From an optimization exercise on the open Yosys and OpenROAD flow, aimed at small area and a short achievable clock period; shortcuts taken in it are not production practice.
The RTL was checked by simulation tests, not by an equivalence proof against the original design.
Some runs may be left out. An edit can pass the tests and still lose a function that they never use.

[design/flow/design.v]
module processor(clk, rst, i_dataValid, i_packet, o_answer);
  input clk;
  input rst;
  input i_dataValid;
  input [31:0] i_packet;
  output reg [31:0] o_answer;
  reg [6:0] rf;
  reg f;
  wire dir = i_packet[31];
  wire [30:0] v;
  wire [3:0] g;
  gctl uc0 (.vld(i_dataValid), .rst(rst), .g(g[0]));
  gctl uc1 (.vld(i_dataValid), .rst(rst), .g(g[1]));
  gctl uc2 (.vld(i_dataValid), .rst(rst), .g(g[2]));
  gctl uc3 (.vld(i_dataValid), .rst(rst), .g(g[3]));
  gate8 ug0 (.d(i_packet[7:0]), .g(g[0]), .q(v[7:0]));
  gate8 ug1 (.d(i_packet[15:8]), .g(g[1]), .q(v[15:8]));
  gate8 ug2 (.d(i_packet[23:16]), .g(g[2]), .q(v[23:16]));
  gate8 ug3 (.d({1'b0, i_packet[30:24]}), .g(g[3]), .q({nc_unused, v[30:24]}));
  wire nc_unused;
  wire [31:0] a = o_answer;
  wire [6:0] rneg = (rf == 7'd0) ? 7'd0 : 7'd100 - rf;
  wire [6:0] rin1 = f ? rf : rneg;        
  wire [6:0] rin0 = f ? rneg : rf;        
  wire [6:0] rin = dir ? rin1 : rin0;
  wire [9:0] c0 = v[11:2];
  wire [9:0] c1 = v[21:12];
  wire [8:0] c2 = v[30:22];
  wire [9:0] c1n = ~c1;
  wire [8:0] c2n = ~c2;
  wire [2:0] uq = {1'b0, v[1:0]} + {1'b0, rin[1:0]};
  wire cc = uq[2];
  wire ns_1, nc_2;
  fa uns_1 (.a(c0[0]), .b(c1n[0]), .c(c2[0]), .s(ns_1), .co(nc_2));
  wire ns_3, nc_4;
  fa uns_3 (.a(c0[7]), .b(c1n[7]), .c(c2[7]), .s(ns_3), .co(nc_4));
  wire ns_5, nc_6;
  fa uns_5 (.a(rin[2]), .b(cc), .c(ns_1), .s(ns_5), .co(nc_6));
  wire ns_7, nc_8;
  xn2 uns_7 (.a(c0[1]), .b(c1n[1]), .y(ns_7));
  or2m unc_8 (.a(c0[1]), .b(c1n[1]), .y(nc_8));
  wire ns_9, nc_10;
  fa uns_9 (.a(c2[1]), .b(c0[8]), .c(c0[7]), .s(ns_9), .co(nc_10));
  wire ns_11, nc_12;
  fa uns_11 (.a(c1n[8]), .b(c1n[7]), .c(c2[8]), .s(ns_11), .co(nc_12));
  wire ns_13, nc_14;
  fa uns_13 (.a(c2[7]), .b(rin[3]), .c(ns_7), .s(ns_13), .co(nc_14));
  wire ns_15, nc_16;
  fa uns_15 (.a(nc_2), .b(nc_4), .c(ns_9), .s(ns_15), .co(nc_16));
  wire ns_17, nc_18;
  fa uns_17 (.a(ns_11), .b(ns_13), .c(nc_6), .s(ns_17), .co(nc_18));
  wire ns_19, nc_20;
  fa uns_19 (.a(c0[2]), .b(c1n[2]), .c(c2[2]), .s(ns_19), .co(nc_20));
  wire ns_21, nc_22;
  fa uns_21 (.a(c0[9]), .b(c0[8]), .c(c1n[9]), .s(ns_21), .co(nc_22));
  wire ns_23, nc_24;
  fa uns_23 (.a(c1n[8]), .b(c2[8]), .c(rin[4]), .s(ns_23), .co(nc_24));
  wire ns_25, nc_26;
  fa uns_25 (.a(nc_8), .b(nc_10), .c(nc_12), .s(ns_25), .co(nc_26));
  wire ns_27, nc_28;
  fa uns_27 (.a(ns_19), .b(ns_21), .c(ns_23), .s(ns_27), .co(nc_28));
  wire ns_29, nc_30;
  fa uns_29 (.a(nc_14), .b(nc_16), .c(ns_25), .s(ns_29), .co(nc_30));
  wire ns_31, nc_32;
  ha uns_31 (.a(ns_27), .b(nc_18), .s(ns_31), .co(nc_32));
  wire ns_33, nc_34;
  fa uns_33 (.a(c0[3]), .b(c1n[3]), .c(c2[3]), .s(ns_33), .co(nc_34));
  wire ns_35, nc_36;
  fa uns_35 (.a(c0[9]), .b(c1n[9]), .c(rin[5]), .s(ns_35), .co(nc_36));
  wire ns_37, nc_38;
  fa uns_37 (.a(nc_20), .b(nc_22), .c(ns_33), .s(ns_37), .co(nc_38));
  wire ns_39, nc_40;
  fa uns_39 (.a(nc_24), .b(ns_35), .c(nc_26), .s(ns_39), .co(nc_40));
  wire ns_41, nc_42;
  fa uns_41 (.a(ns_37), .b(nc_28), .c(nc_30), .s(ns_41), .co(nc_42));
  wire ns_43, nc_44;
  ha uns_43 (.a(ns_39), .b(nc_32), .s(ns_43), .co(nc_44));
  wire ns_45, nc_46;
  fa uns_45 (.a(c0[4]), .b(c1n[4]), .c(c2[4]), .s(ns_45), .co(nc_46));
  wire ns_47, nc_48;
  fa uns_47 (.a(rin[6]), .b(nc_34), .c(ns_45), .s(ns_47), .co(nc_48));
  wire ns_49, nc_50;
  fa uns_49 (.a(nc_36), .b(nc_38), .c(ns_47), .s(ns_49), .co(nc_50));
  wire ns_51, nc_52;
  fa uns_51 (.a(nc_40), .b(ns_49), .c(nc_42), .s(ns_51), .co(nc_52));
  wire ns_53, nc_54;
  fa uns_53 (.a(c0[5]), .b(c1n[5]), .c(c2[5]), .s(ns_53), .co(nc_54));
  wire ns_55, nc_56;
  fa uns_55 (.a(nc_46), .b(ns_53), .c(nc_48), .s(ns_55), .co(nc_56));
  wire ns_57, nc_58;
  ha uns_57 (.a(nc_50), .b(ns_55), .s(ns_57), .co(nc_58));
  wire ns_59, nc_60;
  fa uns_59 (.a(c0[6]), .b(c1n[6]), .c(c2[6]), .s(ns_59), .co(nc_60));
  wire ns_61, nc_62;
  fa uns_61 (.a(nc_54), .b(ns_59), .c(nc_56), .s(ns_61), .co(nc_62));
  wire ng_63, np_64;
  ha unp_64 (.a(ns_3), .b(ns_5), .s(np_64), .co(ng_63));
  wire ng_65, np_66;
  ha unp_66 (.a(ns_15), .b(ns_17), .s(np_66), .co(ng_65));
  wire ng_67, np_68;
  ha unp_68 (.a(ns_29), .b(ns_31), .s(np_68), .co(ng_67));
  wire ng_69, np_70;
  ha unp_70 (.a(ns_41), .b(ns_43), .s(np_70), .co(ng_69));
  wire ng_71, np_72;
  ha unp_72 (.a(nc_44), .b(ns_51), .s(np_72), .co(ng_71));
  wire ng_73, np_74;
  ha unp_74 (.a(ns_57), .b(nc_52), .s(np_74), .co(ng_73));
  wire ng_75, np_76;
  ha unp_76 (.a(nc_58), .b(ns_61), .s(np_76), .co(ng_75));
  wire ng_77, np_78;
  ha unp_78 (.a(nc_60), .b(nc_62), .s(np_78), .co(ng_77));
  wire nG_79 = ng_65 | (np_66 & ng_63);
  wire nP_80 = np_66 & np_64;
  wire nG_81 = ng_69 | (np_70 & ng_67);
  wire nP_82 = np_70 & np_68;
  wire nG_83 = ng_73 | (np_74 & ng_71);
  wire nP_84 = np_74 & np_72;
  wire nG_85 = ng_77 | (np_78 & ng_75);
  wire nP_86 = np_78 & np_76;
  wire nG_87 = ng_67 | (np_68 & nG_79);
  wire nP_88 = np_68 & nP_80;
  wire nG_89 = nG_81 | (nP_82 & nG_79);
  wire nP_90 = nP_82 & nP_80;
  wire nG_91 = ng_75 | (np_76 & nG_83);
  wire nP_92 = np_76 & nP_84;
  wire nG_93 = nG_85 | (nP_86 & nG_83);
  wire nP_94 = nP_86 & nP_84;
  wire nG_95 = ng_71 | (np_72 & nG_89);
  wire nP_96 = np_72 & nP_90;
  wire nG_97 = nG_83 | (nP_84 & nG_89);
  wire nP_98 = nP_84 & nP_90;
  wire nG_99 = nG_91 | (nP_92 & nG_89);
  wire nP_100 = nP_92 & nP_90;
  wire nG_101 = nG_93 | (nP_94 & nG_89);
  wire nP_102 = nP_94 & nP_90;
  wire no_103;
  xr2 uno_103 (.a(np_66), .b(ng_63), .y(no_103));
  wire no_104;
  xr2 uno_104 (.a(np_68), .b(nG_79), .y(no_104));
  wire no_105;
  xr2 uno_105 (.a(np_70), .b(nG_87), .y(no_105));
  wire no_106;
  xr2 uno_106 (.a(np_72), .b(nG_89), .y(no_106));
  wire no_107;
  xr2 uno_107 (.a(np_74), .b(nG_95), .y(no_107));
  wire no_108;
  xr2 uno_108 (.a(np_76), .b(nG_97), .y(no_108));
  wire no_109;
  xr2 uno_109 (.a(np_78), .b(nG_99), .y(no_109));
  wire [8:0] fp = {nG_101, no_109, no_108, no_107, no_106, no_105, no_104, no_103, np_64};
  wire [4:0] rr;
  ftab utab (.f(fp[8:4]), .rr(rr));
  wire [5:0] s = {1'b0, rr} + {2'b0, fp[3:0]};
  wire [4:0] ry = (s >= 6'd25) ? s[4:0] + 5'd7 : s[4:0];
  wire [6:0] m = {ry, uq[1:0]};
  wire ns_110, nc_111;
  fa uns_110 (.a(ns_3), .b(ns_5), .c(ns_41), .s(ns_110), .co(nc_111));
  wire ns_112, nc_113;
  xn2 uns_112 (.a(ns_15), .b(ns_17), .y(ns_112));
  or2m unc_113 (.a(ns_15), .b(ns_17), .y(nc_113));
  wire ns_114, nc_115;
  fa uns_114 (.a(ns_112), .b(nc_44), .c(ns_51), .s(ns_114), .co(nc_115));
  wire ns_116, nc_117;
  fa uns_116 (.a(ns_3), .b(ns_5), .c(ns_29), .s(ns_116), .co(nc_117));
  wire ns_118, nc_119;
  fa uns_118 (.a(nc_113), .b(ns_31), .c(ns_57), .s(ns_118), .co(nc_119));
  wire ns_120, nc_121;
  fa uns_120 (.a(ns_116), .b(ns_118), .c(nc_52), .s(ns_120), .co(nc_121));
  wire ns_122, nc_123;
  fa uns_122 (.a(ns_15), .b(ns_17), .c(nc_58), .s(ns_122), .co(nc_123));
  wire ns_124, nc_125;
  fa uns_124 (.a(ns_41), .b(ns_61), .c(nc_117), .s(ns_124), .co(nc_125));
  wire ns_126, nc_127;
  fa uns_126 (.a(ns_43), .b(nc_119), .c(ns_122), .s(ns_126), .co(nc_127));
  wire ns_128, nc_129;
  ha uns_128 (.a(ns_124), .b(ns_126), .s(ns_128), .co(nc_129));
  wire ns_130, nc_131;
  fa uns_130 (.a(nc_60), .b(ns_29), .c(ns_31), .s(ns_130), .co(nc_131));
  wire ns_132, nc_133;
  fa uns_132 (.a(nc_62), .b(nc_44), .c(nc_123), .s(ns_132), .co(nc_133));
  wire ns_134, nc_135;
  fa uns_134 (.a(ns_130), .b(ns_51), .c(nc_125), .s(ns_134), .co(nc_135));
  wire ns_136, nc_137;
  fa uns_136 (.a(nc_127), .b(ns_132), .c(ns_134), .s(ns_136), .co(nc_137));
  wire ns_138, nc_139;
  fa uns_138 (.a(ns_57), .b(ns_41), .c(ns_43), .s(ns_138), .co(nc_139));
  wire ns_140, nc_141;
  fa uns_140 (.a(nc_131), .b(nc_52), .c(ns_138), .s(ns_140), .co(nc_141));
  wire ns_142, nc_143;
  fa uns_142 (.a(nc_133), .b(nc_135), .c(ns_140), .s(ns_142), .co(nc_143));
  wire ns_144, nc_145;
  fa uns_144 (.a(nc_58), .b(nc_44), .c(ns_61), .s(ns_144), .co(nc_145));
  wire ns_146, nc_147;
  fa uns_146 (.a(ns_51), .b(nc_139), .c(ns_144), .s(ns_146), .co(nc_147));
  wire ns_148, nc_149;
  ha uns_148 (.a(nc_141), .b(ns_146), .s(ns_148), .co(nc_149));
  wire ns_150, nc_151;
  fa uns_150 (.a(a[0]), .b(c1[0]), .c(c2n[0]), .s(ns_150), .co(nc_151));
  wire ns_152, nc_153;
  fa uns_152 (.a(c0[7]), .b(c1n[7]), .c(c2[7]), .s(ns_152), .co(nc_153));
  wire ns_154, nc_155;
  fa uns_154 (.a(nc_60), .b(ns_150), .c(ns_152), .s(ns_154), .co(nc_155));
  wire ns_156, nc_157;
  fa uns_156 (.a(ns_154), .b(ns_57), .c(nc_62), .s(ns_156), .co(nc_157));
  wire ns_158, nc_159;
  fa uns_158 (.a(nc_52), .b(ns_156), .c(nc_145), .s(ns_158), .co(nc_159));
  wire ns_160, nc_161;
  ha uns_160 (.a(nc_147), .b(ns_158), .s(ns_160), .co(nc_161));
  wire ns_162, nc_163;
  fa uns_162 (.a(a[1]), .b(c1[1]), .c(c2n[1]), .s(ns_162), .co(nc_163));
  wire ns_164, nc_165;
  fa uns_164 (.a(c0[8]), .b(c1n[8]), .c(c2[8]), .s(ns_164), .co(nc_165));
  wire ns_166, nc_167;
  fa uns_166 (.a(nc_151), .b(nc_153), .c(ns_162), .s(ns_166), .co(nc_167));
  wire ns_168, nc_169;
  fa uns_168 (.a(ns_164), .b(nc_155), .c(ns_166), .s(ns_168), .co(nc_169));
  wire ns_170, nc_171;
  fa uns_170 (.a(ns_168), .b(nc_58), .c(ns_61), .s(ns_170), .co(nc_171));
  wire ns_172, nc_173;
  fa uns_172 (.a(nc_157), .b(ns_170), .c(nc_159), .s(ns_172), .co(nc_173));
  wire ns_174, nc_175;
  fa uns_174 (.a(a[2]), .b(c1[2]), .c(c2n[2]), .s(ns_174), .co(nc_175));
  wire ns_176, nc_177;
  fa uns_176 (.a(c0[9]), .b(c0[7]), .c(c1n[9]), .s(ns_176), .co(nc_177));
  wire ns_178, nc_179;
  fa uns_178 (.a(c1n[7]), .b(c2[7]), .c(nc_60), .s(ns_178), .co(nc_179));
  wire ns_180, nc_181;
  fa uns_180 (.a(nc_163), .b(nc_165), .c(ns_174), .s(ns_180), .co(nc_181));
  wire ns_182, nc_183;
  fa uns_182 (.a(ns_176), .b(nc_167), .c(ns_178), .s(ns_182), .co(nc_183));
  wire ns_184, nc_185;
  fa uns_184 (.a(ns_180), .b(nc_169), .c(ns_182), .s(ns_184), .co(nc_185));
  wire ns_186, nc_187;
  fa uns_186 (.a(nc_62), .b(ns_184), .c(nc_171), .s(ns_186), .co(nc_187));
  wire ns_188, nc_189;
  fa uns_188 (.a(a[3]), .b(c1[3]), .c(c1[0]), .s(ns_188), .co(nc_189));
  wire ns_190, nc_191;
  fa uns_190 (.a(c2n[0]), .b(c2n[3]), .c(c0[8]), .s(ns_190), .co(nc_191));
  wire ns_192, nc_193;
  fa uns_192 (.a(c1n[8]), .b(c2[8]), .c(nc_175), .s(ns_192), .co(nc_193));
  wire ns_194, nc_195;
  fa uns_194 (.a(nc_177), .b(ns_188), .c(ns_190), .s(ns_194), .co(nc_195));
  wire ns_196, nc_197;
  fa uns_196 (.a(nc_179), .b(nc_181), .c(ns_192), .s(ns_196), .co(nc_197));
  wire ns_198, nc_199;
  fa uns_198 (.a(ns_194), .b(nc_183), .c(ns_196), .s(ns_198), .co(nc_199));
  wire ns_200, nc_201;
  ha uns_200 (.a(nc_185), .b(ns_198), .s(ns_200), .co(nc_201));
  wire ns_202, nc_203;
  fa uns_202 (.a(a[4]), .b(c1[4]), .c(c1[1]), .s(ns_202), .co(nc_203));
  wire ns_204, nc_205;
  fa uns_204 (.a(c2n[1]), .b(c2n[4]), .c(c0[9]), .s(ns_204), .co(nc_205));
  wire ns_206, nc_207;
  fa uns_206 (.a(c1n[9]), .b(nc_189), .c(nc_191), .s(ns_206), .co(nc_207));
  wire ns_208, nc_209;
  fa uns_208 (.a(ns_202), .b(ns_204), .c(nc_193), .s(ns_208), .co(nc_209));
  wire ns_210, nc_211;
  fa uns_210 (.a(nc_195), .b(ns_206), .c(nc_197), .s(ns_210), .co(nc_211));
  wire ns_212, nc_213;
  fa uns_212 (.a(ns_208), .b(nc_199), .c(ns_210), .s(ns_212), .co(nc_213));
  wire ns_214, nc_215;
  fa uns_214 (.a(a[5]), .b(c1[5]), .c(c1[2]), .s(ns_214), .co(nc_215));
  wire ns_216, nc_217;
  fa uns_216 (.a(c1[0]), .b(c2n[0]), .c(c2n[2]), .s(ns_216), .co(nc_217));
  wire ns_218, nc_219;
  fa uns_218 (.a(c2n[5]), .b(nc_203), .c(nc_205), .s(ns_218), .co(nc_219));
  wire ns_220, nc_221;
  fa uns_220 (.a(ns_214), .b(ns_216), .c(nc_207), .s(ns_220), .co(nc_221));
  wire ns_222, nc_223;
  fa uns_222 (.a(ns_218), .b(nc_209), .c(ns_220), .s(ns_222), .co(nc_223));
  wire ns_224, nc_225;
  ha uns_224 (.a(nc_211), .b(ns_222), .s(ns_224), .co(nc_225));
  wire ns_226, nc_227;
  fa uns_226 (.a(a[6]), .b(c1[6]), .c(c1[3]), .s(ns_226), .co(nc_227));
  wire ns_228, nc_229;
  fa uns_228 (.a(c1[1]), .b(c2n[1]), .c(c2n[3]), .s(ns_228), .co(nc_229));
  wire ns_230, nc_231;
  fa uns_230 (.a(c2n[6]), .b(nc_215), .c(nc_217), .s(ns_230), .co(nc_231));
  wire ns_232, nc_233;
  fa uns_232 (.a(ns_226), .b(ns_228), .c(nc_219), .s(ns_232), .co(nc_233));
  wire ns_234, nc_235;
  fa uns_234 (.a(ns_230), .b(nc_221), .c(ns_232), .s(ns_234), .co(nc_235));
  wire ns_236, nc_237;
  ha uns_236 (.a(nc_223), .b(ns_234), .s(ns_236), .co(nc_237));
  wire ns_238, nc_239;
  fa uns_238 (.a(a[7]), .b(c1[7]), .c(c1[4]), .s(ns_238), .co(nc_239));
  wire ns_240, nc_241;
  fa uns_240 (.a(c1[2]), .b(c2n[2]), .c(c2n[4]), .s(ns_240), .co(nc_241));
  wire ns_242, nc_243;
  fa uns_242 (.a(c2n[7]), .b(nc_227), .c(nc_229), .s(ns_242), .co(nc_243));
  wire ns_244, nc_245;
  fa uns_244 (.a(ns_238), .b(ns_240), .c(nc_231), .s(ns_244), .co(nc_245));
  wire ns_246, nc_247;
  fa uns_246 (.a(ns_242), .b(nc_233), .c(ns_244), .s(ns_246), .co(nc_247));
  wire ns_248, nc_249;
  ha uns_248 (.a(nc_235), .b(ns_246), .s(ns_248), .co(nc_249));
  wire ns_250, nc_251;
  fa uns_250 (.a(a[8]), .b(c1[8]), .c(c1[5]), .s(ns_250), .co(nc_251));
  wire ns_252, nc_253;
  fa uns_252 (.a(c1[3]), .b(c2n[3]), .c(c2n[5]), .s(ns_252), .co(nc_253));
  wire ns_254, nc_255;
  fa uns_254 (.a(c2n[8]), .b(nc_239), .c(nc_241), .s(ns_254), .co(nc_255));
  wire ns_256, nc_257;
  fa uns_256 (.a(ns_250), .b(ns_252), .c(nc_243), .s(ns_256), .co(nc_257));
  wire ns_258, nc_259;
  fa uns_258 (.a(ns_254), .b(nc_245), .c(ns_256), .s(ns_258), .co(nc_259));
  wire ns_260, nc_261;
  ha uns_260 (.a(nc_247), .b(ns_258), .s(ns_260), .co(nc_261));
  wire ns_262, nc_263;
  xn2 uns_262 (.a(a[9]), .b(c1[9]), .y(ns_262));
  or2m unc_263 (.a(a[9]), .b(c1[9]), .y(nc_263));
  wire ns_264, nc_265;
  fa uns_264 (.a(c1[6]), .b(c1[4]), .c(c2n[4]), .s(ns_264), .co(nc_265));
  wire ns_266, nc_267;
  fa uns_266 (.a(c2n[6]), .b(ns_262), .c(nc_251), .s(ns_266), .co(nc_267));
  wire ns_268, nc_269;
  fa uns_268 (.a(nc_253), .b(ns_264), .c(nc_255), .s(ns_268), .co(nc_269));
  wire ns_270, nc_271;
  fa uns_270 (.a(ns_266), .b(nc_257), .c(ns_268), .s(ns_270), .co(nc_271));
  wire ns_272, nc_273;
  ha uns_272 (.a(nc_259), .b(ns_270), .s(ns_272), .co(nc_273));
  wire ns_274, nc_275;
  xn2 uns_274 (.a(a[10]), .b(c1[7]), .y(ns_274));
  or2m unc_275 (.a(a[10]), .b(c1[7]), .y(nc_275));
  wire ns_276, nc_277;
  fa uns_276 (.a(c1[5]), .b(c2[0]), .c(c2n[5]), .s(ns_276), .co(nc_277));
  wire ns_278, nc_279;
  fa uns_278 (.a(c2n[7]), .b(nc_263), .c(ns_274), .s(ns_278), .co(nc_279));
  wire ns_280, nc_281;
  fa uns_280 (.a(nc_265), .b(ns_276), .c(ns_278), .s(ns_280), .co(nc_281));
  wire ns_282, nc_283;
  fa uns_282 (.a(nc_267), .b(ns_280), .c(nc_269), .s(ns_282), .co(nc_283));
  wire ns_284, nc_285;
  ha uns_284 (.a(nc_271), .b(ns_282), .s(ns_284), .co(nc_285));
  wire ns_286, nc_287;
  xn2 uns_286 (.a(a[11]), .b(c1[8]), .y(ns_286));
  or2m unc_287 (.a(a[11]), .b(c1[8]), .y(nc_287));
  wire ns_288, nc_289;
  fa uns_288 (.a(c1[6]), .b(c2[1]), .c(c2n[6]), .s(ns_288), .co(nc_289));
  wire ns_290, nc_291;
  fa uns_290 (.a(c2n[8]), .b(nc_275), .c(ns_286), .s(ns_290), .co(nc_291));
  wire ns_292, nc_293;
  fa uns_292 (.a(nc_277), .b(ns_288), .c(nc_279), .s(ns_292), .co(nc_293));
  wire ns_294, nc_295;
  fa uns_294 (.a(ns_290), .b(nc_281), .c(ns_292), .s(ns_294), .co(nc_295));
  wire ns_296, nc_297;
  ha uns_296 (.a(ns_294), .b(nc_283), .s(ns_296), .co(nc_297));
  wire ns_298, nc_299;
  fa uns_298 (.a(a[12]), .b(c1[9]), .c(c1[7]), .s(ns_298), .co(nc_299));
  wire ns_300, nc_301;
  fa uns_300 (.a(c2[2]), .b(c2n[7]), .c(nc_287), .s(ns_300), .co(nc_301));
  wire ns_302, nc_303;
  fa uns_302 (.a(nc_289), .b(ns_298), .c(nc_291), .s(ns_302), .co(nc_303));
  wire ns_304, nc_305;
  fa uns_304 (.a(ns_300), .b(nc_293), .c(ns_302), .s(ns_304), .co(nc_305));
  wire ns_306, nc_307;
  ha uns_306 (.a(nc_295), .b(ns_304), .s(ns_306), .co(nc_307));
  wire ns_308, nc_309;
  xn2 uns_308 (.a(a[13]), .b(c1[8]), .y(ns_308));
  or2m unc_309 (.a(a[13]), .b(c1[8]), .y(nc_309));
  wire ns_310, nc_311;
  fa uns_310 (.a(c2[0]), .b(c2[3]), .c(c2n[8]), .s(ns_310), .co(nc_311));
  wire ns_312, nc_313;
  fa uns_312 (.a(ns_308), .b(nc_299), .c(ns_310), .s(ns_312), .co(nc_313));
  wire ns_314, nc_315;
  fa uns_314 (.a(nc_301), .b(ns_312), .c(nc_303), .s(ns_314), .co(nc_315));
  wire ns_316, nc_317;
  ha uns_316 (.a(nc_305), .b(ns_314), .s(ns_316), .co(nc_317));
  wire ns_318, nc_319;
  fa uns_318 (.a(a[14]), .b(c1[9]), .c(c2[1]), .s(ns_318), .co(nc_319));
  wire ns_320, nc_321;
  fa uns_320 (.a(c2[4]), .b(nc_309), .c(nc_311), .s(ns_320), .co(nc_321));
  wire ns_322, nc_323;
  fa uns_322 (.a(ns_318), .b(nc_313), .c(ns_320), .s(ns_322), .co(nc_323));
  wire ns_324, nc_325;
  ha uns_324 (.a(ns_322), .b(nc_315), .s(ns_324), .co(nc_325));
  wire ns_326, nc_327;
  xn2 uns_326 (.a(a[15]), .b(c2[0]), .y(ns_326));
  or2m unc_327 (.a(a[15]), .b(c2[0]), .y(nc_327));
  wire ns_328, nc_329;
  fa uns_328 (.a(c2[2]), .b(c2[5]), .c(ns_326), .s(ns_328), .co(nc_329));
  wire ns_330, nc_331;
  fa uns_330 (.a(nc_319), .b(ns_328), .c(nc_321), .s(ns_330), .co(nc_331));
  wire ns_332, nc_333;
  ha uns_332 (.a(nc_323), .b(ns_330), .s(ns_332), .co(nc_333));
  wire ns_334, nc_335;
  xn2 uns_334 (.a(a[16]), .b(c2[1]), .y(ns_334));
  or2m unc_335 (.a(a[16]), .b(c2[1]), .y(nc_335));
  wire ns_336, nc_337;
  fa uns_336 (.a(c2[3]), .b(c2[6]), .c(nc_327), .s(ns_336), .co(nc_337));
  wire ns_338, nc_339;
  fa uns_338 (.a(ns_334), .b(nc_329), .c(ns_336), .s(ns_338), .co(nc_339));
  wire ns_340, nc_341;
  ha uns_340 (.a(ns_338), .b(nc_331), .s(ns_340), .co(nc_341));
  wire ns_342, nc_343;
  xn2 uns_342 (.a(a[17]), .b(c2[2]), .y(ns_342));
  or2m unc_343 (.a(a[17]), .b(c2[2]), .y(nc_343));
  wire ns_344, nc_345;
  fa uns_344 (.a(c2[4]), .b(c2[7]), .c(nc_335), .s(ns_344), .co(nc_345));
  wire ns_346, nc_347;
  fa uns_346 (.a(ns_342), .b(nc_337), .c(ns_344), .s(ns_346), .co(nc_347));
  wire ns_348, nc_349;
  ha uns_348 (.a(nc_339), .b(ns_346), .s(ns_348), .co(nc_349));
  wire ns_350, nc_351;
  xn2 uns_350 (.a(a[18]), .b(c2[3]), .y(ns_350));
  or2m unc_351 (.a(a[18]), .b(c2[3]), .y(nc_351));
  wire ns_352, nc_353;
  fa uns_352 (.a(c2[5]), .b(c2[8]), .c(nc_343), .s(ns_352), .co(nc_353));
  wire ns_354, nc_355;
  fa uns_354 (.a(ns_350), .b(nc_345), .c(ns_352), .s(ns_354), .co(nc_355));
  wire ns_356, nc_357;
  ha uns_356 (.a(nc_347), .b(ns_354), .s(ns_356), .co(nc_357));
  wire ns_358, nc_359;
  xn2 uns_358 (.a(a[19]), .b(c2[4]), .y(ns_358));
  or2m unc_359 (.a(a[19]), .b(c2[4]), .y(nc_359));
  wire ns_360, nc_361;
  fa uns_360 (.a(c2[6]), .b(nc_351), .c(ns_358), .s(ns_360), .co(nc_361));
  wire ns_362, nc_363;
  fa uns_362 (.a(nc_353), .b(ns_360), .c(nc_355), .s(ns_362), .co(nc_363));
  wire ns_364, nc_365;
  xn2 uns_364 (.a(a[20]), .b(c2[5]), .y(ns_364));
  or2m unc_365 (.a(a[20]), .b(c2[5]), .y(nc_365));
  wire ns_366, nc_367;
  fa uns_366 (.a(c2[7]), .b(nc_359), .c(ns_364), .s(ns_366), .co(nc_367));
  wire ns_368, nc_369;
  ha uns_368 (.a(nc_361), .b(ns_366), .s(ns_368), .co(nc_369));
  wire ns_370, nc_371;
  xn2 uns_370 (.a(a[21]), .b(c2[6]), .y(ns_370));
  or2m unc_371 (.a(a[21]), .b(c2[6]), .y(nc_371));
  wire ns_372, nc_373;
  fa uns_372 (.a(c2[8]), .b(nc_365), .c(ns_370), .s(ns_372), .co(nc_373));
  wire ns_374, nc_375;
  ha uns_374 (.a(nc_367), .b(ns_372), .s(ns_374), .co(nc_375));
  wire ns_376, nc_377;
  xn2 uns_376 (.a(a[22]), .b(c2[7]), .y(ns_376));
  or2m unc_377 (.a(a[22]), .b(c2[7]), .y(nc_377));
  wire ns_378, nc_379;
  fa uns_378 (.a(nc_371), .b(ns_376), .c(nc_373), .s(ns_378), .co(nc_379));
  wire ns_380, nc_381;
  xn2 uns_380 (.a(a[23]), .b(c2[8]), .y(ns_380));
  or2m unc_381 (.a(a[23]), .b(c2[8]), .y(nc_381));
  wire ns_382, nc_383;
  ha uns_382 (.a(nc_377), .b(ns_380), .s(ns_382), .co(nc_383));
  wire ns_384, nc_385;
  xn2 uns_384 (.a(a[24]), .b(nc_381), .y(ns_384));
  or2m unc_385 (.a(a[24]), .b(nc_381), .y(nc_385));
  wire ns_386 = ~a[25];
  wire ns_387 = ~a[26];
  wire ns_388 = ~a[27];
  wire ns_389 = ~a[28];
  wire ns_390 = ~a[29];
  wire ns_391 = ~a[30];
  wire ns_392 = ~a[31];
  wire ng_393, np_394;
  ha unp_394 (.a(ns_43), .b(ns_110), .s(np_394), .co(ng_393));
  wire ng_395, np_396;
  ha unp_396 (.a(nc_111), .b(ns_114), .s(np_396), .co(ng_395));
  wire ng_397, np_398;
  ha unp_398 (.a(nc_115), .b(ns_120), .s(np_398), .co(ng_397));
  wire ng_399, np_400;
  ha unp_400 (.a(nc_121), .b(ns_128), .s(np_400), .co(ng_399));
  wire ng_401, np_402;
  ha unp_402 (.a(nc_129), .b(ns_136), .s(np_402), .co(ng_401));
  wire ng_403, np_404;
  ha unp_404 (.a(nc_137), .b(ns_142), .s(np_404), .co(ng_403));
  wire ng_405, np_406;
  ha unp_406 (.a(ns_148), .b(nc_143), .s(np_406), .co(ng_405));
  wire ng_407, np_408;
  ha unp_408 (.a(nc_149), .b(ns_160), .s(np_408), .co(ng_407));
  wire ng_409, np_410;
  ha unp_410 (.a(nc_161), .b(ns_172), .s(np_410), .co(ng_409));
  wire ng_411, np_412;
  ha unp_412 (.a(ns_186), .b(nc_173), .s(np_412), .co(ng_411));
  wire ng_413, np_414;
  ha unp_414 (.a(ns_200), .b(nc_187), .s(np_414), .co(ng_413));
  wire ng_415, np_416;
  ha unp_416 (.a(nc_201), .b(ns_212), .s(np_416), .co(ng_415));
  wire ng_417, np_418;
  ha unp_418 (.a(ns_224), .b(nc_213), .s(np_418), .co(ng_417));
  wire ng_419, np_420;
  ha unp_420 (.a(nc_225), .b(ns_236), .s(np_420), .co(ng_419));
  wire ng_421, np_422;
  ha unp_422 (.a(nc_237), .b(ns_248), .s(np_422), .co(ng_421));
  wire ng_423, np_424;
  ha unp_424 (.a(nc_249), .b(ns_260), .s(np_424), .co(ng_423));
  wire ng_425, np_426;
  ha unp_426 (.a(nc_261), .b(ns_272), .s(np_426), .co(ng_425));
  wire ng_427, np_428;
  ha unp_428 (.a(ns_284), .b(nc_273), .s(np_428), .co(ng_427));
  wire ng_429, np_430;
  ha unp_430 (.a(nc_285), .b(ns_296), .s(np_430), .co(ng_429));
  wire ng_431, np_432;
  ha unp_432 (.a(ns_306), .b(nc_297), .s(np_432), .co(ng_431));
  wire ng_433, np_434;
  ha unp_434 (.a(nc_307), .b(ns_316), .s(np_434), .co(ng_433));
  wire ng_435, np_436;
  ha unp_436 (.a(ns_324), .b(nc_317), .s(np_436), .co(ng_435));
  wire ng_437, np_438;
  ha unp_438 (.a(ns_332), .b(nc_325), .s(np_438), .co(ng_437));
  wire ng_439, np_440;
  ha unp_440 (.a(nc_333), .b(ns_340), .s(np_440), .co(ng_439));
  wire ng_441, np_442;
  ha unp_442 (.a(ns_348), .b(nc_341), .s(np_442), .co(ng_441));
  wire ng_443, np_444;
  ha unp_444 (.a(nc_349), .b(ns_356), .s(np_444), .co(ng_443));
  wire ng_445, np_446;
  ha unp_446 (.a(nc_357), .b(ns_362), .s(np_446), .co(ng_445));
  wire ng_447, np_448;
  ha unp_448 (.a(ns_368), .b(nc_363), .s(np_448), .co(ng_447));
  wire ng_449, np_450;
  ha unp_450 (.a(nc_369), .b(ns_374), .s(np_450), .co(ng_449));
  wire ng_451, np_452;
  ha unp_452 (.a(nc_375), .b(ns_378), .s(np_452), .co(ng_451));
  wire ng_453, np_454;
  ha unp_454 (.a(ns_382), .b(nc_379), .s(np_454), .co(ng_453));
  wire ng_455, np_456;
  ha unp_456 (.a(ns_384), .b(nc_383), .s(np_456), .co(ng_455));
  wire ng_457, np_458;
  ha unp_458 (.a(ns_386), .b(nc_385), .s(np_458), .co(ng_457));
  wire ng_459, np_460;
  ha unp_460 (.a(a[25]), .b(ns_387), .s(np_460), .co(ng_459));
  wire ng_461, np_462;
  ha unp_462 (.a(a[26]), .b(ns_388), .s(np_462), .co(ng_461));
  wire ng_463, np_464;
  ha unp_464 (.a(a[27]), .b(ns_389), .s(np_464), .co(ng_463));
  wire ng_465, np_466;
  ha unp_466 (.a(a[28]), .b(ns_390), .s(np_466), .co(ng_465));
  wire ng_467, np_468;
  ha unp_468 (.a(a[29]), .b(ns_391), .s(np_468), .co(ng_467));
  wire ng_469, np_470;
  ha unp_470 (.a(a[30]), .b(ns_392), .s(np_470), .co(ng_469));
  wire nG_471 = ng_395 | (np_396 & ng_393);
  wire nP_472 = np_396 & np_394;
  wire nG_473 = ng_399 | (np_400 & ng_397);
  wire nP_474 = np_400 & np_398;
  wire nG_475 = ng_403 | (np_404 & ng_401);
  wire nP_476 = np_404 & np_402;
  wire nG_477 = ng_407 | (np_408 & ng_405);
  wire nP_478 = np_408 & np_406;
  wire nG_479 = ng_411 | (np_412 & ng_409);
  wire nP_480 = np_412 & np_410;
  wire nG_481 = ng_415 | (np_416 & ng_413);
  wire nP_482 = np_416 & np_414;
  wire nG_483 = ng_419 | (np_420 & ng_417);
  wire nP_484 = np_420 & np_418;
  wire nG_485 = ng_423 | (np_424 & ng_421);
  wire nP_486 = np_424 & np_422;
  wire nG_487 = ng_427 | (np_428 & ng_425);
  wire nP_488 = np_428 & np_426;
  wire nG_489 = ng_431 | (np_432 & ng_429);
  wire nP_490 = np_432 & np_430;
  wire nG_491 = ng_435 | (np_436 & ng_433);
  wire nP_492 = np_436 & np_434;
  wire nG_493 = ng_439 | (np_440 & ng_437);
  wire nP_494 = np_440 & np_438;
  wire nG_495 = ng_443 | (np_444 & ng_441);
  wire nP_496 = np_444 & np_442;
  wire nG_497 = ng_447 | (np_448 & ng_445);
  wire nP_498 = np_448 & np_446;
  wire nG_499 = ng_451 | (np_452 & ng_449);
  wire nP_500 = np_452 & np_450;
  wire nG_501 = ng_455 | (np_456 & ng_453);
  wire nP_502 = np_456 & np_454;
  wire nG_503 = ng_459 | (np_460 & ng_457);
  wire nP_504 = np_460 & np_458;
  wire nG_505 = ng_463 | (np_464 & ng_461);
  wire nP_506 = np_464 & np_462;
  wire nG_507 = ng_467 | (np_468 & ng_465);
  wire nP_508 = np_468 & np_466;
  wire nG_509 = ng_397 | (np_398 & nG_471);
  wire nP_510 = np_398 & nP_472;
  wire nG_511 = nG_473 | (nP_474 & nG_471);
  wire nP_512 = nP_474 & nP_472;
  wire nG_513 = ng_405 | (np_406 & nG_475);
  wire nP_514 = np_406 & nP_476;
  wire nG_515 = nG_477 | (nP_478 & nG_475);
  wire nP_516 = nP_478 & nP_476;
  wire nG_517 = ng_413 | (np_414 & nG_479);
  wire nP_518 = np_414 & nP_480;
  wire nG_519 = nG_481 | (nP_482 & nG_479);
  wire nP_520 = nP_482 & nP_480;
  wire nG_521 = ng_421 | (np_422 & nG_483);
  wire nP_522 = np_422 & nP_484;
  wire nG_523 = nG_485 | (nP_486 & nG_483);
  wire nP_524 = nP_486 & nP_484;
  wire nG_525 = ng_429 | (np_430 & nG_487);
  wire nP_526 = np_430 & nP_488;
  wire nG_527 = nG_489 | (nP_490 & nG_487);
  wire nP_528 = nP_490 & nP_488;
  wire nG_529 = ng_437 | (np_438 & nG_491);
  wire nP_530 = np_438 & nP_492;
  wire nG_531 = nG_493 | (nP_494 & nG_491);
  wire nP_532 = nP_494 & nP_492;
  wire nG_533 = ng_445 | (np_446 & nG_495);
  wire nP_534 = np_446 & nP_496;
  wire nG_535 = nG_497 | (nP_498 & nG_495);
  wire nP_536 = nP_498 & nP_496;
  wire nG_537 = ng_453 | (np_454 & nG_499);
  wire nP_538 = np_454 & nP_500;
  wire nG_539 = nG_501 | (nP_502 & nG_499);
  wire nP_540 = nP_502 & nP_500;
  wire nG_541 = ng_461 | (np_462 & nG_503);
  wire nP_542 = np_462 & nP_504;
  wire nG_543 = nG_505 | (nP_506 & nG_503);
  wire nP_544 = nP_506 & nP_504;
  wire nG_545 = ng_469 | (np_470 & nG_507);
  wire nP_546 = np_470 & nP_508;
  wire nG_547 = ng_401 | (np_402 & nG_511);
  wire nP_548 = np_402 & nP_512;
  wire nG_549 = nG_475 | (nP_476 & nG_511);
  wire nP_550 = nP_476 & nP_512;
  wire nG_551 = nG_513 | (nP_514 & nG_511);
  wire nP_552 = nP_514 & nP_512;
  wire nG_553 = nG_515 | (nP_516 & nG_511);
  wire nP_554 = nP_516 & nP_512;
  wire nG_555 = ng_417 | (np_418 & nG_519);
  wire nP_556 = np_418 & nP_520;
  wire nG_557 = nG_483 | (nP_484 & nG_519);
  wire nP_558 = nP_484 & nP_520;
  wire nG_559 = nG_521 | (nP_522 & nG_519);
  wire nP_560 = nP_522 & nP_520;
  wire nG_561 = nG_523 | (nP_524 & nG_519);
  wire nP_562 = nP_524 & nP_520;
  wire nG_563 = ng_433 | (np_434 & nG_527);
  wire nP_564 = np_434 & nP_528;
  wire nG_565 = nG_491 | (nP_492 & nG_527);
  wire nP_566 = nP_492 & nP_528;
  wire nG_567 = nG_529 | (nP_530 & nG_527);
  wire nP_568 = nP_530 & nP_528;
  wire nG_569 = nG_531 | (nP_532 & nG_527);
  wire nP_570 = nP_532 & nP_528;
  wire nG_571 = ng_449 | (np_450 & nG_535);
  wire nP_572 = np_450 & nP_536;
  wire nG_573 = nG_499 | (nP_500 & nG_535);
  wire nP_574 = nP_500 & nP_536;
  wire nG_575 = nG_537 | (nP_538 & nG_535);
  wire nP_576 = nP_538 & nP_536;
  wire nG_577 = nG_539 | (nP_540 & nG_535);
  wire nP_578 = nP_540 & nP_536;
  wire nG_579 = ng_465 | (np_466 & nG_543);
  wire nP_580 = np_466 & nP_544;
  wire nG_581 = nG_507 | (nP_508 & nG_543);
  wire nP_582 = nP_508 & nP_544;
  wire nG_583 = nG_545 | (nP_546 & nG_543);
  wire nP_584 = nP_546 & nP_544;
  wire nG_585 = ng_409 | (np_410 & nG_553);
  wire nP_586 = np_410 & nP_554;
  wire nG_587 = nG_479 | (nP_480 & nG_553);
  wire nP_588 = nP_480 & nP_554;
  wire nG_589 = nG_517 | (nP_518 & nG_553);
  wire nP_590 = nP_518 & nP_554;
  wire nG_591 = nG_519 | (nP_520 & nG_553);
  wire nP_592 = nP_520 & nP_554;
  wire nG_593 = nG_555 | (nP_556 & nG_553);
  wire nP_594 = nP_556 & nP_554;
  wire nG_595 = nG_557 | (nP_558 & nG_553);
  wire nP_596 = nP_558 & nP_554;
  wire nG_597 = nG_559 | (nP_560 & nG_553);
  wire nP_598 = nP_560 & nP_554;
  wire nG_599 = nG_561 | (nP_562 & nG_553);
  wire nP_600 = nP_562 & nP_554;
  wire nG_601 = ng_441 | (np_442 & nG_569);
  wire nP_602 = np_442 & nP_570;
  wire nG_603 = nG_495 | (nP_496 & nG_569);
  wire nP_604 = nP_496 & nP_570;
  wire nG_605 = nG_533 | (nP_534 & nG_569);
  wire nP_606 = nP_534 & nP_570;
  wire nG_607 = nG_535 | (nP_536 & nG_569);
  wire nP_608 = nP_536 & nP_570;
  wire nG_609 = nG_571 | (nP_572 & nG_569);
  wire nP_610 = nP_572 & nP_570;
  wire nG_611 = nG_573 | (nP_574 & nG_569);
  wire nP_612 = nP_574 & nP_570;
  wire nG_613 = nG_575 | (nP_576 & nG_569);
  wire nP_614 = nP_576 & nP_570;
  wire nG_615 = nG_577 | (nP_578 & nG_569);
  wire nP_616 = nP_578 & nP_570;
  wire nG_617 = ng_425 | (np_426 & nG_599);
  wire nP_618 = np_426 & nP_600;
  wire nG_619 = nG_487 | (nP_488 & nG_599);
  wire nP_620 = nP_488 & nP_600;
  wire nG_621 = nG_525 | (nP_526 & nG_599);
  wire nP_622 = nP_526 & nP_600;
  wire nG_623 = nG_527 | (nP_528 & nG_599);
  wire nP_624 = nP_528 & nP_600;
  wire nG_625 = nG_563 | (nP_564 & nG_599);
  wire nP_626 = nP_564 & nP_600;
  wire nG_627 = nG_565 | (nP_566 & nG_599);
  wire nP_628 = nP_566 & nP_600;
  wire nG_629 = nG_567 | (nP_568 & nG_599);
  wire nP_630 = nP_568 & nP_600;
  wire nG_631 = nG_569 | (nP_570 & nG_599);
  wire nP_632 = nP_570 & nP_600;
  wire nG_633 = nG_601 | (nP_602 & nG_599);
  wire nP_634 = nP_602 & nP_600;
  wire nG_635 = nG_603 | (nP_604 & nG_599);
  wire nP_636 = nP_604 & nP_600;
  wire nG_637 = nG_605 | (nP_606 & nG_599);
  wire nP_638 = nP_606 & nP_600;
  wire nG_639 = nG_607 | (nP_608 & nG_599);
  wire nP_640 = nP_608 & nP_600;
  wire nG_641 = nG_609 | (nP_610 & nG_599);
  wire nP_642 = nP_610 & nP_600;
  wire nG_643 = nG_611 | (nP_612 & nG_599);
  wire nP_644 = nP_612 & nP_600;
  wire nG_645 = nG_613 | (nP_614 & nG_599);
  wire nP_646 = nP_614 & nP_600;
  wire nG_647 = nG_615 | (nP_616 & nG_599);
  wire nP_648 = nP_616 & nP_600;
  wire nG_649 = ng_457 | (np_458 & nG_647);
  wire nP_650 = np_458 & nP_648;
  wire nG_651 = nG_503 | (nP_504 & nG_647);
  wire nP_652 = nP_504 & nP_648;
  wire nG_653 = nG_541 | (nP_542 & nG_647);
  wire nP_654 = nP_542 & nP_648;
  wire nG_655 = nG_543 | (nP_544 & nG_647);
  wire nP_656 = nP_544 & nP_648;
  wire nG_657 = nG_579 | (nP_580 & nG_647);
  wire nP_658 = nP_580 & nP_648;
  wire nG_659 = nG_581 | (nP_582 & nG_647);
  wire nP_660 = nP_582 & nP_648;
  wire nG_661 = nG_583 | (nP_584 & nG_647);
  wire nP_662 = nP_584 & nP_648;
  wire no_663;
  xr2 uno_663 (.a(np_408), .b(nG_551), .y(no_663));
  wire no_664;
  xr2 uno_664 (.a(np_410), .b(nG_553), .y(no_664));
  wire no_665;
  xr2 uno_665 (.a(np_412), .b(nG_585), .y(no_665));
  wire no_666;
  xr2 uno_666 (.a(np_414), .b(nG_587), .y(no_666));
  wire no_667;
  xr2 uno_667 (.a(np_416), .b(nG_589), .y(no_667));
  wire no_668;
  xr2 uno_668 (.a(np_418), .b(nG_591), .y(no_668));
  wire no_669;
  xr2 uno_669 (.a(np_420), .b(nG_593), .y(no_669));
  wire no_670;
  xr2 uno_670 (.a(np_422), .b(nG_595), .y(no_670));
  wire no_671;
  xr2 uno_671 (.a(np_424), .b(nG_597), .y(no_671));
  wire no_672;
  xr2 uno_672 (.a(np_426), .b(nG_599), .y(no_672));
  wire no_673;
  xr2 uno_673 (.a(np_428), .b(nG_617), .y(no_673));
  wire no_674;
  xr2 uno_674 (.a(np_430), .b(nG_619), .y(no_674));
  wire no_675;
  xr2 uno_675 (.a(np_432), .b(nG_621), .y(no_675));
  wire no_676;
  xr2 uno_676 (.a(np_434), .b(nG_623), .y(no_676));
  wire no_677;
  xr2 uno_677 (.a(np_436), .b(nG_625), .y(no_677));
  wire no_678;
  xr2 uno_678 (.a(np_438), .b(nG_627), .y(no_678));
  wire no_679;
  xr2 uno_679 (.a(np_440), .b(nG_629), .y(no_679));
  wire no_680;
  xr2 uno_680 (.a(np_442), .b(nG_631), .y(no_680));
  wire no_681;
  xr2 uno_681 (.a(np_444), .b(nG_633), .y(no_681));
  wire no_682;
  xr2 uno_682 (.a(np_446), .b(nG_635), .y(no_682));
  wire no_683;
  xr2 uno_683 (.a(np_448), .b(nG_637), .y(no_683));
  wire no_684;
  xr2 uno_684 (.a(np_450), .b(nG_639), .y(no_684));
  wire no_685;
  xr2 uno_685 (.a(np_452), .b(nG_641), .y(no_685));
  wire no_686;
  xr2 uno_686 (.a(np_454), .b(nG_643), .y(no_686));
  wire no_687;
  xr2 uno_687 (.a(np_456), .b(nG_645), .y(no_687));
  wire no_688;
  xr2 uno_688 (.a(np_458), .b(nG_647), .y(no_688));
  wire no_689;
  xr2 uno_689 (.a(np_460), .b(nG_649), .y(no_689));
  wire no_690;
  xr2 uno_690 (.a(np_462), .b(nG_651), .y(no_690));
  wire no_691;
  xr2 uno_691 (.a(np_464), .b(nG_653), .y(no_691));
  wire no_692;
  xr2 uno_692 (.a(np_466), .b(nG_655), .y(no_692));
  wire no_693;
  xr2 uno_693 (.a(np_468), .b(nG_657), .y(no_693));
  wire no_694;
  xr2 uno_694 (.a(np_470), .b(nG_659), .y(no_694));
  wire [31:0] sum = {no_694, no_693, no_692, no_691, no_690, no_689, no_688, no_687, no_686, no_685, no_684, no_683, no_682, no_681, no_680, no_679, no_678, no_677, no_676, no_675, no_674, no_673, no_672, no_671, no_670, no_669, no_668, no_667, no_666, no_665, no_664, no_663};
  always @(posedge clk) begin
    o_answer <= rst ? 32'd0 : sum;
    rf <= rst ? 7'd50 : m;
    f <= dir;
  end
endmodule
module ftab(input [4:0] f, output [4:0] rr);
  assign rr[0] = (f == 5'd2) | (f == 5'd3) | (f == 5'd5) | (f == 5'd6) | (f == 5'd8) | (f == 5'd9) | (f == 5'd11) | (f == 5'd12) | (f == 5'd15) | (f == 5'd18) | (f == 5'd21) | (f == 5'd24) | (f == 5'd27) | (f == 5'd28) | (f == 5'd30) | (f == 5'd31);
  assign rr[1] = (f == 5'd2) | (f == 5'd3) | (f == 5'd4) | (f == 5'd8) | (f == 5'd9) | (f == 5'd10) | (f == 5'd15) | (f == 5'd16) | (f == 5'd17) | (f == 5'd21) | (f == 5'd22) | (f == 5'd23) | (f == 5'd27) | (f == 5'd28) | (f == 5'd29);
  assign rr[2] = (f == 5'd2) | (f == 5'd3) | (f == 5'd4) | (f == 5'd5) | (f == 5'd6) | (f == 5'd7) | (f == 5'd15) | (f == 5'd16) | (f == 5'd17) | (f == 5'd18) | (f == 5'd19) | (f == 5'd20) | (f == 5'd27) | (f == 5'd28) | (f == 5'd29) | (f == 5'd30) | (f == 5'd31);
  assign rr[3] = (f == 5'd4) | (f == 5'd7) | (f == 5'd10) | (f == 5'd13) | (f == 5'd14) | (f == 5'd15) | (f == 5'd18) | (f == 5'd21) | (f == 5'd24) | (f == 5'd29);
  assign rr[4] = (f == 5'd1) | (f == 5'd3) | (f == 5'd6) | (f == 5'd9) | (f == 5'd12) | (f == 5'd14) | (f == 5'd17) | (f == 5'd20) | (f == 5'd23) | (f == 5'd26) | (f == 5'd28) | (f == 5'd31);
endmodule
module gctl(input vld, input rst, output g);
  assign g = vld & ~rst;
endmodule
module gate8(input [7:0] d, input g, output [7:0] q);
  assign q = d & {8{g}};
endmodule
module fa(input a, input b, input c, output s, output co);
  assign s = a ^ b ^ c;
  assign co = (a & b) | (a & c) | (b & c);
endmodule
module ao21(input a, input b, input c, output y);
  assign y = a | (b & c);
endmodule
module xn2(input a, input b, output y);
  assign y = ~(a ^ b);
endmodule
module or2m(input a, input b, output y);
  assign y = a | b;
endmodule
module an2(input a, input b, output y);
  assign y = a & b;
endmodule
module xr2(input a, input b, output y);
  assign y = a ^ b;
endmodule
module ha(input a, input b, output s, output co);
  assign s = a ^ b;
  assign co = a & b;
endmodule
[design/flow/flow/run.sh]
#!/bin/bash
# Standard layout, with plain buf_1 cells as the buffers that every input and output port gets,
# and timing repair asked to keep 27 ns of setup slack (a 15 ns path) so that the resizer
# buffers and sizes the critical path instead of leaving minimum-size gates on it.
set -euo pipefail
export BUFFER_PORTS_ARGS="-buffer_cell sky130_fd_sc_hd__buf_1"
export SETUP_SLACK_MARGIN=27
bash standard.sh > standard.log 2>&1
[design/flow/standard.sh]
#!/bin/bash
# synth_recipe.tcl (not shown) runs the flow's synth.tcl, then flattens the netlist and writes it again
# the make line also repeats each setting of config.mk as NAME=value (left out here)
make -C /OpenROAD-flow-scripts/flow DESIGN_CONFIG=/design/flow/config.mk WORK_HOME=/design/flow/orfs CLKGATE_MAP_FILE= SYNTH_SCRIPT=/design/flow/synth_recipe.tcl "${@:-finish}"
[design/flow/config.mk]
export PLATFORM = sky130hd
export DESIGN_NAME = processor
export DESIGN_NICKNAME = processor
export VERILOG_FILES = /design/flow/design.v
export SDC_FILE = /design/flow/constraint.sdc
export NUM_CORES = 4
export LEC_CHECK = 0
export CAP_MARGIN = 20
export CORE_MARGIN = 2
export CORE_UTILIZATION = 75
export SLEW_MARGIN = 20
export SYNTH_HIERARCHICAL = 1
[design/flow/constraint.sdc]
create_clock -name core_clock -period 42.0 [get_ports {clk}]
set_input_delay 8.4000 -clock core_clock [delete_from_list [all_inputs] [get_ports {clk}]]
set_output_delay 8.4000 -clock core_clock [all_outputs]
set_load 0.01 [all_outputs]
**Run 1: pin placement**

(4 px per um) Pins as bars across the die edge, other pins in gray.
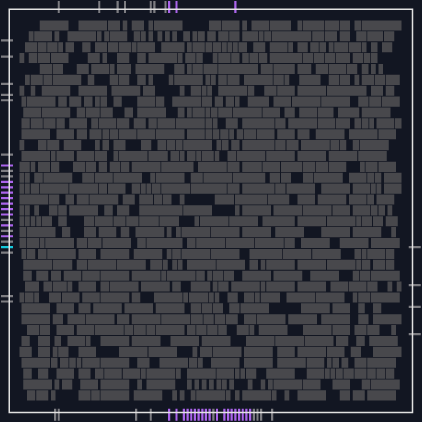
[purple] `i_packet` | pins: 32 | direction: input | edge: 19 bottom, 10 left, 3 top
[cyan] `rst` | pins: 1 | direction: input | edge: left
all pins by edge: 28 bottom, 25 left, 10 top, 4 right

**Run 1: CTS result over the die**

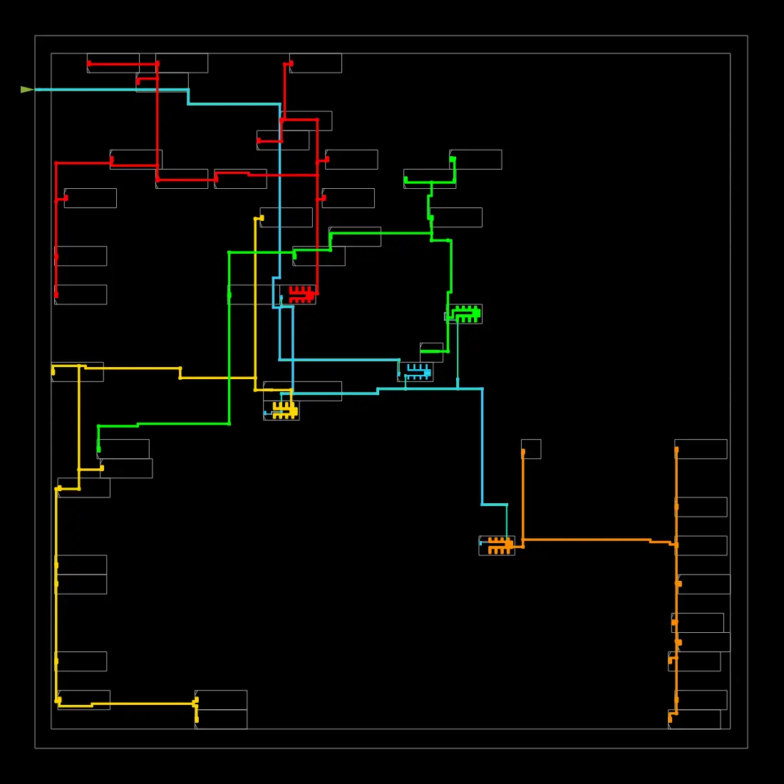
number of sequential storage elements: 40
TritonCTS sink count: 40
htree depth: 2
number of clock buffers inserted by TritonCTS: 5

==> impl_results.html, run 1 <==
<table>
<tr><th>Metric</th><th>Value</th></tr>
<tr><th colspan="2">Cells and area</th></tr>
<tr><td>Most common library cell in the layout ignoring fill and taps</td><td>sky130_fd_sc_hd__fa_1</td></tr>
<tr><td>Finished Layout Cells</td><td>839</td></tr>
<tr><td>Seq. cell area</td><td>801 um^2</td></tr>
<tr><td>Final non-filler cell area</td><td>7810 um^2</td></tr>
<tr><td>Count of plain and timing-repair buffers</td><td>88</td></tr>
<tr><td>Commonest non-fill, non-tap cells in the layout</td><td>122 x sky130_fd_sc_hd__fa_1, 75 x sky130_fd_sc_hd__ha_1, 64 x sky130_fd_sc_hd__buf_1</td></tr>
<tr><td>Area occupied by multi-input gates</td><td>6130 um^2</td></tr>
<tr><td>Synth-to-Final Area Change</td><td>12.0%</td></tr>
<tr><td>Number of multi-input logic gates</td><td>551</td></tr>
<tr><td>Max reg flops</td><td>32</td></tr>
<tr><td>Clock buffer cells</td><td>5</td></tr>
<tr><td>Number of signal-net inverters in the final layout</td><td>41</td></tr>
<tr><td>Final cell utilization of the core</td><td>85.7%</td></tr>
<tr><td>Multi-input gate share of total cell area</td><td>78.5%</td></tr>
<tr><td>Number of filler cells placed in the layout</td><td>511</td></tr>
<tr><td>Clock network contribution to total cell area</td><td>1.47%</td></tr>
<tr><td>N_diodes</td><td>0</td></tr>
<tr><td>Top reg by flops</td><td>o_answer</td></tr>
<tr><td>Largest regs</td><td>o_answer: 32 flops, rf: 7 flops, f: 1 flops</td></tr>
<tr><td>Share of layout cells above drive strength 1</td><td>12.9%</td></tr>
<tr><td>Cell kind with the greatest summed area</td><td>multi-input gates</td></tr>
<tr><th colspan="2">Critical path</th></tr>
<tr><td>R2R Setup Slk</td><td>34,830 ps</td></tr>
<tr><td>Classification of the worst setup path</td><td>input pin to flip-flop</td></tr>
<tr><td>Critical path fanouts, max</td><td>19</td></tr>
<tr><td>Origin of the worst setup path</td><td>rst</td></tr>
<tr><td>Number of cells traversed by the worst register-to-register path</td><td>26</td></tr>
<tr><td>Capture point of the critical path</td><td>rf[4]</td></tr>
<tr><td>Worst-path cell with the longest stage delay</td><td>sky130_fd_sc_hd__fa_2</td></tr>
<tr><td>Setup crit end kind</td><td>flip-flop</td></tr>
<tr><td>Worst Path Buf+Inv</td><td>4</td></tr>
<tr><th colspan="2">STA</th></tr>
<tr><td>Setup-failing EPs final</td><td>0</td></tr>
<tr><td>Post-layout min period</td><td>14,950 ps</td></tr>
<tr><td>Total Neg Setup Slack</td><td>0 ps</td></tr>
<tr><td>PnR worst setup slack</td><td>27,050 ps</td></tr>
<tr><td>Final hold violation count</td><td>0</td></tr>
<tr><td>Number of max-slew violations in the final report</td><td>0</td></tr>
<tr><td>Final clock skew</td><td>13.9 ps</td></tr>
<tr><td>Fmax</td><td>0.0669 GHz</td></tr>
<tr><td>Final clock period utilization by the worst path</td><td>35.6%</td></tr>
<tr><th colspan="2">GRT</th></tr>
<tr><td>GR met1 Demand/Resource</td><td>45.3%</td></tr>
<tr><td>Met3 demand-to-capacity share in global routing</td><td>4.87%</td></tr>
<tr><td>Maximum number of pins on one net before global-route repair</td><td>44</td></tr>
<tr><td>GRT overflow</td><td>0</td></tr>
<tr><td>Overall track demand over capacity in global routing</td><td>34.4%</td></tr>
<tr><td>Global Route met2 Usage</td><td>59.2%</td></tr>
<tr><td>Number of antenna violations at the first check in global routing</td><td>0</td></tr>
<tr><td>Global-route wire length before repair</td><td>26,400 um</td></tr>
<tr><th colspan="2">Synthesis</th></tr>
<tr><td>Post-Synthesis Cells</td><td>644</td></tr>
<tr><td>Synthesized area</td><td>6970 um^2</td></tr>
<tr><td>Net count after synthesis</td><td>889</td></tr>
<tr><td>Average instance area after synthesis</td><td>10.8 um^2</td></tr>
<tr><th colspan="2">Route</th></tr>
<tr><td>Top layer in use</td><td>met4</td></tr>
<tr><td>Avg Vias per Cell</td><td>6.24</td></tr>
<tr><td>Routed WL per cell</td><td>20.5 um</td></tr>
<tr><td>Residual DRC count</td><td>0</td></tr>
<tr><td>Wire length after detailed routing</td><td>17,200 um</td></tr>
<tr><td>Detailed Route Iter0 Violations</td><td>332</td></tr>
<tr><td>Total number of vias</td><td>5,233</td></tr>
<tr><td>Detailed-routing wirelength on met1</td><td>6910 um</td></tr>
<tr><td>Routed length on met2</td><td>8680 um</td></tr>
<tr><th colspan="2">Placed design</th></tr>
<tr><td>Pre-CTS setup slack</td><td>25,470 ps</td></tr>
<tr><td>Count of buffers from port buffering</td><td>66</td></tr>
<tr><td>DP Wirelength</td><td>13,100 um</td></tr>
<tr><td>Instance area at placement</td><td>7280 um^2</td></tr>
<tr><td>GP Congestion</td><td>0.986</td></tr>
<tr><td>Total placed cells including tap cells</td><td>810</td></tr>
<tr><th colspan="2">CTS</th></tr>
<tr><td>Worst-path clk slew</td><td>100 ps</td></tr>
<tr><td>Skew-Pair Late Insertion Delay</td><td>310 ps</td></tr>
<tr><td>Post-cts sizing count</td><td>30</td></tr>
<tr><td>Setup Fix Bufs, Post-CTS</td><td>8</td></tr>
<tr><td>Clock tree from TritonCTS</td><td>yes</td></tr>
<tr><td>Cell chosen for the clock root</td><td>sky130_fd_sc_hd__clkbuf_8</td></tr>
<tr><td>Bufs on Longest Clock Path</td><td>2</td></tr>
<tr><th colspan="2">Floorplanning</th></tr>
<tr><td>Tap cell count</td><td>111</td></tr>
<tr><td>Core ar.</td><td>9110 um^2</td></tr>
<tr><td>Row Count</td><td>35</td></tr>
<tr><td>Die extent in x</td><td>100 um</td></tr>
<tr><td>Die H</td><td>100 um</td></tr>
<tr><td>Number of top-level design ports</td><td>67</td></tr>
<tr><th colspan="2">Job</th></tr>
<tr><td>Max-cap violations</td><td>0</td></tr>
<tr><th colspan="2">Status</th></tr>
<tr><td>Outcome</td><td>finished clean</td></tr>
<tr><th colspan="2">Min path</th></tr>
<tr><td>Worst Hold Class</td><td>flip-flop to flip-flop</td></tr>
<tr><td>Hold-critical path depth</td><td>4</td></tr>
<tr><td>Hold path startpoint</td><td>o_answer[31]</td></tr>
</table>
**Run 1: a small window of the routed layout**

Window x 50 to 100, y 50 to 100 um. Cells in gray, sequential cells in the stronger gray; small squares are vias.
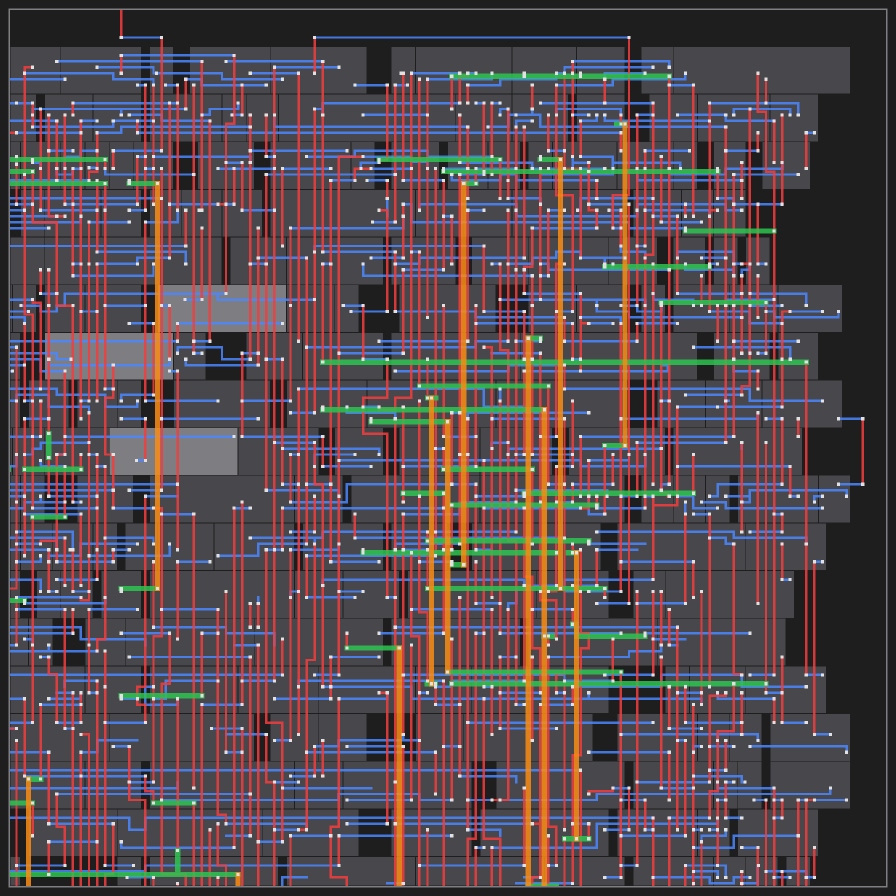
[red] metal 2
[green] metal 3
[orange] metal 4
[blue] metal 1
most frequent: ha_1 (25), fa_1 (23), buf_4 (13)
netlist names of flops here include: `rf` (3)
sequential cells in the window: 3
cells with their middle in the window: 194

**Run 1: gate-type map**

(4 px per um)
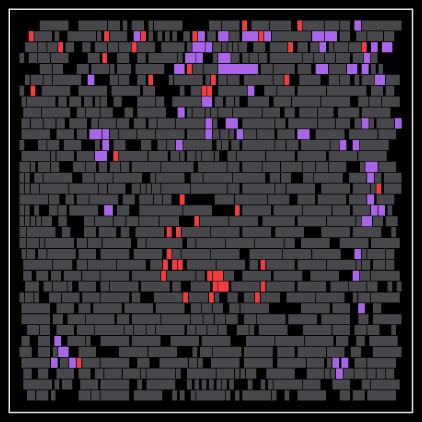
[red] inverters | cells: 41
[purple] inverting AOI/OAI gates | cells: 58 | where: spread over the die

## Run 2: what changed since run 1
==> design/flow/flow/run.sh (replaced) <==
#!/bin/bash
# Standard layout, with plain buf_1 cells as the buffers that every input and output port gets,
# and timing repair asked to keep 25 ns of setup slack (a 17 ns path) so that the resizer
# buffers and sizes the critical path instead of leaving minimum-size gates on it.
set -euo pipefail
export BUFFER_PORTS_ARGS="-buffer_cell sky130_fd_sc_hd__buf_1"
export SETUP_SLACK_MARGIN=25
bash standard.sh > standard.log 2>&1
--- a/design/flow/config.mk
+++ b/design/flow/config.mk
@@ -7,6 +7,6 @@
 export LEC_CHECK = 0
 export CAP_MARGIN = 20
 export CORE_MARGIN = 2
-export CORE_UTILIZATION = 75
+export CORE_UTILIZATION = 60
 export SLEW_MARGIN = 20
 export SYNTH_HIERARCHICAL = 1
==> run 2 against run 1 <==
Largest cell class unchanged. Flip-flop and latch count unchanged. Synthesized area unchanged. Still clean. Critical endpoint is now rf[3]. Die area increased by 24%. Via count decreased by 7.0%. Cell count increased by 1.3%. Non-clock buffer count decreased by 21. Utilization decreased by 20 points.
==> impl_results.html, run 2 <==
<table>
<tr><th>Metric</th><th>Value</th></tr>
<tr><th colspan="2">Floorplanning</th></tr>
<tr><td>Die H</td><td>112 um (+11%)</td></tr>
<tr><td>Core ar.</td><td>11,400 um^2 (+25%)</td></tr>
<tr><td>Number of top-level design ports</td><td>67 (unchanged)</td></tr>
<tr><td>Tap cell count</td><td>143 (+29%)</td></tr>
<tr><td>Die extent in x</td><td>112 um (+11%)</td></tr>
<tr><td>Row Count</td><td>39 (+11%)</td></tr>
<tr><th colspan="2">GRT</th></tr>
<tr><td>GRT overflow</td><td>0 (unchanged)</td></tr>
<tr><td>Maximum number of pins on one net before global-route repair</td><td>44 (unchanged)</td></tr>
<tr><td>GR met1 Demand/Resource</td><td>36.7% (-8.6 points)</td></tr>
<tr><td>Global-route wire length before repair</td><td>25,700 um (-2.5%)</td></tr>
<tr><td>Number of antenna violations at the first check in global routing</td><td>0 (unchanged)</td></tr>
<tr><td>Global Route met2 Usage</td><td>43.2% (-16 points)</td></tr>
<tr><td>Overall track demand over capacity in global routing</td><td>26.5% (-7.9 points)</td></tr>
<tr><td>Met3 demand-to-capacity share in global routing</td><td>5.88% (+1.0 points)</td></tr>
<tr><th colspan="2">Route</th></tr>
<tr><td>Avg Vias per Cell</td><td>5.72 (-8.2%)</td></tr>
<tr><td>Wire length after detailed routing</td><td>15,200 um (-11%)</td></tr>
<tr><td>Top layer in use</td><td>met4</td></tr>
<tr><td>Total number of vias</td><td>4,866 (-7.0%)</td></tr>
<tr><td>Routed length on met2</td><td>7220 um (-17%)</td></tr>
<tr><td>Routed WL per cell</td><td>17.9 um (-13%)</td></tr>
<tr><td>Residual DRC count</td><td>0 (unchanged)</td></tr>
<tr><td>Detailed Route Iter0 Violations</td><td>331 (-0.30%)</td></tr>
<tr><td>Number of routed nets with antenna violations</td><td>0</td></tr>
<tr><th colspan="2">Critical path</th></tr>
<tr><td>Worst Path Buf+Inv</td><td>4 (unchanged)</td></tr>
<tr><td>Classification of the worst setup path</td><td>input pin to flip-flop</td></tr>
<tr><td>Number of cells traversed by the worst register-to-register path</td><td>28 (+7.7%)</td></tr>
<tr><td>Capture point of the critical path</td><td>rf[3]</td></tr>
<tr><td>Origin of the worst setup path</td><td>rst</td></tr>
<tr><td>Setup crit end kind</td><td>flip-flop</td></tr>
<tr><td>Critical path fanouts, max</td><td>43 (+24)</td></tr>
<tr><td>R2R Setup Slk</td><td>33,890 ps (-940 ps)</td></tr>
<tr><th colspan="2">STA</th></tr>
<tr><td>Post-layout min period</td><td>16,150 ps (+1190 ps)</td></tr>
<tr><td>Setup-failing EPs final</td><td>0 (unchanged)</td></tr>
<tr><td>PnR worst setup slack</td><td>25,850 ps (-1190 ps)</td></tr>
<tr><td>Final clock period utilization by the worst path</td><td>38.4% (+2.8 points)</td></tr>
<tr><td>Number of max-slew violations in the final report</td><td>0 (unchanged)</td></tr>
<tr><td>Fmax</td><td>0.0619 GHz (-7.4%)</td></tr>
<tr><td>Total Neg Setup Slack</td><td>0 ps (unchanged)</td></tr>
<tr><td>Final hold violation count</td><td>0 (unchanged)</td></tr>
<tr><td>Slew at the pin closest to its max-slew limit</td><td>1010 ps</td></tr>
<tr><th colspan="2">Cells and area</th></tr>
<tr><td>Clock buffer cells</td><td>5 (unchanged)</td></tr>
<tr><td>Final non-filler cell area</td><td>7490 um^2 (-4.1%)</td></tr>
<tr><td>Top reg by flops</td><td>o_answer</td></tr>
<tr><td>Number of filler cells placed in the layout</td><td>931 (+82%)</td></tr>
<tr><td>N_diodes</td><td>0 (unchanged)</td></tr>
<tr><td>Share of layout cells above drive strength 1</td><td>3.96% (-9.0 points)</td></tr>
<tr><td>Synth-to-Final Area Change</td><td>7.39%</td></tr>
<tr><td>Most common library cell in the layout ignoring fill and taps</td><td>sky130_fd_sc_hd__fa_1</td></tr>
<tr><td>Clock network contribution to total cell area</td><td>1.99% (+0.51 points)</td></tr>
<tr><td>Max reg flops</td><td>32 (unchanged)</td></tr>
<tr><td>Largest regs</td><td>o_answer: 32 flops, rf: 7 flops, f: 1 flops</td></tr>
<tr><td>Finished Layout Cells</td><td>850 (+1.3%)</td></tr>
<tr><td>Count of plain and timing-repair buffers</td><td>67 (-24%)</td></tr>
<tr><td>Multi-input gate share of total cell area</td><td>79.4% (+0.95 points)</td></tr>
<tr><td>Cell kind with the greatest summed area</td><td>multi-input gates</td></tr>
<tr><td>Final cell utilization of the core</td><td>65.9% (-20 points)</td></tr>
<tr><td>Commonest non-fill, non-tap cells in the layout</td><td>131 x sky130_fd_sc_hd__fa_1, 79 x sky130_fd_sc_hd__ha_1, 65 x sky130_fd_sc_hd__buf_1</td></tr>
<tr><td>Area occupied by multi-input gates</td><td>5950 um^2 (-2.9%)</td></tr>
<tr><td>Seq. cell area</td><td>801 um^2 (unchanged)</td></tr>
<tr><td>Number of multi-input logic gates</td><td>551 (unchanged)</td></tr>
<tr><th colspan="2">Placed design</th></tr>
<tr><td>Count of buffers from port buffering</td><td>66 (unchanged)</td></tr>
<tr><td>DP Wirelength</td><td>13,100 um (+0.15%)</td></tr>
<tr><td>Pre-CTS setup slack</td><td>25,400 ps (-64.1 ps)</td></tr>
<tr><td>Total placed cells including tap cells</td><td>842 (+4.0%)</td></tr>
<tr><td>GP Congestion</td><td>0.874 (-11%)</td></tr>
<tr><td>Instance area at placement</td><td>7330 um^2 (+0.65%)</td></tr>
<tr><th colspan="2">Status</th></tr>
<tr><td>Outcome</td><td>finished clean</td></tr>
<tr><th colspan="2">Job</th></tr>
<tr><td>Max-cap violations</td><td>0 (unchanged)</td></tr>
<tr><th colspan="2">CTS</th></tr>
<tr><td>Clock tree from TritonCTS</td><td>yes</td></tr>
<tr><td>Post-cts sizing count</td><td>0 (-100%)</td></tr>
<tr><td>Number of clock buffers inserted by TritonCTS</td><td>5 (unchanged)</td></tr>
<tr><td>Setup Fix Bufs, Post-CTS</td><td>0 (-8)</td></tr>
<tr><td>Bufs on Longest Clock Path</td><td>2 (unchanged)</td></tr>
<tr><td>TritonCTS sink count</td><td>40 (unchanged)</td></tr>
<tr><td>Skew-Pair Late Insertion Delay</td><td>300 ps (about the same)</td></tr>
<tr><td>Htree depth</td><td>2 (unchanged)</td></tr>
<tr><th colspan="2">Synthesis</th></tr>
<tr><td>Synthesized area</td><td>6970 um^2 (unchanged)</td></tr>
<tr><td>Average instance area after synthesis</td><td>10.8 um^2 (unchanged)</td></tr>
<tr><td>Net count after synthesis</td><td>889 (unchanged)</td></tr>
<tr><td>Post-Synthesis Cells</td><td>644 (unchanged)</td></tr>
<tr><th colspan="2">Min path</th></tr>
<tr><td>Hold-critical path depth</td><td>4 (unchanged)</td></tr>
<tr><td>Hold path startpoint</td><td>o_answer[31]</td></tr>
<tr><td>Worst Hold Class</td><td>flip-flop to flip-flop</td></tr>
</table>
**Run 2: gate-type map**

(4 px per um)
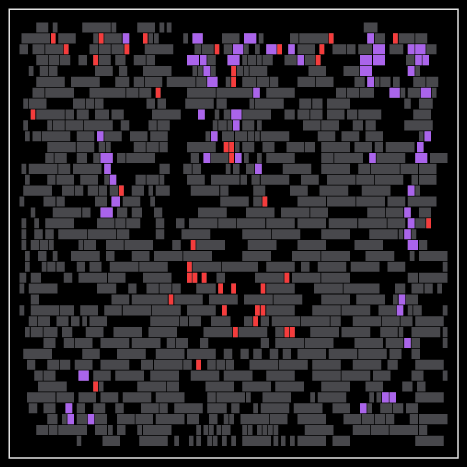
[purple] inverting AOI/OAI gates | cells: 58 | where: spread over the die
[red] inverters | cells: 41

**Run 2: CTS result over the die**

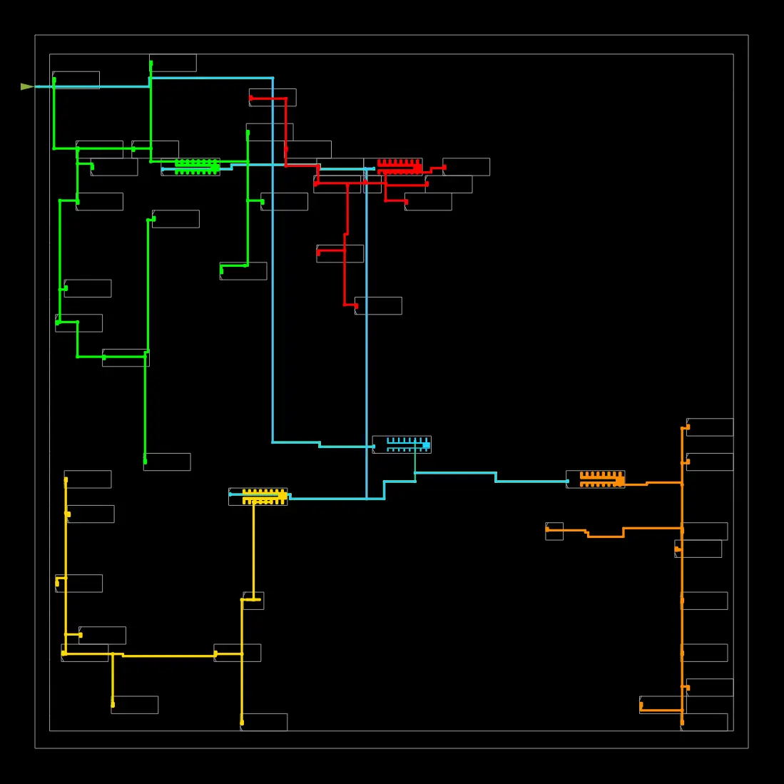
cell chosen for the clock root: sky130_fd_sc_hd__clkbuf_16

## Run 3: what changed since run 2
==> design/flow/flow/run.sh (replaced) <==
#!/bin/bash
# Standard layout, with plain buf_1 cells as the buffers that every input and output port gets,
# and timing repair asked to keep 29 ns of setup slack (a 13 ns path) so that the resizer
# buffers and sizes the critical path instead of leaving minimum-size gates on it.
set -euo pipefail
export BUFFER_PORTS_ARGS="-buffer_cell sky130_fd_sc_hd__buf_1"
export SETUP_SLACK_MARGIN=29
bash standard.sh > standard.log 2>&1
==> run 3 against run 2 <==
Still clean on timing, DRC and antenna. Sequential share of layout area down 1.6 points. Die area is the same. Global-route usage is 3.6 points higher. First-iteration DRC count increased by 4.8%. Flip-flop and latch count unchanged. Cell count increased by 8.6%. Critical path type unchanged.
==> impl_results.html, run 3 <==
<table>
<tr><th>Metric</th><th>Value</th></tr>
<tr><th colspan="2">GRT</th></tr>
<tr><td>Global Route met2 Usage</td><td>49.7% (+6.5 points)</td></tr>
<tr><td>Met3 demand-to-capacity share in global routing</td><td>5.50% (-0.38 points)</td></tr>
<tr><td>Global-route wire length before repair</td><td>29,100 um (+13%)</td></tr>
<tr><td>Number of antenna violations at the first check in global routing</td><td>0 (unchanged)</td></tr>
<tr><td>Overall track demand over capacity in global routing</td><td>30.1% (+3.6 points)</td></tr>
<tr><td>GRT overflow</td><td>0 (unchanged)</td></tr>
<tr><td>Maximum number of pins on one net before global-route repair</td><td>22 (-50%)</td></tr>
<tr><td>GR met1 Demand/Resource</td><td>40.2% (+3.5 points)</td></tr>
<tr><th colspan="2">Cells and area</th></tr>
<tr><td>Multi-input gate share of total cell area</td><td>74.2% (-5.3 points)</td></tr>
<tr><td>Final non-filler cell area</td><td>8780 um^2 (+17%)</td></tr>
<tr><td>Finished Layout Cells</td><td>923 (+8.6%)</td></tr>
<tr><td>Synth-to-Final Area Change</td><td>26.0%</td></tr>
<tr><td>Final cell utilization of the core</td><td>77.3% (+11 points)</td></tr>
<tr><td>Clock network contribution to total cell area</td><td>2.02% (+0.034 points)</td></tr>
<tr><td>Clock buffer cells</td><td>6 (+1)</td></tr>
<tr><td>Commonest non-fill, non-tap cells in the layout</td><td>114 x sky130_fd_sc_hd__fa_1, 65 x sky130_fd_sc_hd__ha_1, 63 x sky130_fd_sc_hd__buf_1</td></tr>
<tr><td>Number of signal-net inverters in the final layout</td><td>41</td></tr>
<tr><td>Area occupied by multi-input gates</td><td>6520 um^2 (+9.5%)</td></tr>
<tr><td>Net total in the final layout</td><td>1,024</td></tr>
<tr><td>Sequential portion of the cell area</td><td>9.12%</td></tr>
<tr><td>Max reg flops</td><td>32 (unchanged)</td></tr>
<tr><td>Number of filler cells placed in the layout</td><td>751 (-19%)</td></tr>
<tr><td>Largest regs</td><td>o_answer: 32 flops, rf: 7 flops, f: 1 flops</td></tr>
<tr><td>Cell kind with the greatest summed area</td><td>multi-input gates</td></tr>
<tr><td>Number of multi-input logic gates</td><td>551 (unchanged)</td></tr>
<tr><td>Count of plain and timing-repair buffers</td><td>140 (+110%)</td></tr>
<tr><td>N_diodes</td><td>0 (unchanged)</td></tr>
<tr><td>Top reg by flops</td><td>o_answer</td></tr>
<tr><td>Share of layout cells above drive strength 1</td><td>25.9% (+22 points)</td></tr>
<tr><td>Seq. cell area</td><td>801 um^2 (unchanged)</td></tr>
<tr><td>Most common library cell in the layout ignoring fill and taps</td><td>sky130_fd_sc_hd__fa_1</td></tr>
<tr><th colspan="2">Critical path</th></tr>
<tr><td>Classification of the worst setup path</td><td>input pin to flip-flop</td></tr>
<tr><td>Worst Path Buf+Inv</td><td>5 (+1)</td></tr>
<tr><td>Origin of the worst setup path</td><td>rst</td></tr>
<tr><td>Capture point of the critical path</td><td>rf[4]</td></tr>
<tr><td>Setup crit end kind</td><td>flip-flop</td></tr>
<tr><td>Top Family by Delay on Critical Path</td><td>adder cells</td></tr>
<tr><td>R2R Setup Slk</td><td>35,380 ps (+1490 ps)</td></tr>
<tr><td>Number of cells traversed by the worst register-to-register path</td><td>31 (+11%)</td></tr>
<tr><td>Most Frequent Cell on Critical Path</td><td>sky130_fd_sc_hd__fa_2</td></tr>
<tr><td>Critical path fanouts, max</td><td>7 (-84%)</td></tr>
<tr><th colspan="2">Job</th></tr>
<tr><td>Max-cap violations</td><td>0 (unchanged)</td></tr>
<tr><th colspan="2">Route</th></tr>
<tr><td>Routed WL per cell</td><td>19.8 um (+11%)</td></tr>
<tr><td>Routed length on met2</td><td>9210 um (+28%)</td></tr>
<tr><td>Wire length after detailed routing</td><td>18,300 um (+20%)</td></tr>
<tr><td>Total number of vias</td><td>5,278 (+8.5%)</td></tr>
<tr><td>Residual DRC count</td><td>0 (unchanged)</td></tr>
<tr><td>Detailed Route Iter0 Violations</td><td>347 (+4.8%)</td></tr>
<tr><td>Top layer in use</td><td>met4</td></tr>
<tr><td>Avg Vias per Cell</td><td>5.72 (-0.11%)</td></tr>
<tr><td>First drt pass iteration count</td><td>4</td></tr>
<tr><td>Number of routed nets with antenna violations</td><td>0 (unchanged)</td></tr>
<tr><th colspan="2">CTS</th></tr>
<tr><td>Clock tree from TritonCTS</td><td>yes</td></tr>
<tr><td>Setup Fix Bufs, Post-CTS</td><td>40 (+40)</td></tr>
<tr><td>Skew-Pair Late Insertion Delay</td><td>290 ps (about the same)</td></tr>
<tr><td>TritonCTS sink count</td><td>40 (unchanged)</td></tr>
<tr><td>Number of clock buffers inserted by TritonCTS</td><td>5 (unchanged)</td></tr>
<tr><td>Post-cts sizing count</td><td>49 (+49)</td></tr>
<tr><td>Bufs on Longest Clock Path</td><td>2 (unchanged)</td></tr>
<tr><td>Cell chosen for the clock root</td><td>sky130_fd_sc_hd__clkbuf_16</td></tr>
<tr><td>Htree depth</td><td>2 (unchanged)</td></tr>
<tr><th colspan="2">Floorplanning</th></tr>
<tr><td>Die H</td><td>112 um (unchanged)</td></tr>
<tr><td>DIE AREA</td><td>12,500 um^2</td></tr>
<tr><td>Number of top-level design ports</td><td>67 (unchanged)</td></tr>
<tr><td>Core ar.</td><td>11,400 um^2 (unchanged)</td></tr>
<tr><td>Die extent in x</td><td>112 um (unchanged)</td></tr>
<tr><td>Row Count</td><td>39 (unchanged)</td></tr>
<tr><td>Tap cell count</td><td>143 (unchanged)</td></tr>
<tr><th colspan="2">Synthesis</th></tr>
<tr><td>Average instance area after synthesis</td><td>10.8 um^2 (unchanged)</td></tr>
<tr><td>Post-Synthesis Cells</td><td>644 (unchanged)</td></tr>
<tr><td>Synthesized area</td><td>6970 um^2 (unchanged)</td></tr>
<tr><td>Net count after synthesis</td><td>889 (unchanged)</td></tr>
<tr><th colspan="2">STA</th></tr>
<tr><td>Total Neg Setup Slack</td><td>0 ps (unchanged)</td></tr>
<tr><td>Final hold violation count</td><td>0 (unchanged)</td></tr>
<tr><td>Post-layout min period</td><td>14,490 ps (-1660 ps)</td></tr>
<tr><td>Slew at the pin closest to its max-slew limit</td><td>724 ps (-289 ps)</td></tr>
<tr><td>Setup-failing EPs final</td><td>0 (unchanged)</td></tr>
<tr><td>Fmax</td><td>0.0690 GHz (+11%)</td></tr>
<tr><td>Number of max-slew violations in the final report</td><td>0 (unchanged)</td></tr>
<tr><td>Final clock period utilization by the worst path</td><td>34.5% (-3.9 points)</td></tr>
<tr><td>PnR worst setup slack</td><td>27,510 ps (+1660 ps)</td></tr>
<tr><th colspan="2">Status</th></tr>
<tr><td>Outcome</td><td>finished clean</td></tr>
<tr><th colspan="2">Min path</th></tr>
<tr><td>Hold path startpoint</td><td>o_answer[31]</td></tr>
<tr><td>Hold-critical path depth</td><td>4 (unchanged)</td></tr>
<tr><td>Worst Hold Class</td><td>flip-flop to flip-flop</td></tr>
<tr><th colspan="2">Placed design</th></tr>
<tr><td>Total placed cells including tap cells</td><td>842 (unchanged)</td></tr>
<tr><td>DP Wirelength</td><td>13,400 um (+2.3%)</td></tr>
<tr><td>Instance area at placement</td><td>7540 um^2 (+2.8%)</td></tr>
<tr><td>Count of buffers from port buffering</td><td>66 (unchanged)</td></tr>
<tr><td>GP Congestion</td><td>0.883 (+0.98%)</td></tr>
<tr><td>Pre-CTS setup slack</td><td>26,200 ps (+802 ps)</td></tr>
</table>
**Run 3: CTS result over the die**

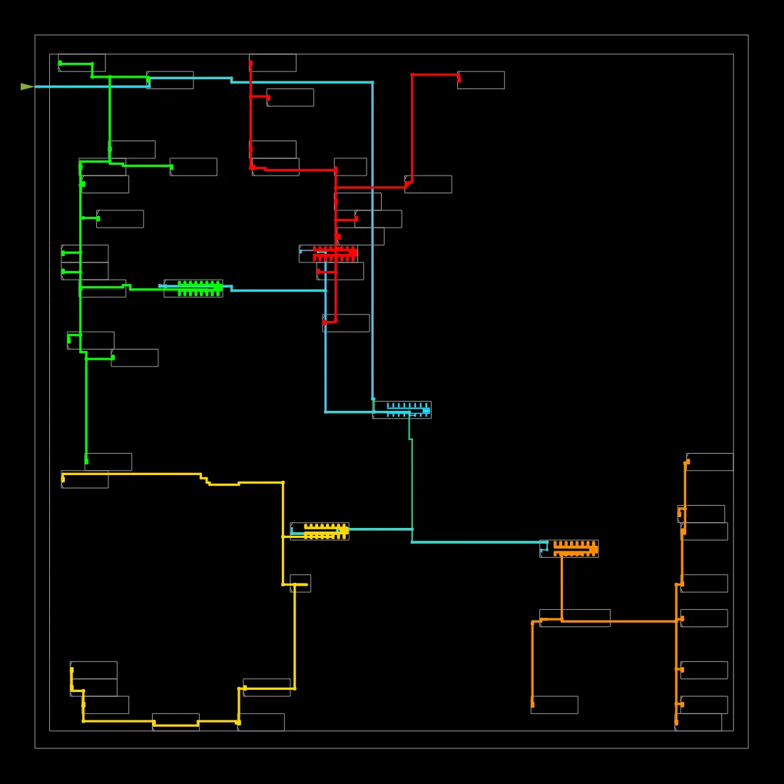

**Run 3: power grid**

(4 px per um) Pins as bars on the die edge. Tap cells in gray.
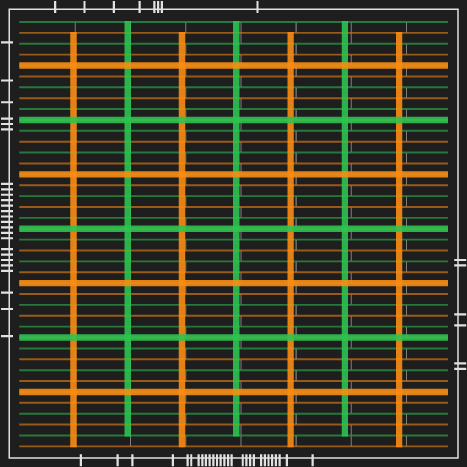
[green] VDD
[orange] VSS
met4 straps: 7
met1 rails: 40
met5 straps: 7

## Run 4: what changed since run 3
==> design/flow/flow/run.sh (replaced) <==
#!/bin/bash
# Standard layout, with plain buf_1 cells as the buffers that every input and output port gets,
# and timing repair asked to keep 26 ns of setup slack (a 16 ns path) so that the resizer
# buffers and sizes the critical path instead of leaving minimum-size gates on it.
set -euo pipefail
export BUFFER_PORTS_ARGS="-buffer_cell sky130_fd_sc_hd__buf_1"
export SETUP_SLACK_MARGIN=26
bash standard.sh > standard.log 2>&1
==> run 4 against run 3 <==
Still clean. Synthesized cell count is the same. Register-to-register slack lost 900 ps. Critical path type unchanged. Critical endpoint is now rf[3].
==> impl_results.html, run 4 <==
<table>
<tr><th>Metric</th><th>Value</th></tr>
<tr><th colspan="2">Job</th></tr>
<tr><td>Max-cap violations</td><td>0 (unchanged)</td></tr>
<tr><th colspan="2">STA</th></tr>
<tr><td>Final hold violation count</td><td>0 (unchanged)</td></tr>
<tr><td>Slew at the pin closest to its max-slew limit</td><td>860 ps (+136 ps)</td></tr>
<tr><td>Final clock period utilization by the worst path</td><td>37.0% (+2.5 points)</td></tr>
<tr><td>Total Neg Setup Slack</td><td>0 ps (unchanged)</td></tr>
<tr><td>Number of max-slew violations in the final report</td><td>0 (unchanged)</td></tr>
<tr><td>Setup-failing EPs final</td><td>0 (unchanged)</td></tr>
<tr><td>PnR worst setup slack</td><td>26,450 ps (-1060 ps)</td></tr>
<tr><th colspan="2">GRT</th></tr>
<tr><td>GR met1 Demand/Resource</td><td>36.7% (-3.5 points)</td></tr>
<tr><td>Number of antenna violations at the first check in global routing</td><td>0 (unchanged)</td></tr>
<tr><td>Met3 demand-to-capacity share in global routing</td><td>5.88% (+0.38 points)</td></tr>
<tr><td>Global Route met2 Usage</td><td>43.2% (-6.5 points)</td></tr>
<tr><td>Maximum number of pins on one net before global-route repair</td><td>44 (+100%)</td></tr>
<tr><th colspan="2">Floorplanning</th></tr>
<tr><td>Number of top-level design ports</td><td>67 (unchanged)</td></tr>
<tr><td>Core ar.</td><td>11,400 um^2 (unchanged)</td></tr>
<tr><td>Row Count</td><td>39 (unchanged)</td></tr>
<tr><td>DIE AREA</td><td>12,500 um^2 (unchanged)</td></tr>
<tr><th colspan="2">Synthesis</th></tr>
<tr><td>Net count after synthesis</td><td>889 (unchanged)</td></tr>
<tr><td>Synthesized area</td><td>6970 um^2 (unchanged)</td></tr>
<tr><td>Post-Synthesis Cells</td><td>644 (unchanged)</td></tr>
<tr><th colspan="2">CTS</th></tr>
<tr><td>Post-cts sizing count</td><td>3 (-94%)</td></tr>
<tr><td>Htree depth</td><td>2 (unchanged)</td></tr>
<tr><td>Setup Fix Bufs, Post-CTS</td><td>0 (-100%)</td></tr>
<tr><td>Clock tree from TritonCTS</td><td>yes</td></tr>
<tr><th colspan="2">Cells and area</th></tr>
<tr><td>Seq. cell area</td><td>801 um^2 (unchanged)</td></tr>
<tr><td>Count of plain and timing-repair buffers</td><td>67 (-52%)</td></tr>
<tr><td>Commonest non-fill, non-tap cells in the layout</td><td>131 x sky130_fd_sc_hd__fa_1, 79 x sky130_fd_sc_hd__ha_1, 65 x sky130_fd_sc_hd__buf_1</td></tr>
<tr><td>Largest regs</td><td>o_answer: 32 flops, rf: 7 flops, f: 1 flops</td></tr>
<tr><td>Sequential portion of the cell area</td><td>10.6% (+1.5 points)</td></tr>
<tr><td>Final cell utilization of the core</td><td>66.2% (-11 points)</td></tr>
<tr><td>Net total in the final layout</td><td>951 (-7.1%)</td></tr>
<tr><td>N_diodes</td><td>0 (unchanged)</td></tr>
<tr><td>Clock network contribution to total cell area</td><td>1.98% (-0.045 points)</td></tr>
<tr><td>Clock buffer cells</td><td>5 (-1)</td></tr>
<tr><td>Area occupied by multi-input gates</td><td>5990 um^2 (-8.1%)</td></tr>
<tr><td>Number of signal-net inverters in the final layout</td><td>41 (unchanged)</td></tr>
<tr><th colspan="2">Placed design</th></tr>
<tr><td>Count of buffers from port buffering</td><td>66 (unchanged)</td></tr>
<tr><td>Pre-CTS setup slack</td><td>25,400 ps (-802 ps)</td></tr>
<tr><td>Total placed cells including tap cells</td><td>842 (unchanged)</td></tr>
<tr><th colspan="2">Min path</th></tr>
<tr><td>Worst Hold Class</td><td>flip-flop to flip-flop</td></tr>
<tr><td>Hold-critical path depth</td><td>4 (unchanged)</td></tr>
<tr><th colspan="2">Critical path</th></tr>
<tr><td>Most Frequent Cell on Critical Path</td><td>sky130_fd_sc_hd__fa_1</td></tr>
<tr><td>Capture point of the critical path</td><td>rf[3]</td></tr>
<tr><td>Worst Path Buf+Inv</td><td>3 (-2)</td></tr>
<tr><td>Top Family by Delay on Critical Path</td><td>adder cells</td></tr>
<tr><th colspan="2">Route</th></tr>
<tr><td>Top layer in use</td><td>met4</td></tr>
<tr><td>First drt pass iteration count</td><td>5 (+1)</td></tr>
<tr><td>Residual DRC count</td><td>0 (unchanged)</td></tr>
<tr><td>Routed WL per cell</td><td>18.0 um (-9.3%)</td></tr>
<tr><td>Detailed Route Iter0 Violations</td><td>292 (-16%)</td></tr>
<tr><td>Avg Vias per Cell</td><td>5.73 (+0.28%)</td></tr>
<tr><td>Total number of vias</td><td>4,874 (-7.7%)</td></tr>
<tr><th colspan="2">Status</th></tr>
<tr><td>Outcome</td><td>finished clean</td></tr>
</table>
**Run 4: a small window of the routed layout**

Window x 59 to 109, y 59 to 109 um. Cells in gray, sequential cells in the stronger gray; small squares are vias.
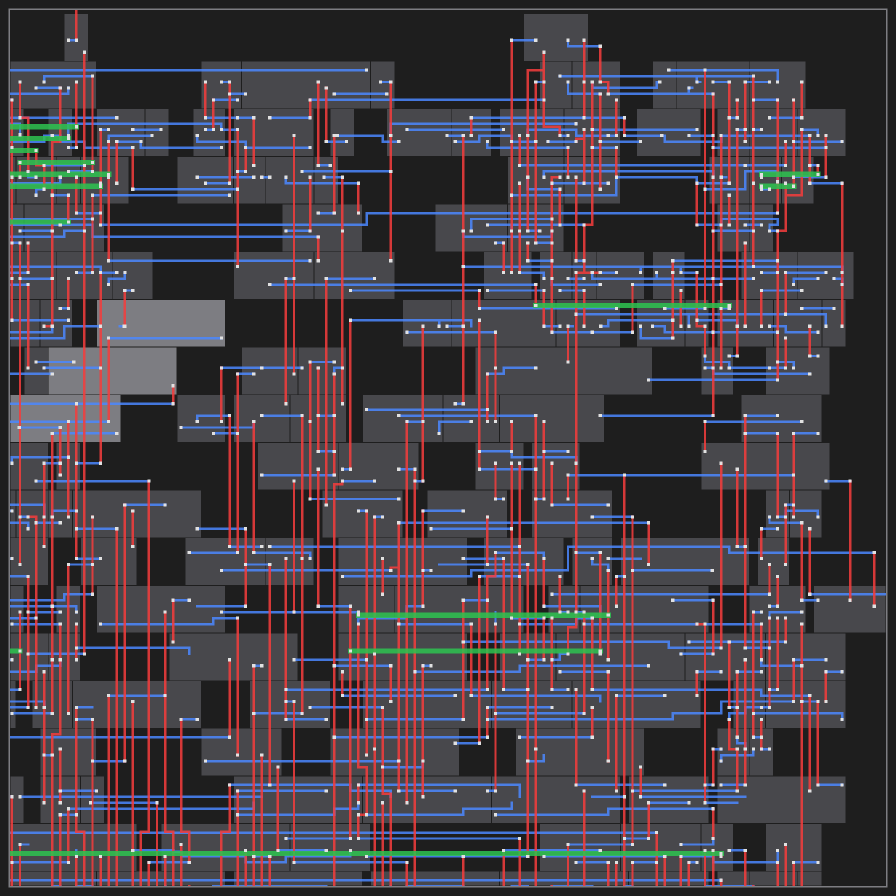
[red] metal 2
[green] metal 3
[blue] metal 1
sequential cells in the window: 3
netlist names of flops here include: `rf` (3)
cells with their middle in the window: 151
most frequent: ha_1 (25), fa_1 (22), o21ai_0 (9)

**Run 4: pin placement**

(4 px per um) Pins as bars across the die edge, other pins in gray.
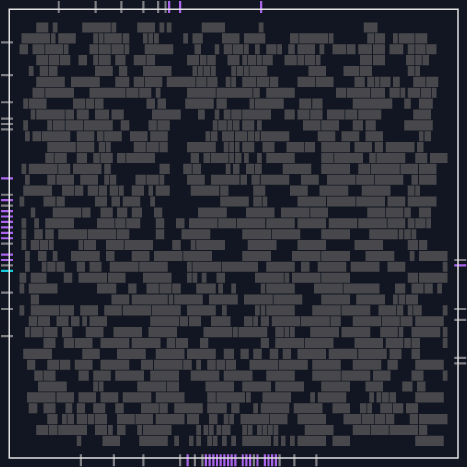
[cyan] `rst` | pins: 1 | direction: input | edge: left
[purple] `i_packet` | pins: 32 | direction: input | edge: 18 bottom, 10 left, 3 top, 1 right
all pins by edge: 28 bottom, 24 left, 9 top, 6 right

## Run 5: what changed since run 4
==> design/flow/flow/run.sh (replaced) <==
#!/bin/bash
# Standard layout, with plain buf_1 cells (instead of the default delay buffers) as the
# buffers that every input and output port gets.
set -euo pipefail
export BUFFER_PORTS_ARGS="-buffer_cell sky130_fd_sc_hd__buf_1"
bash standard.sh > standard.log 2>&1
==> run 5 against run 4 <==
Hold slack about the same. Utilization decreased by 0.35 points. Synthesized cell count is the same. Synthesized area did not move. Clock-buffer cell count is the same. Die area unchanged. Global-route usage is essentially flat. Still clean. Routed wire length fell by 0.28%.
==> impl_results.html, run 5 <==
<table>
<tr><th>Metric</th><th>Value</th></tr>
<tr><th colspan="2">Cells and area</th></tr>
<tr><td>Finished Layout Cells</td><td>850</td></tr>
<tr><td>Max reg flops</td><td>32</td></tr>
<tr><td>Number of signal-net inverters in the final layout</td><td>41 (unchanged)</td></tr>
<tr><td>Count of plain and timing-repair buffers</td><td>67 (unchanged)</td></tr>
<tr><td>Clock network contribution to total cell area</td><td>1.99% (+0.011 points)</td></tr>
<tr><td>Final cell utilization of the core</td><td>65.9% (-0.35 points)</td></tr>
<tr><td>Seq. cell area</td><td>801 um^2 (unchanged)</td></tr>
<tr><td>Largest regs</td><td>o_answer: 32 flops, rf: 7 flops, f: 1 flops</td></tr>
<tr><td>Commonest non-fill, non-tap cells in the layout</td><td>131 x sky130_fd_sc_hd__fa_1, 79 x sky130_fd_sc_hd__ha_1, 65 x sky130_fd_sc_hd__buf_1</td></tr>
<tr><td>Clock buffer cells</td><td>5 (unchanged)</td></tr>
<tr><td>Net total in the final layout</td><td>951 (unchanged)</td></tr>
<tr><td>Number of multi-input logic gates</td><td>551</td></tr>
<tr><td>Area occupied by multi-input gates</td><td>5950 um^2 (-0.61%)</td></tr>
<tr><th colspan="2">STA</th></tr>
<tr><td>Number of max-slew violations in the final report</td><td>0 (unchanged)</td></tr>
<tr><td>Total Neg Setup Slack</td><td>0 ps (unchanged)</td></tr>
<tr><td>Final hold violation count</td><td>0 (unchanged)</td></tr>
<tr><td>PnR worst setup slack</td><td>25,850 ps (-599 ps)</td></tr>
<tr><td>Final clock period utilization by the worst path</td><td>38.4% (+1.4 points)</td></tr>
<tr><td>Slew at the pin closest to its max-slew limit</td><td>1010 ps (+153 ps)</td></tr>
<tr><td>Final clock skew</td><td>12.3 ps</td></tr>
<tr><th colspan="2">Placed design</th></tr>
<tr><td>Pre-CTS setup slack</td><td>25,400 ps (unchanged)</td></tr>
<tr><td>Total placed cells including tap cells</td><td>842 (unchanged)</td></tr>
<tr><td>Count of buffers from port buffering</td><td>66 (unchanged)</td></tr>
<tr><th colspan="2">Critical path</th></tr>
<tr><td>Most Frequent Cell on Critical Path</td><td>sky130_fd_sc_hd__fa_1</td></tr>
<tr><td>Worst Path Buf+Inv</td><td>4 (+1)</td></tr>
<tr><td>Required arrival time at the worst endpoint</td><td>42,160 ps</td></tr>
<tr><td>Capture point of the critical path</td><td>rf[3]</td></tr>
<tr><td>Max stage delay on crit path</td><td>810 ps</td></tr>
<tr><td>Top Family by Delay on Critical Path</td><td>adder cells</td></tr>
<tr><th colspan="2">GRT</th></tr>
<tr><td>Met3 demand-to-capacity share in global routing</td><td>5.88% (unchanged)</td></tr>
<tr><td>GRT overflow</td><td>0</td></tr>
<tr><td>GR met1 Demand/Resource</td><td>36.7% (about the same)</td></tr>
<tr><td>Maximum number of pins on one net before global-route repair</td><td>44 (unchanged)</td></tr>
<tr><td>Number of antenna violations at the first check in global routing</td><td>0 (unchanged)</td></tr>
<tr><th colspan="2">Route</th></tr>
<tr><td>Top layer in use</td><td>met4</td></tr>
<tr><td>Routed WL per cell</td><td>17.9 um (-0.28%)</td></tr>
<tr><td>Avg Vias per Cell</td><td>5.72 (-0.16%)</td></tr>
<tr><td>Detailed Route Iter0 Violations</td><td>331 (+13%)</td></tr>
<tr><td>Residual DRC count</td><td>0 (unchanged)</td></tr>
<tr><td>First drt pass iteration count</td><td>5 (unchanged)</td></tr>
<tr><td>Routed length on met2</td><td>7220 um</td></tr>
<tr><td>Total number of vias</td><td>4,866 (-0.16%)</td></tr>
<tr><th colspan="2">CTS</th></tr>
<tr><td>Cell chosen for the clock root</td><td>sky130_fd_sc_hd__clkbuf_16</td></tr>
<tr><td>Setup Fix Bufs, Post-CTS</td><td>0 (unchanged)</td></tr>
<tr><td>Post-cts sizing count</td><td>0 (-3)</td></tr>
<tr><td>Htree depth</td><td>2 (unchanged)</td></tr>
<tr><th colspan="2">Floorplanning</th></tr>
<tr><td>DIE AREA</td><td>12,500 um^2 (unchanged)</td></tr>
<tr><td>Row Count</td><td>39 (unchanged)</td></tr>
<tr><td>Core ar.</td><td>11,400 um^2 (unchanged)</td></tr>
<tr><td>Die H</td><td>112 um</td></tr>
<tr><td>Starting utilization of the core area</td><td>61.3%</td></tr>
<tr><th colspan="2">Synthesis</th></tr>
<tr><td>Total number of yosys warnings</td><td>7</td></tr>
<tr><td>Post-Synthesis Cells</td><td>644 (unchanged)</td></tr>
<tr><td>Net count after synthesis</td><td>889 (unchanged)</td></tr>
<tr><td>Synthesized area</td><td>6970 um^2 (unchanged)</td></tr>
<tr><th colspan="2">Min path</th></tr>
<tr><td>Worst Hold Class</td><td>flip-flop to flip-flop</td></tr>
<tr><td>Hold-critical path depth</td><td>4 (unchanged)</td></tr>
<tr><th colspan="2">Status</th></tr>
<tr><td>Outcome</td><td>finished clean</td></tr>
</table>
**Run 5: pin placement**

(4 px per um) Pins as bars across the die edge, other pins in gray.
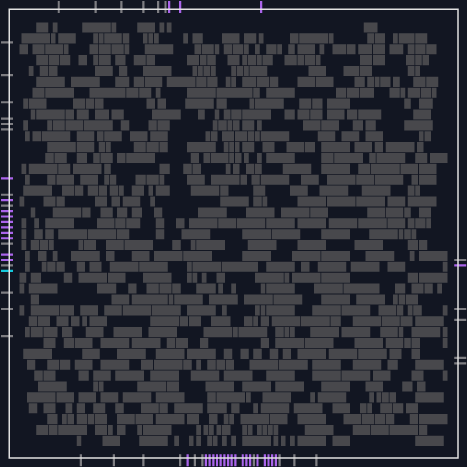
[purple] `i_packet` | pins: 32 | direction: input | edge: 18 bottom, 10 left, 3 top, 1 right
[cyan] `rst` | pins: 1 | direction: input | edge: left
all pins by edge: 28 bottom, 24 left, 9 top, 6 right

**Run 5: power grid**

(4 px per um) Pins as bars on the die edge. Tap cells in gray.
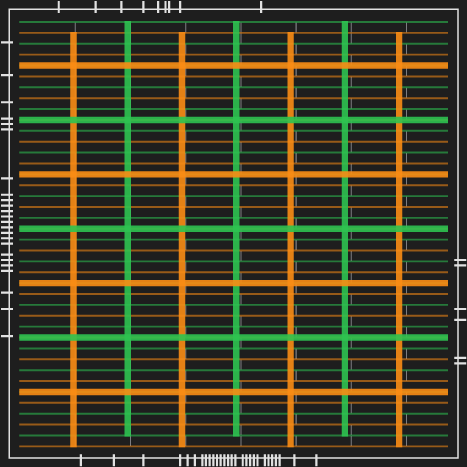
[green] VDD
[orange] VSS
met5 straps: 7
met4 straps: 7
tap cells: 143

--- run 6 (changed files replaced; the others as in run 5) ---
==> design/flow/design.v <==
module processor(clk, rst, i_dataValid, i_packet, o_answer);
  input clk;
  input rst;
  input i_dataValid;
  input [31:0] i_packet;
  output reg [31:0] o_answer;
  reg [6:0] rf;
  reg f;
  wire dir = i_packet[31];
  wire [30:0] v;
  wire [3:0] g;
  gctl uc0 (.vld(i_dataValid), .rst(rst), .g(g[0]));
  gctl uc1 (.vld(i_dataValid), .rst(rst), .g(g[1]));
  gctl uc2 (.vld(i_dataValid), .rst(rst), .g(g[2]));
  gctl uc3 (.vld(i_dataValid), .rst(rst), .g(g[3]));
  gate8 ug0 (.d(i_packet[7:0]), .g(g[0]), .q(v[7:0]));
  gate8 ug1 (.d(i_packet[15:8]), .g(g[1]), .q(v[15:8]));
  gate8 ug2 (.d(i_packet[23:16]), .g(g[2]), .q(v[23:16]));
  gate8 ug3 (.d({1'b0, i_packet[30:24]}), .g(g[3]), .q({nc_unused, v[30:24]}));
  wire nc_unused;
  wire [31:0] a = o_answer;
  wire [6:0] rneg = (rf == 7'd0) ? 7'd0 : 7'd100 - rf;
  wire [6:0] rin1 = f ? rf : rneg;        
  wire [6:0] rin0 = f ? rneg : rf;        
  wire [6:0] rin = dir ? rin1 : rin0;
  wire [9:0] c0 = v[11:2];
  wire [9:0] c1 = v[21:12];
  wire [8:0] c2 = v[30:22];
  wire [9:0] c1n = ~c1;
  wire [8:0] c2n = ~c2;
  wire [2:0] uq = {1'b0, v[1:0]} + {1'b0, rin[1:0]};
  wire cc = uq[2];
  wire ns_1, nc_2;
  fa uns_1 (.a(c0[0]), .b(c1n[0]), .c(c2[0]), .s(ns_1), .co(nc_2));
  wire ns_3, nc_4;
  fa uns_3 (.a(c0[7]), .b(c1n[7]), .c(c2[7]), .s(ns_3), .co(nc_4));
  wire ns_5, nc_6;
  fa uns_5 (.a(rin[2]), .b(cc), .c(ns_1), .s(ns_5), .co(nc_6));
  wire ns_7, nc_8;
  xn2 uns_7 (.a(c0[1]), .b(c1n[1]), .y(ns_7));
  or2m unc_8 (.a(c0[1]), .b(c1n[1]), .y(nc_8));
  wire ns_9, nc_10;
  fa uns_9 (.a(c2[1]), .b(c0[8]), .c(c0[7]), .s(ns_9), .co(nc_10));
  wire ns_11, nc_12;
  fa uns_11 (.a(c1n[8]), .b(c1n[7]), .c(c2[8]), .s(ns_11), .co(nc_12));
  wire ns_13, nc_14;
  fa uns_13 (.a(c2[7]), .b(rin[3]), .c(ns_7), .s(ns_13), .co(nc_14));
  wire ns_15, nc_16;
  fa uns_15 (.a(nc_2), .b(nc_4), .c(ns_9), .s(ns_15), .co(nc_16));
  wire ns_17, nc_18;
  fa uns_17 (.a(ns_11), .b(ns_13), .c(nc_6), .s(ns_17), .co(nc_18));
  wire ns_19, nc_20;
  fa uns_19 (.a(c0[2]), .b(c1n[2]), .c(c2[2]), .s(ns_19), .co(nc_20));
  wire ns_21, nc_22;
  fa uns_21 (.a(c0[9]), .b(c0[8]), .c(c1n[9]), .s(ns_21), .co(nc_22));
  wire ns_23, nc_24;
  fa uns_23 (.a(c1n[8]), .b(c2[8]), .c(rin[4]), .s(ns_23), .co(nc_24));
  wire ns_25, nc_26;
  fa uns_25 (.a(nc_8), .b(nc_10), .c(nc_12), .s(ns_25), .co(nc_26));
  wire ns_27, nc_28;
  fa uns_27 (.a(ns_19), .b(ns_21), .c(ns_23), .s(ns_27), .co(nc_28));
  wire ns_29, nc_30;
  fa uns_29 (.a(nc_14), .b(nc_16), .c(ns_25), .s(ns_29), .co(nc_30));
  wire ns_31, nc_32;
  ha uns_31 (.a(ns_27), .b(nc_18), .s(ns_31), .co(nc_32));
  wire ns_33, nc_34;
  fa uns_33 (.a(c0[3]), .b(c1n[3]), .c(c2[3]), .s(ns_33), .co(nc_34));
  wire ns_35, nc_36;
  fa uns_35 (.a(c0[9]), .b(c1n[9]), .c(rin[5]), .s(ns_35), .co(nc_36));
  wire ns_37, nc_38;
  fa uns_37 (.a(nc_20), .b(nc_22), .c(ns_33), .s(ns_37), .co(nc_38));
  wire ns_39, nc_40;
  fa uns_39 (.a(nc_24), .b(ns_35), .c(nc_26), .s(ns_39), .co(nc_40));
  wire ns_41, nc_42;
  fa uns_41 (.a(ns_37), .b(nc_28), .c(nc_30), .s(ns_41), .co(nc_42));
  wire ns_43, nc_44;
  ha uns_43 (.a(ns_39), .b(nc_32), .s(ns_43), .co(nc_44));
  wire ns_45, nc_46;
  fa uns_45 (.a(c0[4]), .b(c1n[4]), .c(c2[4]), .s(ns_45), .co(nc_46));
  wire ns_47, nc_48;
  fa uns_47 (.a(rin[6]), .b(nc_34), .c(ns_45), .s(ns_47), .co(nc_48));
  wire ns_49, nc_50;
  fa uns_49 (.a(nc_36), .b(nc_38), .c(ns_47), .s(ns_49), .co(nc_50));
  wire ns_51, nc_52;
  fa uns_51 (.a(nc_40), .b(ns_49), .c(nc_42), .s(ns_51), .co(nc_52));
  wire ns_53, nc_54;
  fa uns_53 (.a(c0[5]), .b(c1n[5]), .c(c2[5]), .s(ns_53), .co(nc_54));
  wire ns_55, nc_56;
  fa uns_55 (.a(nc_46), .b(ns_53), .c(nc_48), .s(ns_55), .co(nc_56));
  wire ns_57, nc_58;
  ha uns_57 (.a(nc_50), .b(ns_55), .s(ns_57), .co(nc_58));
  wire ns_59, nc_60;
  fa uns_59 (.a(c0[6]), .b(c1n[6]), .c(c2[6]), .s(ns_59), .co(nc_60));
  wire ns_61, nc_62;
  fa uns_61 (.a(nc_54), .b(ns_59), .c(nc_56), .s(ns_61), .co(nc_62));
  wire ng_63, np_64;
  ha unp_64 (.a(ns_3), .b(ns_5), .s(np_64), .co(ng_63));
  wire ng_65, np_66;
  ha unp_66 (.a(ns_15), .b(ns_17), .s(np_66), .co(ng_65));
  wire ng_67, np_68;
  ha unp_68 (.a(ns_29), .b(ns_31), .s(np_68), .co(ng_67));
  wire ng_69, np_70;
  ha unp_70 (.a(ns_41), .b(ns_43), .s(np_70), .co(ng_69));
  wire ng_71, np_72;
  ha unp_72 (.a(nc_44), .b(ns_51), .s(np_72), .co(ng_71));
  wire ng_73, np_74;
  ha unp_74 (.a(ns_57), .b(nc_52), .s(np_74), .co(ng_73));
  wire ng_75, np_76;
  ha unp_76 (.a(nc_58), .b(ns_61), .s(np_76), .co(ng_75));
  wire ng_77, np_78;
  ha unp_78 (.a(nc_60), .b(nc_62), .s(np_78), .co(ng_77));
  wire nG_79 = ng_65 | (np_66 & ng_63);
  wire nP_80 = np_66 & np_64;
  wire nG_81 = ng_69 | (np_70 & ng_67);
  wire nP_82 = np_70 & np_68;
  wire nG_83 = ng_73 | (np_74 & ng_71);
  wire nP_84 = np_74 & np_72;
  wire nG_85 = ng_77 | (np_78 & ng_75);
  wire nP_86 = np_78 & np_76;
  wire nG_87 = ng_67 | (np_68 & nG_79);
  wire nP_88 = np_68 & nP_80;
  wire nG_89 = nG_81 | (nP_82 & nG_79);
  wire nP_90 = nP_82 & nP_80;
  wire nG_91 = ng_75 | (np_76 & nG_83);
  wire nP_92 = np_76 & nP_84;
  wire nG_93 = nG_85 | (nP_86 & nG_83);
  wire nP_94 = nP_86 & nP_84;
  wire nG_95 = ng_71 | (np_72 & nG_89);
  wire nP_96 = np_72 & nP_90;
  wire nG_97 = nG_83 | (nP_84 & nG_89);
  wire nP_98 = nP_84 & nP_90;
  wire nG_99 = nG_91 | (nP_92 & nG_89);
  wire nP_100 = nP_92 & nP_90;
  wire nG_101 = nG_93 | (nP_94 & nG_89);
  wire nP_102 = nP_94 & nP_90;
  wire no_103;
  xr2 uno_103 (.a(np_66), .b(ng_63), .y(no_103));
  wire no_104;
  xr2 uno_104 (.a(np_68), .b(nG_79), .y(no_104));
  wire no_105;
  xr2 uno_105 (.a(np_70), .b(nG_87), .y(no_105));
  wire no_106;
  xr2 uno_106 (.a(np_72), .b(nG_89), .y(no_106));
  wire no_107;
  xr2 uno_107 (.a(np_74), .b(nG_95), .y(no_107));
  wire no_108;
  xr2 uno_108 (.a(np_76), .b(nG_97), .y(no_108));
  wire no_109;
  xr2 uno_109 (.a(np_78), .b(nG_99), .y(no_109));
  wire [8:0] fp = {nG_101, no_109, no_108, no_107, no_106, no_105, no_104, no_103, np_64};
  wire [4:0] rr;
  ftab utab (.f(fp[8:4]), .rr(rr));
  wire [5:0] s = {1'b0, rr} + {2'b0, fp[3:0]};
  wire [4:0] ry = (s >= 6'd25) ? s[4:0] + 5'd7 : s[4:0];
  wire [6:0] m = {ry, uq[1:0]};
  wire ns_110 = ~no_103;
  wire ns_111, nc_112;
  fa uns_111 (.a(np_64), .b(no_103), .c(no_104), .s(ns_111), .co(nc_112));
  wire ns_113, nc_114;
  fa uns_113 (.a(no_103), .b(no_105), .c(nc_112), .s(ns_113), .co(nc_114));
  wire ns_115, nc_116;
  fa uns_115 (.a(no_104), .b(no_106), .c(nc_114), .s(ns_115), .co(nc_116));
  wire ns_117, nc_118;
  fa uns_117 (.a(no_105), .b(no_107), .c(nG_101), .s(ns_117), .co(nc_118));
  wire ns_119, nc_120;
  ha uns_119 (.a(no_106), .b(no_108), .s(ns_119), .co(nc_120));
  wire ns_121, nc_122;
  fa uns_121 (.a(a[0]), .b(c1[0]), .c(c2n[0]), .s(ns_121), .co(nc_122));
  wire ns_123, nc_124;
  fa uns_123 (.a(c0[7]), .b(c1n[7]), .c(c2[7]), .s(ns_123), .co(nc_124));
  wire ns_125, nc_126;
  fa uns_125 (.a(ns_121), .b(ns_123), .c(no_107), .s(ns_125), .co(nc_126));
  wire ns_127, nc_128;
  ha uns_127 (.a(no_109), .b(nc_120), .s(ns_127), .co(nc_128));
  wire ns_129, nc_130;
  fa uns_129 (.a(a[1]), .b(c1[1]), .c(c2n[1]), .s(ns_129), .co(nc_130));
  wire ns_131, nc_132;
  fa uns_131 (.a(c0[8]), .b(c1n[8]), .c(c2[8]), .s(ns_131), .co(nc_132));
  wire ns_133, nc_134;
  fa uns_133 (.a(nc_122), .b(nc_124), .c(ns_129), .s(ns_133), .co(nc_134));
  wire ns_135, nc_136;
  fa uns_135 (.a(ns_131), .b(ns_133), .c(nG_101), .s(ns_135), .co(nc_136));
  wire ns_137, nc_138;
  fa uns_137 (.a(no_108), .b(nc_126), .c(nc_128), .s(ns_137), .co(nc_138));
  wire ns_139, nc_140;
  fa uns_139 (.a(a[2]), .b(c1[2]), .c(c2n[2]), .s(ns_139), .co(nc_140));
  wire ns_141, nc_142;
  fa uns_141 (.a(c0[9]), .b(c0[7]), .c(c1n[9]), .s(ns_141), .co(nc_142));
  wire ns_143, nc_144;
  fa uns_143 (.a(c1n[7]), .b(c2[7]), .c(nc_130), .s(ns_143), .co(nc_144));
  wire ns_145, nc_146;
  fa uns_145 (.a(nc_132), .b(ns_139), .c(ns_141), .s(ns_145), .co(nc_146));
  wire ns_147, nc_148;
  fa uns_147 (.a(nc_134), .b(ns_143), .c(ns_145), .s(ns_147), .co(nc_148));
  wire ns_149, nc_150;
  fa uns_149 (.a(ns_147), .b(no_109), .c(nc_136), .s(ns_149), .co(nc_150));
  wire ns_151, nc_152;
  fa uns_151 (.a(a[3]), .b(c1[3]), .c(c1[0]), .s(ns_151), .co(nc_152));
  wire ns_153, nc_154;
  fa uns_153 (.a(c2n[0]), .b(c2n[3]), .c(c0[8]), .s(ns_153), .co(nc_154));
  wire ns_155, nc_156;
  fa uns_155 (.a(c1n[8]), .b(c2[8]), .c(nc_140), .s(ns_155), .co(nc_156));
  wire ns_157, nc_158;
  fa uns_157 (.a(nc_142), .b(ns_151), .c(ns_153), .s(ns_157), .co(nc_158));
  wire ns_159, nc_160;
  fa uns_159 (.a(nc_144), .b(nc_146), .c(ns_155), .s(ns_159), .co(nc_160));
  wire ns_161, nc_162;
  fa uns_161 (.a(ns_157), .b(nc_148), .c(ns_159), .s(ns_161), .co(nc_162));
  wire ns_163, nc_164;
  ha uns_163 (.a(ns_161), .b(nG_101), .s(ns_163), .co(nc_164));
  wire ns_165, nc_166;
  fa uns_165 (.a(a[4]), .b(c1[4]), .c(c1[1]), .s(ns_165), .co(nc_166));
  wire ns_167, nc_168;
  fa uns_167 (.a(c2n[1]), .b(c2n[4]), .c(c0[9]), .s(ns_167), .co(nc_168));
  wire ns_169, nc_170;
  fa uns_169 (.a(c1n[9]), .b(nc_152), .c(nc_154), .s(ns_169), .co(nc_170));
  wire ns_171, nc_172;
  fa uns_171 (.a(ns_165), .b(ns_167), .c(nc_156), .s(ns_171), .co(nc_172));
  wire ns_173, nc_174;
  fa uns_173 (.a(nc_158), .b(ns_169), .c(nc_160), .s(ns_173), .co(nc_174));
  wire ns_175, nc_176;
  fa uns_175 (.a(ns_171), .b(nc_162), .c(ns_173), .s(ns_175), .co(nc_176));
  wire ns_177, nc_178;
  fa uns_177 (.a(a[5]), .b(c1[5]), .c(c1[2]), .s(ns_177), .co(nc_178));
  wire ns_179, nc_180;
  fa uns_179 (.a(c1[0]), .b(c2n[0]), .c(c2n[2]), .s(ns_179), .co(nc_180));
  wire ns_181, nc_182;
  fa uns_181 (.a(c2n[5]), .b(nc_166), .c(nc_168), .s(ns_181), .co(nc_182));
  wire ns_183, nc_184;
  fa uns_183 (.a(ns_177), .b(ns_179), .c(nc_170), .s(ns_183), .co(nc_184));
  wire ns_185, nc_186;
  fa uns_185 (.a(ns_181), .b(nc_172), .c(ns_183), .s(ns_185), .co(nc_186));
  wire ns_187, nc_188;
  ha uns_187 (.a(nc_174), .b(ns_185), .s(ns_187), .co(nc_188));
  wire ns_189, nc_190;
  fa uns_189 (.a(a[6]), .b(c1[6]), .c(c1[3]), .s(ns_189), .co(nc_190));
  wire ns_191, nc_192;
  fa uns_191 (.a(c1[1]), .b(c2n[1]), .c(c2n[3]), .s(ns_191), .co(nc_192));
  wire ns_193, nc_194;
  fa uns_193 (.a(c2n[6]), .b(nc_178), .c(nc_180), .s(ns_193), .co(nc_194));
  wire ns_195, nc_196;
  fa uns_195 (.a(ns_189), .b(ns_191), .c(nc_182), .s(ns_195), .co(nc_196));
  wire ns_197, nc_198;
  fa uns_197 (.a(ns_193), .b(nc_184), .c(ns_195), .s(ns_197), .co(nc_198));
  wire ns_199, nc_200;
  ha uns_199 (.a(nc_186), .b(ns_197), .s(ns_199), .co(nc_200));
  wire ns_201, nc_202;
  fa uns_201 (.a(a[7]), .b(c1[7]), .c(c1[4]), .s(ns_201), .co(nc_202));
  wire ns_203, nc_204;
  fa uns_203 (.a(c1[2]), .b(c2n[2]), .c(c2n[4]), .s(ns_203), .co(nc_204));
  wire ns_205, nc_206;
  fa uns_205 (.a(c2n[7]), .b(nc_190), .c(nc_192), .s(ns_205), .co(nc_206));
  wire ns_207, nc_208;
  fa uns_207 (.a(ns_201), .b(ns_203), .c(nc_194), .s(ns_207), .co(nc_208));
  wire ns_209, nc_210;
  fa uns_209 (.a(ns_205), .b(nc_196), .c(ns_207), .s(ns_209), .co(nc_210));
  wire ns_211, nc_212;
  ha uns_211 (.a(nc_198), .b(ns_209), .s(ns_211), .co(nc_212));
  wire ns_213, nc_214;
  fa uns_213 (.a(a[8]), .b(c1[8]), .c(c1[5]), .s(ns_213), .co(nc_214));
  wire ns_215, nc_216;
  fa uns_215 (.a(c1[3]), .b(c2n[3]), .c(c2n[5]), .s(ns_215), .co(nc_216));
  wire ns_217, nc_218;
  fa uns_217 (.a(c2n[8]), .b(nc_202), .c(nc_204), .s(ns_217), .co(nc_218));
  wire ns_219, nc_220;
  fa uns_219 (.a(ns_213), .b(ns_215), .c(nc_206), .s(ns_219), .co(nc_220));
  wire ns_221, nc_222;
  fa uns_221 (.a(ns_217), .b(nc_208), .c(ns_219), .s(ns_221), .co(nc_222));
  wire ns_223, nc_224;
  ha uns_223 (.a(nc_210), .b(ns_221), .s(ns_223), .co(nc_224));
  wire ns_225, nc_226;
  xn2 uns_225 (.a(a[9]), .b(c1[9]), .y(ns_225));
  or2m unc_226 (.a(a[9]), .b(c1[9]), .y(nc_226));
  wire ns_227, nc_228;
  fa uns_227 (.a(c1[6]), .b(c1[4]), .c(c2n[4]), .s(ns_227), .co(nc_228));
  wire ns_229, nc_230;
  fa uns_229 (.a(c2n[6]), .b(ns_225), .c(nc_214), .s(ns_229), .co(nc_230));
  wire ns_231, nc_232;
  fa uns_231 (.a(nc_216), .b(ns_227), .c(nc_218), .s(ns_231), .co(nc_232));
  wire ns_233, nc_234;
  fa uns_233 (.a(ns_229), .b(nc_220), .c(ns_231), .s(ns_233), .co(nc_234));
  wire ns_235, nc_236;
  ha uns_235 (.a(nc_222), .b(ns_233), .s(ns_235), .co(nc_236));
  wire ns_237, nc_238;
  xn2 uns_237 (.a(a[10]), .b(c1[7]), .y(ns_237));
  or2m unc_238 (.a(a[10]), .b(c1[7]), .y(nc_238));
  wire ns_239, nc_240;
  fa uns_239 (.a(c1[5]), .b(c2[0]), .c(c2n[5]), .s(ns_239), .co(nc_240));
  wire ns_241, nc_242;
  fa uns_241 (.a(c2n[7]), .b(nc_226), .c(ns_237), .s(ns_241), .co(nc_242));
  wire ns_243, nc_244;
  fa uns_243 (.a(nc_228), .b(ns_239), .c(ns_241), .s(ns_243), .co(nc_244));
  wire ns_245, nc_246;
  fa uns_245 (.a(nc_230), .b(ns_243), .c(nc_232), .s(ns_245), .co(nc_246));
  wire ns_247, nc_248;
  ha uns_247 (.a(nc_234), .b(ns_245), .s(ns_247), .co(nc_248));
  wire ns_249, nc_250;
  xn2 uns_249 (.a(a[11]), .b(c1[8]), .y(ns_249));
  or2m unc_250 (.a(a[11]), .b(c1[8]), .y(nc_250));
  wire ns_251, nc_252;
  fa uns_251 (.a(c1[6]), .b(c2[1]), .c(c2n[6]), .s(ns_251), .co(nc_252));
  wire ns_253, nc_254;
  fa uns_253 (.a(c2n[8]), .b(nc_238), .c(ns_249), .s(ns_253), .co(nc_254));
  wire ns_255, nc_256;
  fa uns_255 (.a(nc_240), .b(ns_251), .c(nc_242), .s(ns_255), .co(nc_256));
  wire ns_257, nc_258;
  fa uns_257 (.a(ns_253), .b(nc_244), .c(ns_255), .s(ns_257), .co(nc_258));
  wire ns_259, nc_260;
  ha uns_259 (.a(ns_257), .b(nc_246), .s(ns_259), .co(nc_260));
  wire ns_261, nc_262;
  fa uns_261 (.a(a[12]), .b(c1[9]), .c(c1[7]), .s(ns_261), .co(nc_262));
  wire ns_263, nc_264;
  fa uns_263 (.a(c2[2]), .b(c2n[7]), .c(nc_250), .s(ns_263), .co(nc_264));
  wire ns_265, nc_266;
  fa uns_265 (.a(nc_252), .b(ns_261), .c(nc_254), .s(ns_265), .co(nc_266));
  wire ns_267, nc_268;
  fa uns_267 (.a(ns_263), .b(nc_256), .c(ns_265), .s(ns_267), .co(nc_268));
  wire ns_269, nc_270;
  ha uns_269 (.a(nc_258), .b(ns_267), .s(ns_269), .co(nc_270));
  wire ns_271, nc_272;
  xn2 uns_271 (.a(a[13]), .b(c1[8]), .y(ns_271));
  or2m unc_272 (.a(a[13]), .b(c1[8]), .y(nc_272));
  wire ns_273, nc_274;
  fa uns_273 (.a(c2[0]), .b(c2[3]), .c(c2n[8]), .s(ns_273), .co(nc_274));
  wire ns_275, nc_276;
  fa uns_275 (.a(ns_271), .b(nc_262), .c(ns_273), .s(ns_275), .co(nc_276));
  wire ns_277, nc_278;
  fa uns_277 (.a(nc_264), .b(ns_275), .c(nc_266), .s(ns_277), .co(nc_278));
  wire ns_279, nc_280;
  ha uns_279 (.a(nc_268), .b(ns_277), .s(ns_279), .co(nc_280));
  wire ns_281, nc_282;
  fa uns_281 (.a(a[14]), .b(c1[9]), .c(c2[1]), .s(ns_281), .co(nc_282));
  wire ns_283, nc_284;
  fa uns_283 (.a(c2[4]), .b(nc_272), .c(nc_274), .s(ns_283), .co(nc_284));
  wire ns_285, nc_286;
  fa uns_285 (.a(ns_281), .b(nc_276), .c(ns_283), .s(ns_285), .co(nc_286));
  wire ns_287, nc_288;
  ha uns_287 (.a(ns_285), .b(nc_278), .s(ns_287), .co(nc_288));
  wire ns_289, nc_290;
  xn2 uns_289 (.a(a[15]), .b(c2[0]), .y(ns_289));
  or2m unc_290 (.a(a[15]), .b(c2[0]), .y(nc_290));
  wire ns_291, nc_292;
  fa uns_291 (.a(c2[2]), .b(c2[5]), .c(ns_289), .s(ns_291), .co(nc_292));
  wire ns_293, nc_294;
  fa uns_293 (.a(nc_282), .b(ns_291), .c(nc_284), .s(ns_293), .co(nc_294));
  wire ns_295, nc_296;
  ha uns_295 (.a(nc_286), .b(ns_293), .s(ns_295), .co(nc_296));
  wire ns_297, nc_298;
  xn2 uns_297 (.a(a[16]), .b(c2[1]), .y(ns_297));
  or2m unc_298 (.a(a[16]), .b(c2[1]), .y(nc_298));
  wire ns_299, nc_300;
  fa uns_299 (.a(c2[3]), .b(c2[6]), .c(nc_290), .s(ns_299), .co(nc_300));
  wire ns_301, nc_302;
  fa uns_301 (.a(ns_297), .b(nc_292), .c(ns_299), .s(ns_301), .co(nc_302));
  wire ns_303, nc_304;
  ha uns_303 (.a(ns_301), .b(nc_294), .s(ns_303), .co(nc_304));
  wire ns_305, nc_306;
  xn2 uns_305 (.a(a[17]), .b(c2[2]), .y(ns_305));
  or2m unc_306 (.a(a[17]), .b(c2[2]), .y(nc_306));
  wire ns_307, nc_308;
  fa uns_307 (.a(c2[4]), .b(c2[7]), .c(nc_298), .s(ns_307), .co(nc_308));
  wire ns_309, nc_310;
  fa uns_309 (.a(ns_305), .b(nc_300), .c(ns_307), .s(ns_309), .co(nc_310));
  wire ns_311, nc_312;
  ha uns_311 (.a(nc_302), .b(ns_309), .s(ns_311), .co(nc_312));
  wire ns_313, nc_314;
  xn2 uns_313 (.a(a[18]), .b(c2[3]), .y(ns_313));
  or2m unc_314 (.a(a[18]), .b(c2[3]), .y(nc_314));
  wire ns_315, nc_316;
  fa uns_315 (.a(c2[5]), .b(c2[8]), .c(nc_306), .s(ns_315), .co(nc_316));
  wire ns_317, nc_318;
  fa uns_317 (.a(ns_313), .b(nc_308), .c(ns_315), .s(ns_317), .co(nc_318));
  wire ns_319, nc_320;
  ha uns_319 (.a(nc_310), .b(ns_317), .s(ns_319), .co(nc_320));
  wire ns_321, nc_322;
  xn2 uns_321 (.a(a[19]), .b(c2[4]), .y(ns_321));
  or2m unc_322 (.a(a[19]), .b(c2[4]), .y(nc_322));
  wire ns_323, nc_324;
  fa uns_323 (.a(c2[6]), .b(nc_314), .c(ns_321), .s(ns_323), .co(nc_324));
  wire ns_325, nc_326;
  fa uns_325 (.a(nc_316), .b(ns_323), .c(nc_318), .s(ns_325), .co(nc_326));
  wire ns_327, nc_328;
  xn2 uns_327 (.a(a[20]), .b(c2[5]), .y(ns_327));
  or2m unc_328 (.a(a[20]), .b(c2[5]), .y(nc_328));
  wire ns_329, nc_330;
  fa uns_329 (.a(c2[7]), .b(nc_322), .c(ns_327), .s(ns_329), .co(nc_330));
  wire ns_331, nc_332;
  ha uns_331 (.a(nc_324), .b(ns_329), .s(ns_331), .co(nc_332));
  wire ns_333, nc_334;
  xn2 uns_333 (.a(a[21]), .b(c2[6]), .y(ns_333));
  or2m unc_334 (.a(a[21]), .b(c2[6]), .y(nc_334));
  wire ns_335, nc_336;
  fa uns_335 (.a(c2[8]), .b(nc_328), .c(ns_333), .s(ns_335), .co(nc_336));
  wire ns_337, nc_338;
  ha uns_337 (.a(nc_330), .b(ns_335), .s(ns_337), .co(nc_338));
  wire ns_339, nc_340;
  xn2 uns_339 (.a(a[22]), .b(c2[7]), .y(ns_339));
  or2m unc_340 (.a(a[22]), .b(c2[7]), .y(nc_340));
  wire ns_341, nc_342;
  fa uns_341 (.a(nc_334), .b(ns_339), .c(nc_336), .s(ns_341), .co(nc_342));
  wire ns_343, nc_344;
  xn2 uns_343 (.a(a[23]), .b(c2[8]), .y(ns_343));
  or2m unc_344 (.a(a[23]), .b(c2[8]), .y(nc_344));
  wire ns_345, nc_346;
  ha uns_345 (.a(nc_340), .b(ns_343), .s(ns_345), .co(nc_346));
  wire ns_347, nc_348;
  xn2 uns_347 (.a(a[24]), .b(nc_344), .y(ns_347));
  or2m unc_348 (.a(a[24]), .b(nc_344), .y(nc_348));
  wire ns_349 = ~a[25];
  wire ns_350 = ~a[26];
  wire ns_351 = ~a[27];
  wire ns_352 = ~a[28];
  wire ns_353 = ~a[29];
  wire ns_354 = ~a[30];
  wire ns_355 = ~a[31];
  wire ng_356, np_357;
  ha unp_357 (.a(np_64), .b(no_105), .s(np_357), .co(ng_356));
  wire ng_358, np_359;
  ha unp_359 (.a(ns_110), .b(no_106), .s(np_359), .co(ng_358));
  wire ng_360, np_361;
  ha unp_361 (.a(ns_111), .b(no_107), .s(np_361), .co(ng_360));
  wire ng_362, np_363;
  ha unp_363 (.a(ns_113), .b(no_108), .s(np_363), .co(ng_362));
  wire ng_364, np_365;
  ha unp_365 (.a(no_109), .b(ns_115), .s(np_365), .co(ng_364));
  wire ng_366, np_367;
  ha unp_367 (.a(nc_116), .b(ns_117), .s(np_367), .co(ng_366));
  wire ng_368, np_369;
  ha unp_369 (.a(ns_119), .b(nc_118), .s(np_369), .co(ng_368));
  wire ng_370, np_371;
  ha unp_371 (.a(ns_125), .b(ns_127), .s(np_371), .co(ng_370));
  wire ng_372, np_373;
  ha unp_373 (.a(ns_135), .b(ns_137), .s(np_373), .co(ng_372));
  wire ng_374, np_375;
  ha unp_375 (.a(nc_138), .b(ns_149), .s(np_375), .co(ng_374));
  wire ng_376, np_377;
  ha unp_377 (.a(ns_163), .b(nc_150), .s(np_377), .co(ng_376));
  wire ng_378, np_379;
  ha unp_379 (.a(ns_175), .b(nc_164), .s(np_379), .co(ng_378));
  wire ng_380, np_381;
  ha unp_381 (.a(ns_187), .b(nc_176), .s(np_381), .co(ng_380));
  wire ng_382, np_383;
  ha unp_383 (.a(nc_188), .b(ns_199), .s(np_383), .co(ng_382));
  wire ng_384, np_385;
  ha unp_385 (.a(nc_200), .b(ns_211), .s(np_385), .co(ng_384));
  wire ng_386, np_387;
  ha unp_387 (.a(nc_212), .b(ns_223), .s(np_387), .co(ng_386));
  wire ng_388, np_389;
  ha unp_389 (.a(nc_224), .b(ns_235), .s(np_389), .co(ng_388));
  wire ng_390, np_391;
  ha unp_391 (.a(ns_247), .b(nc_236), .s(np_391), .co(ng_390));
  wire ng_392, np_393;
  ha unp_393 (.a(nc_248), .b(ns_259), .s(np_393), .co(ng_392));
  wire ng_394, np_395;
  ha unp_395 (.a(ns_269), .b(nc_260), .s(np_395), .co(ng_394));
  wire ng_396, np_397;
  ha unp_397 (.a(nc_270), .b(ns_279), .s(np_397), .co(ng_396));
  wire ng_398, np_399;
  ha unp_399 (.a(ns_287), .b(nc_280), .s(np_399), .co(ng_398));
  wire ng_400, np_401;
  ha unp_401 (.a(ns_295), .b(nc_288), .s(np_401), .co(ng_400));
  wire ng_402, np_403;
  ha unp_403 (.a(nc_296), .b(ns_303), .s(np_403), .co(ng_402));
  wire ng_404, np_405;
  ha unp_405 (.a(ns_311), .b(nc_304), .s(np_405), .co(ng_404));
  wire ng_406, np_407;
  ha unp_407 (.a(nc_312), .b(ns_319), .s(np_407), .co(ng_406));
  wire ng_408, np_409;
  ha unp_409 (.a(nc_320), .b(ns_325), .s(np_409), .co(ng_408));
  wire ng_410, np_411;
  ha unp_411 (.a(ns_331), .b(nc_326), .s(np_411), .co(ng_410));
  wire ng_412, np_413;
  ha unp_413 (.a(nc_332), .b(ns_337), .s(np_413), .co(ng_412));
  wire ng_414, np_415;
  ha unp_415 (.a(nc_338), .b(ns_341), .s(np_415), .co(ng_414));
  wire ng_416, np_417;
  ha unp_417 (.a(ns_345), .b(nc_342), .s(np_417), .co(ng_416));
  wire ng_418, np_419;
  ha unp_419 (.a(ns_347), .b(nc_346), .s(np_419), .co(ng_418));
  wire ng_420, np_421;
  ha unp_421 (.a(ns_349), .b(nc_348), .s(np_421), .co(ng_420));
  wire ng_422, np_423;
  ha unp_423 (.a(a[25]), .b(ns_350), .s(np_423), .co(ng_422));
  wire ng_424, np_425;
  ha unp_425 (.a(a[26]), .b(ns_351), .s(np_425), .co(ng_424));
  wire ng_426, np_427;
  ha unp_427 (.a(a[27]), .b(ns_352), .s(np_427), .co(ng_426));
  wire ng_428, np_429;
  ha unp_429 (.a(a[28]), .b(ns_353), .s(np_429), .co(ng_428));
  wire ng_430, np_431;
  ha unp_431 (.a(a[29]), .b(ns_354), .s(np_431), .co(ng_430));
  wire ng_432, np_433;
  ha unp_433 (.a(a[30]), .b(ns_355), .s(np_433), .co(ng_432));
  wire nG_434 = ng_358 | (np_359 & ng_356);
  wire nP_435 = np_359 & np_357;
  wire nG_436 = ng_362 | (np_363 & ng_360);
  wire nP_437 = np_363 & np_361;
  wire nG_438 = ng_366 | (np_367 & ng_364);
  wire nP_439 = np_367 & np_365;
  wire nG_440 = ng_370 | (np_371 & ng_368);
  wire nP_441 = np_371 & np_369;
  wire nG_442 = ng_374 | (np_375 & ng_372);
  wire nP_443 = np_375 & np_373;
  wire nG_444 = ng_378 | (np_379 & ng_376);
  wire nP_445 = np_379 & np_377;
  wire nG_446 = ng_382 | (np_383 & ng_380);
  wire nP_447 = np_383 & np_381;
  wire nG_448 = ng_386 | (np_387 & ng_384);
  wire nP_449 = np_387 & np_385;
  wire nG_450 = ng_390 | (np_391 & ng_388);
  wire nP_451 = np_391 & np_389;
  wire nG_452 = ng_394 | (np_395 & ng_392);
  wire nP_453 = np_395 & np_393;
  wire nG_454 = ng_398 | (np_399 & ng_396);
  wire nP_455 = np_399 & np_397;
  wire nG_456 = ng_402 | (np_403 & ng_400);
  wire nP_457 = np_403 & np_401;
  wire nG_458 = ng_406 | (np_407 & ng_404);
  wire nP_459 = np_407 & np_405;
  wire nG_460 = ng_410 | (np_411 & ng_408);
  wire nP_461 = np_411 & np_409;
  wire nG_462 = ng_414 | (np_415 & ng_412);
  wire nP_463 = np_415 & np_413;
  wire nG_464 = ng_418 | (np_419 & ng_416);
  wire nP_465 = np_419 & np_417;
  wire nG_466 = ng_422 | (np_423 & ng_420);
  wire nP_467 = np_423 & np_421;
  wire nG_468 = ng_426 | (np_427 & ng_424);
  wire nP_469 = np_427 & np_425;
  wire nG_470 = ng_430 | (np_431 & ng_428);
  wire nP_471 = np_431 & np_429;
  wire nG_472 = ng_360 | (np_361 & nG_434);
  wire nP_473 = np_361 & nP_435;
  wire nG_474 = nG_436 | (nP_437 & nG_434);
  wire nP_475 = nP_437 & nP_435;
  wire nG_476 = ng_368 | (np_369 & nG_438);
  wire nP_477 = np_369 & nP_439;
  wire nG_478 = nG_440 | (nP_441 & nG_438);
  wire nP_479 = nP_441 & nP_439;
  wire nG_480 = ng_376 | (np_377 & nG_442);
  wire nP_481 = np_377 & nP_443;
  wire nG_482 = nG_444 | (nP_445 & nG_442);
  wire nP_483 = nP_445 & nP_443;
  wire nG_484 = ng_384 | (np_385 & nG_446);
  wire nP_485 = np_385 & nP_447;
  wire nG_486 = nG_448 | (nP_449 & nG_446);
  wire nP_487 = nP_449 & nP_447;
  wire nG_488 = ng_392 | (np_393 & nG_450);
  wire nP_489 = np_393 & nP_451;
  wire nG_490 = nG_452 | (nP_453 & nG_450);
  wire nP_491 = nP_453 & nP_451;
  wire nG_492 = ng_400 | (np_401 & nG_454);
  wire nP_493 = np_401 & nP_455;
  wire nG_494 = nG_456 | (nP_457 & nG_454);
  wire nP_495 = nP_457 & nP_455;
  wire nG_496 = ng_408 | (np_409 & nG_458);
  wire nP_497 = np_409 & nP_459;
  wire nG_498 = nG_460 | (nP_461 & nG_458);
  wire nP_499 = nP_461 & nP_459;
  wire nG_500 = ng_416 | (np_417 & nG_462);
  wire nP_501 = np_417 & nP_463;
  wire nG_502 = nG_464 | (nP_465 & nG_462);
  wire nP_503 = nP_465 & nP_463;
  wire nG_504 = ng_424 | (np_425 & nG_466);
  wire nP_505 = np_425 & nP_467;
  wire nG_506 = nG_468 | (nP_469 & nG_466);
  wire nP_507 = nP_469 & nP_467;
  wire nG_508 = ng_432 | (np_433 & nG_470);
  wire nP_509 = np_433 & nP_471;
  wire nG_510 = ng_364 | (np_365 & nG_474);
  wire nP_511 = np_365 & nP_475;
  wire nG_512 = nG_438 | (nP_439 & nG_474);
  wire nP_513 = nP_439 & nP_475;
  wire nG_514 = nG_476 | (nP_477 & nG_474);
  wire nP_515 = nP_477 & nP_475;
  wire nG_516 = nG_478 | (nP_479 & nG_474);
  wire nP_517 = nP_479 & nP_475;
  wire nG_518 = ng_380 | (np_381 & nG_482);
  wire nP_519 = np_381 & nP_483;
  wire nG_520 = nG_446 | (nP_447 & nG_482);
  wire nP_521 = nP_447 & nP_483;
  wire nG_522 = nG_484 | (nP_485 & nG_482);
  wire nP_523 = nP_485 & nP_483;
  wire nG_524 = nG_486 | (nP_487 & nG_482);
  wire nP_525 = nP_487 & nP_483;
  wire nG_526 = ng_396 | (np_397 & nG_490);
  wire nP_527 = np_397 & nP_491;
  wire nG_528 = nG_454 | (nP_455 & nG_490);
  wire nP_529 = nP_455 & nP_491;
  wire nG_530 = nG_492 | (nP_493 & nG_490);
  wire nP_531 = nP_493 & nP_491;
  wire nG_532 = nG_494 | (nP_495 & nG_490);
  wire nP_533 = nP_495 & nP_491;
  wire nG_534 = ng_412 | (np_413 & nG_498);
  wire nP_535 = np_413 & nP_499;
  wire nG_536 = nG_462 | (nP_463 & nG_498);
  wire nP_537 = nP_463 & nP_499;
  wire nG_538 = nG_500 | (nP_501 & nG_498);
  wire nP_539 = nP_501 & nP_499;
  wire nG_540 = nG_502 | (nP_503 & nG_498);
  wire nP_541 = nP_503 & nP_499;
  wire nG_542 = ng_428 | (np_429 & nG_506);
  wire nP_543 = np_429 & nP_507;
  wire nG_544 = nG_470 | (nP_471 & nG_506);
  wire nP_545 = nP_471 & nP_507;
  wire nG_546 = nG_508 | (nP_509 & nG_506);
  wire nP_547 = nP_509 & nP_507;
  wire nG_548 = ng_372 | (np_373 & nG_516);
  wire nP_549 = np_373 & nP_517;
  wire nG_550 = nG_442 | (nP_443 & nG_516);
  wire nP_551 = nP_443 & nP_517;
  wire nG_552 = nG_480 | (nP_481 & nG_516);
  wire nP_553 = nP_481 & nP_517;
  wire nG_554 = nG_482 | (nP_483 & nG_516);
  wire nP_555 = nP_483 & nP_517;
  wire nG_556 = nG_518 | (nP_519 & nG_516);
  wire nP_557 = nP_519 & nP_517;
  wire nG_558 = nG_520 | (nP_521 & nG_516);
  wire nP_559 = nP_521 & nP_517;
  wire nG_560 = nG_522 | (nP_523 & nG_516);
  wire nP_561 = nP_523 & nP_517;
  wire nG_562 = nG_524 | (nP_525 & nG_516);
  wire nP_563 = nP_525 & nP_517;
  wire nG_564 = ng_404 | (np_405 & nG_532);
  wire nP_565 = np_405 & nP_533;
  wire nG_566 = nG_458 | (nP_459 & nG_532);
  wire nP_567 = nP_459 & nP_533;
  wire nG_568 = nG_496 | (nP_497 & nG_532);
  wire nP_569 = nP_497 & nP_533;
  wire nG_570 = nG_498 | (nP_499 & nG_532);
  wire nP_571 = nP_499 & nP_533;
  wire nG_572 = nG_534 | (nP_535 & nG_532);
  wire nP_573 = nP_535 & nP_533;
  wire nG_574 = nG_536 | (nP_537 & nG_532);
  wire nP_575 = nP_537 & nP_533;
  wire nG_576 = nG_538 | (nP_539 & nG_532);
  wire nP_577 = nP_539 & nP_533;
  wire nG_578 = nG_540 | (nP_541 & nG_532);
  wire nP_579 = nP_541 & nP_533;
  wire nG_580 = ng_388 | (np_389 & nG_562);
  wire nP_581 = np_389 & nP_563;
  wire nG_582 = nG_450 | (nP_451 & nG_562);
  wire nP_583 = nP_451 & nP_563;
  wire nG_584 = nG_488 | (nP_489 & nG_562);
  wire nP_585 = nP_489 & nP_563;
  wire nG_586 = nG_490 | (nP_491 & nG_562);
  wire nP_587 = nP_491 & nP_563;
  wire nG_588 = nG_526 | (nP_527 & nG_562);
  wire nP_589 = nP_527 & nP_563;
  wire nG_590 = nG_528 | (nP_529 & nG_562);
  wire nP_591 = nP_529 & nP_563;
  wire nG_592 = nG_530 | (nP_531 & nG_562);
  wire nP_593 = nP_531 & nP_563;
  wire nG_594 = nG_532 | (nP_533 & nG_562);
  wire nP_595 = nP_533 & nP_563;
  wire nG_596 = nG_564 | (nP_565 & nG_562);
  wire nP_597 = nP_565 & nP_563;
  wire nG_598 = nG_566 | (nP_567 & nG_562);
  wire nP_599 = nP_567 & nP_563;
  wire nG_600 = nG_568 | (nP_569 & nG_562);
  wire nP_601 = nP_569 & nP_563;
  wire nG_602 = nG_570 | (nP_571 & nG_562);
  wire nP_603 = nP_571 & nP_563;
  wire nG_604 = nG_572 | (nP_573 & nG_562);
  wire nP_605 = nP_573 & nP_563;
  wire nG_606 = nG_574 | (nP_575 & nG_562);
  wire nP_607 = nP_575 & nP_563;
  wire nG_608 = nG_576 | (nP_577 & nG_562);
  wire nP_609 = nP_577 & nP_563;
  wire nG_610 = nG_578 | (nP_579 & nG_562);
  wire nP_611 = nP_579 & nP_563;
  wire nG_612 = ng_420 | (np_421 & nG_610);
  wire nP_613 = np_421 & nP_611;
  wire nG_614 = nG_466 | (nP_467 & nG_610);
  wire nP_615 = nP_467 & nP_611;
  wire nG_616 = nG_504 | (nP_505 & nG_610);
  wire nP_617 = nP_505 & nP_611;
  wire nG_618 = nG_506 | (nP_507 & nG_610);
  wire nP_619 = nP_507 & nP_611;
  wire nG_620 = nG_542 | (nP_543 & nG_610);
  wire nP_621 = nP_543 & nP_611;
  wire nG_622 = nG_544 | (nP_545 & nG_610);
  wire nP_623 = nP_545 & nP_611;
  wire nG_624 = nG_546 | (nP_547 & nG_610);
  wire nP_625 = nP_547 & nP_611;
  wire no_626;
  xr2 uno_626 (.a(np_371), .b(nG_514), .y(no_626));
  wire no_627;
  xr2 uno_627 (.a(np_373), .b(nG_516), .y(no_627));
  wire no_628;
  xr2 uno_628 (.a(np_375), .b(nG_548), .y(no_628));
  wire no_629;
  xr2 uno_629 (.a(np_377), .b(nG_550), .y(no_629));
  wire no_630;
  xr2 uno_630 (.a(np_379), .b(nG_552), .y(no_630));
  wire no_631;
  xr2 uno_631 (.a(np_381), .b(nG_554), .y(no_631));
  wire no_632;
  xr2 uno_632 (.a(np_383), .b(nG_556), .y(no_632));
  wire no_633;
  xr2 uno_633 (.a(np_385), .b(nG_558), .y(no_633));
  wire no_634;
  xr2 uno_634 (.a(np_387), .b(nG_560), .y(no_634));
  wire no_635;
  xr2 uno_635 (.a(np_389), .b(nG_562), .y(no_635));
  wire no_636;
  xr2 uno_636 (.a(np_391), .b(nG_580), .y(no_636));
  wire no_637;
  xr2 uno_637 (.a(np_393), .b(nG_582), .y(no_637));
  wire no_638;
  xr2 uno_638 (.a(np_395), .b(nG_584), .y(no_638));
  wire no_639;
  xr2 uno_639 (.a(np_397), .b(nG_586), .y(no_639));
  wire no_640;
  xr2 uno_640 (.a(np_399), .b(nG_588), .y(no_640));
  wire no_641;
  xr2 uno_641 (.a(np_401), .b(nG_590), .y(no_641));
  wire no_642;
  xr2 uno_642 (.a(np_403), .b(nG_592), .y(no_642));
  wire no_643;
  xr2 uno_643 (.a(np_405), .b(nG_594), .y(no_643));
  wire no_644;
  xr2 uno_644 (.a(np_407), .b(nG_596), .y(no_644));
  wire no_645;
  xr2 uno_645 (.a(np_409), .b(nG_598), .y(no_645));
  wire no_646;
  xr2 uno_646 (.a(np_411), .b(nG_600), .y(no_646));
  wire no_647;
  xr2 uno_647 (.a(np_413), .b(nG_602), .y(no_647));
  wire no_648;
  xr2 uno_648 (.a(np_415), .b(nG_604), .y(no_648));
  wire no_649;
  xr2 uno_649 (.a(np_417), .b(nG_606), .y(no_649));
  wire no_650;
  xr2 uno_650 (.a(np_419), .b(nG_608), .y(no_650));
  wire no_651;
  xr2 uno_651 (.a(np_421), .b(nG_610), .y(no_651));
  wire no_652;
  xr2 uno_652 (.a(np_423), .b(nG_612), .y(no_652));
  wire no_653;
  xr2 uno_653 (.a(np_425), .b(nG_614), .y(no_653));
  wire no_654;
  xr2 uno_654 (.a(np_427), .b(nG_616), .y(no_654));
  wire no_655;
  xr2 uno_655 (.a(np_429), .b(nG_618), .y(no_655));
  wire no_656;
  xr2 uno_656 (.a(np_431), .b(nG_620), .y(no_656));
  wire no_657;
  xr2 uno_657 (.a(np_433), .b(nG_622), .y(no_657));
  wire [31:0] sum = {no_657, no_656, no_655, no_654, no_653, no_652, no_651, no_650, no_649, no_648, no_647, no_646, no_645, no_644, no_643, no_642, no_641, no_640, no_639, no_638, no_637, no_636, no_635, no_634, no_633, no_632, no_631, no_630, no_629, no_628, no_627, no_626};
  always @(posedge clk) begin
    o_answer <= rst ? 32'd0 : sum;
    rf <= rst ? 7'd50 : m;
    f <= dir;
  end
endmodule
module ftab(input [4:0] f, output [4:0] rr);
  assign rr[0] = (f == 5'd2) | (f == 5'd3) | (f == 5'd5) | (f == 5'd6) | (f == 5'd8) | (f == 5'd9) | (f == 5'd11) | (f == 5'd12) | (f == 5'd15) | (f == 5'd18) | (f == 5'd21) | (f == 5'd24) | (f == 5'd27) | (f == 5'd28) | (f == 5'd30) | (f == 5'd31);
  assign rr[1] = (f == 5'd2) | (f == 5'd3) | (f == 5'd4) | (f == 5'd8) | (f == 5'd9) | (f == 5'd10) | (f == 5'd15) | (f == 5'd16) | (f == 5'd17) | (f == 5'd21) | (f == 5'd22) | (f == 5'd23) | (f == 5'd27) | (f == 5'd28) | (f == 5'd29);
  assign rr[2] = (f == 5'd2) | (f == 5'd3) | (f == 5'd4) | (f == 5'd5) | (f == 5'd6) | (f == 5'd7) | (f == 5'd15) | (f == 5'd16) | (f == 5'd17) | (f == 5'd18) | (f == 5'd19) | (f == 5'd20) | (f == 5'd27) | (f == 5'd28) | (f == 5'd29) | (f == 5'd30) | (f == 5'd31);
  assign rr[3] = (f == 5'd4) | (f == 5'd7) | (f == 5'd10) | (f == 5'd13) | (f == 5'd14) | (f == 5'd15) | (f == 5'd18) | (f == 5'd21) | (f == 5'd24) | (f == 5'd29);
  assign rr[4] = (f == 5'd1) | (f == 5'd3) | (f == 5'd6) | (f == 5'd9) | (f == 5'd12) | (f == 5'd14) | (f == 5'd17) | (f == 5'd20) | (f == 5'd23) | (f == 5'd26) | (f == 5'd28) | (f == 5'd31);
endmodule
module gctl(input vld, input rst, output g);
  assign g = vld & ~rst;
endmodule
module gate8(input [7:0] d, input g, output [7:0] q);
  assign q = d & {8{g}};
endmodule
module fa(input a, input b, input c, output s, output co);
  assign s = a ^ b ^ c;
  assign co = (a & b) | (a & c) | (b & c);
endmodule
module ao21(input a, input b, input c, output y);
  assign y = a | (b & c);
endmodule
module xn2(input a, input b, output y);
  assign y = ~(a ^ b);
endmodule
module or2m(input a, input b, output y);
  assign y = a | b;
endmodule
module an2(input a, input b, output y);
  assign y = a & b;
endmodule
module xr2(input a, input b, output y);
  assign y = a ^ b;
endmodule
module ha(input a, input b, output s, output co);
  assign s = a ^ b;
  assign co = a & b;
endmodule
==> design/flow/flow/run.sh <==
#!/bin/bash
# Standard layout, with plain buf_1 cells as the buffers that every input and output port gets,
# and timing repair asked to keep 26 ns of setup slack (a 16 ns path) so that the resizer
# buffers and sizes the critical path instead of leaving minimum-size gates on it.
set -euo pipefail
export BUFFER_PORTS_ARGS="-buffer_cell sky130_fd_sc_hd__buf_1"
export SETUP_SLACK_MARGIN=26
bash standard.sh > standard.log 2>&1
==> run 6 against run 5 <==
Sequential share of layout area is 0.54 points higher. Via count is 2.4% lower. Critical path depth grew 1. Utilization increased by 0.16 points. Design area fell by 4.8%. Global-route usage increased by 0.65 points. Still clean. Largest cell class unchanged. Highest routed layer unchanged. Hold slack got worse by 1.7 ps.
==> impl_results.html, run 6 <==
<table>
<tr><th>Metric</th><th>Value</th></tr>
<tr><th colspan="2">Route</th></tr>
<tr><td>Wire length after detailed routing</td><td>14,800 um</td></tr>
<tr><td>Detailed Route Iter0 Violations</td><td>305 (-7.9%)</td></tr>
<tr><td>Routed WL per cell</td><td>17.7 um (-1.0%)</td></tr>
<tr><td>First drt pass iteration count</td><td>5 (unchanged)</td></tr>
<tr><td>Top layer in use</td><td>met4</td></tr>
<tr><td>Routed length on met2</td><td>7370 um (+2.1%)</td></tr>
<tr><td>Total number of vias</td><td>4,749 (-2.4%)</td></tr>
<tr><td>Residual DRC count</td><td>0 (unchanged)</td></tr>
<tr><td>Avg Vias per Cell</td><td>5.69 (-0.65%)</td></tr>
<tr><th colspan="2">Floorplanning</th></tr>
<tr><td>Starting utilization of the core area</td><td>61.3% (about the same)</td></tr>
<tr><td>Tap cell count</td><td>140</td></tr>
<tr><td>Core ar.</td><td>10,800 um^2 (-5.1%)</td></tr>
<tr><td>Die extent in x</td><td>109 um</td></tr>
<tr><td>Row Count</td><td>38 (-2.6%)</td></tr>
<tr><td>DIE AREA</td><td>11,900 um^2 (-4.9%)</td></tr>
<tr><td>Die H</td><td>109 um (-2.5%)</td></tr>
<tr><th colspan="2">Placed design</th></tr>
<tr><td>Count of buffers from port buffering</td><td>66 (unchanged)</td></tr>
<tr><td>GP Congestion</td><td>0.915</td></tr>
<tr><td>Total placed cells including tap cells</td><td>827 (-1.8%)</td></tr>
<tr><td>Pre-CTS setup slack</td><td>25,680 ps (+275 ps)</td></tr>
<tr><th colspan="2">Status</th></tr>
<tr><td>Outcome</td><td>finished clean</td></tr>
<tr><th colspan="2">STA</th></tr>
<tr><td>Slew at the pin closest to its max-slew limit</td><td>692 ps (-321 ps)</td></tr>
<tr><td>Fmax</td><td>0.0642 GHz</td></tr>
<tr><td>Final clock skew</td><td>19.3 ps (+7.00 ps)</td></tr>
<tr><td>PnR worst setup slack</td><td>26,430 ps (+576 ps)</td></tr>
<tr><td>Total Neg Setup Slack</td><td>0 ps (unchanged)</td></tr>
<tr><td>Number of max-slew violations in the final report</td><td>0 (unchanged)</td></tr>
<tr><td>Setup-failing EPs final</td><td>0</td></tr>
<tr><td>Remaining max-slew budget at the tightest pin</td><td>53.4%</td></tr>
<tr><td>Final hold violation count</td><td>0 (unchanged)</td></tr>
<tr><td>Final clock period utilization by the worst path</td><td>37.1% (-1.4 points)</td></tr>
<tr><th colspan="2">Synthesis</th></tr>
<tr><td>Synthesized area</td><td>6620 um^2 (-5.0%)</td></tr>
<tr><td>Net count after synthesis</td><td>853 (-4.0%)</td></tr>
<tr><td>Post-Synthesis Cells</td><td>626 (-2.8%)</td></tr>
<tr><td>Average instance area after synthesis</td><td>10.6 um^2</td></tr>
<tr><td>Total number of yosys warnings</td><td>7 (unchanged)</td></tr>
<tr><th colspan="2">Cells and area</th></tr>
<tr><td>Area occupied by multi-input gates</td><td>5610 um^2 (-5.8%)</td></tr>
<tr><td>Net total in the final layout</td><td>921 (-3.2%)</td></tr>
<tr><td>Largest regs</td><td>o_answer: 32 flops, rf: 7 flops, f: 1 flops</td></tr>
<tr><td>Seq. cell area</td><td>801 um^2 (unchanged)</td></tr>
<tr><td>Max reg flops</td><td>32 (unchanged)</td></tr>
<tr><td>Number of multi-input logic gates</td><td>534 (-3.1%)</td></tr>
<tr><td>Count of plain and timing-repair buffers</td><td>72 (+7.5%)</td></tr>
<tr><td>Final non-clock buffer share</td><td>4.18%</td></tr>
<tr><td>Sequential portion of the cell area</td><td>11.2%</td></tr>
<tr><td>Clock network contribution to total cell area</td><td>1.30% (-0.69 points)</td></tr>
<tr><td>Number of signal-net inverters in the final layout</td><td>41 (unchanged)</td></tr>
<tr><td>Commonest non-fill, non-tap cells in the layout</td><td>114 x sky130_fd_sc_hd__fa_1, 78 x sky130_fd_sc_hd__ha_1, 65 x sky130_fd_sc_hd__buf_1</td></tr>
<tr><td>Finished Layout Cells</td><td>835 (-1.8%)</td></tr>
<tr><td>Number of sequential storage elements</td><td>40</td></tr>
<tr><td>Final cell utilization of the core</td><td>66.0% (+0.16 points)</td></tr>
<tr><td>Clock buffer cells</td><td>5 (unchanged)</td></tr>
<tr><th colspan="2">CTS</th></tr>
<tr><td>Setup Fix Bufs, Post-CTS</td><td>0 (unchanged)</td></tr>
<tr><td>Cell chosen for the clock root</td><td>sky130_fd_sc_hd__clkbuf_8</td></tr>
<tr><td>Skew-Pair Late Insertion Delay</td><td>340 ps</td></tr>
<tr><td>Post-cts sizing count</td><td>0 (unchanged)</td></tr>
<tr><td>Bufs on Longest Clock Path</td><td>2</td></tr>
<tr><td>Htree depth</td><td>2 (unchanged)</td></tr>
<tr><th colspan="2">Critical path</th></tr>
<tr><td>Capture point of the critical path</td><td>rf[4]</td></tr>
<tr><td>Number of cells traversed by the worst register-to-register path</td><td>29</td></tr>
<tr><td>Critical path fanouts, max</td><td>43</td></tr>
<tr><td>Top Family by Delay on Critical Path</td><td>adder cells</td></tr>
<tr><td>Max stage delay on crit path</td><td>560 ps (-250 ps)</td></tr>
<tr><td>Worst Path Buf+Inv</td><td>4 (unchanged)</td></tr>
<tr><td>Startpoint of the worst-slack reg-to-reg timing path</td><td>f</td></tr>
<tr><td>Classification of the worst setup path</td><td>input pin to flip-flop</td></tr>
<tr><td>CP startpoint kind</td><td>input pin</td></tr>
<tr><td>Most Frequent Cell on Critical Path</td><td>sky130_fd_sc_hd__fa_1</td></tr>
<tr><td>Required arrival time at the worst endpoint</td><td>42,200 ps (+40 ps)</td></tr>
<tr><td>Origin of the worst setup path</td><td>rst</td></tr>
<tr><th colspan="2">GRT</th></tr>
<tr><td>Number of antenna violations at the first check in global routing</td><td>0 (unchanged)</td></tr>
<tr><td>Met3 demand-to-capacity share in global routing</td><td>5.38% (-0.50 points)</td></tr>
<tr><td>GRT overflow</td><td>0 (unchanged)</td></tr>
<tr><td>Maximum number of pins on one net before global-route repair</td><td>44 (unchanged)</td></tr>
<tr><td>GR met1 Demand/Resource</td><td>34.8% (-1.9 points)</td></tr>
<tr><th colspan="2">Min path</th></tr>
<tr><td>Worst Hold Class</td><td>flip-flop to flip-flop</td></tr>
<tr><td>Hold-critical path depth</td><td>4 (unchanged)</td></tr>
</table>
**Run 6: power grid**

(4 px per um) Pins as bars on the die edge. Tap cells in gray.
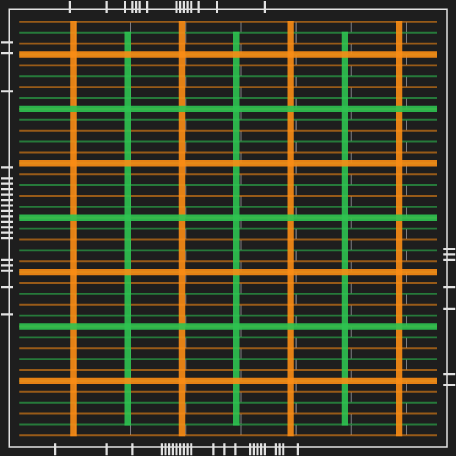
[orange] VSS
[green] VDD
tap cells: 140
signal pins: 67

**Run 6: a small window of the routed layout**

Window x 57 to 107, y 57 to 107 um. Cells in gray, sequential cells in the stronger gray; small squares are vias.
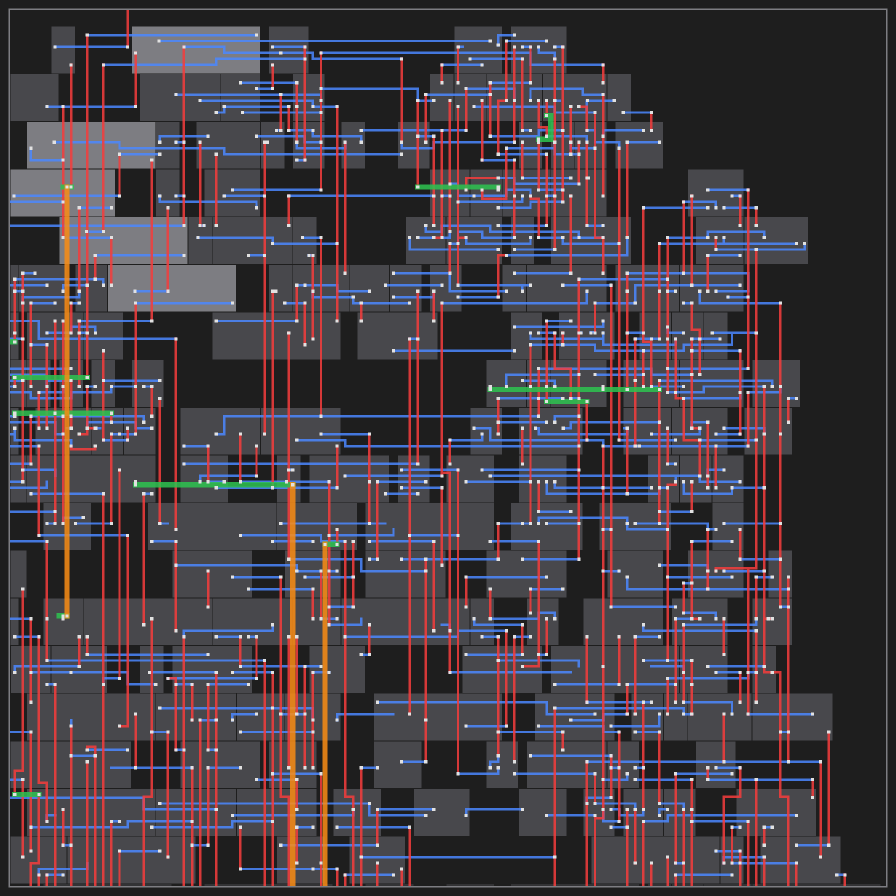
[orange] metal 4
[green] metal 3
[blue] metal 1
[red] metal 2
netlist names of flops here include: `rf` (5)
cells with their middle in the window: 163
sequential cells in the window: 5
most frequent: ha_1 (24), nand2_1 (12), fa_1 (12)

## Run 7: what changed since run 6
==> design/flow/flow/run.sh (replaced) <==
#!/bin/bash
# Standard layout, with plain buf_1 cells as the buffers that every input and output port gets,
# and timing repair asked to keep 27 ns of setup slack (a 15 ns path) so that the resizer
# buffers and sizes the critical path instead of leaving minimum-size gates on it.
set -euo pipefail
export BUFFER_PORTS_ARGS="-buffer_cell sky130_fd_sc_hd__buf_1"
export SETUP_SLACK_MARGIN=27
bash standard.sh > standard.log 2>&1
==> run 7 against run 6 <==
Clock-buffer cell count unchanged. Sequential share of layout area decreased by 0.96 points. Design area increased by 9.3%. Utilization increased by 6.1 points. Synthesized cell count unchanged. Critical path type unchanged.
==> impl_results.html, run 7 <==
<table>
<tr><th>Metric</th><th>Value</th></tr>
<tr><th colspan="2">Route</th></tr>
<tr><td>Detailed Route Iter0 Violations</td><td>290 (-4.9%)</td></tr>
<tr><td>Routed WL per cell</td><td>18.4 um (+3.7%)</td></tr>
<tr><td>Routed length on met2</td><td>7780 um (+5.5%)</td></tr>
<tr><td>Wire length after detailed routing</td><td>15,900 um (+7.6%)</td></tr>
<tr><th colspan="2">Cells and area</th></tr>
<tr><td>Number of signal-net inverters in the final layout</td><td>41 (unchanged)</td></tr>
<tr><td>Largest regs</td><td>o_answer: 32 flops, rf: 7 flops, f: 1 flops</td></tr>
<tr><td>Count of plain and timing-repair buffers</td><td>103 (+43%)</td></tr>
<tr><td>Final non-clock buffer share</td><td>7.89% (+3.7 points)</td></tr>
<tr><td>Area occupied by multi-input gates</td><td>5940 um^2 (+6.0%)</td></tr>
<tr><td>Number of multi-input logic gates</td><td>534 (unchanged)</td></tr>
<tr><td>Max reg flops</td><td>32 (unchanged)</td></tr>
<tr><td>Sequential portion of the cell area</td><td>10.3% (-0.96 points)</td></tr>
<tr><th colspan="2">STA</th></tr>
<tr><td>Final clock skew</td><td>10.3 ps (-8.95 ps)</td></tr>
<tr><td>Fmax</td><td>0.0672 GHz (+4.6%)</td></tr>
<tr><td>Remaining max-slew budget at the tightest pin</td><td>50.3% (-3.1 points)</td></tr>
<tr><td>Total Neg Setup Slack</td><td>0 ps (unchanged)</td></tr>
<tr><th colspan="2">Critical path</th></tr>
<tr><td>Capture point of the critical path</td><td>o_answer[12]</td></tr>
<tr><td>Top Family by Delay on Critical Path</td><td>adder cells</td></tr>
<tr><td>CP startpoint kind</td><td>input pin</td></tr>
<tr><td>Origin of the worst setup path</td><td>rst</td></tr>
<tr><td>Classification of the worst setup path</td><td>input pin to flip-flop</td></tr>
<tr><th colspan="2">GRT</th></tr>
<tr><td>Met3 demand-to-capacity share in global routing</td><td>5.56% (+0.18 points)</td></tr>
<tr><td>Maximum number of pins on one net before global-route repair</td><td>23 (-48%)</td></tr>
<tr><th colspan="2">CTS</th></tr>
<tr><td>Htree depth</td><td>2 (unchanged)</td></tr>
<tr><td>Skew-Pair Late Insertion Delay</td><td>320 ps (-20 ps)</td></tr>
<tr><td>Bufs on Longest Clock Path</td><td>2 (unchanged)</td></tr>
<tr><th colspan="2">Status</th></tr>
<tr><td>Outcome</td><td>finished clean</td></tr>
<tr><th colspan="2">Floorplanning</th></tr>
<tr><td>Row Count</td><td>38 (unchanged)</td></tr>
<tr><td>Die H</td><td>109 um (unchanged)</td></tr>
<tr><td>Starting utilization of the core area</td><td>61.3% (unchanged)</td></tr>
<tr><th colspan="2">Placed design</th></tr>
<tr><td>GP Congestion</td><td>0.965 (+5.5%)</td></tr>
<tr><td>Pre-CTS setup slack</td><td>25,550 ps (-132 ps)</td></tr>
<tr><th colspan="2">Min path</th></tr>
<tr><td>Hold-critical path depth</td><td>4 (unchanged)</td></tr>
</table>
**Run 7: gate-type map**

(4 px per um)
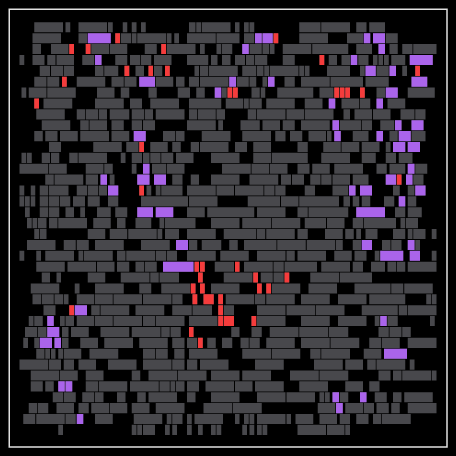
[purple] inverting AOI/OAI gates | cells: 63 | where: spread over the die
[red] inverters | cells: 41

**Run 7: a small window of the routed layout**

Window x 57 to 107, y 57 to 107 um. Cells in gray, sequential cells in the stronger gray; small squares are vias.
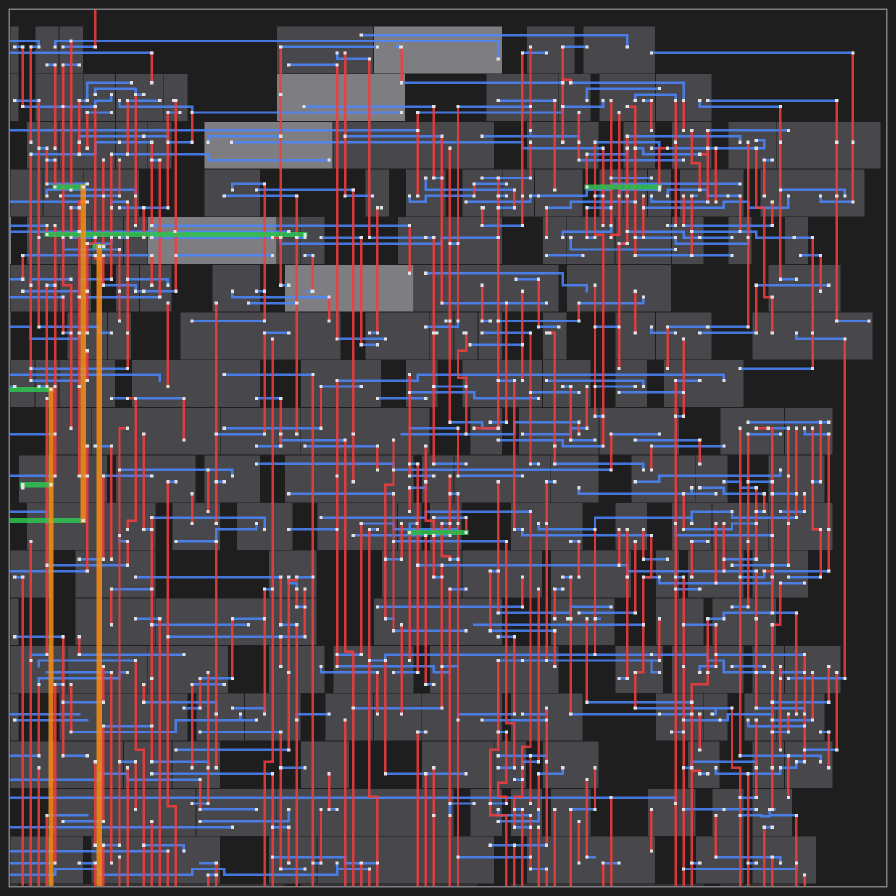
[orange] metal 4
[blue] metal 1
[green] metal 3
[red] metal 2
sequential cells in the window: 5
most frequent: ha_1 (17), buf_4 (11), fa_1 (10)
netlist names of flops here include: `rf` (5)
cells with their middle in the window: 172

==> run 8: a larger rewrite; changed files in full <==
==> design/flow/design.v <==
module processor(clk, rst, i_dataValid, i_packet, o_answer);
  input clk;
  input rst;
  input i_dataValid;
  input [31:0] i_packet;
  output reg [31:0] o_answer;
  reg [6:0] rf;
  reg f;
  wire dir = i_packet[31];
  wire [30:0] v;
  wire [3:0] g;
  gctl uc0 (.vld(i_dataValid), .rst(rst), .g(g[0]));
  gctl uc1 (.vld(i_dataValid), .rst(rst), .g(g[1]));
  gctl uc2 (.vld(i_dataValid), .rst(rst), .g(g[2]));
  gctl uc3 (.vld(i_dataValid), .rst(rst), .g(g[3]));
  gate8 ug0 (.d(i_packet[7:0]), .g(g[0]), .q(v[7:0]));
  gate8 ug1 (.d(i_packet[15:8]), .g(g[1]), .q(v[15:8]));
  gate8 ug2 (.d(i_packet[23:16]), .g(g[2]), .q(v[23:16]));
  gate8 ug3 (.d({1'b0, i_packet[30:24]}), .g(g[3]), .q({nc_unused, v[30:24]}));
  wire nc_unused;
  wire [31:0] a = o_answer;
  wire [6:0] rneg = (rf == 7'd0) ? 7'd0 : 7'd100 - rf;
  wire [6:0] rin1 = f ? rf : rneg;        
  wire [6:0] rin0 = f ? rneg : rf;        
  wire [6:0] rin = dir ? rin1 : rin0;
  wire [9:0] c0 = v[11:2];
  wire [9:0] c1 = v[21:12];
  wire [8:0] c2 = v[30:22];
  wire [9:0] c1n = ~c1;
  wire [8:0] c2n = ~c2;
  wire [2:0] uq = {1'b0, v[1:0]} + {1'b0, rin[1:0]};
  wire cc = uq[2];
  wire ns_1, nc_2;
  fa uns_1 (.a(c0[0]), .b(c1n[0]), .c(c2[0]), .s(ns_1), .co(nc_2));
  wire ns_3, nc_4;
  fa uns_3 (.a(c0[7]), .b(c1n[7]), .c(c2[7]), .s(ns_3), .co(nc_4));
  wire ns_5, nc_6;
  fa uns_5 (.a(rin[2]), .b(cc), .c(ns_1), .s(ns_5), .co(nc_6));
  wire ns_7, nc_8;
  xn2 uns_7 (.a(c0[1]), .b(c1n[1]), .y(ns_7));
  or2m unc_8 (.a(c0[1]), .b(c1n[1]), .y(nc_8));
  wire ns_9, nc_10;
  fa uns_9 (.a(c2[1]), .b(c0[8]), .c(c0[7]), .s(ns_9), .co(nc_10));
  wire ns_11, nc_12;
  fa uns_11 (.a(c1n[8]), .b(c1n[7]), .c(c2[8]), .s(ns_11), .co(nc_12));
  wire ns_13, nc_14;
  fa uns_13 (.a(c2[7]), .b(rin[3]), .c(ns_7), .s(ns_13), .co(nc_14));
  wire ns_15, nc_16;
  fa uns_15 (.a(nc_2), .b(nc_4), .c(ns_9), .s(ns_15), .co(nc_16));
  wire ns_17, nc_18;
  fa uns_17 (.a(ns_11), .b(ns_13), .c(nc_6), .s(ns_17), .co(nc_18));
  wire ns_19, nc_20;
  fa uns_19 (.a(c0[2]), .b(c1n[2]), .c(c2[2]), .s(ns_19), .co(nc_20));
  wire ns_21, nc_22;
  fa uns_21 (.a(c0[9]), .b(c0[8]), .c(c1n[9]), .s(ns_21), .co(nc_22));
  wire ns_23, nc_24;
  fa uns_23 (.a(c1n[8]), .b(c2[8]), .c(rin[4]), .s(ns_23), .co(nc_24));
  wire ns_25, nc_26;
  fa uns_25 (.a(nc_8), .b(nc_10), .c(nc_12), .s(ns_25), .co(nc_26));
  wire ns_27, nc_28;
  fa uns_27 (.a(ns_19), .b(ns_21), .c(ns_23), .s(ns_27), .co(nc_28));
  wire ns_29, nc_30;
  fa uns_29 (.a(nc_14), .b(nc_16), .c(ns_25), .s(ns_29), .co(nc_30));
  wire ns_31, nc_32;
  ha uns_31 (.a(ns_27), .b(nc_18), .s(ns_31), .co(nc_32));
  wire ns_33, nc_34;
  fa uns_33 (.a(c0[3]), .b(c1n[3]), .c(c2[3]), .s(ns_33), .co(nc_34));
  wire ns_35, nc_36;
  fa uns_35 (.a(c0[9]), .b(c1n[9]), .c(rin[5]), .s(ns_35), .co(nc_36));
  wire ns_37, nc_38;
  fa uns_37 (.a(nc_20), .b(nc_22), .c(ns_33), .s(ns_37), .co(nc_38));
  wire ns_39, nc_40;
  fa uns_39 (.a(nc_24), .b(ns_35), .c(nc_26), .s(ns_39), .co(nc_40));
  wire ns_41, nc_42;
  fa uns_41 (.a(ns_37), .b(nc_28), .c(nc_30), .s(ns_41), .co(nc_42));
  wire ns_43, nc_44;
  ha uns_43 (.a(ns_39), .b(nc_32), .s(ns_43), .co(nc_44));
  wire ns_45, nc_46;
  fa uns_45 (.a(c0[4]), .b(c1n[4]), .c(c2[4]), .s(ns_45), .co(nc_46));
  wire ns_47, nc_48;
  fa uns_47 (.a(rin[6]), .b(nc_34), .c(ns_45), .s(ns_47), .co(nc_48));
  wire ns_49, nc_50;
  fa uns_49 (.a(nc_36), .b(nc_38), .c(ns_47), .s(ns_49), .co(nc_50));
  wire ns_51, nc_52;
  fa uns_51 (.a(nc_40), .b(ns_49), .c(nc_42), .s(ns_51), .co(nc_52));
  wire ns_53, nc_54;
  fa uns_53 (.a(c0[5]), .b(c1n[5]), .c(c2[5]), .s(ns_53), .co(nc_54));
  wire ns_55, nc_56;
  fa uns_55 (.a(nc_46), .b(ns_53), .c(nc_48), .s(ns_55), .co(nc_56));
  wire ns_57, nc_58;
  ha uns_57 (.a(nc_50), .b(ns_55), .s(ns_57), .co(nc_58));
  wire ns_59, nc_60;
  fa uns_59 (.a(c0[6]), .b(c1n[6]), .c(c2[6]), .s(ns_59), .co(nc_60));
  wire ns_61, nc_62;
  fa uns_61 (.a(nc_54), .b(ns_59), .c(nc_56), .s(ns_61), .co(nc_62));
  wire ng_63, np_64;
  ha unp_64 (.a(ns_3), .b(ns_5), .s(np_64), .co(ng_63));
  wire ng_65, np_66;
  ha unp_66 (.a(ns_15), .b(ns_17), .s(np_66), .co(ng_65));
  wire ng_67, np_68;
  ha unp_68 (.a(ns_29), .b(ns_31), .s(np_68), .co(ng_67));
  wire ng_69, np_70;
  ha unp_70 (.a(ns_41), .b(ns_43), .s(np_70), .co(ng_69));
  wire ng_71, np_72;
  ha unp_72 (.a(nc_44), .b(ns_51), .s(np_72), .co(ng_71));
  wire ng_73, np_74;
  ha unp_74 (.a(ns_57), .b(nc_52), .s(np_74), .co(ng_73));
  wire ng_75, np_76;
  ha unp_76 (.a(nc_58), .b(ns_61), .s(np_76), .co(ng_75));
  wire ng_77, np_78;
  ha unp_78 (.a(nc_60), .b(nc_62), .s(np_78), .co(ng_77));
  wire nG_79 = ng_65 | (np_66 & ng_63);
  wire nP_80 = np_66 & np_64;
  wire nG_81 = ng_69 | (np_70 & ng_67);
  wire nP_82 = np_70 & np_68;
  wire nG_83 = ng_73 | (np_74 & ng_71);
  wire nP_84 = np_74 & np_72;
  wire nG_85 = ng_77 | (np_78 & ng_75);
  wire nP_86 = np_78 & np_76;
  wire nG_87 = ng_67 | (np_68 & nG_79);
  wire nP_88 = np_68 & nP_80;
  wire nG_89 = nG_81 | (nP_82 & nG_79);
  wire nP_90 = nP_82 & nP_80;
  wire nG_91 = ng_75 | (np_76 & nG_83);
  wire nP_92 = np_76 & nP_84;
  wire nG_93 = nG_85 | (nP_86 & nG_83);
  wire nP_94 = nP_86 & nP_84;
  wire nG_95 = ng_71 | (np_72 & nG_89);
  wire nP_96 = np_72 & nP_90;
  wire nG_97 = nG_83 | (nP_84 & nG_89);
  wire nP_98 = nP_84 & nP_90;
  wire nG_99 = nG_91 | (nP_92 & nG_89);
  wire nP_100 = nP_92 & nP_90;
  wire nG_101 = nG_93 | (nP_94 & nG_89);
  wire nP_102 = nP_94 & nP_90;
  wire no_103;
  xr2 uno_103 (.a(np_66), .b(ng_63), .y(no_103));
  wire no_104;
  xr2 uno_104 (.a(np_68), .b(nG_79), .y(no_104));
  wire no_105;
  xr2 uno_105 (.a(np_70), .b(nG_87), .y(no_105));
  wire no_106;
  xr2 uno_106 (.a(np_72), .b(nG_89), .y(no_106));
  wire no_107;
  xr2 uno_107 (.a(np_74), .b(nG_95), .y(no_107));
  wire no_108;
  xr2 uno_108 (.a(np_76), .b(nG_97), .y(no_108));
  wire no_109;
  xr2 uno_109 (.a(np_78), .b(nG_99), .y(no_109));
  wire [8:0] fp = {nG_101, no_109, no_108, no_107, no_106, no_105, no_104, no_103, np_64};
  wire [4:0] rr;
  ftab utab (.f(fp[8:4]), .rr(rr));
  wire [5:0] s = {1'b0, rr} + {2'b0, fp[3:0]};
  wire [4:0] ry = (s >= 6'd25) ? s[4:0] + 5'd7 : s[4:0];
  wire [6:0] m = {ry, uq[1:0]};
  wire ng_110, np_111;
  ha unp_111 (.a(c1[0]), .b(c2n[0]), .s(np_111), .co(ng_110));
  wire ng_112, np_113;
  ha unp_113 (.a(c1[1]), .b(c2n[1]), .s(np_113), .co(ng_112));
  wire ng_114, np_115;
  ha unp_115 (.a(c1[2]), .b(c2n[2]), .s(np_115), .co(ng_114));
  wire ng_116, np_117;
  ha unp_117 (.a(c1[3]), .b(c2n[3]), .s(np_117), .co(ng_116));
  wire ng_118, np_119;
  ha unp_119 (.a(c1[4]), .b(c2n[4]), .s(np_119), .co(ng_118));
  wire ng_120, np_121;
  ha unp_121 (.a(c1[5]), .b(c2n[5]), .s(np_121), .co(ng_120));
  wire ng_122, np_123;
  ha unp_123 (.a(c1[6]), .b(c2n[6]), .s(np_123), .co(ng_122));
  wire ng_124, np_125;
  ha unp_125 (.a(c1[7]), .b(c2n[7]), .s(np_125), .co(ng_124));
  wire ng_126, np_127;
  ha unp_127 (.a(c1[8]), .b(c2n[8]), .s(np_127), .co(ng_126));
  wire nG_128 = ng_112 | (np_113 & ng_110);
  wire nP_129 = np_113 & np_111;
  wire nG_130 = ng_116 | (np_117 & ng_114);
  wire nP_131 = np_117 & np_115;
  wire nG_132 = ng_120 | (np_121 & ng_118);
  wire nP_133 = np_121 & np_119;
  wire nG_134 = ng_124 | (np_125 & ng_122);
  wire nP_135 = np_125 & np_123;
  wire nG_136 = c1[9] & ng_126;
  wire nP_137 = c1[9] & np_127;
  wire nG_138 = ng_114 | (np_115 & nG_128);
  wire nP_139 = np_115 & nP_129;
  wire nG_140 = nG_130 | (nP_131 & nG_128);
  wire nP_141 = nP_131 & nP_129;
  wire nG_142 = ng_122 | (np_123 & nG_132);
  wire nP_143 = np_123 & nP_133;
  wire nG_144 = nG_134 | (nP_135 & nG_132);
  wire nP_145 = nP_135 & nP_133;
  wire nG_146 = ng_118 | (np_119 & nG_140);
  wire nP_147 = np_119 & nP_141;
  wire nG_148 = nG_132 | (nP_133 & nG_140);
  wire nP_149 = nP_133 & nP_141;
  wire nG_150 = nG_142 | (nP_143 & nG_140);
  wire nP_151 = nP_143 & nP_141;
  wire nG_152 = nG_144 | (nP_145 & nG_140);
  wire nP_153 = nP_145 & nP_141;
  wire nG_154 = ng_126 | (np_127 & nG_152);
  wire nP_155 = np_127 & nP_153;
  wire nG_156 = nG_136 | (nP_137 & nG_152);
  wire nP_157 = nP_137 & nP_153;
  wire no_158 = ~np_111;
  wire nG_159 = ng_110 | np_111;
  wire no_160;
  xr2 uno_160 (.a(np_113), .b(nG_159), .y(no_160));
  wire nG_161 = nG_128 | nP_129;
  wire no_162;
  xr2 uno_162 (.a(np_115), .b(nG_161), .y(no_162));
  wire nG_163 = nG_138 | nP_139;
  wire no_164;
  xr2 uno_164 (.a(np_117), .b(nG_163), .y(no_164));
  wire nG_165 = nG_140 | nP_141;
  wire no_166;
  xr2 uno_166 (.a(np_119), .b(nG_165), .y(no_166));
  wire nG_167 = nG_146 | nP_147;
  wire no_168;
  xr2 uno_168 (.a(np_121), .b(nG_167), .y(no_168));
  wire nG_169 = nG_148 | nP_149;
  wire no_170;
  xr2 uno_170 (.a(np_123), .b(nG_169), .y(no_170));
  wire nG_171 = nG_150 | nP_151;
  wire no_172;
  xr2 uno_172 (.a(np_125), .b(nG_171), .y(no_172));
  wire nG_173 = nG_152 | nP_153;
  wire no_174;
  xr2 uno_174 (.a(np_127), .b(nG_173), .y(no_174));
  wire nG_175 = nG_154 | nP_155;
  wire no_176;
  xr2 uno_176 (.a(c1[9]), .b(nG_175), .y(no_176));
  wire nG_177 = nG_156 | nP_157;
  wire ns_178 = ~no_103;
  wire ns_179, nc_180;
  fa uns_179 (.a(np_64), .b(no_103), .c(no_104), .s(ns_179), .co(nc_180));
  wire ns_181, nc_182;
  fa uns_181 (.a(no_103), .b(no_105), .c(nc_180), .s(ns_181), .co(nc_182));
  wire ns_183, nc_184;
  fa uns_183 (.a(no_104), .b(no_106), .c(nc_182), .s(ns_183), .co(nc_184));
  wire ns_185, nc_186;
  fa uns_185 (.a(no_105), .b(no_107), .c(nG_101), .s(ns_185), .co(nc_186));
  wire ns_187, nc_188;
  ha uns_187 (.a(no_106), .b(no_108), .s(ns_187), .co(nc_188));
  wire ns_189, nc_190;
  xn2 uns_189 (.a(a[0]), .b(c0[7]), .y(ns_189));
  or2m unc_190 (.a(a[0]), .b(c0[7]), .y(nc_190));
  wire ns_191, nc_192;
  fa uns_191 (.a(c1n[7]), .b(c2[7]), .c(ns_189), .s(ns_191), .co(nc_192));
  wire ns_193, nc_194;
  fa uns_193 (.a(no_158), .b(ns_191), .c(no_107), .s(ns_193), .co(nc_194));
  wire ns_195, nc_196;
  ha uns_195 (.a(no_109), .b(nc_188), .s(ns_195), .co(nc_196));
  wire ns_197, nc_198;
  xn2 uns_197 (.a(a[1]), .b(c0[8]), .y(ns_197));
  or2m unc_198 (.a(a[1]), .b(c0[8]), .y(nc_198));
  wire ns_199, nc_200;
  fa uns_199 (.a(c1n[8]), .b(c2[8]), .c(nc_190), .s(ns_199), .co(nc_200));
  wire ns_201, nc_202;
  fa uns_201 (.a(ns_197), .b(no_160), .c(nc_192), .s(ns_201), .co(nc_202));
  wire ns_203, nc_204;
  fa uns_203 (.a(ns_199), .b(ns_201), .c(nG_101), .s(ns_203), .co(nc_204));
  wire ns_205, nc_206;
  fa uns_205 (.a(no_108), .b(nc_194), .c(nc_196), .s(ns_205), .co(nc_206));
  wire ns_207, nc_208;
  xn2 uns_207 (.a(a[2]), .b(c0[9]), .y(ns_207));
  or2m unc_208 (.a(a[2]), .b(c0[9]), .y(nc_208));
  wire ns_209, nc_210;
  fa uns_209 (.a(c0[7]), .b(c1n[9]), .c(c1n[7]), .s(ns_209), .co(nc_210));
  wire ns_211, nc_212;
  fa uns_211 (.a(c2[7]), .b(nc_198), .c(ns_207), .s(ns_211), .co(nc_212));
  wire ns_213, nc_214;
  fa uns_213 (.a(ns_209), .b(nc_200), .c(ns_211), .s(ns_213), .co(nc_214));
  wire ns_215, nc_216;
  fa uns_215 (.a(no_162), .b(nc_202), .c(ns_213), .s(ns_215), .co(nc_216));
  wire ns_217, nc_218;
  fa uns_217 (.a(ns_215), .b(no_109), .c(nc_204), .s(ns_217), .co(nc_218));
  wire ns_219, nc_220;
  fa uns_219 (.a(a[3]), .b(c0[8]), .c(c1n[8]), .s(ns_219), .co(nc_220));
  wire ns_221, nc_222;
  fa uns_221 (.a(c2[8]), .b(nc_208), .c(no_158), .s(ns_221), .co(nc_222));
  wire ns_223, nc_224;
  fa uns_223 (.a(nc_210), .b(ns_219), .c(nc_212), .s(ns_223), .co(nc_224));
  wire ns_225, nc_226;
  fa uns_225 (.a(ns_221), .b(no_164), .c(nc_214), .s(ns_225), .co(nc_226));
  wire ns_227, nc_228;
  fa uns_227 (.a(ns_223), .b(nc_216), .c(ns_225), .s(ns_227), .co(nc_228));
  wire ns_229, nc_230;
  ha uns_229 (.a(ns_227), .b(nG_101), .s(ns_229), .co(nc_230));
  wire ns_231, nc_232;
  xn2 uns_231 (.a(a[4]), .b(c0[9]), .y(ns_231));
  or2m unc_232 (.a(a[4]), .b(c0[9]), .y(nc_232));
  wire ns_233, nc_234;
  fa uns_233 (.a(c1n[9]), .b(ns_231), .c(nc_220), .s(ns_233), .co(nc_234));
  wire ns_235, nc_236;
  fa uns_235 (.a(no_160), .b(nc_222), .c(ns_233), .s(ns_235), .co(nc_236));
  wire ns_237, nc_238;
  fa uns_237 (.a(no_166), .b(nc_224), .c(ns_235), .s(ns_237), .co(nc_238));
  wire ns_239, nc_240;
  fa uns_239 (.a(nc_226), .b(ns_237), .c(nc_228), .s(ns_239), .co(nc_240));
  wire ns_241, nc_242;
  fa uns_241 (.a(a[5]), .b(nc_232), .c(no_158), .s(ns_241), .co(nc_242));
  wire ns_243, nc_244;
  fa uns_243 (.a(no_162), .b(nc_234), .c(ns_241), .s(ns_243), .co(nc_244));
  wire ns_245, nc_246;
  fa uns_245 (.a(no_168), .b(nc_236), .c(ns_243), .s(ns_245), .co(nc_246));
  wire ns_247, nc_248;
  ha uns_247 (.a(nc_238), .b(ns_245), .s(ns_247), .co(nc_248));
  wire ns_249, nc_250;
  xn2 uns_249 (.a(a[6]), .b(no_160), .y(ns_249));
  or2m unc_250 (.a(a[6]), .b(no_160), .y(nc_250));
  wire ns_251, nc_252;
  fa uns_251 (.a(nc_242), .b(ns_249), .c(no_164), .s(ns_251), .co(nc_252));
  wire ns_253, nc_254;
  fa uns_253 (.a(no_170), .b(nc_244), .c(ns_251), .s(ns_253), .co(nc_254));
  wire ns_255, nc_256;
  ha uns_255 (.a(nc_246), .b(ns_253), .s(ns_255), .co(nc_256));
  wire ns_257, nc_258;
  xn2 uns_257 (.a(a[7]), .b(no_162), .y(ns_257));
  or2m unc_258 (.a(a[7]), .b(no_162), .y(nc_258));
  wire ns_259, nc_260;
  fa uns_259 (.a(nc_250), .b(no_166), .c(ns_257), .s(ns_259), .co(nc_260));
  wire ns_261, nc_262;
  fa uns_261 (.a(no_172), .b(nc_252), .c(ns_259), .s(ns_261), .co(nc_262));
  wire ns_263, nc_264;
  ha uns_263 (.a(nc_254), .b(ns_261), .s(ns_263), .co(nc_264));
  wire ns_265, nc_266;
  xn2 uns_265 (.a(a[8]), .b(no_164), .y(ns_265));
  or2m unc_266 (.a(a[8]), .b(no_164), .y(nc_266));
  wire ns_267, nc_268;
  fa uns_267 (.a(nc_258), .b(no_174), .c(no_168), .s(ns_267), .co(nc_268));
  wire ns_269, nc_270;
  fa uns_269 (.a(ns_265), .b(nc_260), .c(ns_267), .s(ns_269), .co(nc_270));
  wire ns_271, nc_272;
  ha uns_271 (.a(nc_262), .b(ns_269), .s(ns_271), .co(nc_272));
  wire ns_273, nc_274;
  fa uns_273 (.a(a[9]), .b(no_166), .c(no_170), .s(ns_273), .co(nc_274));
  wire ns_275, nc_276;
  fa uns_275 (.a(nc_266), .b(no_176), .c(nc_268), .s(ns_275), .co(nc_276));
  wire ns_277, nc_278;
  fa uns_277 (.a(ns_273), .b(nc_270), .c(ns_275), .s(ns_277), .co(nc_278));
  wire ns_279, nc_280;
  xn2 uns_279 (.a(a[10]), .b(c2[0]), .y(ns_279));
  or2m unc_280 (.a(a[10]), .b(c2[0]), .y(nc_280));
  wire ns_281, nc_282;
  fa uns_281 (.a(ns_279), .b(nG_177), .c(no_172), .s(ns_281), .co(nc_282));
  wire ns_283, nc_284;
  fa uns_283 (.a(no_168), .b(nc_274), .c(ns_281), .s(ns_283), .co(nc_284));
  wire ns_285, nc_286;
  ha uns_285 (.a(nc_276), .b(ns_283), .s(ns_285), .co(nc_286));
  wire ns_287, nc_288;
  xn2 uns_287 (.a(a[11]), .b(c2[1]), .y(ns_287));
  or2m unc_288 (.a(a[11]), .b(c2[1]), .y(nc_288));
  wire ns_289, nc_290;
  fa uns_289 (.a(nc_280), .b(ns_287), .c(no_174), .s(ns_289), .co(nc_290));
  wire ns_291, nc_292;
  fa uns_291 (.a(no_170), .b(nc_282), .c(ns_289), .s(ns_291), .co(nc_292));
  wire ns_293, nc_294;
  ha uns_293 (.a(nc_284), .b(ns_291), .s(ns_293), .co(nc_294));
  wire ns_295, nc_296;
  fa uns_295 (.a(a[12]), .b(c2[2]), .c(nc_288), .s(ns_295), .co(nc_296));
  wire ns_297, nc_298;
  fa uns_297 (.a(ns_295), .b(no_172), .c(no_176), .s(ns_297), .co(nc_298));
  wire ns_299, nc_300;
  fa uns_299 (.a(nc_290), .b(ns_297), .c(nc_292), .s(ns_299), .co(nc_300));
  wire ns_301, nc_302;
  xn2 uns_301 (.a(a[13]), .b(c2[0]), .y(ns_301));
  or2m unc_302 (.a(a[13]), .b(c2[0]), .y(nc_302));
  wire ns_303, nc_304;
  fa uns_303 (.a(c2[3]), .b(ns_301), .c(nc_296), .s(ns_303), .co(nc_304));
  wire ns_305, nc_306;
  fa uns_305 (.a(ns_303), .b(nG_177), .c(no_174), .s(ns_305), .co(nc_306));
  wire ns_307, nc_308;
  ha uns_307 (.a(ns_305), .b(nc_298), .s(ns_307), .co(nc_308));
  wire ns_309, nc_310;
  fa uns_309 (.a(a[14]), .b(c2[1]), .c(c2[4]), .s(ns_309), .co(nc_310));
  wire ns_311, nc_312;
  fa uns_311 (.a(nc_302), .b(ns_309), .c(nc_304), .s(ns_311), .co(nc_312));
  wire ns_313, nc_314;
  fa uns_313 (.a(no_176), .b(ns_311), .c(nc_306), .s(ns_313), .co(nc_314));
  wire ns_315, nc_316;
  xn2 uns_315 (.a(a[15]), .b(c2[0]), .y(ns_315));
  or2m unc_316 (.a(a[15]), .b(c2[0]), .y(nc_316));
  wire ns_317, nc_318;
  fa uns_317 (.a(c2[2]), .b(c2[5]), .c(ns_315), .s(ns_317), .co(nc_318));
  wire ns_319, nc_320;
  fa uns_319 (.a(nc_310), .b(ns_317), .c(nG_177), .s(ns_319), .co(nc_320));
  wire ns_321, nc_322;
  ha uns_321 (.a(nc_312), .b(ns_319), .s(ns_321), .co(nc_322));
  wire ns_323, nc_324;
  xn2 uns_323 (.a(a[16]), .b(c2[1]), .y(ns_323));
  or2m unc_324 (.a(a[16]), .b(c2[1]), .y(nc_324));
  wire ns_325, nc_326;
  fa uns_325 (.a(c2[3]), .b(c2[6]), .c(nc_316), .s(ns_325), .co(nc_326));
  wire ns_327, nc_328;
  fa uns_327 (.a(ns_323), .b(nc_318), .c(ns_325), .s(ns_327), .co(nc_328));
  wire ns_329, nc_330;
  ha uns_329 (.a(ns_327), .b(nc_320), .s(ns_329), .co(nc_330));
  wire ns_331, nc_332;
  xn2 uns_331 (.a(a[17]), .b(c2[2]), .y(ns_331));
  or2m unc_332 (.a(a[17]), .b(c2[2]), .y(nc_332));
  wire ns_333, nc_334;
  fa uns_333 (.a(c2[4]), .b(c2[7]), .c(nc_324), .s(ns_333), .co(nc_334));
  wire ns_335, nc_336;
  fa uns_335 (.a(ns_331), .b(nc_326), .c(ns_333), .s(ns_335), .co(nc_336));
  wire ns_337, nc_338;
  ha uns_337 (.a(nc_328), .b(ns_335), .s(ns_337), .co(nc_338));
  wire ns_339, nc_340;
  xn2 uns_339 (.a(a[18]), .b(c2[3]), .y(ns_339));
  or2m unc_340 (.a(a[18]), .b(c2[3]), .y(nc_340));
  wire ns_341, nc_342;
  fa uns_341 (.a(c2[5]), .b(c2[8]), .c(nc_332), .s(ns_341), .co(nc_342));
  wire ns_343, nc_344;
  fa uns_343 (.a(ns_339), .b(nc_334), .c(ns_341), .s(ns_343), .co(nc_344));
  wire ns_345, nc_346;
  ha uns_345 (.a(nc_336), .b(ns_343), .s(ns_345), .co(nc_346));
  wire ns_347, nc_348;
  xn2 uns_347 (.a(a[19]), .b(c2[4]), .y(ns_347));
  or2m unc_348 (.a(a[19]), .b(c2[4]), .y(nc_348));
  wire ns_349, nc_350;
  fa uns_349 (.a(c2[6]), .b(nc_340), .c(ns_347), .s(ns_349), .co(nc_350));
  wire ns_351, nc_352;
  fa uns_351 (.a(nc_342), .b(ns_349), .c(nc_344), .s(ns_351), .co(nc_352));
  wire ns_353, nc_354;
  xn2 uns_353 (.a(a[20]), .b(c2[5]), .y(ns_353));
  or2m unc_354 (.a(a[20]), .b(c2[5]), .y(nc_354));
  wire ns_355, nc_356;
  fa uns_355 (.a(c2[7]), .b(nc_348), .c(ns_353), .s(ns_355), .co(nc_356));
  wire ns_357, nc_358;
  ha uns_357 (.a(nc_350), .b(ns_355), .s(ns_357), .co(nc_358));
  wire ns_359, nc_360;
  xn2 uns_359 (.a(a[21]), .b(c2[6]), .y(ns_359));
  or2m unc_360 (.a(a[21]), .b(c2[6]), .y(nc_360));
  wire ns_361, nc_362;
  fa uns_361 (.a(c2[8]), .b(nc_354), .c(ns_359), .s(ns_361), .co(nc_362));
  wire ns_363, nc_364;
  ha uns_363 (.a(nc_356), .b(ns_361), .s(ns_363), .co(nc_364));
  wire ns_365, nc_366;
  xn2 uns_365 (.a(a[22]), .b(c2[7]), .y(ns_365));
  or2m unc_366 (.a(a[22]), .b(c2[7]), .y(nc_366));
  wire ns_367, nc_368;
  fa uns_367 (.a(nc_360), .b(ns_365), .c(nc_362), .s(ns_367), .co(nc_368));
  wire ns_369, nc_370;
  xn2 uns_369 (.a(a[23]), .b(c2[8]), .y(ns_369));
  or2m unc_370 (.a(a[23]), .b(c2[8]), .y(nc_370));
  wire ns_371, nc_372;
  ha uns_371 (.a(nc_366), .b(ns_369), .s(ns_371), .co(nc_372));
  wire ns_373, nc_374;
  xn2 uns_373 (.a(a[24]), .b(nc_370), .y(ns_373));
  or2m unc_374 (.a(a[24]), .b(nc_370), .y(nc_374));
  wire ns_375 = ~a[25];
  wire ns_376 = ~a[26];
  wire ns_377 = ~a[27];
  wire ns_378 = ~a[28];
  wire ns_379 = ~a[29];
  wire ns_380 = ~a[30];
  wire ns_381 = ~a[31];
  wire ng_382, np_383;
  ha unp_383 (.a(np_64), .b(no_105), .s(np_383), .co(ng_382));
  wire ng_384, np_385;
  ha unp_385 (.a(ns_178), .b(no_106), .s(np_385), .co(ng_384));
  wire ng_386, np_387;
  ha unp_387 (.a(ns_179), .b(no_107), .s(np_387), .co(ng_386));
  wire ng_388, np_389;
  ha unp_389 (.a(ns_181), .b(no_108), .s(np_389), .co(ng_388));
  wire ng_390, np_391;
  ha unp_391 (.a(no_109), .b(ns_183), .s(np_391), .co(ng_390));
  wire ng_392, np_393;
  ha unp_393 (.a(nc_184), .b(ns_185), .s(np_393), .co(ng_392));
  wire ng_394, np_395;
  ha unp_395 (.a(ns_187), .b(nc_186), .s(np_395), .co(ng_394));
  wire ng_396, np_397;
  ha unp_397 (.a(ns_193), .b(ns_195), .s(np_397), .co(ng_396));
  wire ng_398, np_399;
  ha unp_399 (.a(ns_203), .b(ns_205), .s(np_399), .co(ng_398));
  wire ng_400, np_401;
  ha unp_401 (.a(nc_206), .b(ns_217), .s(np_401), .co(ng_400));
  wire ng_402, np_403;
  ha unp_403 (.a(ns_229), .b(nc_218), .s(np_403), .co(ng_402));
  wire ng_404, np_405;
  ha unp_405 (.a(ns_239), .b(nc_230), .s(np_405), .co(ng_404));
  wire ng_406, np_407;
  ha unp_407 (.a(ns_247), .b(nc_240), .s(np_407), .co(ng_406));
  wire ng_408, np_409;
  ha unp_409 (.a(nc_248), .b(ns_255), .s(np_409), .co(ng_408));
  wire ng_410, np_411;
  ha unp_411 (.a(nc_256), .b(ns_263), .s(np_411), .co(ng_410));
  wire ng_412, np_413;
  ha unp_413 (.a(nc_264), .b(ns_271), .s(np_413), .co(ng_412));
  wire ng_414, np_415;
  ha unp_415 (.a(nc_272), .b(ns_277), .s(np_415), .co(ng_414));
  wire ng_416, np_417;
  ha unp_417 (.a(ns_285), .b(nc_278), .s(np_417), .co(ng_416));
  wire ng_418, np_419;
  ha unp_419 (.a(nc_286), .b(ns_293), .s(np_419), .co(ng_418));
  wire ng_420, np_421;
  ha unp_421 (.a(nc_294), .b(ns_299), .s(np_421), .co(ng_420));
  wire ng_422, np_423;
  ha unp_423 (.a(ns_307), .b(nc_300), .s(np_423), .co(ng_422));
  wire ng_424, np_425;
  ha unp_425 (.a(nc_308), .b(ns_313), .s(np_425), .co(ng_424));
  wire ng_426, np_427;
  ha unp_427 (.a(ns_321), .b(nc_314), .s(np_427), .co(ng_426));
  wire ng_428, np_429;
  ha unp_429 (.a(nc_322), .b(ns_329), .s(np_429), .co(ng_428));
  wire ng_430, np_431;
  ha unp_431 (.a(ns_337), .b(nc_330), .s(np_431), .co(ng_430));
  wire ng_432, np_433;
  ha unp_433 (.a(nc_338), .b(ns_345), .s(np_433), .co(ng_432));
  wire ng_434, np_435;
  ha unp_435 (.a(nc_346), .b(ns_351), .s(np_435), .co(ng_434));
  wire ng_436, np_437;
  ha unp_437 (.a(ns_357), .b(nc_352), .s(np_437), .co(ng_436));
  wire ng_438, np_439;
  ha unp_439 (.a(nc_358), .b(ns_363), .s(np_439), .co(ng_438));
  wire ng_440, np_441;
  ha unp_441 (.a(nc_364), .b(ns_367), .s(np_441), .co(ng_440));
  wire ng_442, np_443;
  ha unp_443 (.a(ns_371), .b(nc_368), .s(np_443), .co(ng_442));
  wire ng_444, np_445;
  ha unp_445 (.a(ns_373), .b(nc_372), .s(np_445), .co(ng_444));
  wire ng_446, np_447;
  ha unp_447 (.a(ns_375), .b(nc_374), .s(np_447), .co(ng_446));
  wire ng_448, np_449;
  ha unp_449 (.a(a[25]), .b(ns_376), .s(np_449), .co(ng_448));
  wire ng_450, np_451;
  ha unp_451 (.a(a[26]), .b(ns_377), .s(np_451), .co(ng_450));
  wire ng_452, np_453;
  ha unp_453 (.a(a[27]), .b(ns_378), .s(np_453), .co(ng_452));
  wire ng_454, np_455;
  ha unp_455 (.a(a[28]), .b(ns_379), .s(np_455), .co(ng_454));
  wire ng_456, np_457;
  ha unp_457 (.a(a[29]), .b(ns_380), .s(np_457), .co(ng_456));
  wire ng_458, np_459;
  ha unp_459 (.a(a[30]), .b(ns_381), .s(np_459), .co(ng_458));
  wire nG_460 = ng_384 | (np_385 & ng_382);
  wire nP_461 = np_385 & np_383;
  wire nG_462 = ng_388 | (np_389 & ng_386);
  wire nP_463 = np_389 & np_387;
  wire nG_464 = ng_392 | (np_393 & ng_390);
  wire nP_465 = np_393 & np_391;
  wire nG_466 = ng_396 | (np_397 & ng_394);
  wire nP_467 = np_397 & np_395;
  wire nG_468 = ng_400 | (np_401 & ng_398);
  wire nP_469 = np_401 & np_399;
  wire nG_470 = ng_404 | (np_405 & ng_402);
  wire nP_471 = np_405 & np_403;
  wire nG_472 = ng_408 | (np_409 & ng_406);
  wire nP_473 = np_409 & np_407;
  wire nG_474 = ng_412 | (np_413 & ng_410);
  wire nP_475 = np_413 & np_411;
  wire nG_476 = ng_416 | (np_417 & ng_414);
  wire nP_477 = np_417 & np_415;
  wire nG_478 = ng_420 | (np_421 & ng_418);
  wire nP_479 = np_421 & np_419;
  wire nG_480 = ng_424 | (np_425 & ng_422);
  wire nP_481 = np_425 & np_423;
  wire nG_482 = ng_428 | (np_429 & ng_426);
  wire nP_483 = np_429 & np_427;
  wire nG_484 = ng_432 | (np_433 & ng_430);
  wire nP_485 = np_433 & np_431;
  wire nG_486 = ng_436 | (np_437 & ng_434);
  wire nP_487 = np_437 & np_435;
  wire nG_488 = ng_440 | (np_441 & ng_438);
  wire nP_489 = np_441 & np_439;
  wire nG_490 = ng_444 | (np_445 & ng_442);
  wire nP_491 = np_445 & np_443;
  wire nG_492 = ng_448 | (np_449 & ng_446);
  wire nP_493 = np_449 & np_447;
  wire nG_494 = ng_452 | (np_453 & ng_450);
  wire nP_495 = np_453 & np_451;
  wire nG_496 = ng_456 | (np_457 & ng_454);
  wire nP_497 = np_457 & np_455;
  wire nG_498 = ng_386 | (np_387 & nG_460);
  wire nP_499 = np_387 & nP_461;
  wire nG_500 = nG_462 | (nP_463 & nG_460);
  wire nP_501 = nP_463 & nP_461;
  wire nG_502 = ng_394 | (np_395 & nG_464);
  wire nP_503 = np_395 & nP_465;
  wire nG_504 = nG_466 | (nP_467 & nG_464);
  wire nP_505 = nP_467 & nP_465;
  wire nG_506 = ng_402 | (np_403 & nG_468);
  wire nP_507 = np_403 & nP_469;
  wire nG_508 = nG_470 | (nP_471 & nG_468);
  wire nP_509 = nP_471 & nP_469;
  wire nG_510 = ng_410 | (np_411 & nG_472);
  wire nP_511 = np_411 & nP_473;
  wire nG_512 = nG_474 | (nP_475 & nG_472);
  wire nP_513 = nP_475 & nP_473;
  wire nG_514 = ng_418 | (np_419 & nG_476);
  wire nP_515 = np_419 & nP_477;
  wire nG_516 = nG_478 | (nP_479 & nG_476);
  wire nP_517 = nP_479 & nP_477;
  wire nG_518 = ng_426 | (np_427 & nG_480);
  wire nP_519 = np_427 & nP_481;
  wire nG_520 = nG_482 | (nP_483 & nG_480);
  wire nP_521 = nP_483 & nP_481;
  wire nG_522 = ng_434 | (np_435 & nG_484);
  wire nP_523 = np_435 & nP_485;
  wire nG_524 = nG_486 | (nP_487 & nG_484);
  wire nP_525 = nP_487 & nP_485;
  wire nG_526 = ng_442 | (np_443 & nG_488);
  wire nP_527 = np_443 & nP_489;
  wire nG_528 = nG_490 | (nP_491 & nG_488);
  wire nP_529 = nP_491 & nP_489;
  wire nG_530 = ng_450 | (np_451 & nG_492);
  wire nP_531 = np_451 & nP_493;
  wire nG_532 = nG_494 | (nP_495 & nG_492);
  wire nP_533 = nP_495 & nP_493;
  wire nG_534 = ng_458 | (np_459 & nG_496);
  wire nP_535 = np_459 & nP_497;
  wire nG_536 = ng_390 | (np_391 & nG_500);
  wire nP_537 = np_391 & nP_501;
  wire nG_538 = nG_464 | (nP_465 & nG_500);
  wire nP_539 = nP_465 & nP_501;
  wire nG_540 = nG_502 | (nP_503 & nG_500);
  wire nP_541 = nP_503 & nP_501;
  wire nG_542 = nG_504 | (nP_505 & nG_500);
  wire nP_543 = nP_505 & nP_501;
  wire nG_544 = ng_406 | (np_407 & nG_508);
  wire nP_545 = np_407 & nP_509;
  wire nG_546 = nG_472 | (nP_473 & nG_508);
  wire nP_547 = nP_473 & nP_509;
  wire nG_548 = nG_510 | (nP_511 & nG_508);
  wire nP_549 = nP_511 & nP_509;
  wire nG_550 = nG_512 | (nP_513 & nG_508);
  wire nP_551 = nP_513 & nP_509;
  wire nG_552 = ng_422 | (np_423 & nG_516);
  wire nP_553 = np_423 & nP_517;
  wire nG_554 = nG_480 | (nP_481 & nG_516);
  wire nP_555 = nP_481 & nP_517;
  wire nG_556 = nG_518 | (nP_519 & nG_516);
  wire nP_557 = nP_519 & nP_517;
  wire nG_558 = nG_520 | (nP_521 & nG_516);
  wire nP_559 = nP_521 & nP_517;
  wire nG_560 = ng_438 | (np_439 & nG_524);
  wire nP_561 = np_439 & nP_525;
  wire nG_562 = nG_488 | (nP_489 & nG_524);
  wire nP_563 = nP_489 & nP_525;
  wire nG_564 = nG_526 | (nP_527 & nG_524);
  wire nP_565 = nP_527 & nP_525;
  wire nG_566 = nG_528 | (nP_529 & nG_524);
  wire nP_567 = nP_529 & nP_525;
  wire nG_568 = ng_454 | (np_455 & nG_532);
  wire nP_569 = np_455 & nP_533;
  wire nG_570 = nG_496 | (nP_497 & nG_532);
  wire nP_571 = nP_497 & nP_533;
  wire nG_572 = nG_534 | (nP_535 & nG_532);
  wire nP_573 = nP_535 & nP_533;
  wire nG_574 = ng_398 | (np_399 & nG_542);
  wire nP_575 = np_399 & nP_543;
  wire nG_576 = nG_468 | (nP_469 & nG_542);
  wire nP_577 = nP_469 & nP_543;
  wire nG_578 = nG_506 | (nP_507 & nG_542);
  wire nP_579 = nP_507 & nP_543;
  wire nG_580 = nG_508 | (nP_509 & nG_542);
  wire nP_581 = nP_509 & nP_543;
  wire nG_582 = nG_544 | (nP_545 & nG_542);
  wire nP_583 = nP_545 & nP_543;
  wire nG_584 = nG_546 | (nP_547 & nG_542);
  wire nP_585 = nP_547 & nP_543;
  wire nG_586 = nG_548 | (nP_549 & nG_542);
  wire nP_587 = nP_549 & nP_543;
  wire nG_588 = nG_550 | (nP_551 & nG_542);
  wire nP_589 = nP_551 & nP_543;
  wire nG_590 = ng_430 | (np_431 & nG_558);
  wire nP_591 = np_431 & nP_559;
  wire nG_592 = nG_484 | (nP_485 & nG_558);
  wire nP_593 = nP_485 & nP_559;
  wire nG_594 = nG_522 | (nP_523 & nG_558);
  wire nP_595 = nP_523 & nP_559;
  wire nG_596 = nG_524 | (nP_525 & nG_558);
  wire nP_597 = nP_525 & nP_559;
  wire nG_598 = nG_560 | (nP_561 & nG_558);
  wire nP_599 = nP_561 & nP_559;
  wire nG_600 = nG_562 | (nP_563 & nG_558);
  wire nP_601 = nP_563 & nP_559;
  wire nG_602 = nG_564 | (nP_565 & nG_558);
  wire nP_603 = nP_565 & nP_559;
  wire nG_604 = nG_566 | (nP_567 & nG_558);
  wire nP_605 = nP_567 & nP_559;
  wire nG_606 = ng_414 | (np_415 & nG_588);
  wire nP_607 = np_415 & nP_589;
  wire nG_608 = nG_476 | (nP_477 & nG_588);
  wire nP_609 = nP_477 & nP_589;
  wire nG_610 = nG_514 | (nP_515 & nG_588);
  wire nP_611 = nP_515 & nP_589;
  wire nG_612 = nG_516 | (nP_517 & nG_588);
  wire nP_613 = nP_517 & nP_589;
  wire nG_614 = nG_552 | (nP_553 & nG_588);
  wire nP_615 = nP_553 & nP_589;
  wire nG_616 = nG_554 | (nP_555 & nG_588);
  wire nP_617 = nP_555 & nP_589;
  wire nG_618 = nG_556 | (nP_557 & nG_588);
  wire nP_619 = nP_557 & nP_589;
  wire nG_620 = nG_558 | (nP_559 & nG_588);
  wire nP_621 = nP_559 & nP_589;
  wire nG_622 = nG_590 | (nP_591 & nG_588);
  wire nP_623 = nP_591 & nP_589;
  wire nG_624 = nG_592 | (nP_593 & nG_588);
  wire nP_625 = nP_593 & nP_589;
  wire nG_626 = nG_594 | (nP_595 & nG_588);
  wire nP_627 = nP_595 & nP_589;
  wire nG_628 = nG_596 | (nP_597 & nG_588);
  wire nP_629 = nP_597 & nP_589;
  wire nG_630 = nG_598 | (nP_599 & nG_588);
  wire nP_631 = nP_599 & nP_589;
  wire nG_632 = nG_600 | (nP_601 & nG_588);
  wire nP_633 = nP_601 & nP_589;
  wire nG_634 = nG_602 | (nP_603 & nG_588);
  wire nP_635 = nP_603 & nP_589;
  wire nG_636 = nG_604 | (nP_605 & nG_588);
  wire nP_637 = nP_605 & nP_589;
  wire nG_638 = ng_446 | (np_447 & nG_636);
  wire nP_639 = np_447 & nP_637;
  wire nG_640 = nG_492 | (nP_493 & nG_636);
  wire nP_641 = nP_493 & nP_637;
  wire nG_642 = nG_530 | (nP_531 & nG_636);
  wire nP_643 = nP_531 & nP_637;
  wire nG_644 = nG_532 | (nP_533 & nG_636);
  wire nP_645 = nP_533 & nP_637;
  wire nG_646 = nG_568 | (nP_569 & nG_636);
  wire nP_647 = nP_569 & nP_637;
  wire nG_648 = nG_570 | (nP_571 & nG_636);
  wire nP_649 = nP_571 & nP_637;
  wire nG_650 = nG_572 | (nP_573 & nG_636);
  wire nP_651 = nP_573 & nP_637;
  wire no_652;
  xr2 uno_652 (.a(np_397), .b(nG_540), .y(no_652));
  wire no_653;
  xr2 uno_653 (.a(np_399), .b(nG_542), .y(no_653));
  wire no_654;
  xr2 uno_654 (.a(np_401), .b(nG_574), .y(no_654));
  wire no_655;
  xr2 uno_655 (.a(np_403), .b(nG_576), .y(no_655));
  wire no_656;
  xr2 uno_656 (.a(np_405), .b(nG_578), .y(no_656));
  wire no_657;
  xr2 uno_657 (.a(np_407), .b(nG_580), .y(no_657));
  wire no_658;
  xr2 uno_658 (.a(np_409), .b(nG_582), .y(no_658));
  wire no_659;
  xr2 uno_659 (.a(np_411), .b(nG_584), .y(no_659));
  wire no_660;
  xr2 uno_660 (.a(np_413), .b(nG_586), .y(no_660));
  wire no_661;
  xr2 uno_661 (.a(np_415), .b(nG_588), .y(no_661));
  wire no_662;
  xr2 uno_662 (.a(np_417), .b(nG_606), .y(no_662));
  wire no_663;
  xr2 uno_663 (.a(np_419), .b(nG_608), .y(no_663));
  wire no_664;
  xr2 uno_664 (.a(np_421), .b(nG_610), .y(no_664));
  wire no_665;
  xr2 uno_665 (.a(np_423), .b(nG_612), .y(no_665));
  wire no_666;
  xr2 uno_666 (.a(np_425), .b(nG_614), .y(no_666));
  wire no_667;
  xr2 uno_667 (.a(np_427), .b(nG_616), .y(no_667));
  wire no_668;
  xr2 uno_668 (.a(np_429), .b(nG_618), .y(no_668));
  wire no_669;
  xr2 uno_669 (.a(np_431), .b(nG_620), .y(no_669));
  wire no_670;
  xr2 uno_670 (.a(np_433), .b(nG_622), .y(no_670));
  wire no_671;
  xr2 uno_671 (.a(np_435), .b(nG_624), .y(no_671));
  wire no_672;
  xr2 uno_672 (.a(np_437), .b(nG_626), .y(no_672));
  wire no_673;
  xr2 uno_673 (.a(np_439), .b(nG_628), .y(no_673));
  wire no_674;
  xr2 uno_674 (.a(np_441), .b(nG_630), .y(no_674));
  wire no_675;
  xr2 uno_675 (.a(np_443), .b(nG_632), .y(no_675));
  wire no_676;
  xr2 uno_676 (.a(np_445), .b(nG_634), .y(no_676));
  wire no_677;
  xr2 uno_677 (.a(np_447), .b(nG_636), .y(no_677));
  wire no_678;
  xr2 uno_678 (.a(np_449), .b(nG_638), .y(no_678));
  wire no_679;
  xr2 uno_679 (.a(np_451), .b(nG_640), .y(no_679));
  wire no_680;
  xr2 uno_680 (.a(np_453), .b(nG_642), .y(no_680));
  wire no_681;
  xr2 uno_681 (.a(np_455), .b(nG_644), .y(no_681));
  wire no_682;
  xr2 uno_682 (.a(np_457), .b(nG_646), .y(no_682));
  wire no_683;
  xr2 uno_683 (.a(np_459), .b(nG_648), .y(no_683));
  wire [31:0] sum = {no_683, no_682, no_681, no_680, no_679, no_678, no_677, no_676, no_675, no_674, no_673, no_672, no_671, no_670, no_669, no_668, no_667, no_666, no_665, no_664, no_663, no_662, no_661, no_660, no_659, no_658, no_657, no_656, no_655, no_654, no_653, no_652};
  always @(posedge clk) begin
    o_answer <= rst ? 32'd0 : sum;
    rf <= rst ? 7'd50 : m;
    f <= dir;
  end
endmodule
module ftab(input [4:0] f, output [4:0] rr);
  assign rr[0] = (f == 5'd2) | (f == 5'd3) | (f == 5'd5) | (f == 5'd6) | (f == 5'd8) | (f == 5'd9) | (f == 5'd11) | (f == 5'd12) | (f == 5'd15) | (f == 5'd18) | (f == 5'd21) | (f == 5'd24) | (f == 5'd27) | (f == 5'd28) | (f == 5'd30) | (f == 5'd31);
  assign rr[1] = (f == 5'd2) | (f == 5'd3) | (f == 5'd4) | (f == 5'd8) | (f == 5'd9) | (f == 5'd10) | (f == 5'd15) | (f == 5'd16) | (f == 5'd17) | (f == 5'd21) | (f == 5'd22) | (f == 5'd23) | (f == 5'd27) | (f == 5'd28) | (f == 5'd29);
  assign rr[2] = (f == 5'd2) | (f == 5'd3) | (f == 5'd4) | (f == 5'd5) | (f == 5'd6) | (f == 5'd7) | (f == 5'd15) | (f == 5'd16) | (f == 5'd17) | (f == 5'd18) | (f == 5'd19) | (f == 5'd20) | (f == 5'd27) | (f == 5'd28) | (f == 5'd29) | (f == 5'd30) | (f == 5'd31);
  assign rr[3] = (f == 5'd4) | (f == 5'd7) | (f == 5'd10) | (f == 5'd13) | (f == 5'd14) | (f == 5'd15) | (f == 5'd18) | (f == 5'd21) | (f == 5'd24) | (f == 5'd29);
  assign rr[4] = (f == 5'd1) | (f == 5'd3) | (f == 5'd6) | (f == 5'd9) | (f == 5'd12) | (f == 5'd14) | (f == 5'd17) | (f == 5'd20) | (f == 5'd23) | (f == 5'd26) | (f == 5'd28) | (f == 5'd31);
endmodule
module gctl(input vld, input rst, output g);
  assign g = vld & ~rst;
endmodule
module gate8(input [7:0] d, input g, output [7:0] q);
  assign q = d & {8{g}};
endmodule
module fa(input a, input b, input c, output s, output co);
  assign s = a ^ b ^ c;
  assign co = (a & b) | (a & c) | (b & c);
endmodule
module ao21(input a, input b, input c, output y);
  assign y = a | (b & c);
endmodule
module xn2(input a, input b, output y);
  assign y = ~(a ^ b);
endmodule
module or2m(input a, input b, output y);
  assign y = a | b;
endmodule
module an2(input a, input b, output y);
  assign y = a & b;
endmodule
module xr2(input a, input b, output y);
  assign y = a ^ b;
endmodule
module ha(input a, input b, output s, output co);
  assign s = a ^ b;
  assign co = a & b;
endmodule
==> design/flow/flow/run.sh <==
#!/bin/bash
# Standard layout, with plain buf_1 cells as the buffers that every input and output port gets,
# and timing repair asked to keep 26 ns of setup slack (a 16 ns path) so that the resizer
# buffers and sizes the critical path instead of leaving minimum-size gates on it.
set -euo pipefail
export BUFFER_PORTS_ARGS="-buffer_cell sky130_fd_sc_hd__buf_1"
export SETUP_SLACK_MARGIN=26
bash standard.sh > standard.log 2>&1
==> run 8 against run 7 <==
Clock-buffer cell count rose by 1. Routed wire length fell by 14%. Cell count fell by 4.3%. Worst setup slack got worse by 800 ps. Synthesized area fell by 4.0%. Non-clock buffer count fell by 29. Utilization fell by 5.2 points. Critical endpoint is now o_answer[31].
==> impl_results.html, run 8 <==
<table>
<tr><th>Metric</th><th>Value</th></tr>
<tr><th colspan="2">Cells and area</th></tr>
<tr><td>Max reg flops</td><td>32 (unchanged)</td></tr>
<tr><td>Most common library cell in the layout ignoring fill and taps</td><td>sky130_fd_sc_hd__fa_1</td></tr>
<tr><td>Count of plain and timing-repair buffers</td><td>74 (-28%)</td></tr>
<tr><td>Seq. cell area</td><td>801 um^2</td></tr>
<tr><td>Final non-clock buffer share</td><td>4.58% (-3.3 points)</td></tr>
<tr><td>Number of signal-net inverters in the final layout</td><td>46 (+12%)</td></tr>
<tr><td>Sequential portion of the cell area</td><td>11.6% (+1.3 points)</td></tr>
<tr><td>Number of multi-input logic gates</td><td>525 (-1.7%)</td></tr>
<tr><td>Largest regs</td><td>o_answer: 32 flops, rf: 7 flops, f: 1 flops</td></tr>
<tr><td>Top reg by flops</td><td>o_answer</td></tr>
<tr><td>Area occupied by multi-input gates</td><td>5340 um^2 (-10%)</td></tr>
<tr><th colspan="2">STA</th></tr>
<tr><td>Remaining max-slew budget at the tightest pin</td><td>58.4% (+8.2 points)</td></tr>
<tr><td>Worst hold margin</td><td>696 ps</td></tr>
<tr><td>Fmax</td><td>0.0638 GHz (-5.1%)</td></tr>
<tr><td>Final clock period utilization by the worst path</td><td>37.3%</td></tr>
<tr><td>Post-layout min period</td><td>15,680 ps</td></tr>
<tr><td>Total Neg Setup Slack</td><td>0 ps (unchanged)</td></tr>
<tr><td>Final clock skew</td><td>5.32 ps (-5.02 ps)</td></tr>
<tr><td>Final hold violation count</td><td>0</td></tr>
<tr><td>RSZ-0062 raised after global routing</td><td>no</td></tr>
<tr><th colspan="2">Critical path</th></tr>
<tr><td>Capture point of the critical path</td><td>o_answer[31]</td></tr>
<tr><td>Classification of the worst setup path</td><td>input pin to flip-flop</td></tr>
<tr><td>CP startpoint kind</td><td>input pin</td></tr>
<tr><td>Worst-path cell with the longest stage delay</td><td>sky130_fd_sc_hd__fa_1</td></tr>
<tr><td>Top Family by Delay on Critical Path</td><td>adder cells</td></tr>
<tr><td>Origin of the worst setup path</td><td>rst</td></tr>
<tr><th colspan="2">GRT</th></tr>
<tr><td>Number of antenna violations at the first check in global routing</td><td>0</td></tr>
<tr><td>Busiest metal layer after global routing</td><td>met2</td></tr>
<tr><td>Met3 demand-to-capacity share in global routing</td><td>3.83% (-1.7 points)</td></tr>
<tr><td>Maximum number of pins on one net before global-route repair</td><td>44 (+91%)</td></tr>
<tr><th colspan="2">Min path</th></tr>
<tr><td>Hold-critical path depth</td><td>4 (unchanged)</td></tr>
<tr><td>Worst Hold Class</td><td>flip-flop to flip-flop</td></tr>
<tr><th colspan="2">Route</th></tr>
<tr><td>Total number of vias</td><td>4,575</td></tr>
<tr><td>Wire length after detailed routing</td><td>13,700 um (-14%)</td></tr>
<tr><td>Routed length on met2</td><td>6850 um (-12%)</td></tr>
<tr><td>Number of routed nets with antenna violations</td><td>0</td></tr>
<tr><td>Routed WL per cell</td><td>16.5 um (-10%)</td></tr>
<tr><td>Detailed Route Iter0 Violations</td><td>242 (-17%)</td></tr>
<tr><th colspan="2">Status</th></tr>
<tr><td>Outcome</td><td>finished clean</td></tr>
<tr><th colspan="2">CTS</th></tr>
<tr><td>Setup Fix Bufs, Post-CTS</td><td>0</td></tr>
<tr><td>Htree depth</td><td>2 (unchanged)</td></tr>
<tr><td>Skew-Pair Late Insertion Delay</td><td>310 ps (about the same)</td></tr>
<tr><td>Worst-path clk slew</td><td>80 ps</td></tr>
<tr><td>Bufs on Longest Clock Path</td><td>2 (unchanged)</td></tr>
<tr><th colspan="2">Floorplanning</th></tr>
<tr><td>Starting utilization of the core area</td><td>61.6% (+0.21 points)</td></tr>
<tr><td>Core ar.</td><td>10,300 um^2</td></tr>
<tr><td>Row Count</td><td>37 (-2.6%)</td></tr>
<tr><td>Die H</td><td>107 um (-2.0%)</td></tr>
<tr><td>Tap cell count</td><td>136</td></tr>
<tr><th colspan="2">Job</th></tr>
<tr><td>Max-cap violations</td><td>0</td></tr>
<tr><th colspan="2">Placed design</th></tr>
<tr><td>Pre-CTS setup slack</td><td>25,520 ps (-29.0 ps)</td></tr>
<tr><td>GP Congestion</td><td>0.877 (-9.1%)</td></tr>
</table>
**Run 8: power grid**

(4 px per um) Pins as bars on the die edge. Tap cells in gray.
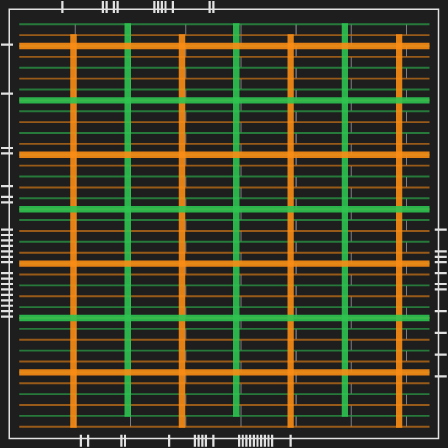
[orange] VSS
[green] VDD
met1 rails: 38
met5 straps: 7
signal pins: 67

**Run 8: CTS result over the die**

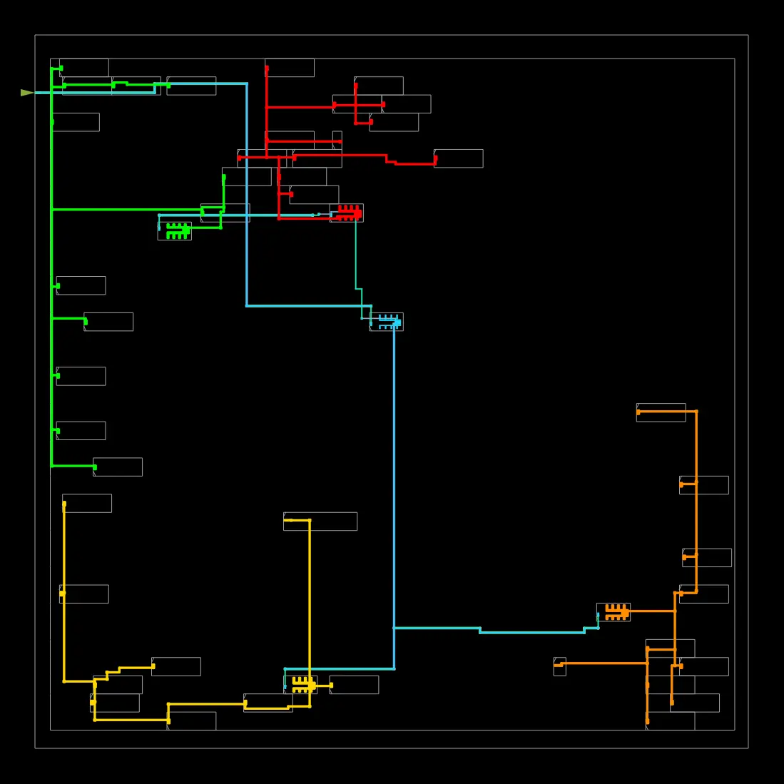
cell chosen for the clock root: sky130_fd_sc_hd__clkbuf_8

## Run 9: what changed since run 8
--- a/design/flow/config.mk
+++ b/design/flow/config.mk
@@ -7,6 +7,6 @@
 export LEC_CHECK = 0
 export CAP_MARGIN = 20
 export CORE_MARGIN = 2
-export CORE_UTILIZATION = 60
+export CORE_UTILIZATION = 70
 export SLEW_MARGIN = 20
 export SYNTH_HIERARCHICAL = 1
==> run 9 against run 8 <==
Clock skew rose by 3.4 ps. Cell count fell by 3.5%. Critical endpoint unchanged. Synthesized cell count did not move. Largest cell class unchanged. Register-to-register slack barely moved. Fmax fell by 0.36%. Still clean on timing, DRC and antenna.
==> impl_results.html, run 9 <==
<table>
<tr><th>Metric</th><th>Value</th></tr>
<tr><th colspan="2">Cells and area</th></tr>
<tr><td>Synth-to-Final Area Change</td><td>8.92%</td></tr>
<tr><td>Final cell utilization of the core</td><td>79.0%</td></tr>
<tr><td>Max reg flops</td><td>32 (unchanged)</td></tr>
<tr><td>Most common library cell in the layout ignoring fill and taps</td><td>sky130_fd_sc_hd__fa_1</td></tr>
<tr><td>Cell kind with the greatest summed area</td><td>multi-input gates</td></tr>
<tr><td>Sequential portion of the cell area</td><td>11.6% (-0.019 points)</td></tr>
<tr><td>Seq. cell area</td><td>801 um^2 (unchanged)</td></tr>
<tr><td>Clock network contribution to total cell area</td><td>2.30%</td></tr>
<tr><td>Top reg by flops</td><td>o_answer</td></tr>
<tr><td>Count of plain and timing-repair buffers</td><td>73 (-1.4%)</td></tr>
<tr><td>Largest regs</td><td>o_answer: 32 flops, rf: 7 flops, f: 1 flops</td></tr>
<tr><td>Number of filler cells placed in the layout</td><td>597</td></tr>
<tr><td>Finished Layout Cells</td><td>800</td></tr>
<tr><td>Number of signal-net inverters in the final layout</td><td>46 (unchanged)</td></tr>
<tr><td>Number of multi-input logic gates</td><td>525 (unchanged)</td></tr>
<tr><td>Area occupied by multi-input gates</td><td>5350 um^2 (about the same)</td></tr>
<tr><td>Final non-clock buffer share</td><td>4.46% (-0.12 points)</td></tr>
<tr><td>Net total in the final layout</td><td>900</td></tr>
<tr><td>Number of sequential storage elements</td><td>40</td></tr>
<tr><th colspan="2">Placed design</th></tr>
<tr><td>Pre-CTS setup slack</td><td>25,450 ps (-67.1 ps)</td></tr>
<tr><td>Count of buffers from port buffering</td><td>66</td></tr>
<tr><td>GP Congestion</td><td>0.897 (+2.3%)</td></tr>
<tr><th colspan="2">GRT</th></tr>
<tr><td>Global-route wire length before repair</td><td>23,300 um</td></tr>
<tr><td>GR met1 Demand/Resource</td><td>37.8%</td></tr>
<tr><td>Maximum number of pins on one net before global-route repair</td><td>44 (unchanged)</td></tr>
<tr><td>Met3 demand-to-capacity share in global routing</td><td>5.69% (+1.9 points)</td></tr>
<tr><td>Busiest metal layer after global routing</td><td>met2</td></tr>
<tr><td>Overall track demand over capacity in global routing</td><td>30.0%</td></tr>
<tr><td>Number of antenna violations at the first check in global routing</td><td>0 (unchanged)</td></tr>
<tr><th colspan="2">Status</th></tr>
<tr><td>Outcome</td><td>finished clean</td></tr>
<tr><th colspan="2">Route</th></tr>
<tr><td>Detailed Route Iter0 Violations</td><td>148 (-39%)</td></tr>
<tr><td>Wire length after detailed routing</td><td>13,800 um (+0.75%)</td></tr>
<tr><td>Routed WL per cell</td><td>17.2 um (+4.4%)</td></tr>
<tr><td>Total number of vias</td><td>4,651 (+1.7%)</td></tr>
<tr><td>Number of routed nets with antenna violations</td><td>0 (unchanged)</td></tr>
<tr><td>Residual DRC count</td><td>0</td></tr>
<tr><td>Total met3 wirelength after detailed routing</td><td>701 um</td></tr>
<tr><td>Detailed-routing wirelength on met1</td><td>5760 um</td></tr>
<tr><td>Routed length on met2</td><td>6830 um (-0.22%)</td></tr>
<tr><th colspan="2">Critical path</th></tr>
<tr><td>Top Family by Delay on Critical Path</td><td>adder cells</td></tr>
<tr><td>Setup crit end kind</td><td>flip-flop</td></tr>
<tr><td>Max stage delay on crit path</td><td>480 ps</td></tr>
<tr><td>Worst-path cell with the longest stage delay</td><td>sky130_fd_sc_hd__fa_1</td></tr>
<tr><td>Classification of the worst setup path</td><td>input pin to flip-flop</td></tr>
<tr><td>Critical path data arrival time</td><td>15,920 ps</td></tr>
<tr><td>Terminus of the critical flop-to-flop path</td><td>o_answer[31]</td></tr>
<tr><td>R2R Setup Slk</td><td>34,160 ps</td></tr>
<tr><td>CP startpoint kind</td><td>input pin</td></tr>
<tr><td>Cell depth of the worst setup path</td><td>27</td></tr>
<tr><td>Capture point of the critical path</td><td>o_answer[31]</td></tr>
<tr><td>Origin of the worst setup path</td><td>rst</td></tr>
<tr><td>Number of cells traversed by the worst register-to-register path</td><td>29</td></tr>
<tr><th colspan="2">CTS</th></tr>
<tr><td>Number of clock buffers inserted by TritonCTS</td><td>5</td></tr>
<tr><td>Post-cts sizing count</td><td>6</td></tr>
<tr><td>Setup Fix Bufs, Post-CTS</td><td>0 (unchanged)</td></tr>
<tr><td>Bufs on Longest Clock Path</td><td>2 (unchanged)</td></tr>
<tr><td>Cell chosen for the clock root</td><td>sky130_fd_sc_hd__clkbuf_8</td></tr>
<tr><td>Worst-path clk slew</td><td>80 ps (about the same)</td></tr>
<tr><td>Skew-Pair Late Insertion Delay</td><td>300 ps (about the same)</td></tr>
<tr><td>Hold_buf cts</td><td>0</td></tr>
<tr><td>Htree depth</td><td>2 (unchanged)</td></tr>
<tr><th colspan="2">STA</th></tr>
<tr><td>Number of max-slew violations in the final report</td><td>0</td></tr>
<tr><td>Final hold violation count</td><td>0 (unchanged)</td></tr>
<tr><td>Final clock skew</td><td>8.70 ps (+3.38 ps)</td></tr>
<tr><td>Slew at the pin closest to its max-slew limit</td><td>589 ps</td></tr>
<tr><td>RSZ-0062 raised after global routing</td><td>no</td></tr>
<tr><td>Final clock period utilization by the worst path</td><td>37.5% (+0.14 points)</td></tr>
<tr><td>Post-layout min period</td><td>15,740 ps (+56.7 ps)</td></tr>
<tr><td>Worst hold margin</td><td>715 ps (+19.8 ps)</td></tr>
<tr><td>Total Neg Setup Slack</td><td>0 ps (unchanged)</td></tr>
<tr><td>Remaining max-slew budget at the tightest pin</td><td>60.6% (+2.2 points)</td></tr>
<tr><td>Fmax</td><td>0.0635 GHz (-0.36%)</td></tr>
<tr><th colspan="2">Synthesis</th></tr>
<tr><td>Total number of yosys warnings</td><td>7</td></tr>
<tr><td>Synthesized area</td><td>6350 um^2</td></tr>
<tr><td>Post-Synthesis Cells</td><td>622</td></tr>
<tr><td>Average instance area after synthesis</td><td>10.2 um^2</td></tr>
<tr><th colspan="2">Floorplanning</th></tr>
<tr><td>Core ar.</td><td>8760 um^2 (-15%)</td></tr>
<tr><td>Die extent in x</td><td>99.3 um</td></tr>
<tr><td>Starting utilization of the core area</td><td>72.5% (+11 points)</td></tr>
<tr><td>Row Count</td><td>34 (-8.1%)</td></tr>
<tr><td>DIE AREA</td><td>9860 um^2</td></tr>
<tr><td>Die H</td><td>99.3 um (-7.1%)</td></tr>
<tr><td>Number of top-level design ports</td><td>67</td></tr>
<tr><td>Tap cell count</td><td>108 (-21%)</td></tr>
<tr><th colspan="2">Min path</th></tr>
<tr><td>Worst Hold Class</td><td>flip-flop to flip-flop</td></tr>
<tr><td>Hold-critical path depth</td><td>4 (unchanged)</td></tr>
<tr><td>Hold path startpoint</td><td>o_answer[31]</td></tr>
<tr><td>Endpoint of the worst hold-timing path</td><td>o_answer[31]</td></tr>
<tr><th colspan="2">Job</th></tr>
<tr><td>Max-cap violations</td><td>0 (unchanged)</td></tr>
</table>
**Run 9: power grid**

(4 px per um) Pins as bars on the die edge. Tap cells in gray.
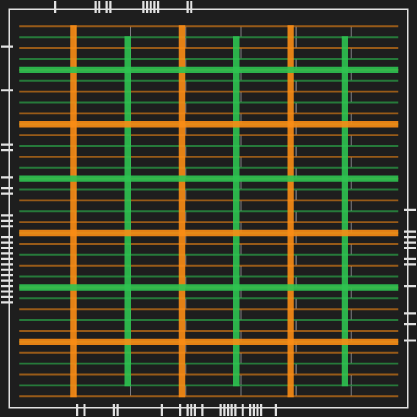
[orange] VSS
[green] VDD
met5 straps: 6
signal pins: 67

**Run 9: CTS result over the die**

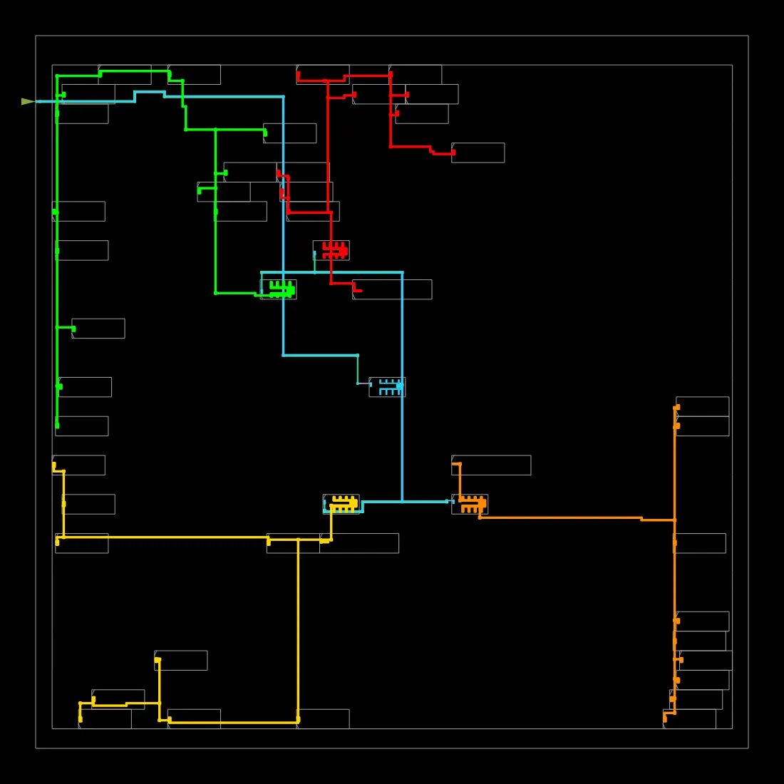

## Run 10: what changed since run 9
==> design/flow/flow/run.sh (replaced) <==
#!/bin/bash
# Standard layout, with plain buf_1 cells (instead of the default delay buffers) as the
# buffers that every input and output port gets.
set -euo pipefail
export BUFFER_PORTS_ARGS="-buffer_cell sky130_fd_sc_hd__buf_1"
bash standard.sh > standard.log 2>&1
--- a/design/flow/config.mk
+++ b/design/flow/config.mk
@@ -7,6 +7,6 @@
 export LEC_CHECK = 0
 export CAP_MARGIN = 20
 export CORE_MARGIN = 2
-export CORE_UTILIZATION = 70
+export CORE_UTILIZATION = 60
 export SLEW_MARGIN = 20
 export SYNTH_HIERARCHICAL = 1
==> run 10 against run 9 <==
Routed wire length decreased by 1.0%. Via count fell by 1.8%. Clock-buffer cell count grew 1. Synthesized cell count did not move. Design area down 1.2%. Clock skew decreased by 4.1 ps. Critical path type unchanged. Largest cell class unchanged.
==> impl_results.html, run 10 <==
<table>
<tr><th>Metric</th><th>Value</th></tr>
<tr><th colspan="2">Critical path</th></tr>
<tr><td>Setup crit end kind</td><td>flip-flop</td></tr>
<tr><td>R2R Setup Slk</td><td>33,790 ps (-370 ps)</td></tr>
<tr><td>Max stage delay on crit path</td><td>490 ps (about the same)</td></tr>
<tr><td>Cell depth of the worst setup path</td><td>27 (unchanged)</td></tr>
<tr><td>Worst-path cell with the longest stage delay</td><td>sky130_fd_sc_hd__fa_1</td></tr>
<tr><td>Terminus of the critical flop-to-flop path</td><td>o_answer[31]</td></tr>
<tr><th colspan="2">GRT</th></tr>
<tr><td>Busiest metal layer after global routing</td><td>met2</td></tr>
<tr><td>Overall track demand over capacity in global routing</td><td>26.4% (-3.6 points)</td></tr>
<tr><td>Maximum number of pins on one net before global-route repair</td><td>44 (unchanged)</td></tr>
<tr><td>Met3 demand-to-capacity share in global routing</td><td>3.83% (-1.9 points)</td></tr>
<tr><th colspan="2">Cells and area</th></tr>
<tr><td>Finished Layout Cells</td><td>826 (+3.3%)</td></tr>
<tr><td>Sequential portion of the cell area</td><td>11.7% (+0.14 points)</td></tr>
<tr><td>Net total in the final layout</td><td>898 (-0.22%)</td></tr>
<tr><td>Largest regs</td><td>o_answer: 32 flops, rf: 7 flops, f: 1 flops</td></tr>
<tr><td>Clock network contribution to total cell area</td><td>1.57% (-0.72 points)</td></tr>
<tr><td>Number of multi-input logic gates</td><td>525 (unchanged)</td></tr>
<tr><td>Final non-clock buffer share</td><td>4.19% (-0.28 points)</td></tr>
<tr><td>Final cell utilization of the core</td><td>66.2% (-13 points)</td></tr>
<tr><td>Synth-to-Final Area Change</td><td>7.62%</td></tr>
<tr><td>Number of filler cells placed in the layout</td><td>879 (+47%)</td></tr>
<tr><th colspan="2">CTS</th></tr>
<tr><td>Hold_buf cts</td><td>0 (unchanged)</td></tr>
<tr><td>Cell chosen for the clock root</td><td>sky130_fd_sc_hd__clkbuf_8</td></tr>
<tr><td>Htree depth</td><td>2 (unchanged)</td></tr>
<tr><td>Number of clock buffers inserted by TritonCTS</td><td>5 (unchanged)</td></tr>
<tr><td>Setup Fix Bufs, Post-CTS</td><td>0 (unchanged)</td></tr>
<tr><th colspan="2">Min path</th></tr>
<tr><td>Worst Hold Class</td><td>flip-flop to flip-flop</td></tr>
<tr><td>Hold-critical path depth</td><td>4 (unchanged)</td></tr>
<tr><td>Hold path startpoint</td><td>o_answer[31]</td></tr>
<tr><th colspan="2">STA</th></tr>
<tr><td>Final hold violation count</td><td>0 (unchanged)</td></tr>
<tr><td>Fmax</td><td>0.0620 GHz (-2.4%)</td></tr>
<tr><td>Remaining max-slew budget at the tightest pin</td><td>57.2% (-3.4 points)</td></tr>
<tr><td>Worst hold margin</td><td>695 ps (-20.0 ps)</td></tr>
<tr><td>Post-layout min period</td><td>16,120 ps (+384 ps)</td></tr>
<tr><th colspan="2">Synthesis</th></tr>
<tr><td>Average instance area after synthesis</td><td>10.2 um^2 (unchanged)</td></tr>
<tr><td>Total number of yosys warnings</td><td>7 (unchanged)</td></tr>
<tr><th colspan="2">Placed design</th></tr>
<tr><td>Pre-CTS setup slack</td><td>25,520 ps (+67.1 ps)</td></tr>
<tr><th colspan="2">Route</th></tr>
<tr><td>Wire length after detailed routing</td><td>13,600 um (-1.0%)</td></tr>
<tr><td>Detailed-routing wirelength on met1</td><td>6110 um (+6.1%)</td></tr>
<tr><td>Total number of vias</td><td>4,566 (-1.8%)</td></tr>
<tr><th colspan="2">Floorplanning</th></tr>
<tr><td>Tap cell count</td><td>136 (+26%)</td></tr>
<tr><td>Core ar.</td><td>10,300 um^2 (+18%)</td></tr>
<tr><td>Number of top-level design ports</td><td>67 (unchanged)</td></tr>
<tr><td>Row Count</td><td>37 (+8.8%)</td></tr>
<tr><th colspan="2">Status</th></tr>
<tr><td>Outcome</td><td>finished clean</td></tr>
</table>
**Run 10: a small window of the routed layout**

Window x 55 to 105, y 55 to 105 um. Cells in gray, sequential cells in the stronger gray; small squares are vias.
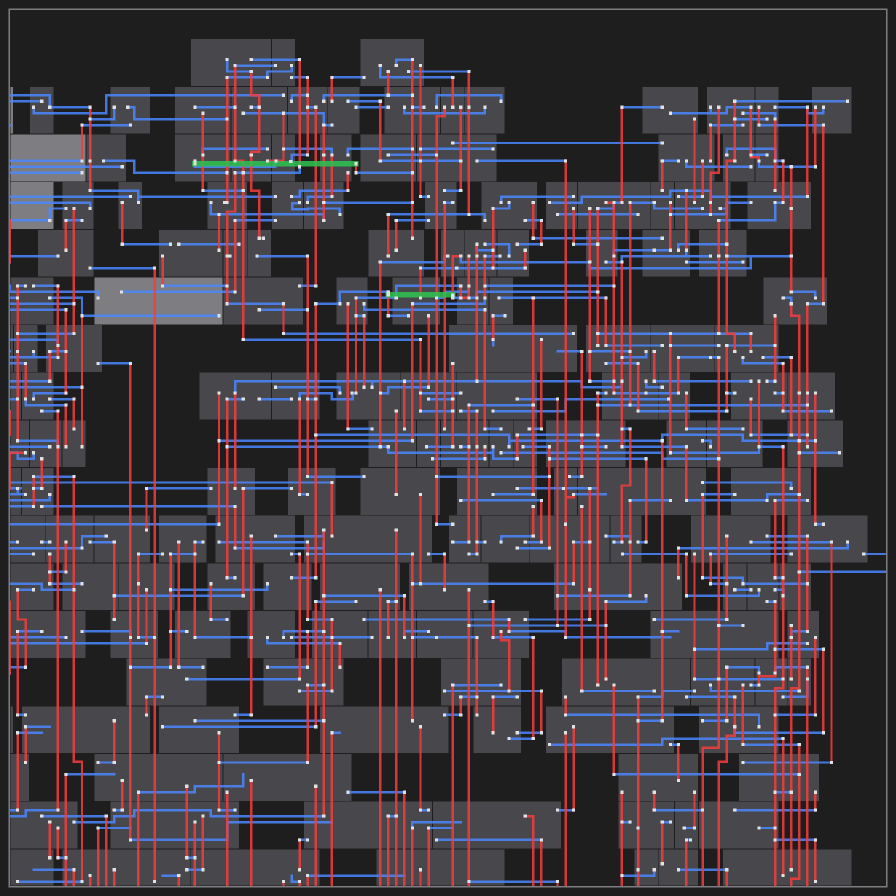
[red] metal 2
[green] metal 3
[blue] metal 1
most frequent: ha_1 (24), fa_1 (19)
cells with their middle in the window: 157
sequential cells in the window: 2
netlist names of flops here include: `rf` (2)

**Run 10: pin placement**

(4 px per um) Pins as bars across the die edge, other pins in gray.
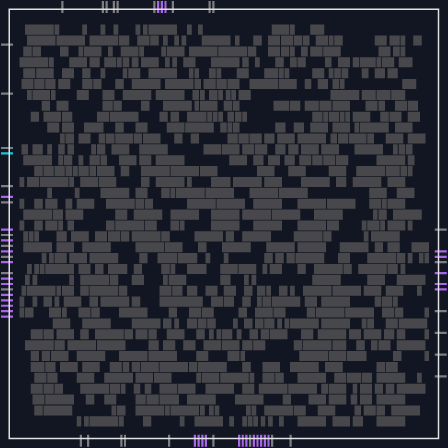
[cyan] `rst` | pins: 1 | direction: input | edge: left
[purple] `i_packet` | pins: 32 | direction: input | edge: 12 bottom, 12 left, 5 right, 3 top
all pins by edge: 23 left, 21 bottom, 12 top, 11 right

## Run 11: what changed since run 10
--- a/design/flow/design.v
+++ b/design/flow/design.v
@@ -7,17 +7,7 @@
   reg [6:0] rf;
   reg f;
   wire dir = i_packet[31];
-  wire [30:0] v;
-  wire [3:0] g;
-  gctl uc0 (.vld(i_dataValid), .rst(rst), .g(g[0]));
-  gctl uc1 (.vld(i_dataValid), .rst(rst), .g(g[1]));
-  gctl uc2 (.vld(i_dataValid), .rst(rst), .g(g[2]));
-  gctl uc3 (.vld(i_dataValid), .rst(rst), .g(g[3]));
-  gate8 ug0 (.d(i_packet[7:0]), .g(g[0]), .q(v[7:0]));
-  gate8 ug1 (.d(i_packet[15:8]), .g(g[1]), .q(v[15:8]));
-  gate8 ug2 (.d(i_packet[23:16]), .g(g[2]), .q(v[23:16]));
-  gate8 ug3 (.d({1'b0, i_packet[30:24]}), .g(g[3]), .q({nc_unused, v[30:24]}));
-  wire nc_unused;
+  wire [30:0] v = i_packet[30:0];
   wire [31:0] a = o_answer;
   wire [6:0] rneg = (rf == 7'd0) ? 7'd0 : 7'd100 - rf;
   wire [6:0] rin1 = f ? rf : rneg;        
@@ -790,9 +780,14 @@
   xr2 uno_683 (.a(np_459), .b(nG_648), .y(no_683));
   wire [31:0] sum = {no_683, no_682, no_681, no_680, no_679, no_678, no_677, no_676, no_675, no_674, no_673, no_672, no_671, no_670, no_669, no_668, no_667, no_666, no_665, no_664, no_663, no_662, no_661, no_660, no_659, no_658, no_657, no_656, no_655, no_654, no_653, no_652};
   always @(posedge clk) begin
-    o_answer <= rst ? 32'd0 : sum;
-    rf <= rst ? 7'd50 : m;
-    f <= dir;
+    if (rst) begin
+      o_answer <= 32'd0;
+      rf <= 7'd50;
+    end else if (i_dataValid) begin
+      o_answer <= sum;
+      rf <= m;
+      f <= dir;
+    end
   end
 endmodule
 module ftab(input [4:0] f, output [4:0] rr);
==> design/flow/flow/run.sh (replaced) <==
#!/bin/bash
# Standard layout, with plain buf_1 cells as the buffers that every input and output port gets,
# and timing repair asked to keep 26 ns of setup slack (a 16 ns path) so that the resizer
# buffers and sizes the critical path instead of leaving minimum-size gates on it.
set -euo pipefail
export BUFFER_PORTS_ARGS="-buffer_cell sky130_fd_sc_hd__buf_1"
export SETUP_SLACK_MARGIN=26
bash standard.sh > standard.log 2>&1
==> run 11 against run 10 <==
Clock-buffer cell count rose by 1. Non-clock buffer count is 3 higher. Register-to-register slack improved by 520 ps. Sequential share of layout area fell by 0.63 points. Via count grew 11%. Highest routed layer unchanged. Hold slack got worse by 170 ps. Design area is 7.0% higher. Utilization grew 0.65 points.
==> impl_results.html, run 11 <==
<table>
<tr><th>Metric</th><th>Value</th></tr>
<tr><th colspan="2">Cells and area</th></tr>
<tr><td>Finished Layout Cells</td><td>883 (+6.9%)</td></tr>
<tr><td>Clock network contribution to total cell area</td><td>2.09% (+0.51 points)</td></tr>
<tr><td>Net total in the final layout</td><td>952 (+6.0%)</td></tr>
<tr><td>Final non-clock buffer share</td><td>4.24% (+0.052 points)</td></tr>
<tr><td>Number of filler cells placed in the layout</td><td>927 (+5.5%)</td></tr>
<tr><td>Sequential portion of the cell area</td><td>11.1% (-0.63 points)</td></tr>
<tr><td>Synth-to-Final Area Change</td><td>8.30%</td></tr>
<tr><td>Number of multi-input logic gates</td><td>578 (+10%)</td></tr>
<tr><td>Top reg by flops</td><td>o_answer</td></tr>
<tr><td>Most common library cell in the layout ignoring fill and taps</td><td>sky130_fd_sc_hd__fa_1</td></tr>
<tr><td>Largest regs</td><td>o_answer: 32 flops, rf: 7 flops, f: 1 flops</td></tr>
<tr><th colspan="2">CTS</th></tr>
<tr><td>Hold_buf cts</td><td>0 (unchanged)</td></tr>
<tr><td>Cell chosen for the clock root</td><td>sky130_fd_sc_hd__clkbuf_16</td></tr>
<tr><td>Setup Fix Bufs, Post-CTS</td><td>0 (unchanged)</td></tr>
<tr><td>Htree depth</td><td>2 (unchanged)</td></tr>
<tr><td>Post-cts sizing count</td><td>0</td></tr>
<tr><td>Skew-Pair Late Insertion Delay</td><td>300 ps</td></tr>
<tr><td>Number of clock buffers inserted by TritonCTS</td><td>5 (unchanged)</td></tr>
<tr><th colspan="2">Synthesis</th></tr>
<tr><td>Top cell type by total area after synthesis</td><td>sky130_fd_sc_hd__fa_1</td></tr>
<tr><td>Total number of yosys warnings</td><td>7 (unchanged)</td></tr>
<tr><td>XOR/XNOR share of the synthesized area</td><td>9.98%</td></tr>
<tr><td>Average instance area after synthesis</td><td>9.96 um^2 (-2.5%)</td></tr>
<tr><td>Top cells by area in the synthesized netlist</td><td>sky130_fd_sc_hd__fa_1 27%, sky130_fd_sc_hd__ha_1 16%, sky130_fd_sc_hd__dfxtp_1 12%, sky130_fd_sc_hd__xor2_1 6.6%, sky130_fd_sc_hd__mux2i_1 5.3%</td></tr>
<tr><th colspan="2">GRT</th></tr>
<tr><td>Met3 demand-to-capacity share in global routing</td><td>3.35% (-0.48 points)</td></tr>
<tr><td>Busiest metal layer after global routing</td><td>met2</td></tr>
<tr><td>Overall track demand over capacity in global routing</td><td>27.0% (+0.56 points)</td></tr>
<tr><td>Maximum number of pins on one net before global-route repair</td><td>49 (+11%)</td></tr>
<tr><th colspan="2">Floorplanning</th></tr>
<tr><td>Row Count</td><td>38 (+2.7%)</td></tr>
<tr><td>Core ar.</td><td>10,900 um^2 (+5.9%)</td></tr>
<tr><td>Tap cell count</td><td>140 (+2.9%)</td></tr>
<tr><td>DIE AREA</td><td>12,100 um^2</td></tr>
<tr><td>Number of top-level design ports</td><td>67 (unchanged)</td></tr>
<tr><th colspan="2">Route</th></tr>
<tr><td>Residual DRC count</td><td>0</td></tr>
<tr><td>Total number of vias</td><td>5,087 (+11%)</td></tr>
<tr><td>Detailed-routing wirelength on met1</td><td>7260 um (+19%)</td></tr>
<tr><td>Wire length after detailed routing</td><td>15,200 um (+12%)</td></tr>
<tr><th colspan="2">Critical path</th></tr>
<tr><td>Worst-path cell with the longest stage delay</td><td>sky130_fd_sc_hd__fa_1</td></tr>
<tr><td>Max stage delay on crit path</td><td>440 ps (-50 ps)</td></tr>
<tr><td>Cell depth of the worst setup path</td><td>30 (+11%)</td></tr>
<tr><td>Number of cells traversed by the worst register-to-register path</td><td>29</td></tr>
<tr><td>Setup crit end kind</td><td>flip-flop</td></tr>
<tr><td>R2R Setup Slk</td><td>34,310 ps (+520 ps)</td></tr>
<tr><td>Required arrival time at the worst endpoint</td><td>42,150 ps</td></tr>
<tr><th colspan="2">Status</th></tr>
<tr><td>Outcome</td><td>finished clean</td></tr>
<tr><th colspan="2">Placed design</th></tr>
<tr><td>Instance area at placement</td><td>7110 um^2</td></tr>
<tr><td>Pre-CTS setup slack</td><td>25,760 ps (+247 ps)</td></tr>
<tr><th colspan="2">Min path</th></tr>
<tr><td>Hold path startpoint</td><td>rf[0]</td></tr>
<tr><td>Worst Hold Class</td><td>flip-flop to flip-flop</td></tr>
<tr><td>Hold-critical path depth</td><td>2 (-2)</td></tr>
<tr><th colspan="2">STA</th></tr>
<tr><td>Remaining max-slew budget at the tightest pin</td><td>34.1% (-23 points)</td></tr>
<tr><td>Post-layout min period</td><td>15,530 ps (-594 ps)</td></tr>
<tr><td>Worst hold margin</td><td>527 ps (-169 ps)</td></tr>
<tr><td>Fmax</td><td>0.0644 GHz (+3.8%)</td></tr>
</table>
**Run 11: gate-type map**

(4 px per um)
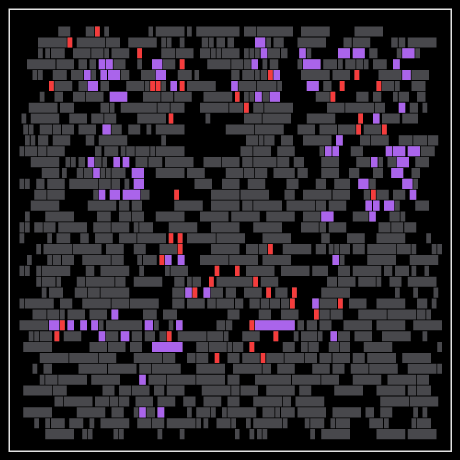
[purple] inverting AOI/OAI gates | cells: 75
[red] inverters | cells: 44

**Run 11: a small window of the routed layout**

Window x 58 to 108, y 58 to 108 um. Cells in gray, sequential cells in the stronger gray; small squares are vias.
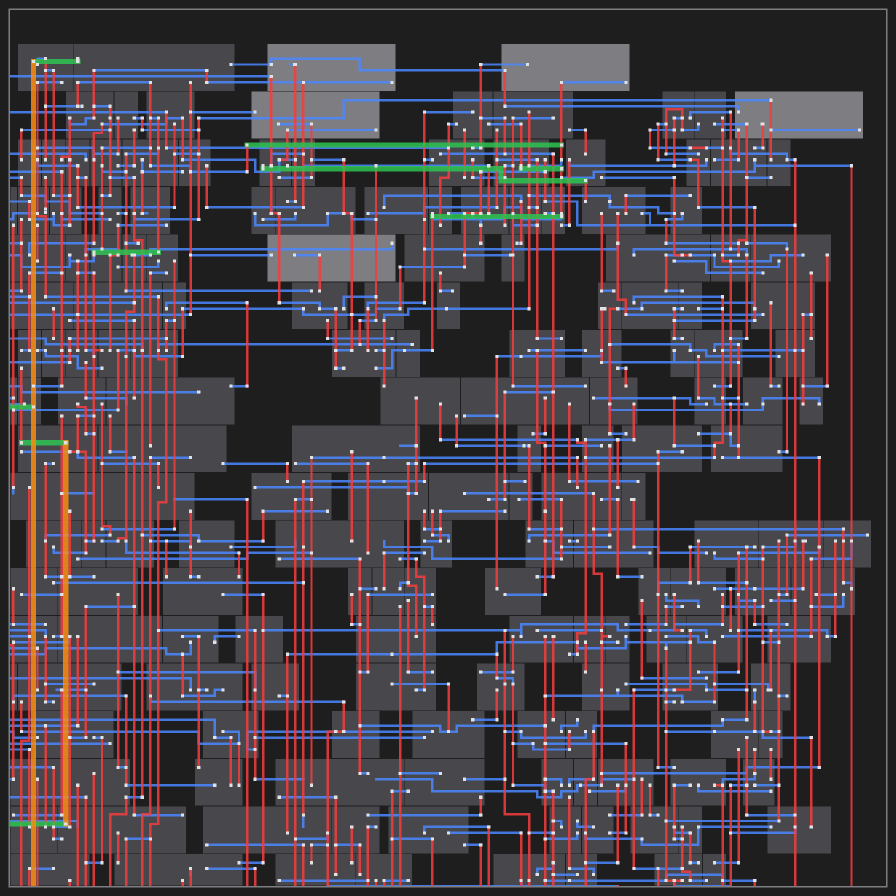
[green] metal 3
[orange] metal 4
[red] metal 2
[blue] metal 1
netlist names of flops here include: `rf` (5)
sequential cells in the window: 5
cells with their middle in the window: 173
most frequent: ha_1 (19), nand2_1 (14)

==> run 12: too many edits to list; what changed since run 11 <==
design/flow/design.v: 828 -> 815 lines; modules unchanged: 10
  processor: edited, 792 -> 779 lines
==> run 12 against run 11 <==
Via count is 11% lower. Synthesized cell count decreased by 9.6%. Largest cell class unchanged.
==> impl_results.html, run 12 <==
<table>
<tr><th>Metric</th><th>Value</th></tr>
<tr><th colspan="2">Status</th></tr>
<tr><td>Outcome</td><td>finished clean</td></tr>
<tr><th colspan="2">Critical path</th></tr>
<tr><td>Required arrival time at the worst endpoint</td><td>42,200 ps (+50 ps)</td></tr>
<tr><td>Cell depth of the worst setup path</td><td>30 (unchanged)</td></tr>
<tr><td>Number of cells traversed by the worst register-to-register path</td><td>29 (unchanged)</td></tr>
<tr><td>Setup crit end kind</td><td>flip-flop</td></tr>
<tr><td>Max stage delay on crit path</td><td>520 ps (+80 ps)</td></tr>
<tr><td>R2R Setup Slk</td><td>34,170 ps (-140 ps)</td></tr>
<tr><th colspan="2">CTS</th></tr>
<tr><td>Post-cts sizing count</td><td>6 (+6)</td></tr>
<tr><td>Htree depth</td><td>2 (unchanged)</td></tr>
<tr><td>Skew-Pair Late Insertion Delay</td><td>320 ps (+20 ps)</td></tr>
<tr><td>Cell chosen for the clock root</td><td>sky130_fd_sc_hd__clkbuf_8</td></tr>
<tr><th colspan="2">STA</th></tr>
<tr><td>Worst hold margin</td><td>719 ps (+193 ps)</td></tr>
<tr><td>Post-layout min period</td><td>15,640 ps (+112 ps)</td></tr>
<tr><td>Fmax</td><td>0.0639 GHz (-0.71%)</td></tr>
<tr><th colspan="2">Cells and area</th></tr>
<tr><td>Final non-clock buffer share</td><td>5.07% (+0.83 points)</td></tr>
<tr><td>Clock network contribution to total cell area</td><td>1.64% (-0.44 points)</td></tr>
<tr><td>Number of multi-input logic gates</td><td>516 (-11%)</td></tr>
<tr><td>Finished Layout Cells</td><td>823 (-6.8%)</td></tr>
<tr><td>Largest regs</td><td>o_answer: 32 flops, rf: 7 flops, f: 1 flops</td></tr>
<tr><td>Sequential portion of the cell area</td><td>11.8% (+0.72 points)</td></tr>
<tr><td>Most common library cell in the layout ignoring fill and taps</td><td>sky130_fd_sc_hd__ha_1</td></tr>
<tr><td>Synth-to-Final Area Change</td><td>9.85%</td></tr>
<tr><td>Number of filler cells placed in the layout</td><td>849 (-8.4%)</td></tr>
<tr><th colspan="2">GRT</th></tr>
<tr><td>Overall track demand over capacity in global routing</td><td>25.8% (-1.2 points)</td></tr>
<tr><td>Busiest metal layer after global routing</td><td>met2</td></tr>
<tr><td>Maximum number of pins on one net before global-route repair</td><td>44 (-10%)</td></tr>
<tr><td>Met3 demand-to-capacity share in global routing</td><td>2.84% (-0.51 points)</td></tr>
<tr><th colspan="2">Min path</th></tr>
<tr><td>Hold-critical path depth</td><td>4 (+2)</td></tr>
<tr><td>Hold path startpoint</td><td>o_answer[31]</td></tr>
<tr><th colspan="2">Placed design</th></tr>
<tr><td>Instance area at placement</td><td>6540 um^2 (-8.0%)</td></tr>
<tr><td>Pre-CTS setup slack</td><td>25,390 ps (-368 ps)</td></tr>
<tr><th colspan="2">Route</th></tr>
<tr><td>Residual DRC count</td><td>0 (unchanged)</td></tr>
<tr><td>Total number of vias</td><td>4,538 (-11%)</td></tr>
<tr><td>Wire length after detailed routing</td><td>13,300 um (-12%)</td></tr>
<tr><th colspan="2">Floorplanning</th></tr>
<tr><td>Tap cell count</td><td>136 (-2.9%)</td></tr>
<tr><td>Number of top-level design ports</td><td>67 (unchanged)</td></tr>
<tr><th colspan="2">Synthesis</th></tr>
<tr><td>Average instance area after synthesis</td><td>10.1 um^2 (+1.1%)</td></tr>
<tr><td>Total number of yosys warnings</td><td>7 (unchanged)</td></tr>
</table>
**Run 12: a small window of the routed layout**

Window x 54 to 104, y 54 to 104 um. Cells in gray, sequential cells in the stronger gray; small squares are vias.
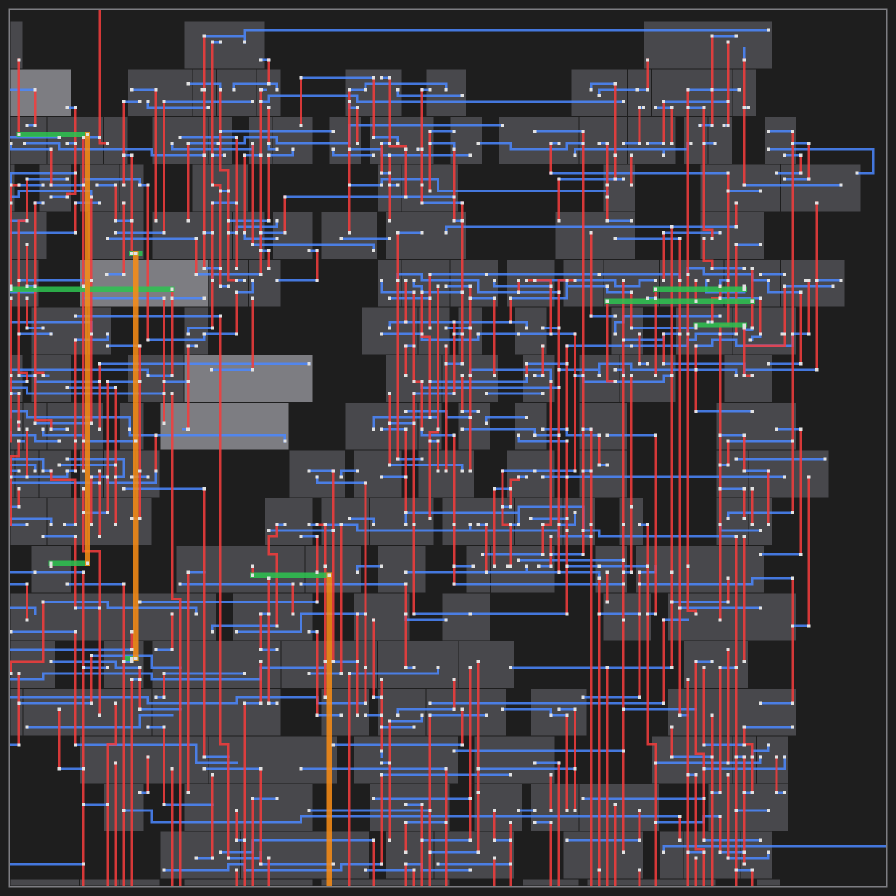
[red] metal 2
[blue] metal 1
[green] metal 3
[orange] metal 4
most frequent: ha_1 (22), fa_1 (13), nand2_1 (10)
sequential cells in the window: 3
netlist names of flops here include: `rf` (3)
cells with their middle in the window: 163

**Run 12: power grid**

(4 px per um) Pins as bars on the die edge. Tap cells in gray.
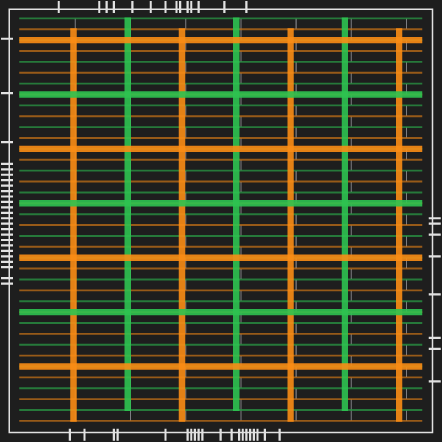
[green] VDD
[orange] VSS
met5 straps: 7
met4 straps: 7
signal pins: 67


==> notes/layouts.md <==
Pictures saved along the way, in no particular order.

Pin placement.
(4 px per um) Pins as bars across the die edge, other pins in gray.
panel A
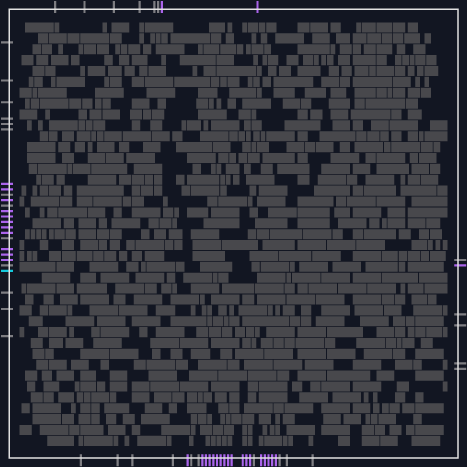
panel B
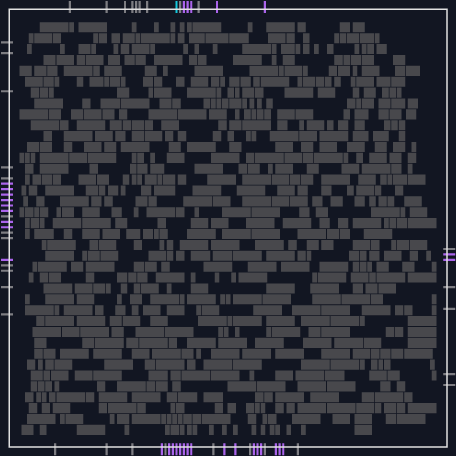
panel C
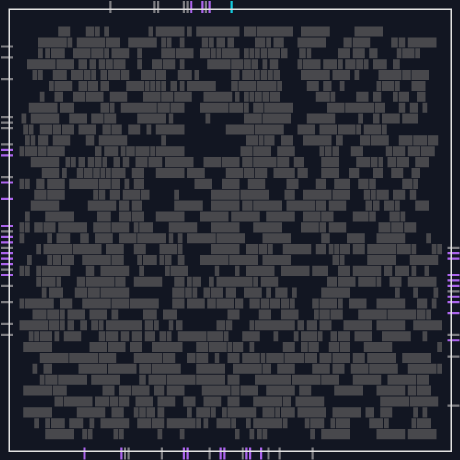
panel D
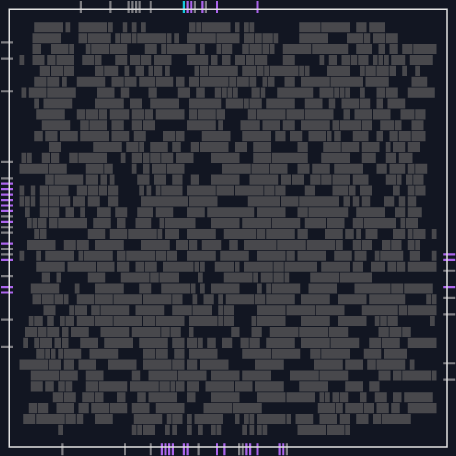
panel E
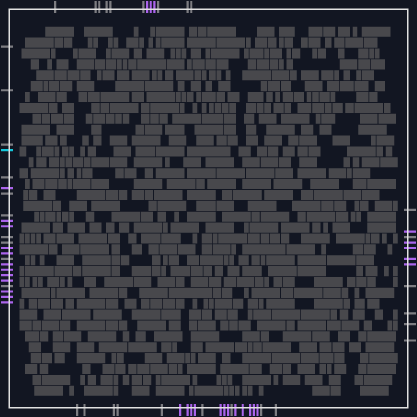
panel F
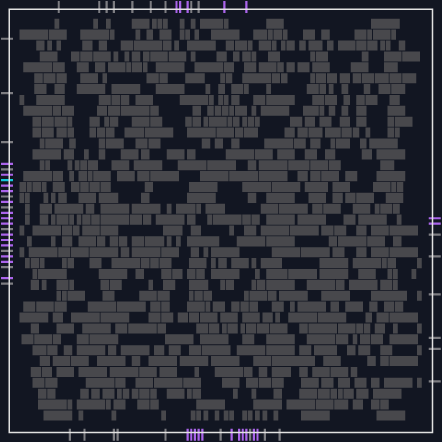
Run 12 is panel F.
Run 11 is panel C.
Run 9 is panel E.
Run 6 is panel B.
Run 3 is panel A.
Run 7 is panel D.

Key to panel D:
[cyan] `rst` | pins: 1 | direction: input | edge: top
[purple] `i_packet` | pins: 32 | direction: input | edge: 13 bottom, 11 left, 5 top, 3 right
all pins by edge: 24 left, 20 bottom, 15 top, 8 right

re-timing with driven ports:
Ports are ideal in the flow. The routed layouts listed here were re-timed in OpenROAD. Step 1: set_driving_cell puts a clkbuf_16 on clk and a buf_2 on each other input, an assumption about the parent block. Step 2 moves the port delays by t, midway between the first and last clock arrival at a register: inputs arrive t later, outputs are due t later. That takes back most of the time a late clock gives input paths. Slacks: no drivers / after step 1 / after step 2; pairs: no drivers / after step 1.
| run | t, ns | setup WS [ns] | worst hold slack (ns) | latest minus earliest clock arrival (ns) |
|---|---|---|---|---|
| run 1 | 0.339 | 27.046 / 27.062 / 26.723 | 0.717 / 0.717 / 0.717 | 0.014 / 0.014 |
| run 2 | 0.338 | 25.854 / 25.876 / 25.538 | 0.708 / 0.708 / 0.708 | 0.013 / 0.012 |
| run 3 | 0.333 | 27.513 / 27.515 / 27.183 | 0.709 / 0.709 / 0.709 | 0.006 / 0.007 |
| run 4 | 0.338 | 26.454 / 26.473 / 26.135 | 0.709 / 0.709 / 0.709 | 0.012 / 0.012 |
| run 5 | 0.338 | 25.854 / 25.876 / 25.538 | 0.708 / 0.708 / 0.708 | 0.013 / 0.012 |
| run 6 | 0.363 | 26.430 / 26.444 / 26.080 | 0.707 / 0.707 / 0.707 | 0.020 / 0.019 |
| run 7 | 0.353 | 27.114 / 27.108 / 26.755 | 0.737 / 0.737 / 0.737 | 0.010 / 0.010 |
| run 8 | 0.345 | 26.318 / 26.328 / 25.984 | 0.696 / 0.696 / 0.696 | 0.005 / 0.005 |
| run 9 | 0.330 | 26.261 / 26.273 / 25.944 | 0.715 / 0.715 / 0.715 | 0.009 / 0.009 |
| run 10 | 0.344 | 25.877 / 25.889 / 25.546 | 0.695 / 0.695 / 0.695 | 0.005 / 0.005 |
| run 11 | 0.338 | 26.471 / 26.488 / 26.150 | 0.527 / 0.527 / 0.527 | 0.006 / 0.006 |
| run 12 | 0.349 | 26.359 / 26.373 / 26.024 | 0.719 / 0.719 / 0.719 | 0.015 / 0.016 |
After both steps setup and hold are still met in every run listed. The setup slack of run 7, which loses most, moves by -0.006 ns with the drivers and by -0.359 ns with both steps.
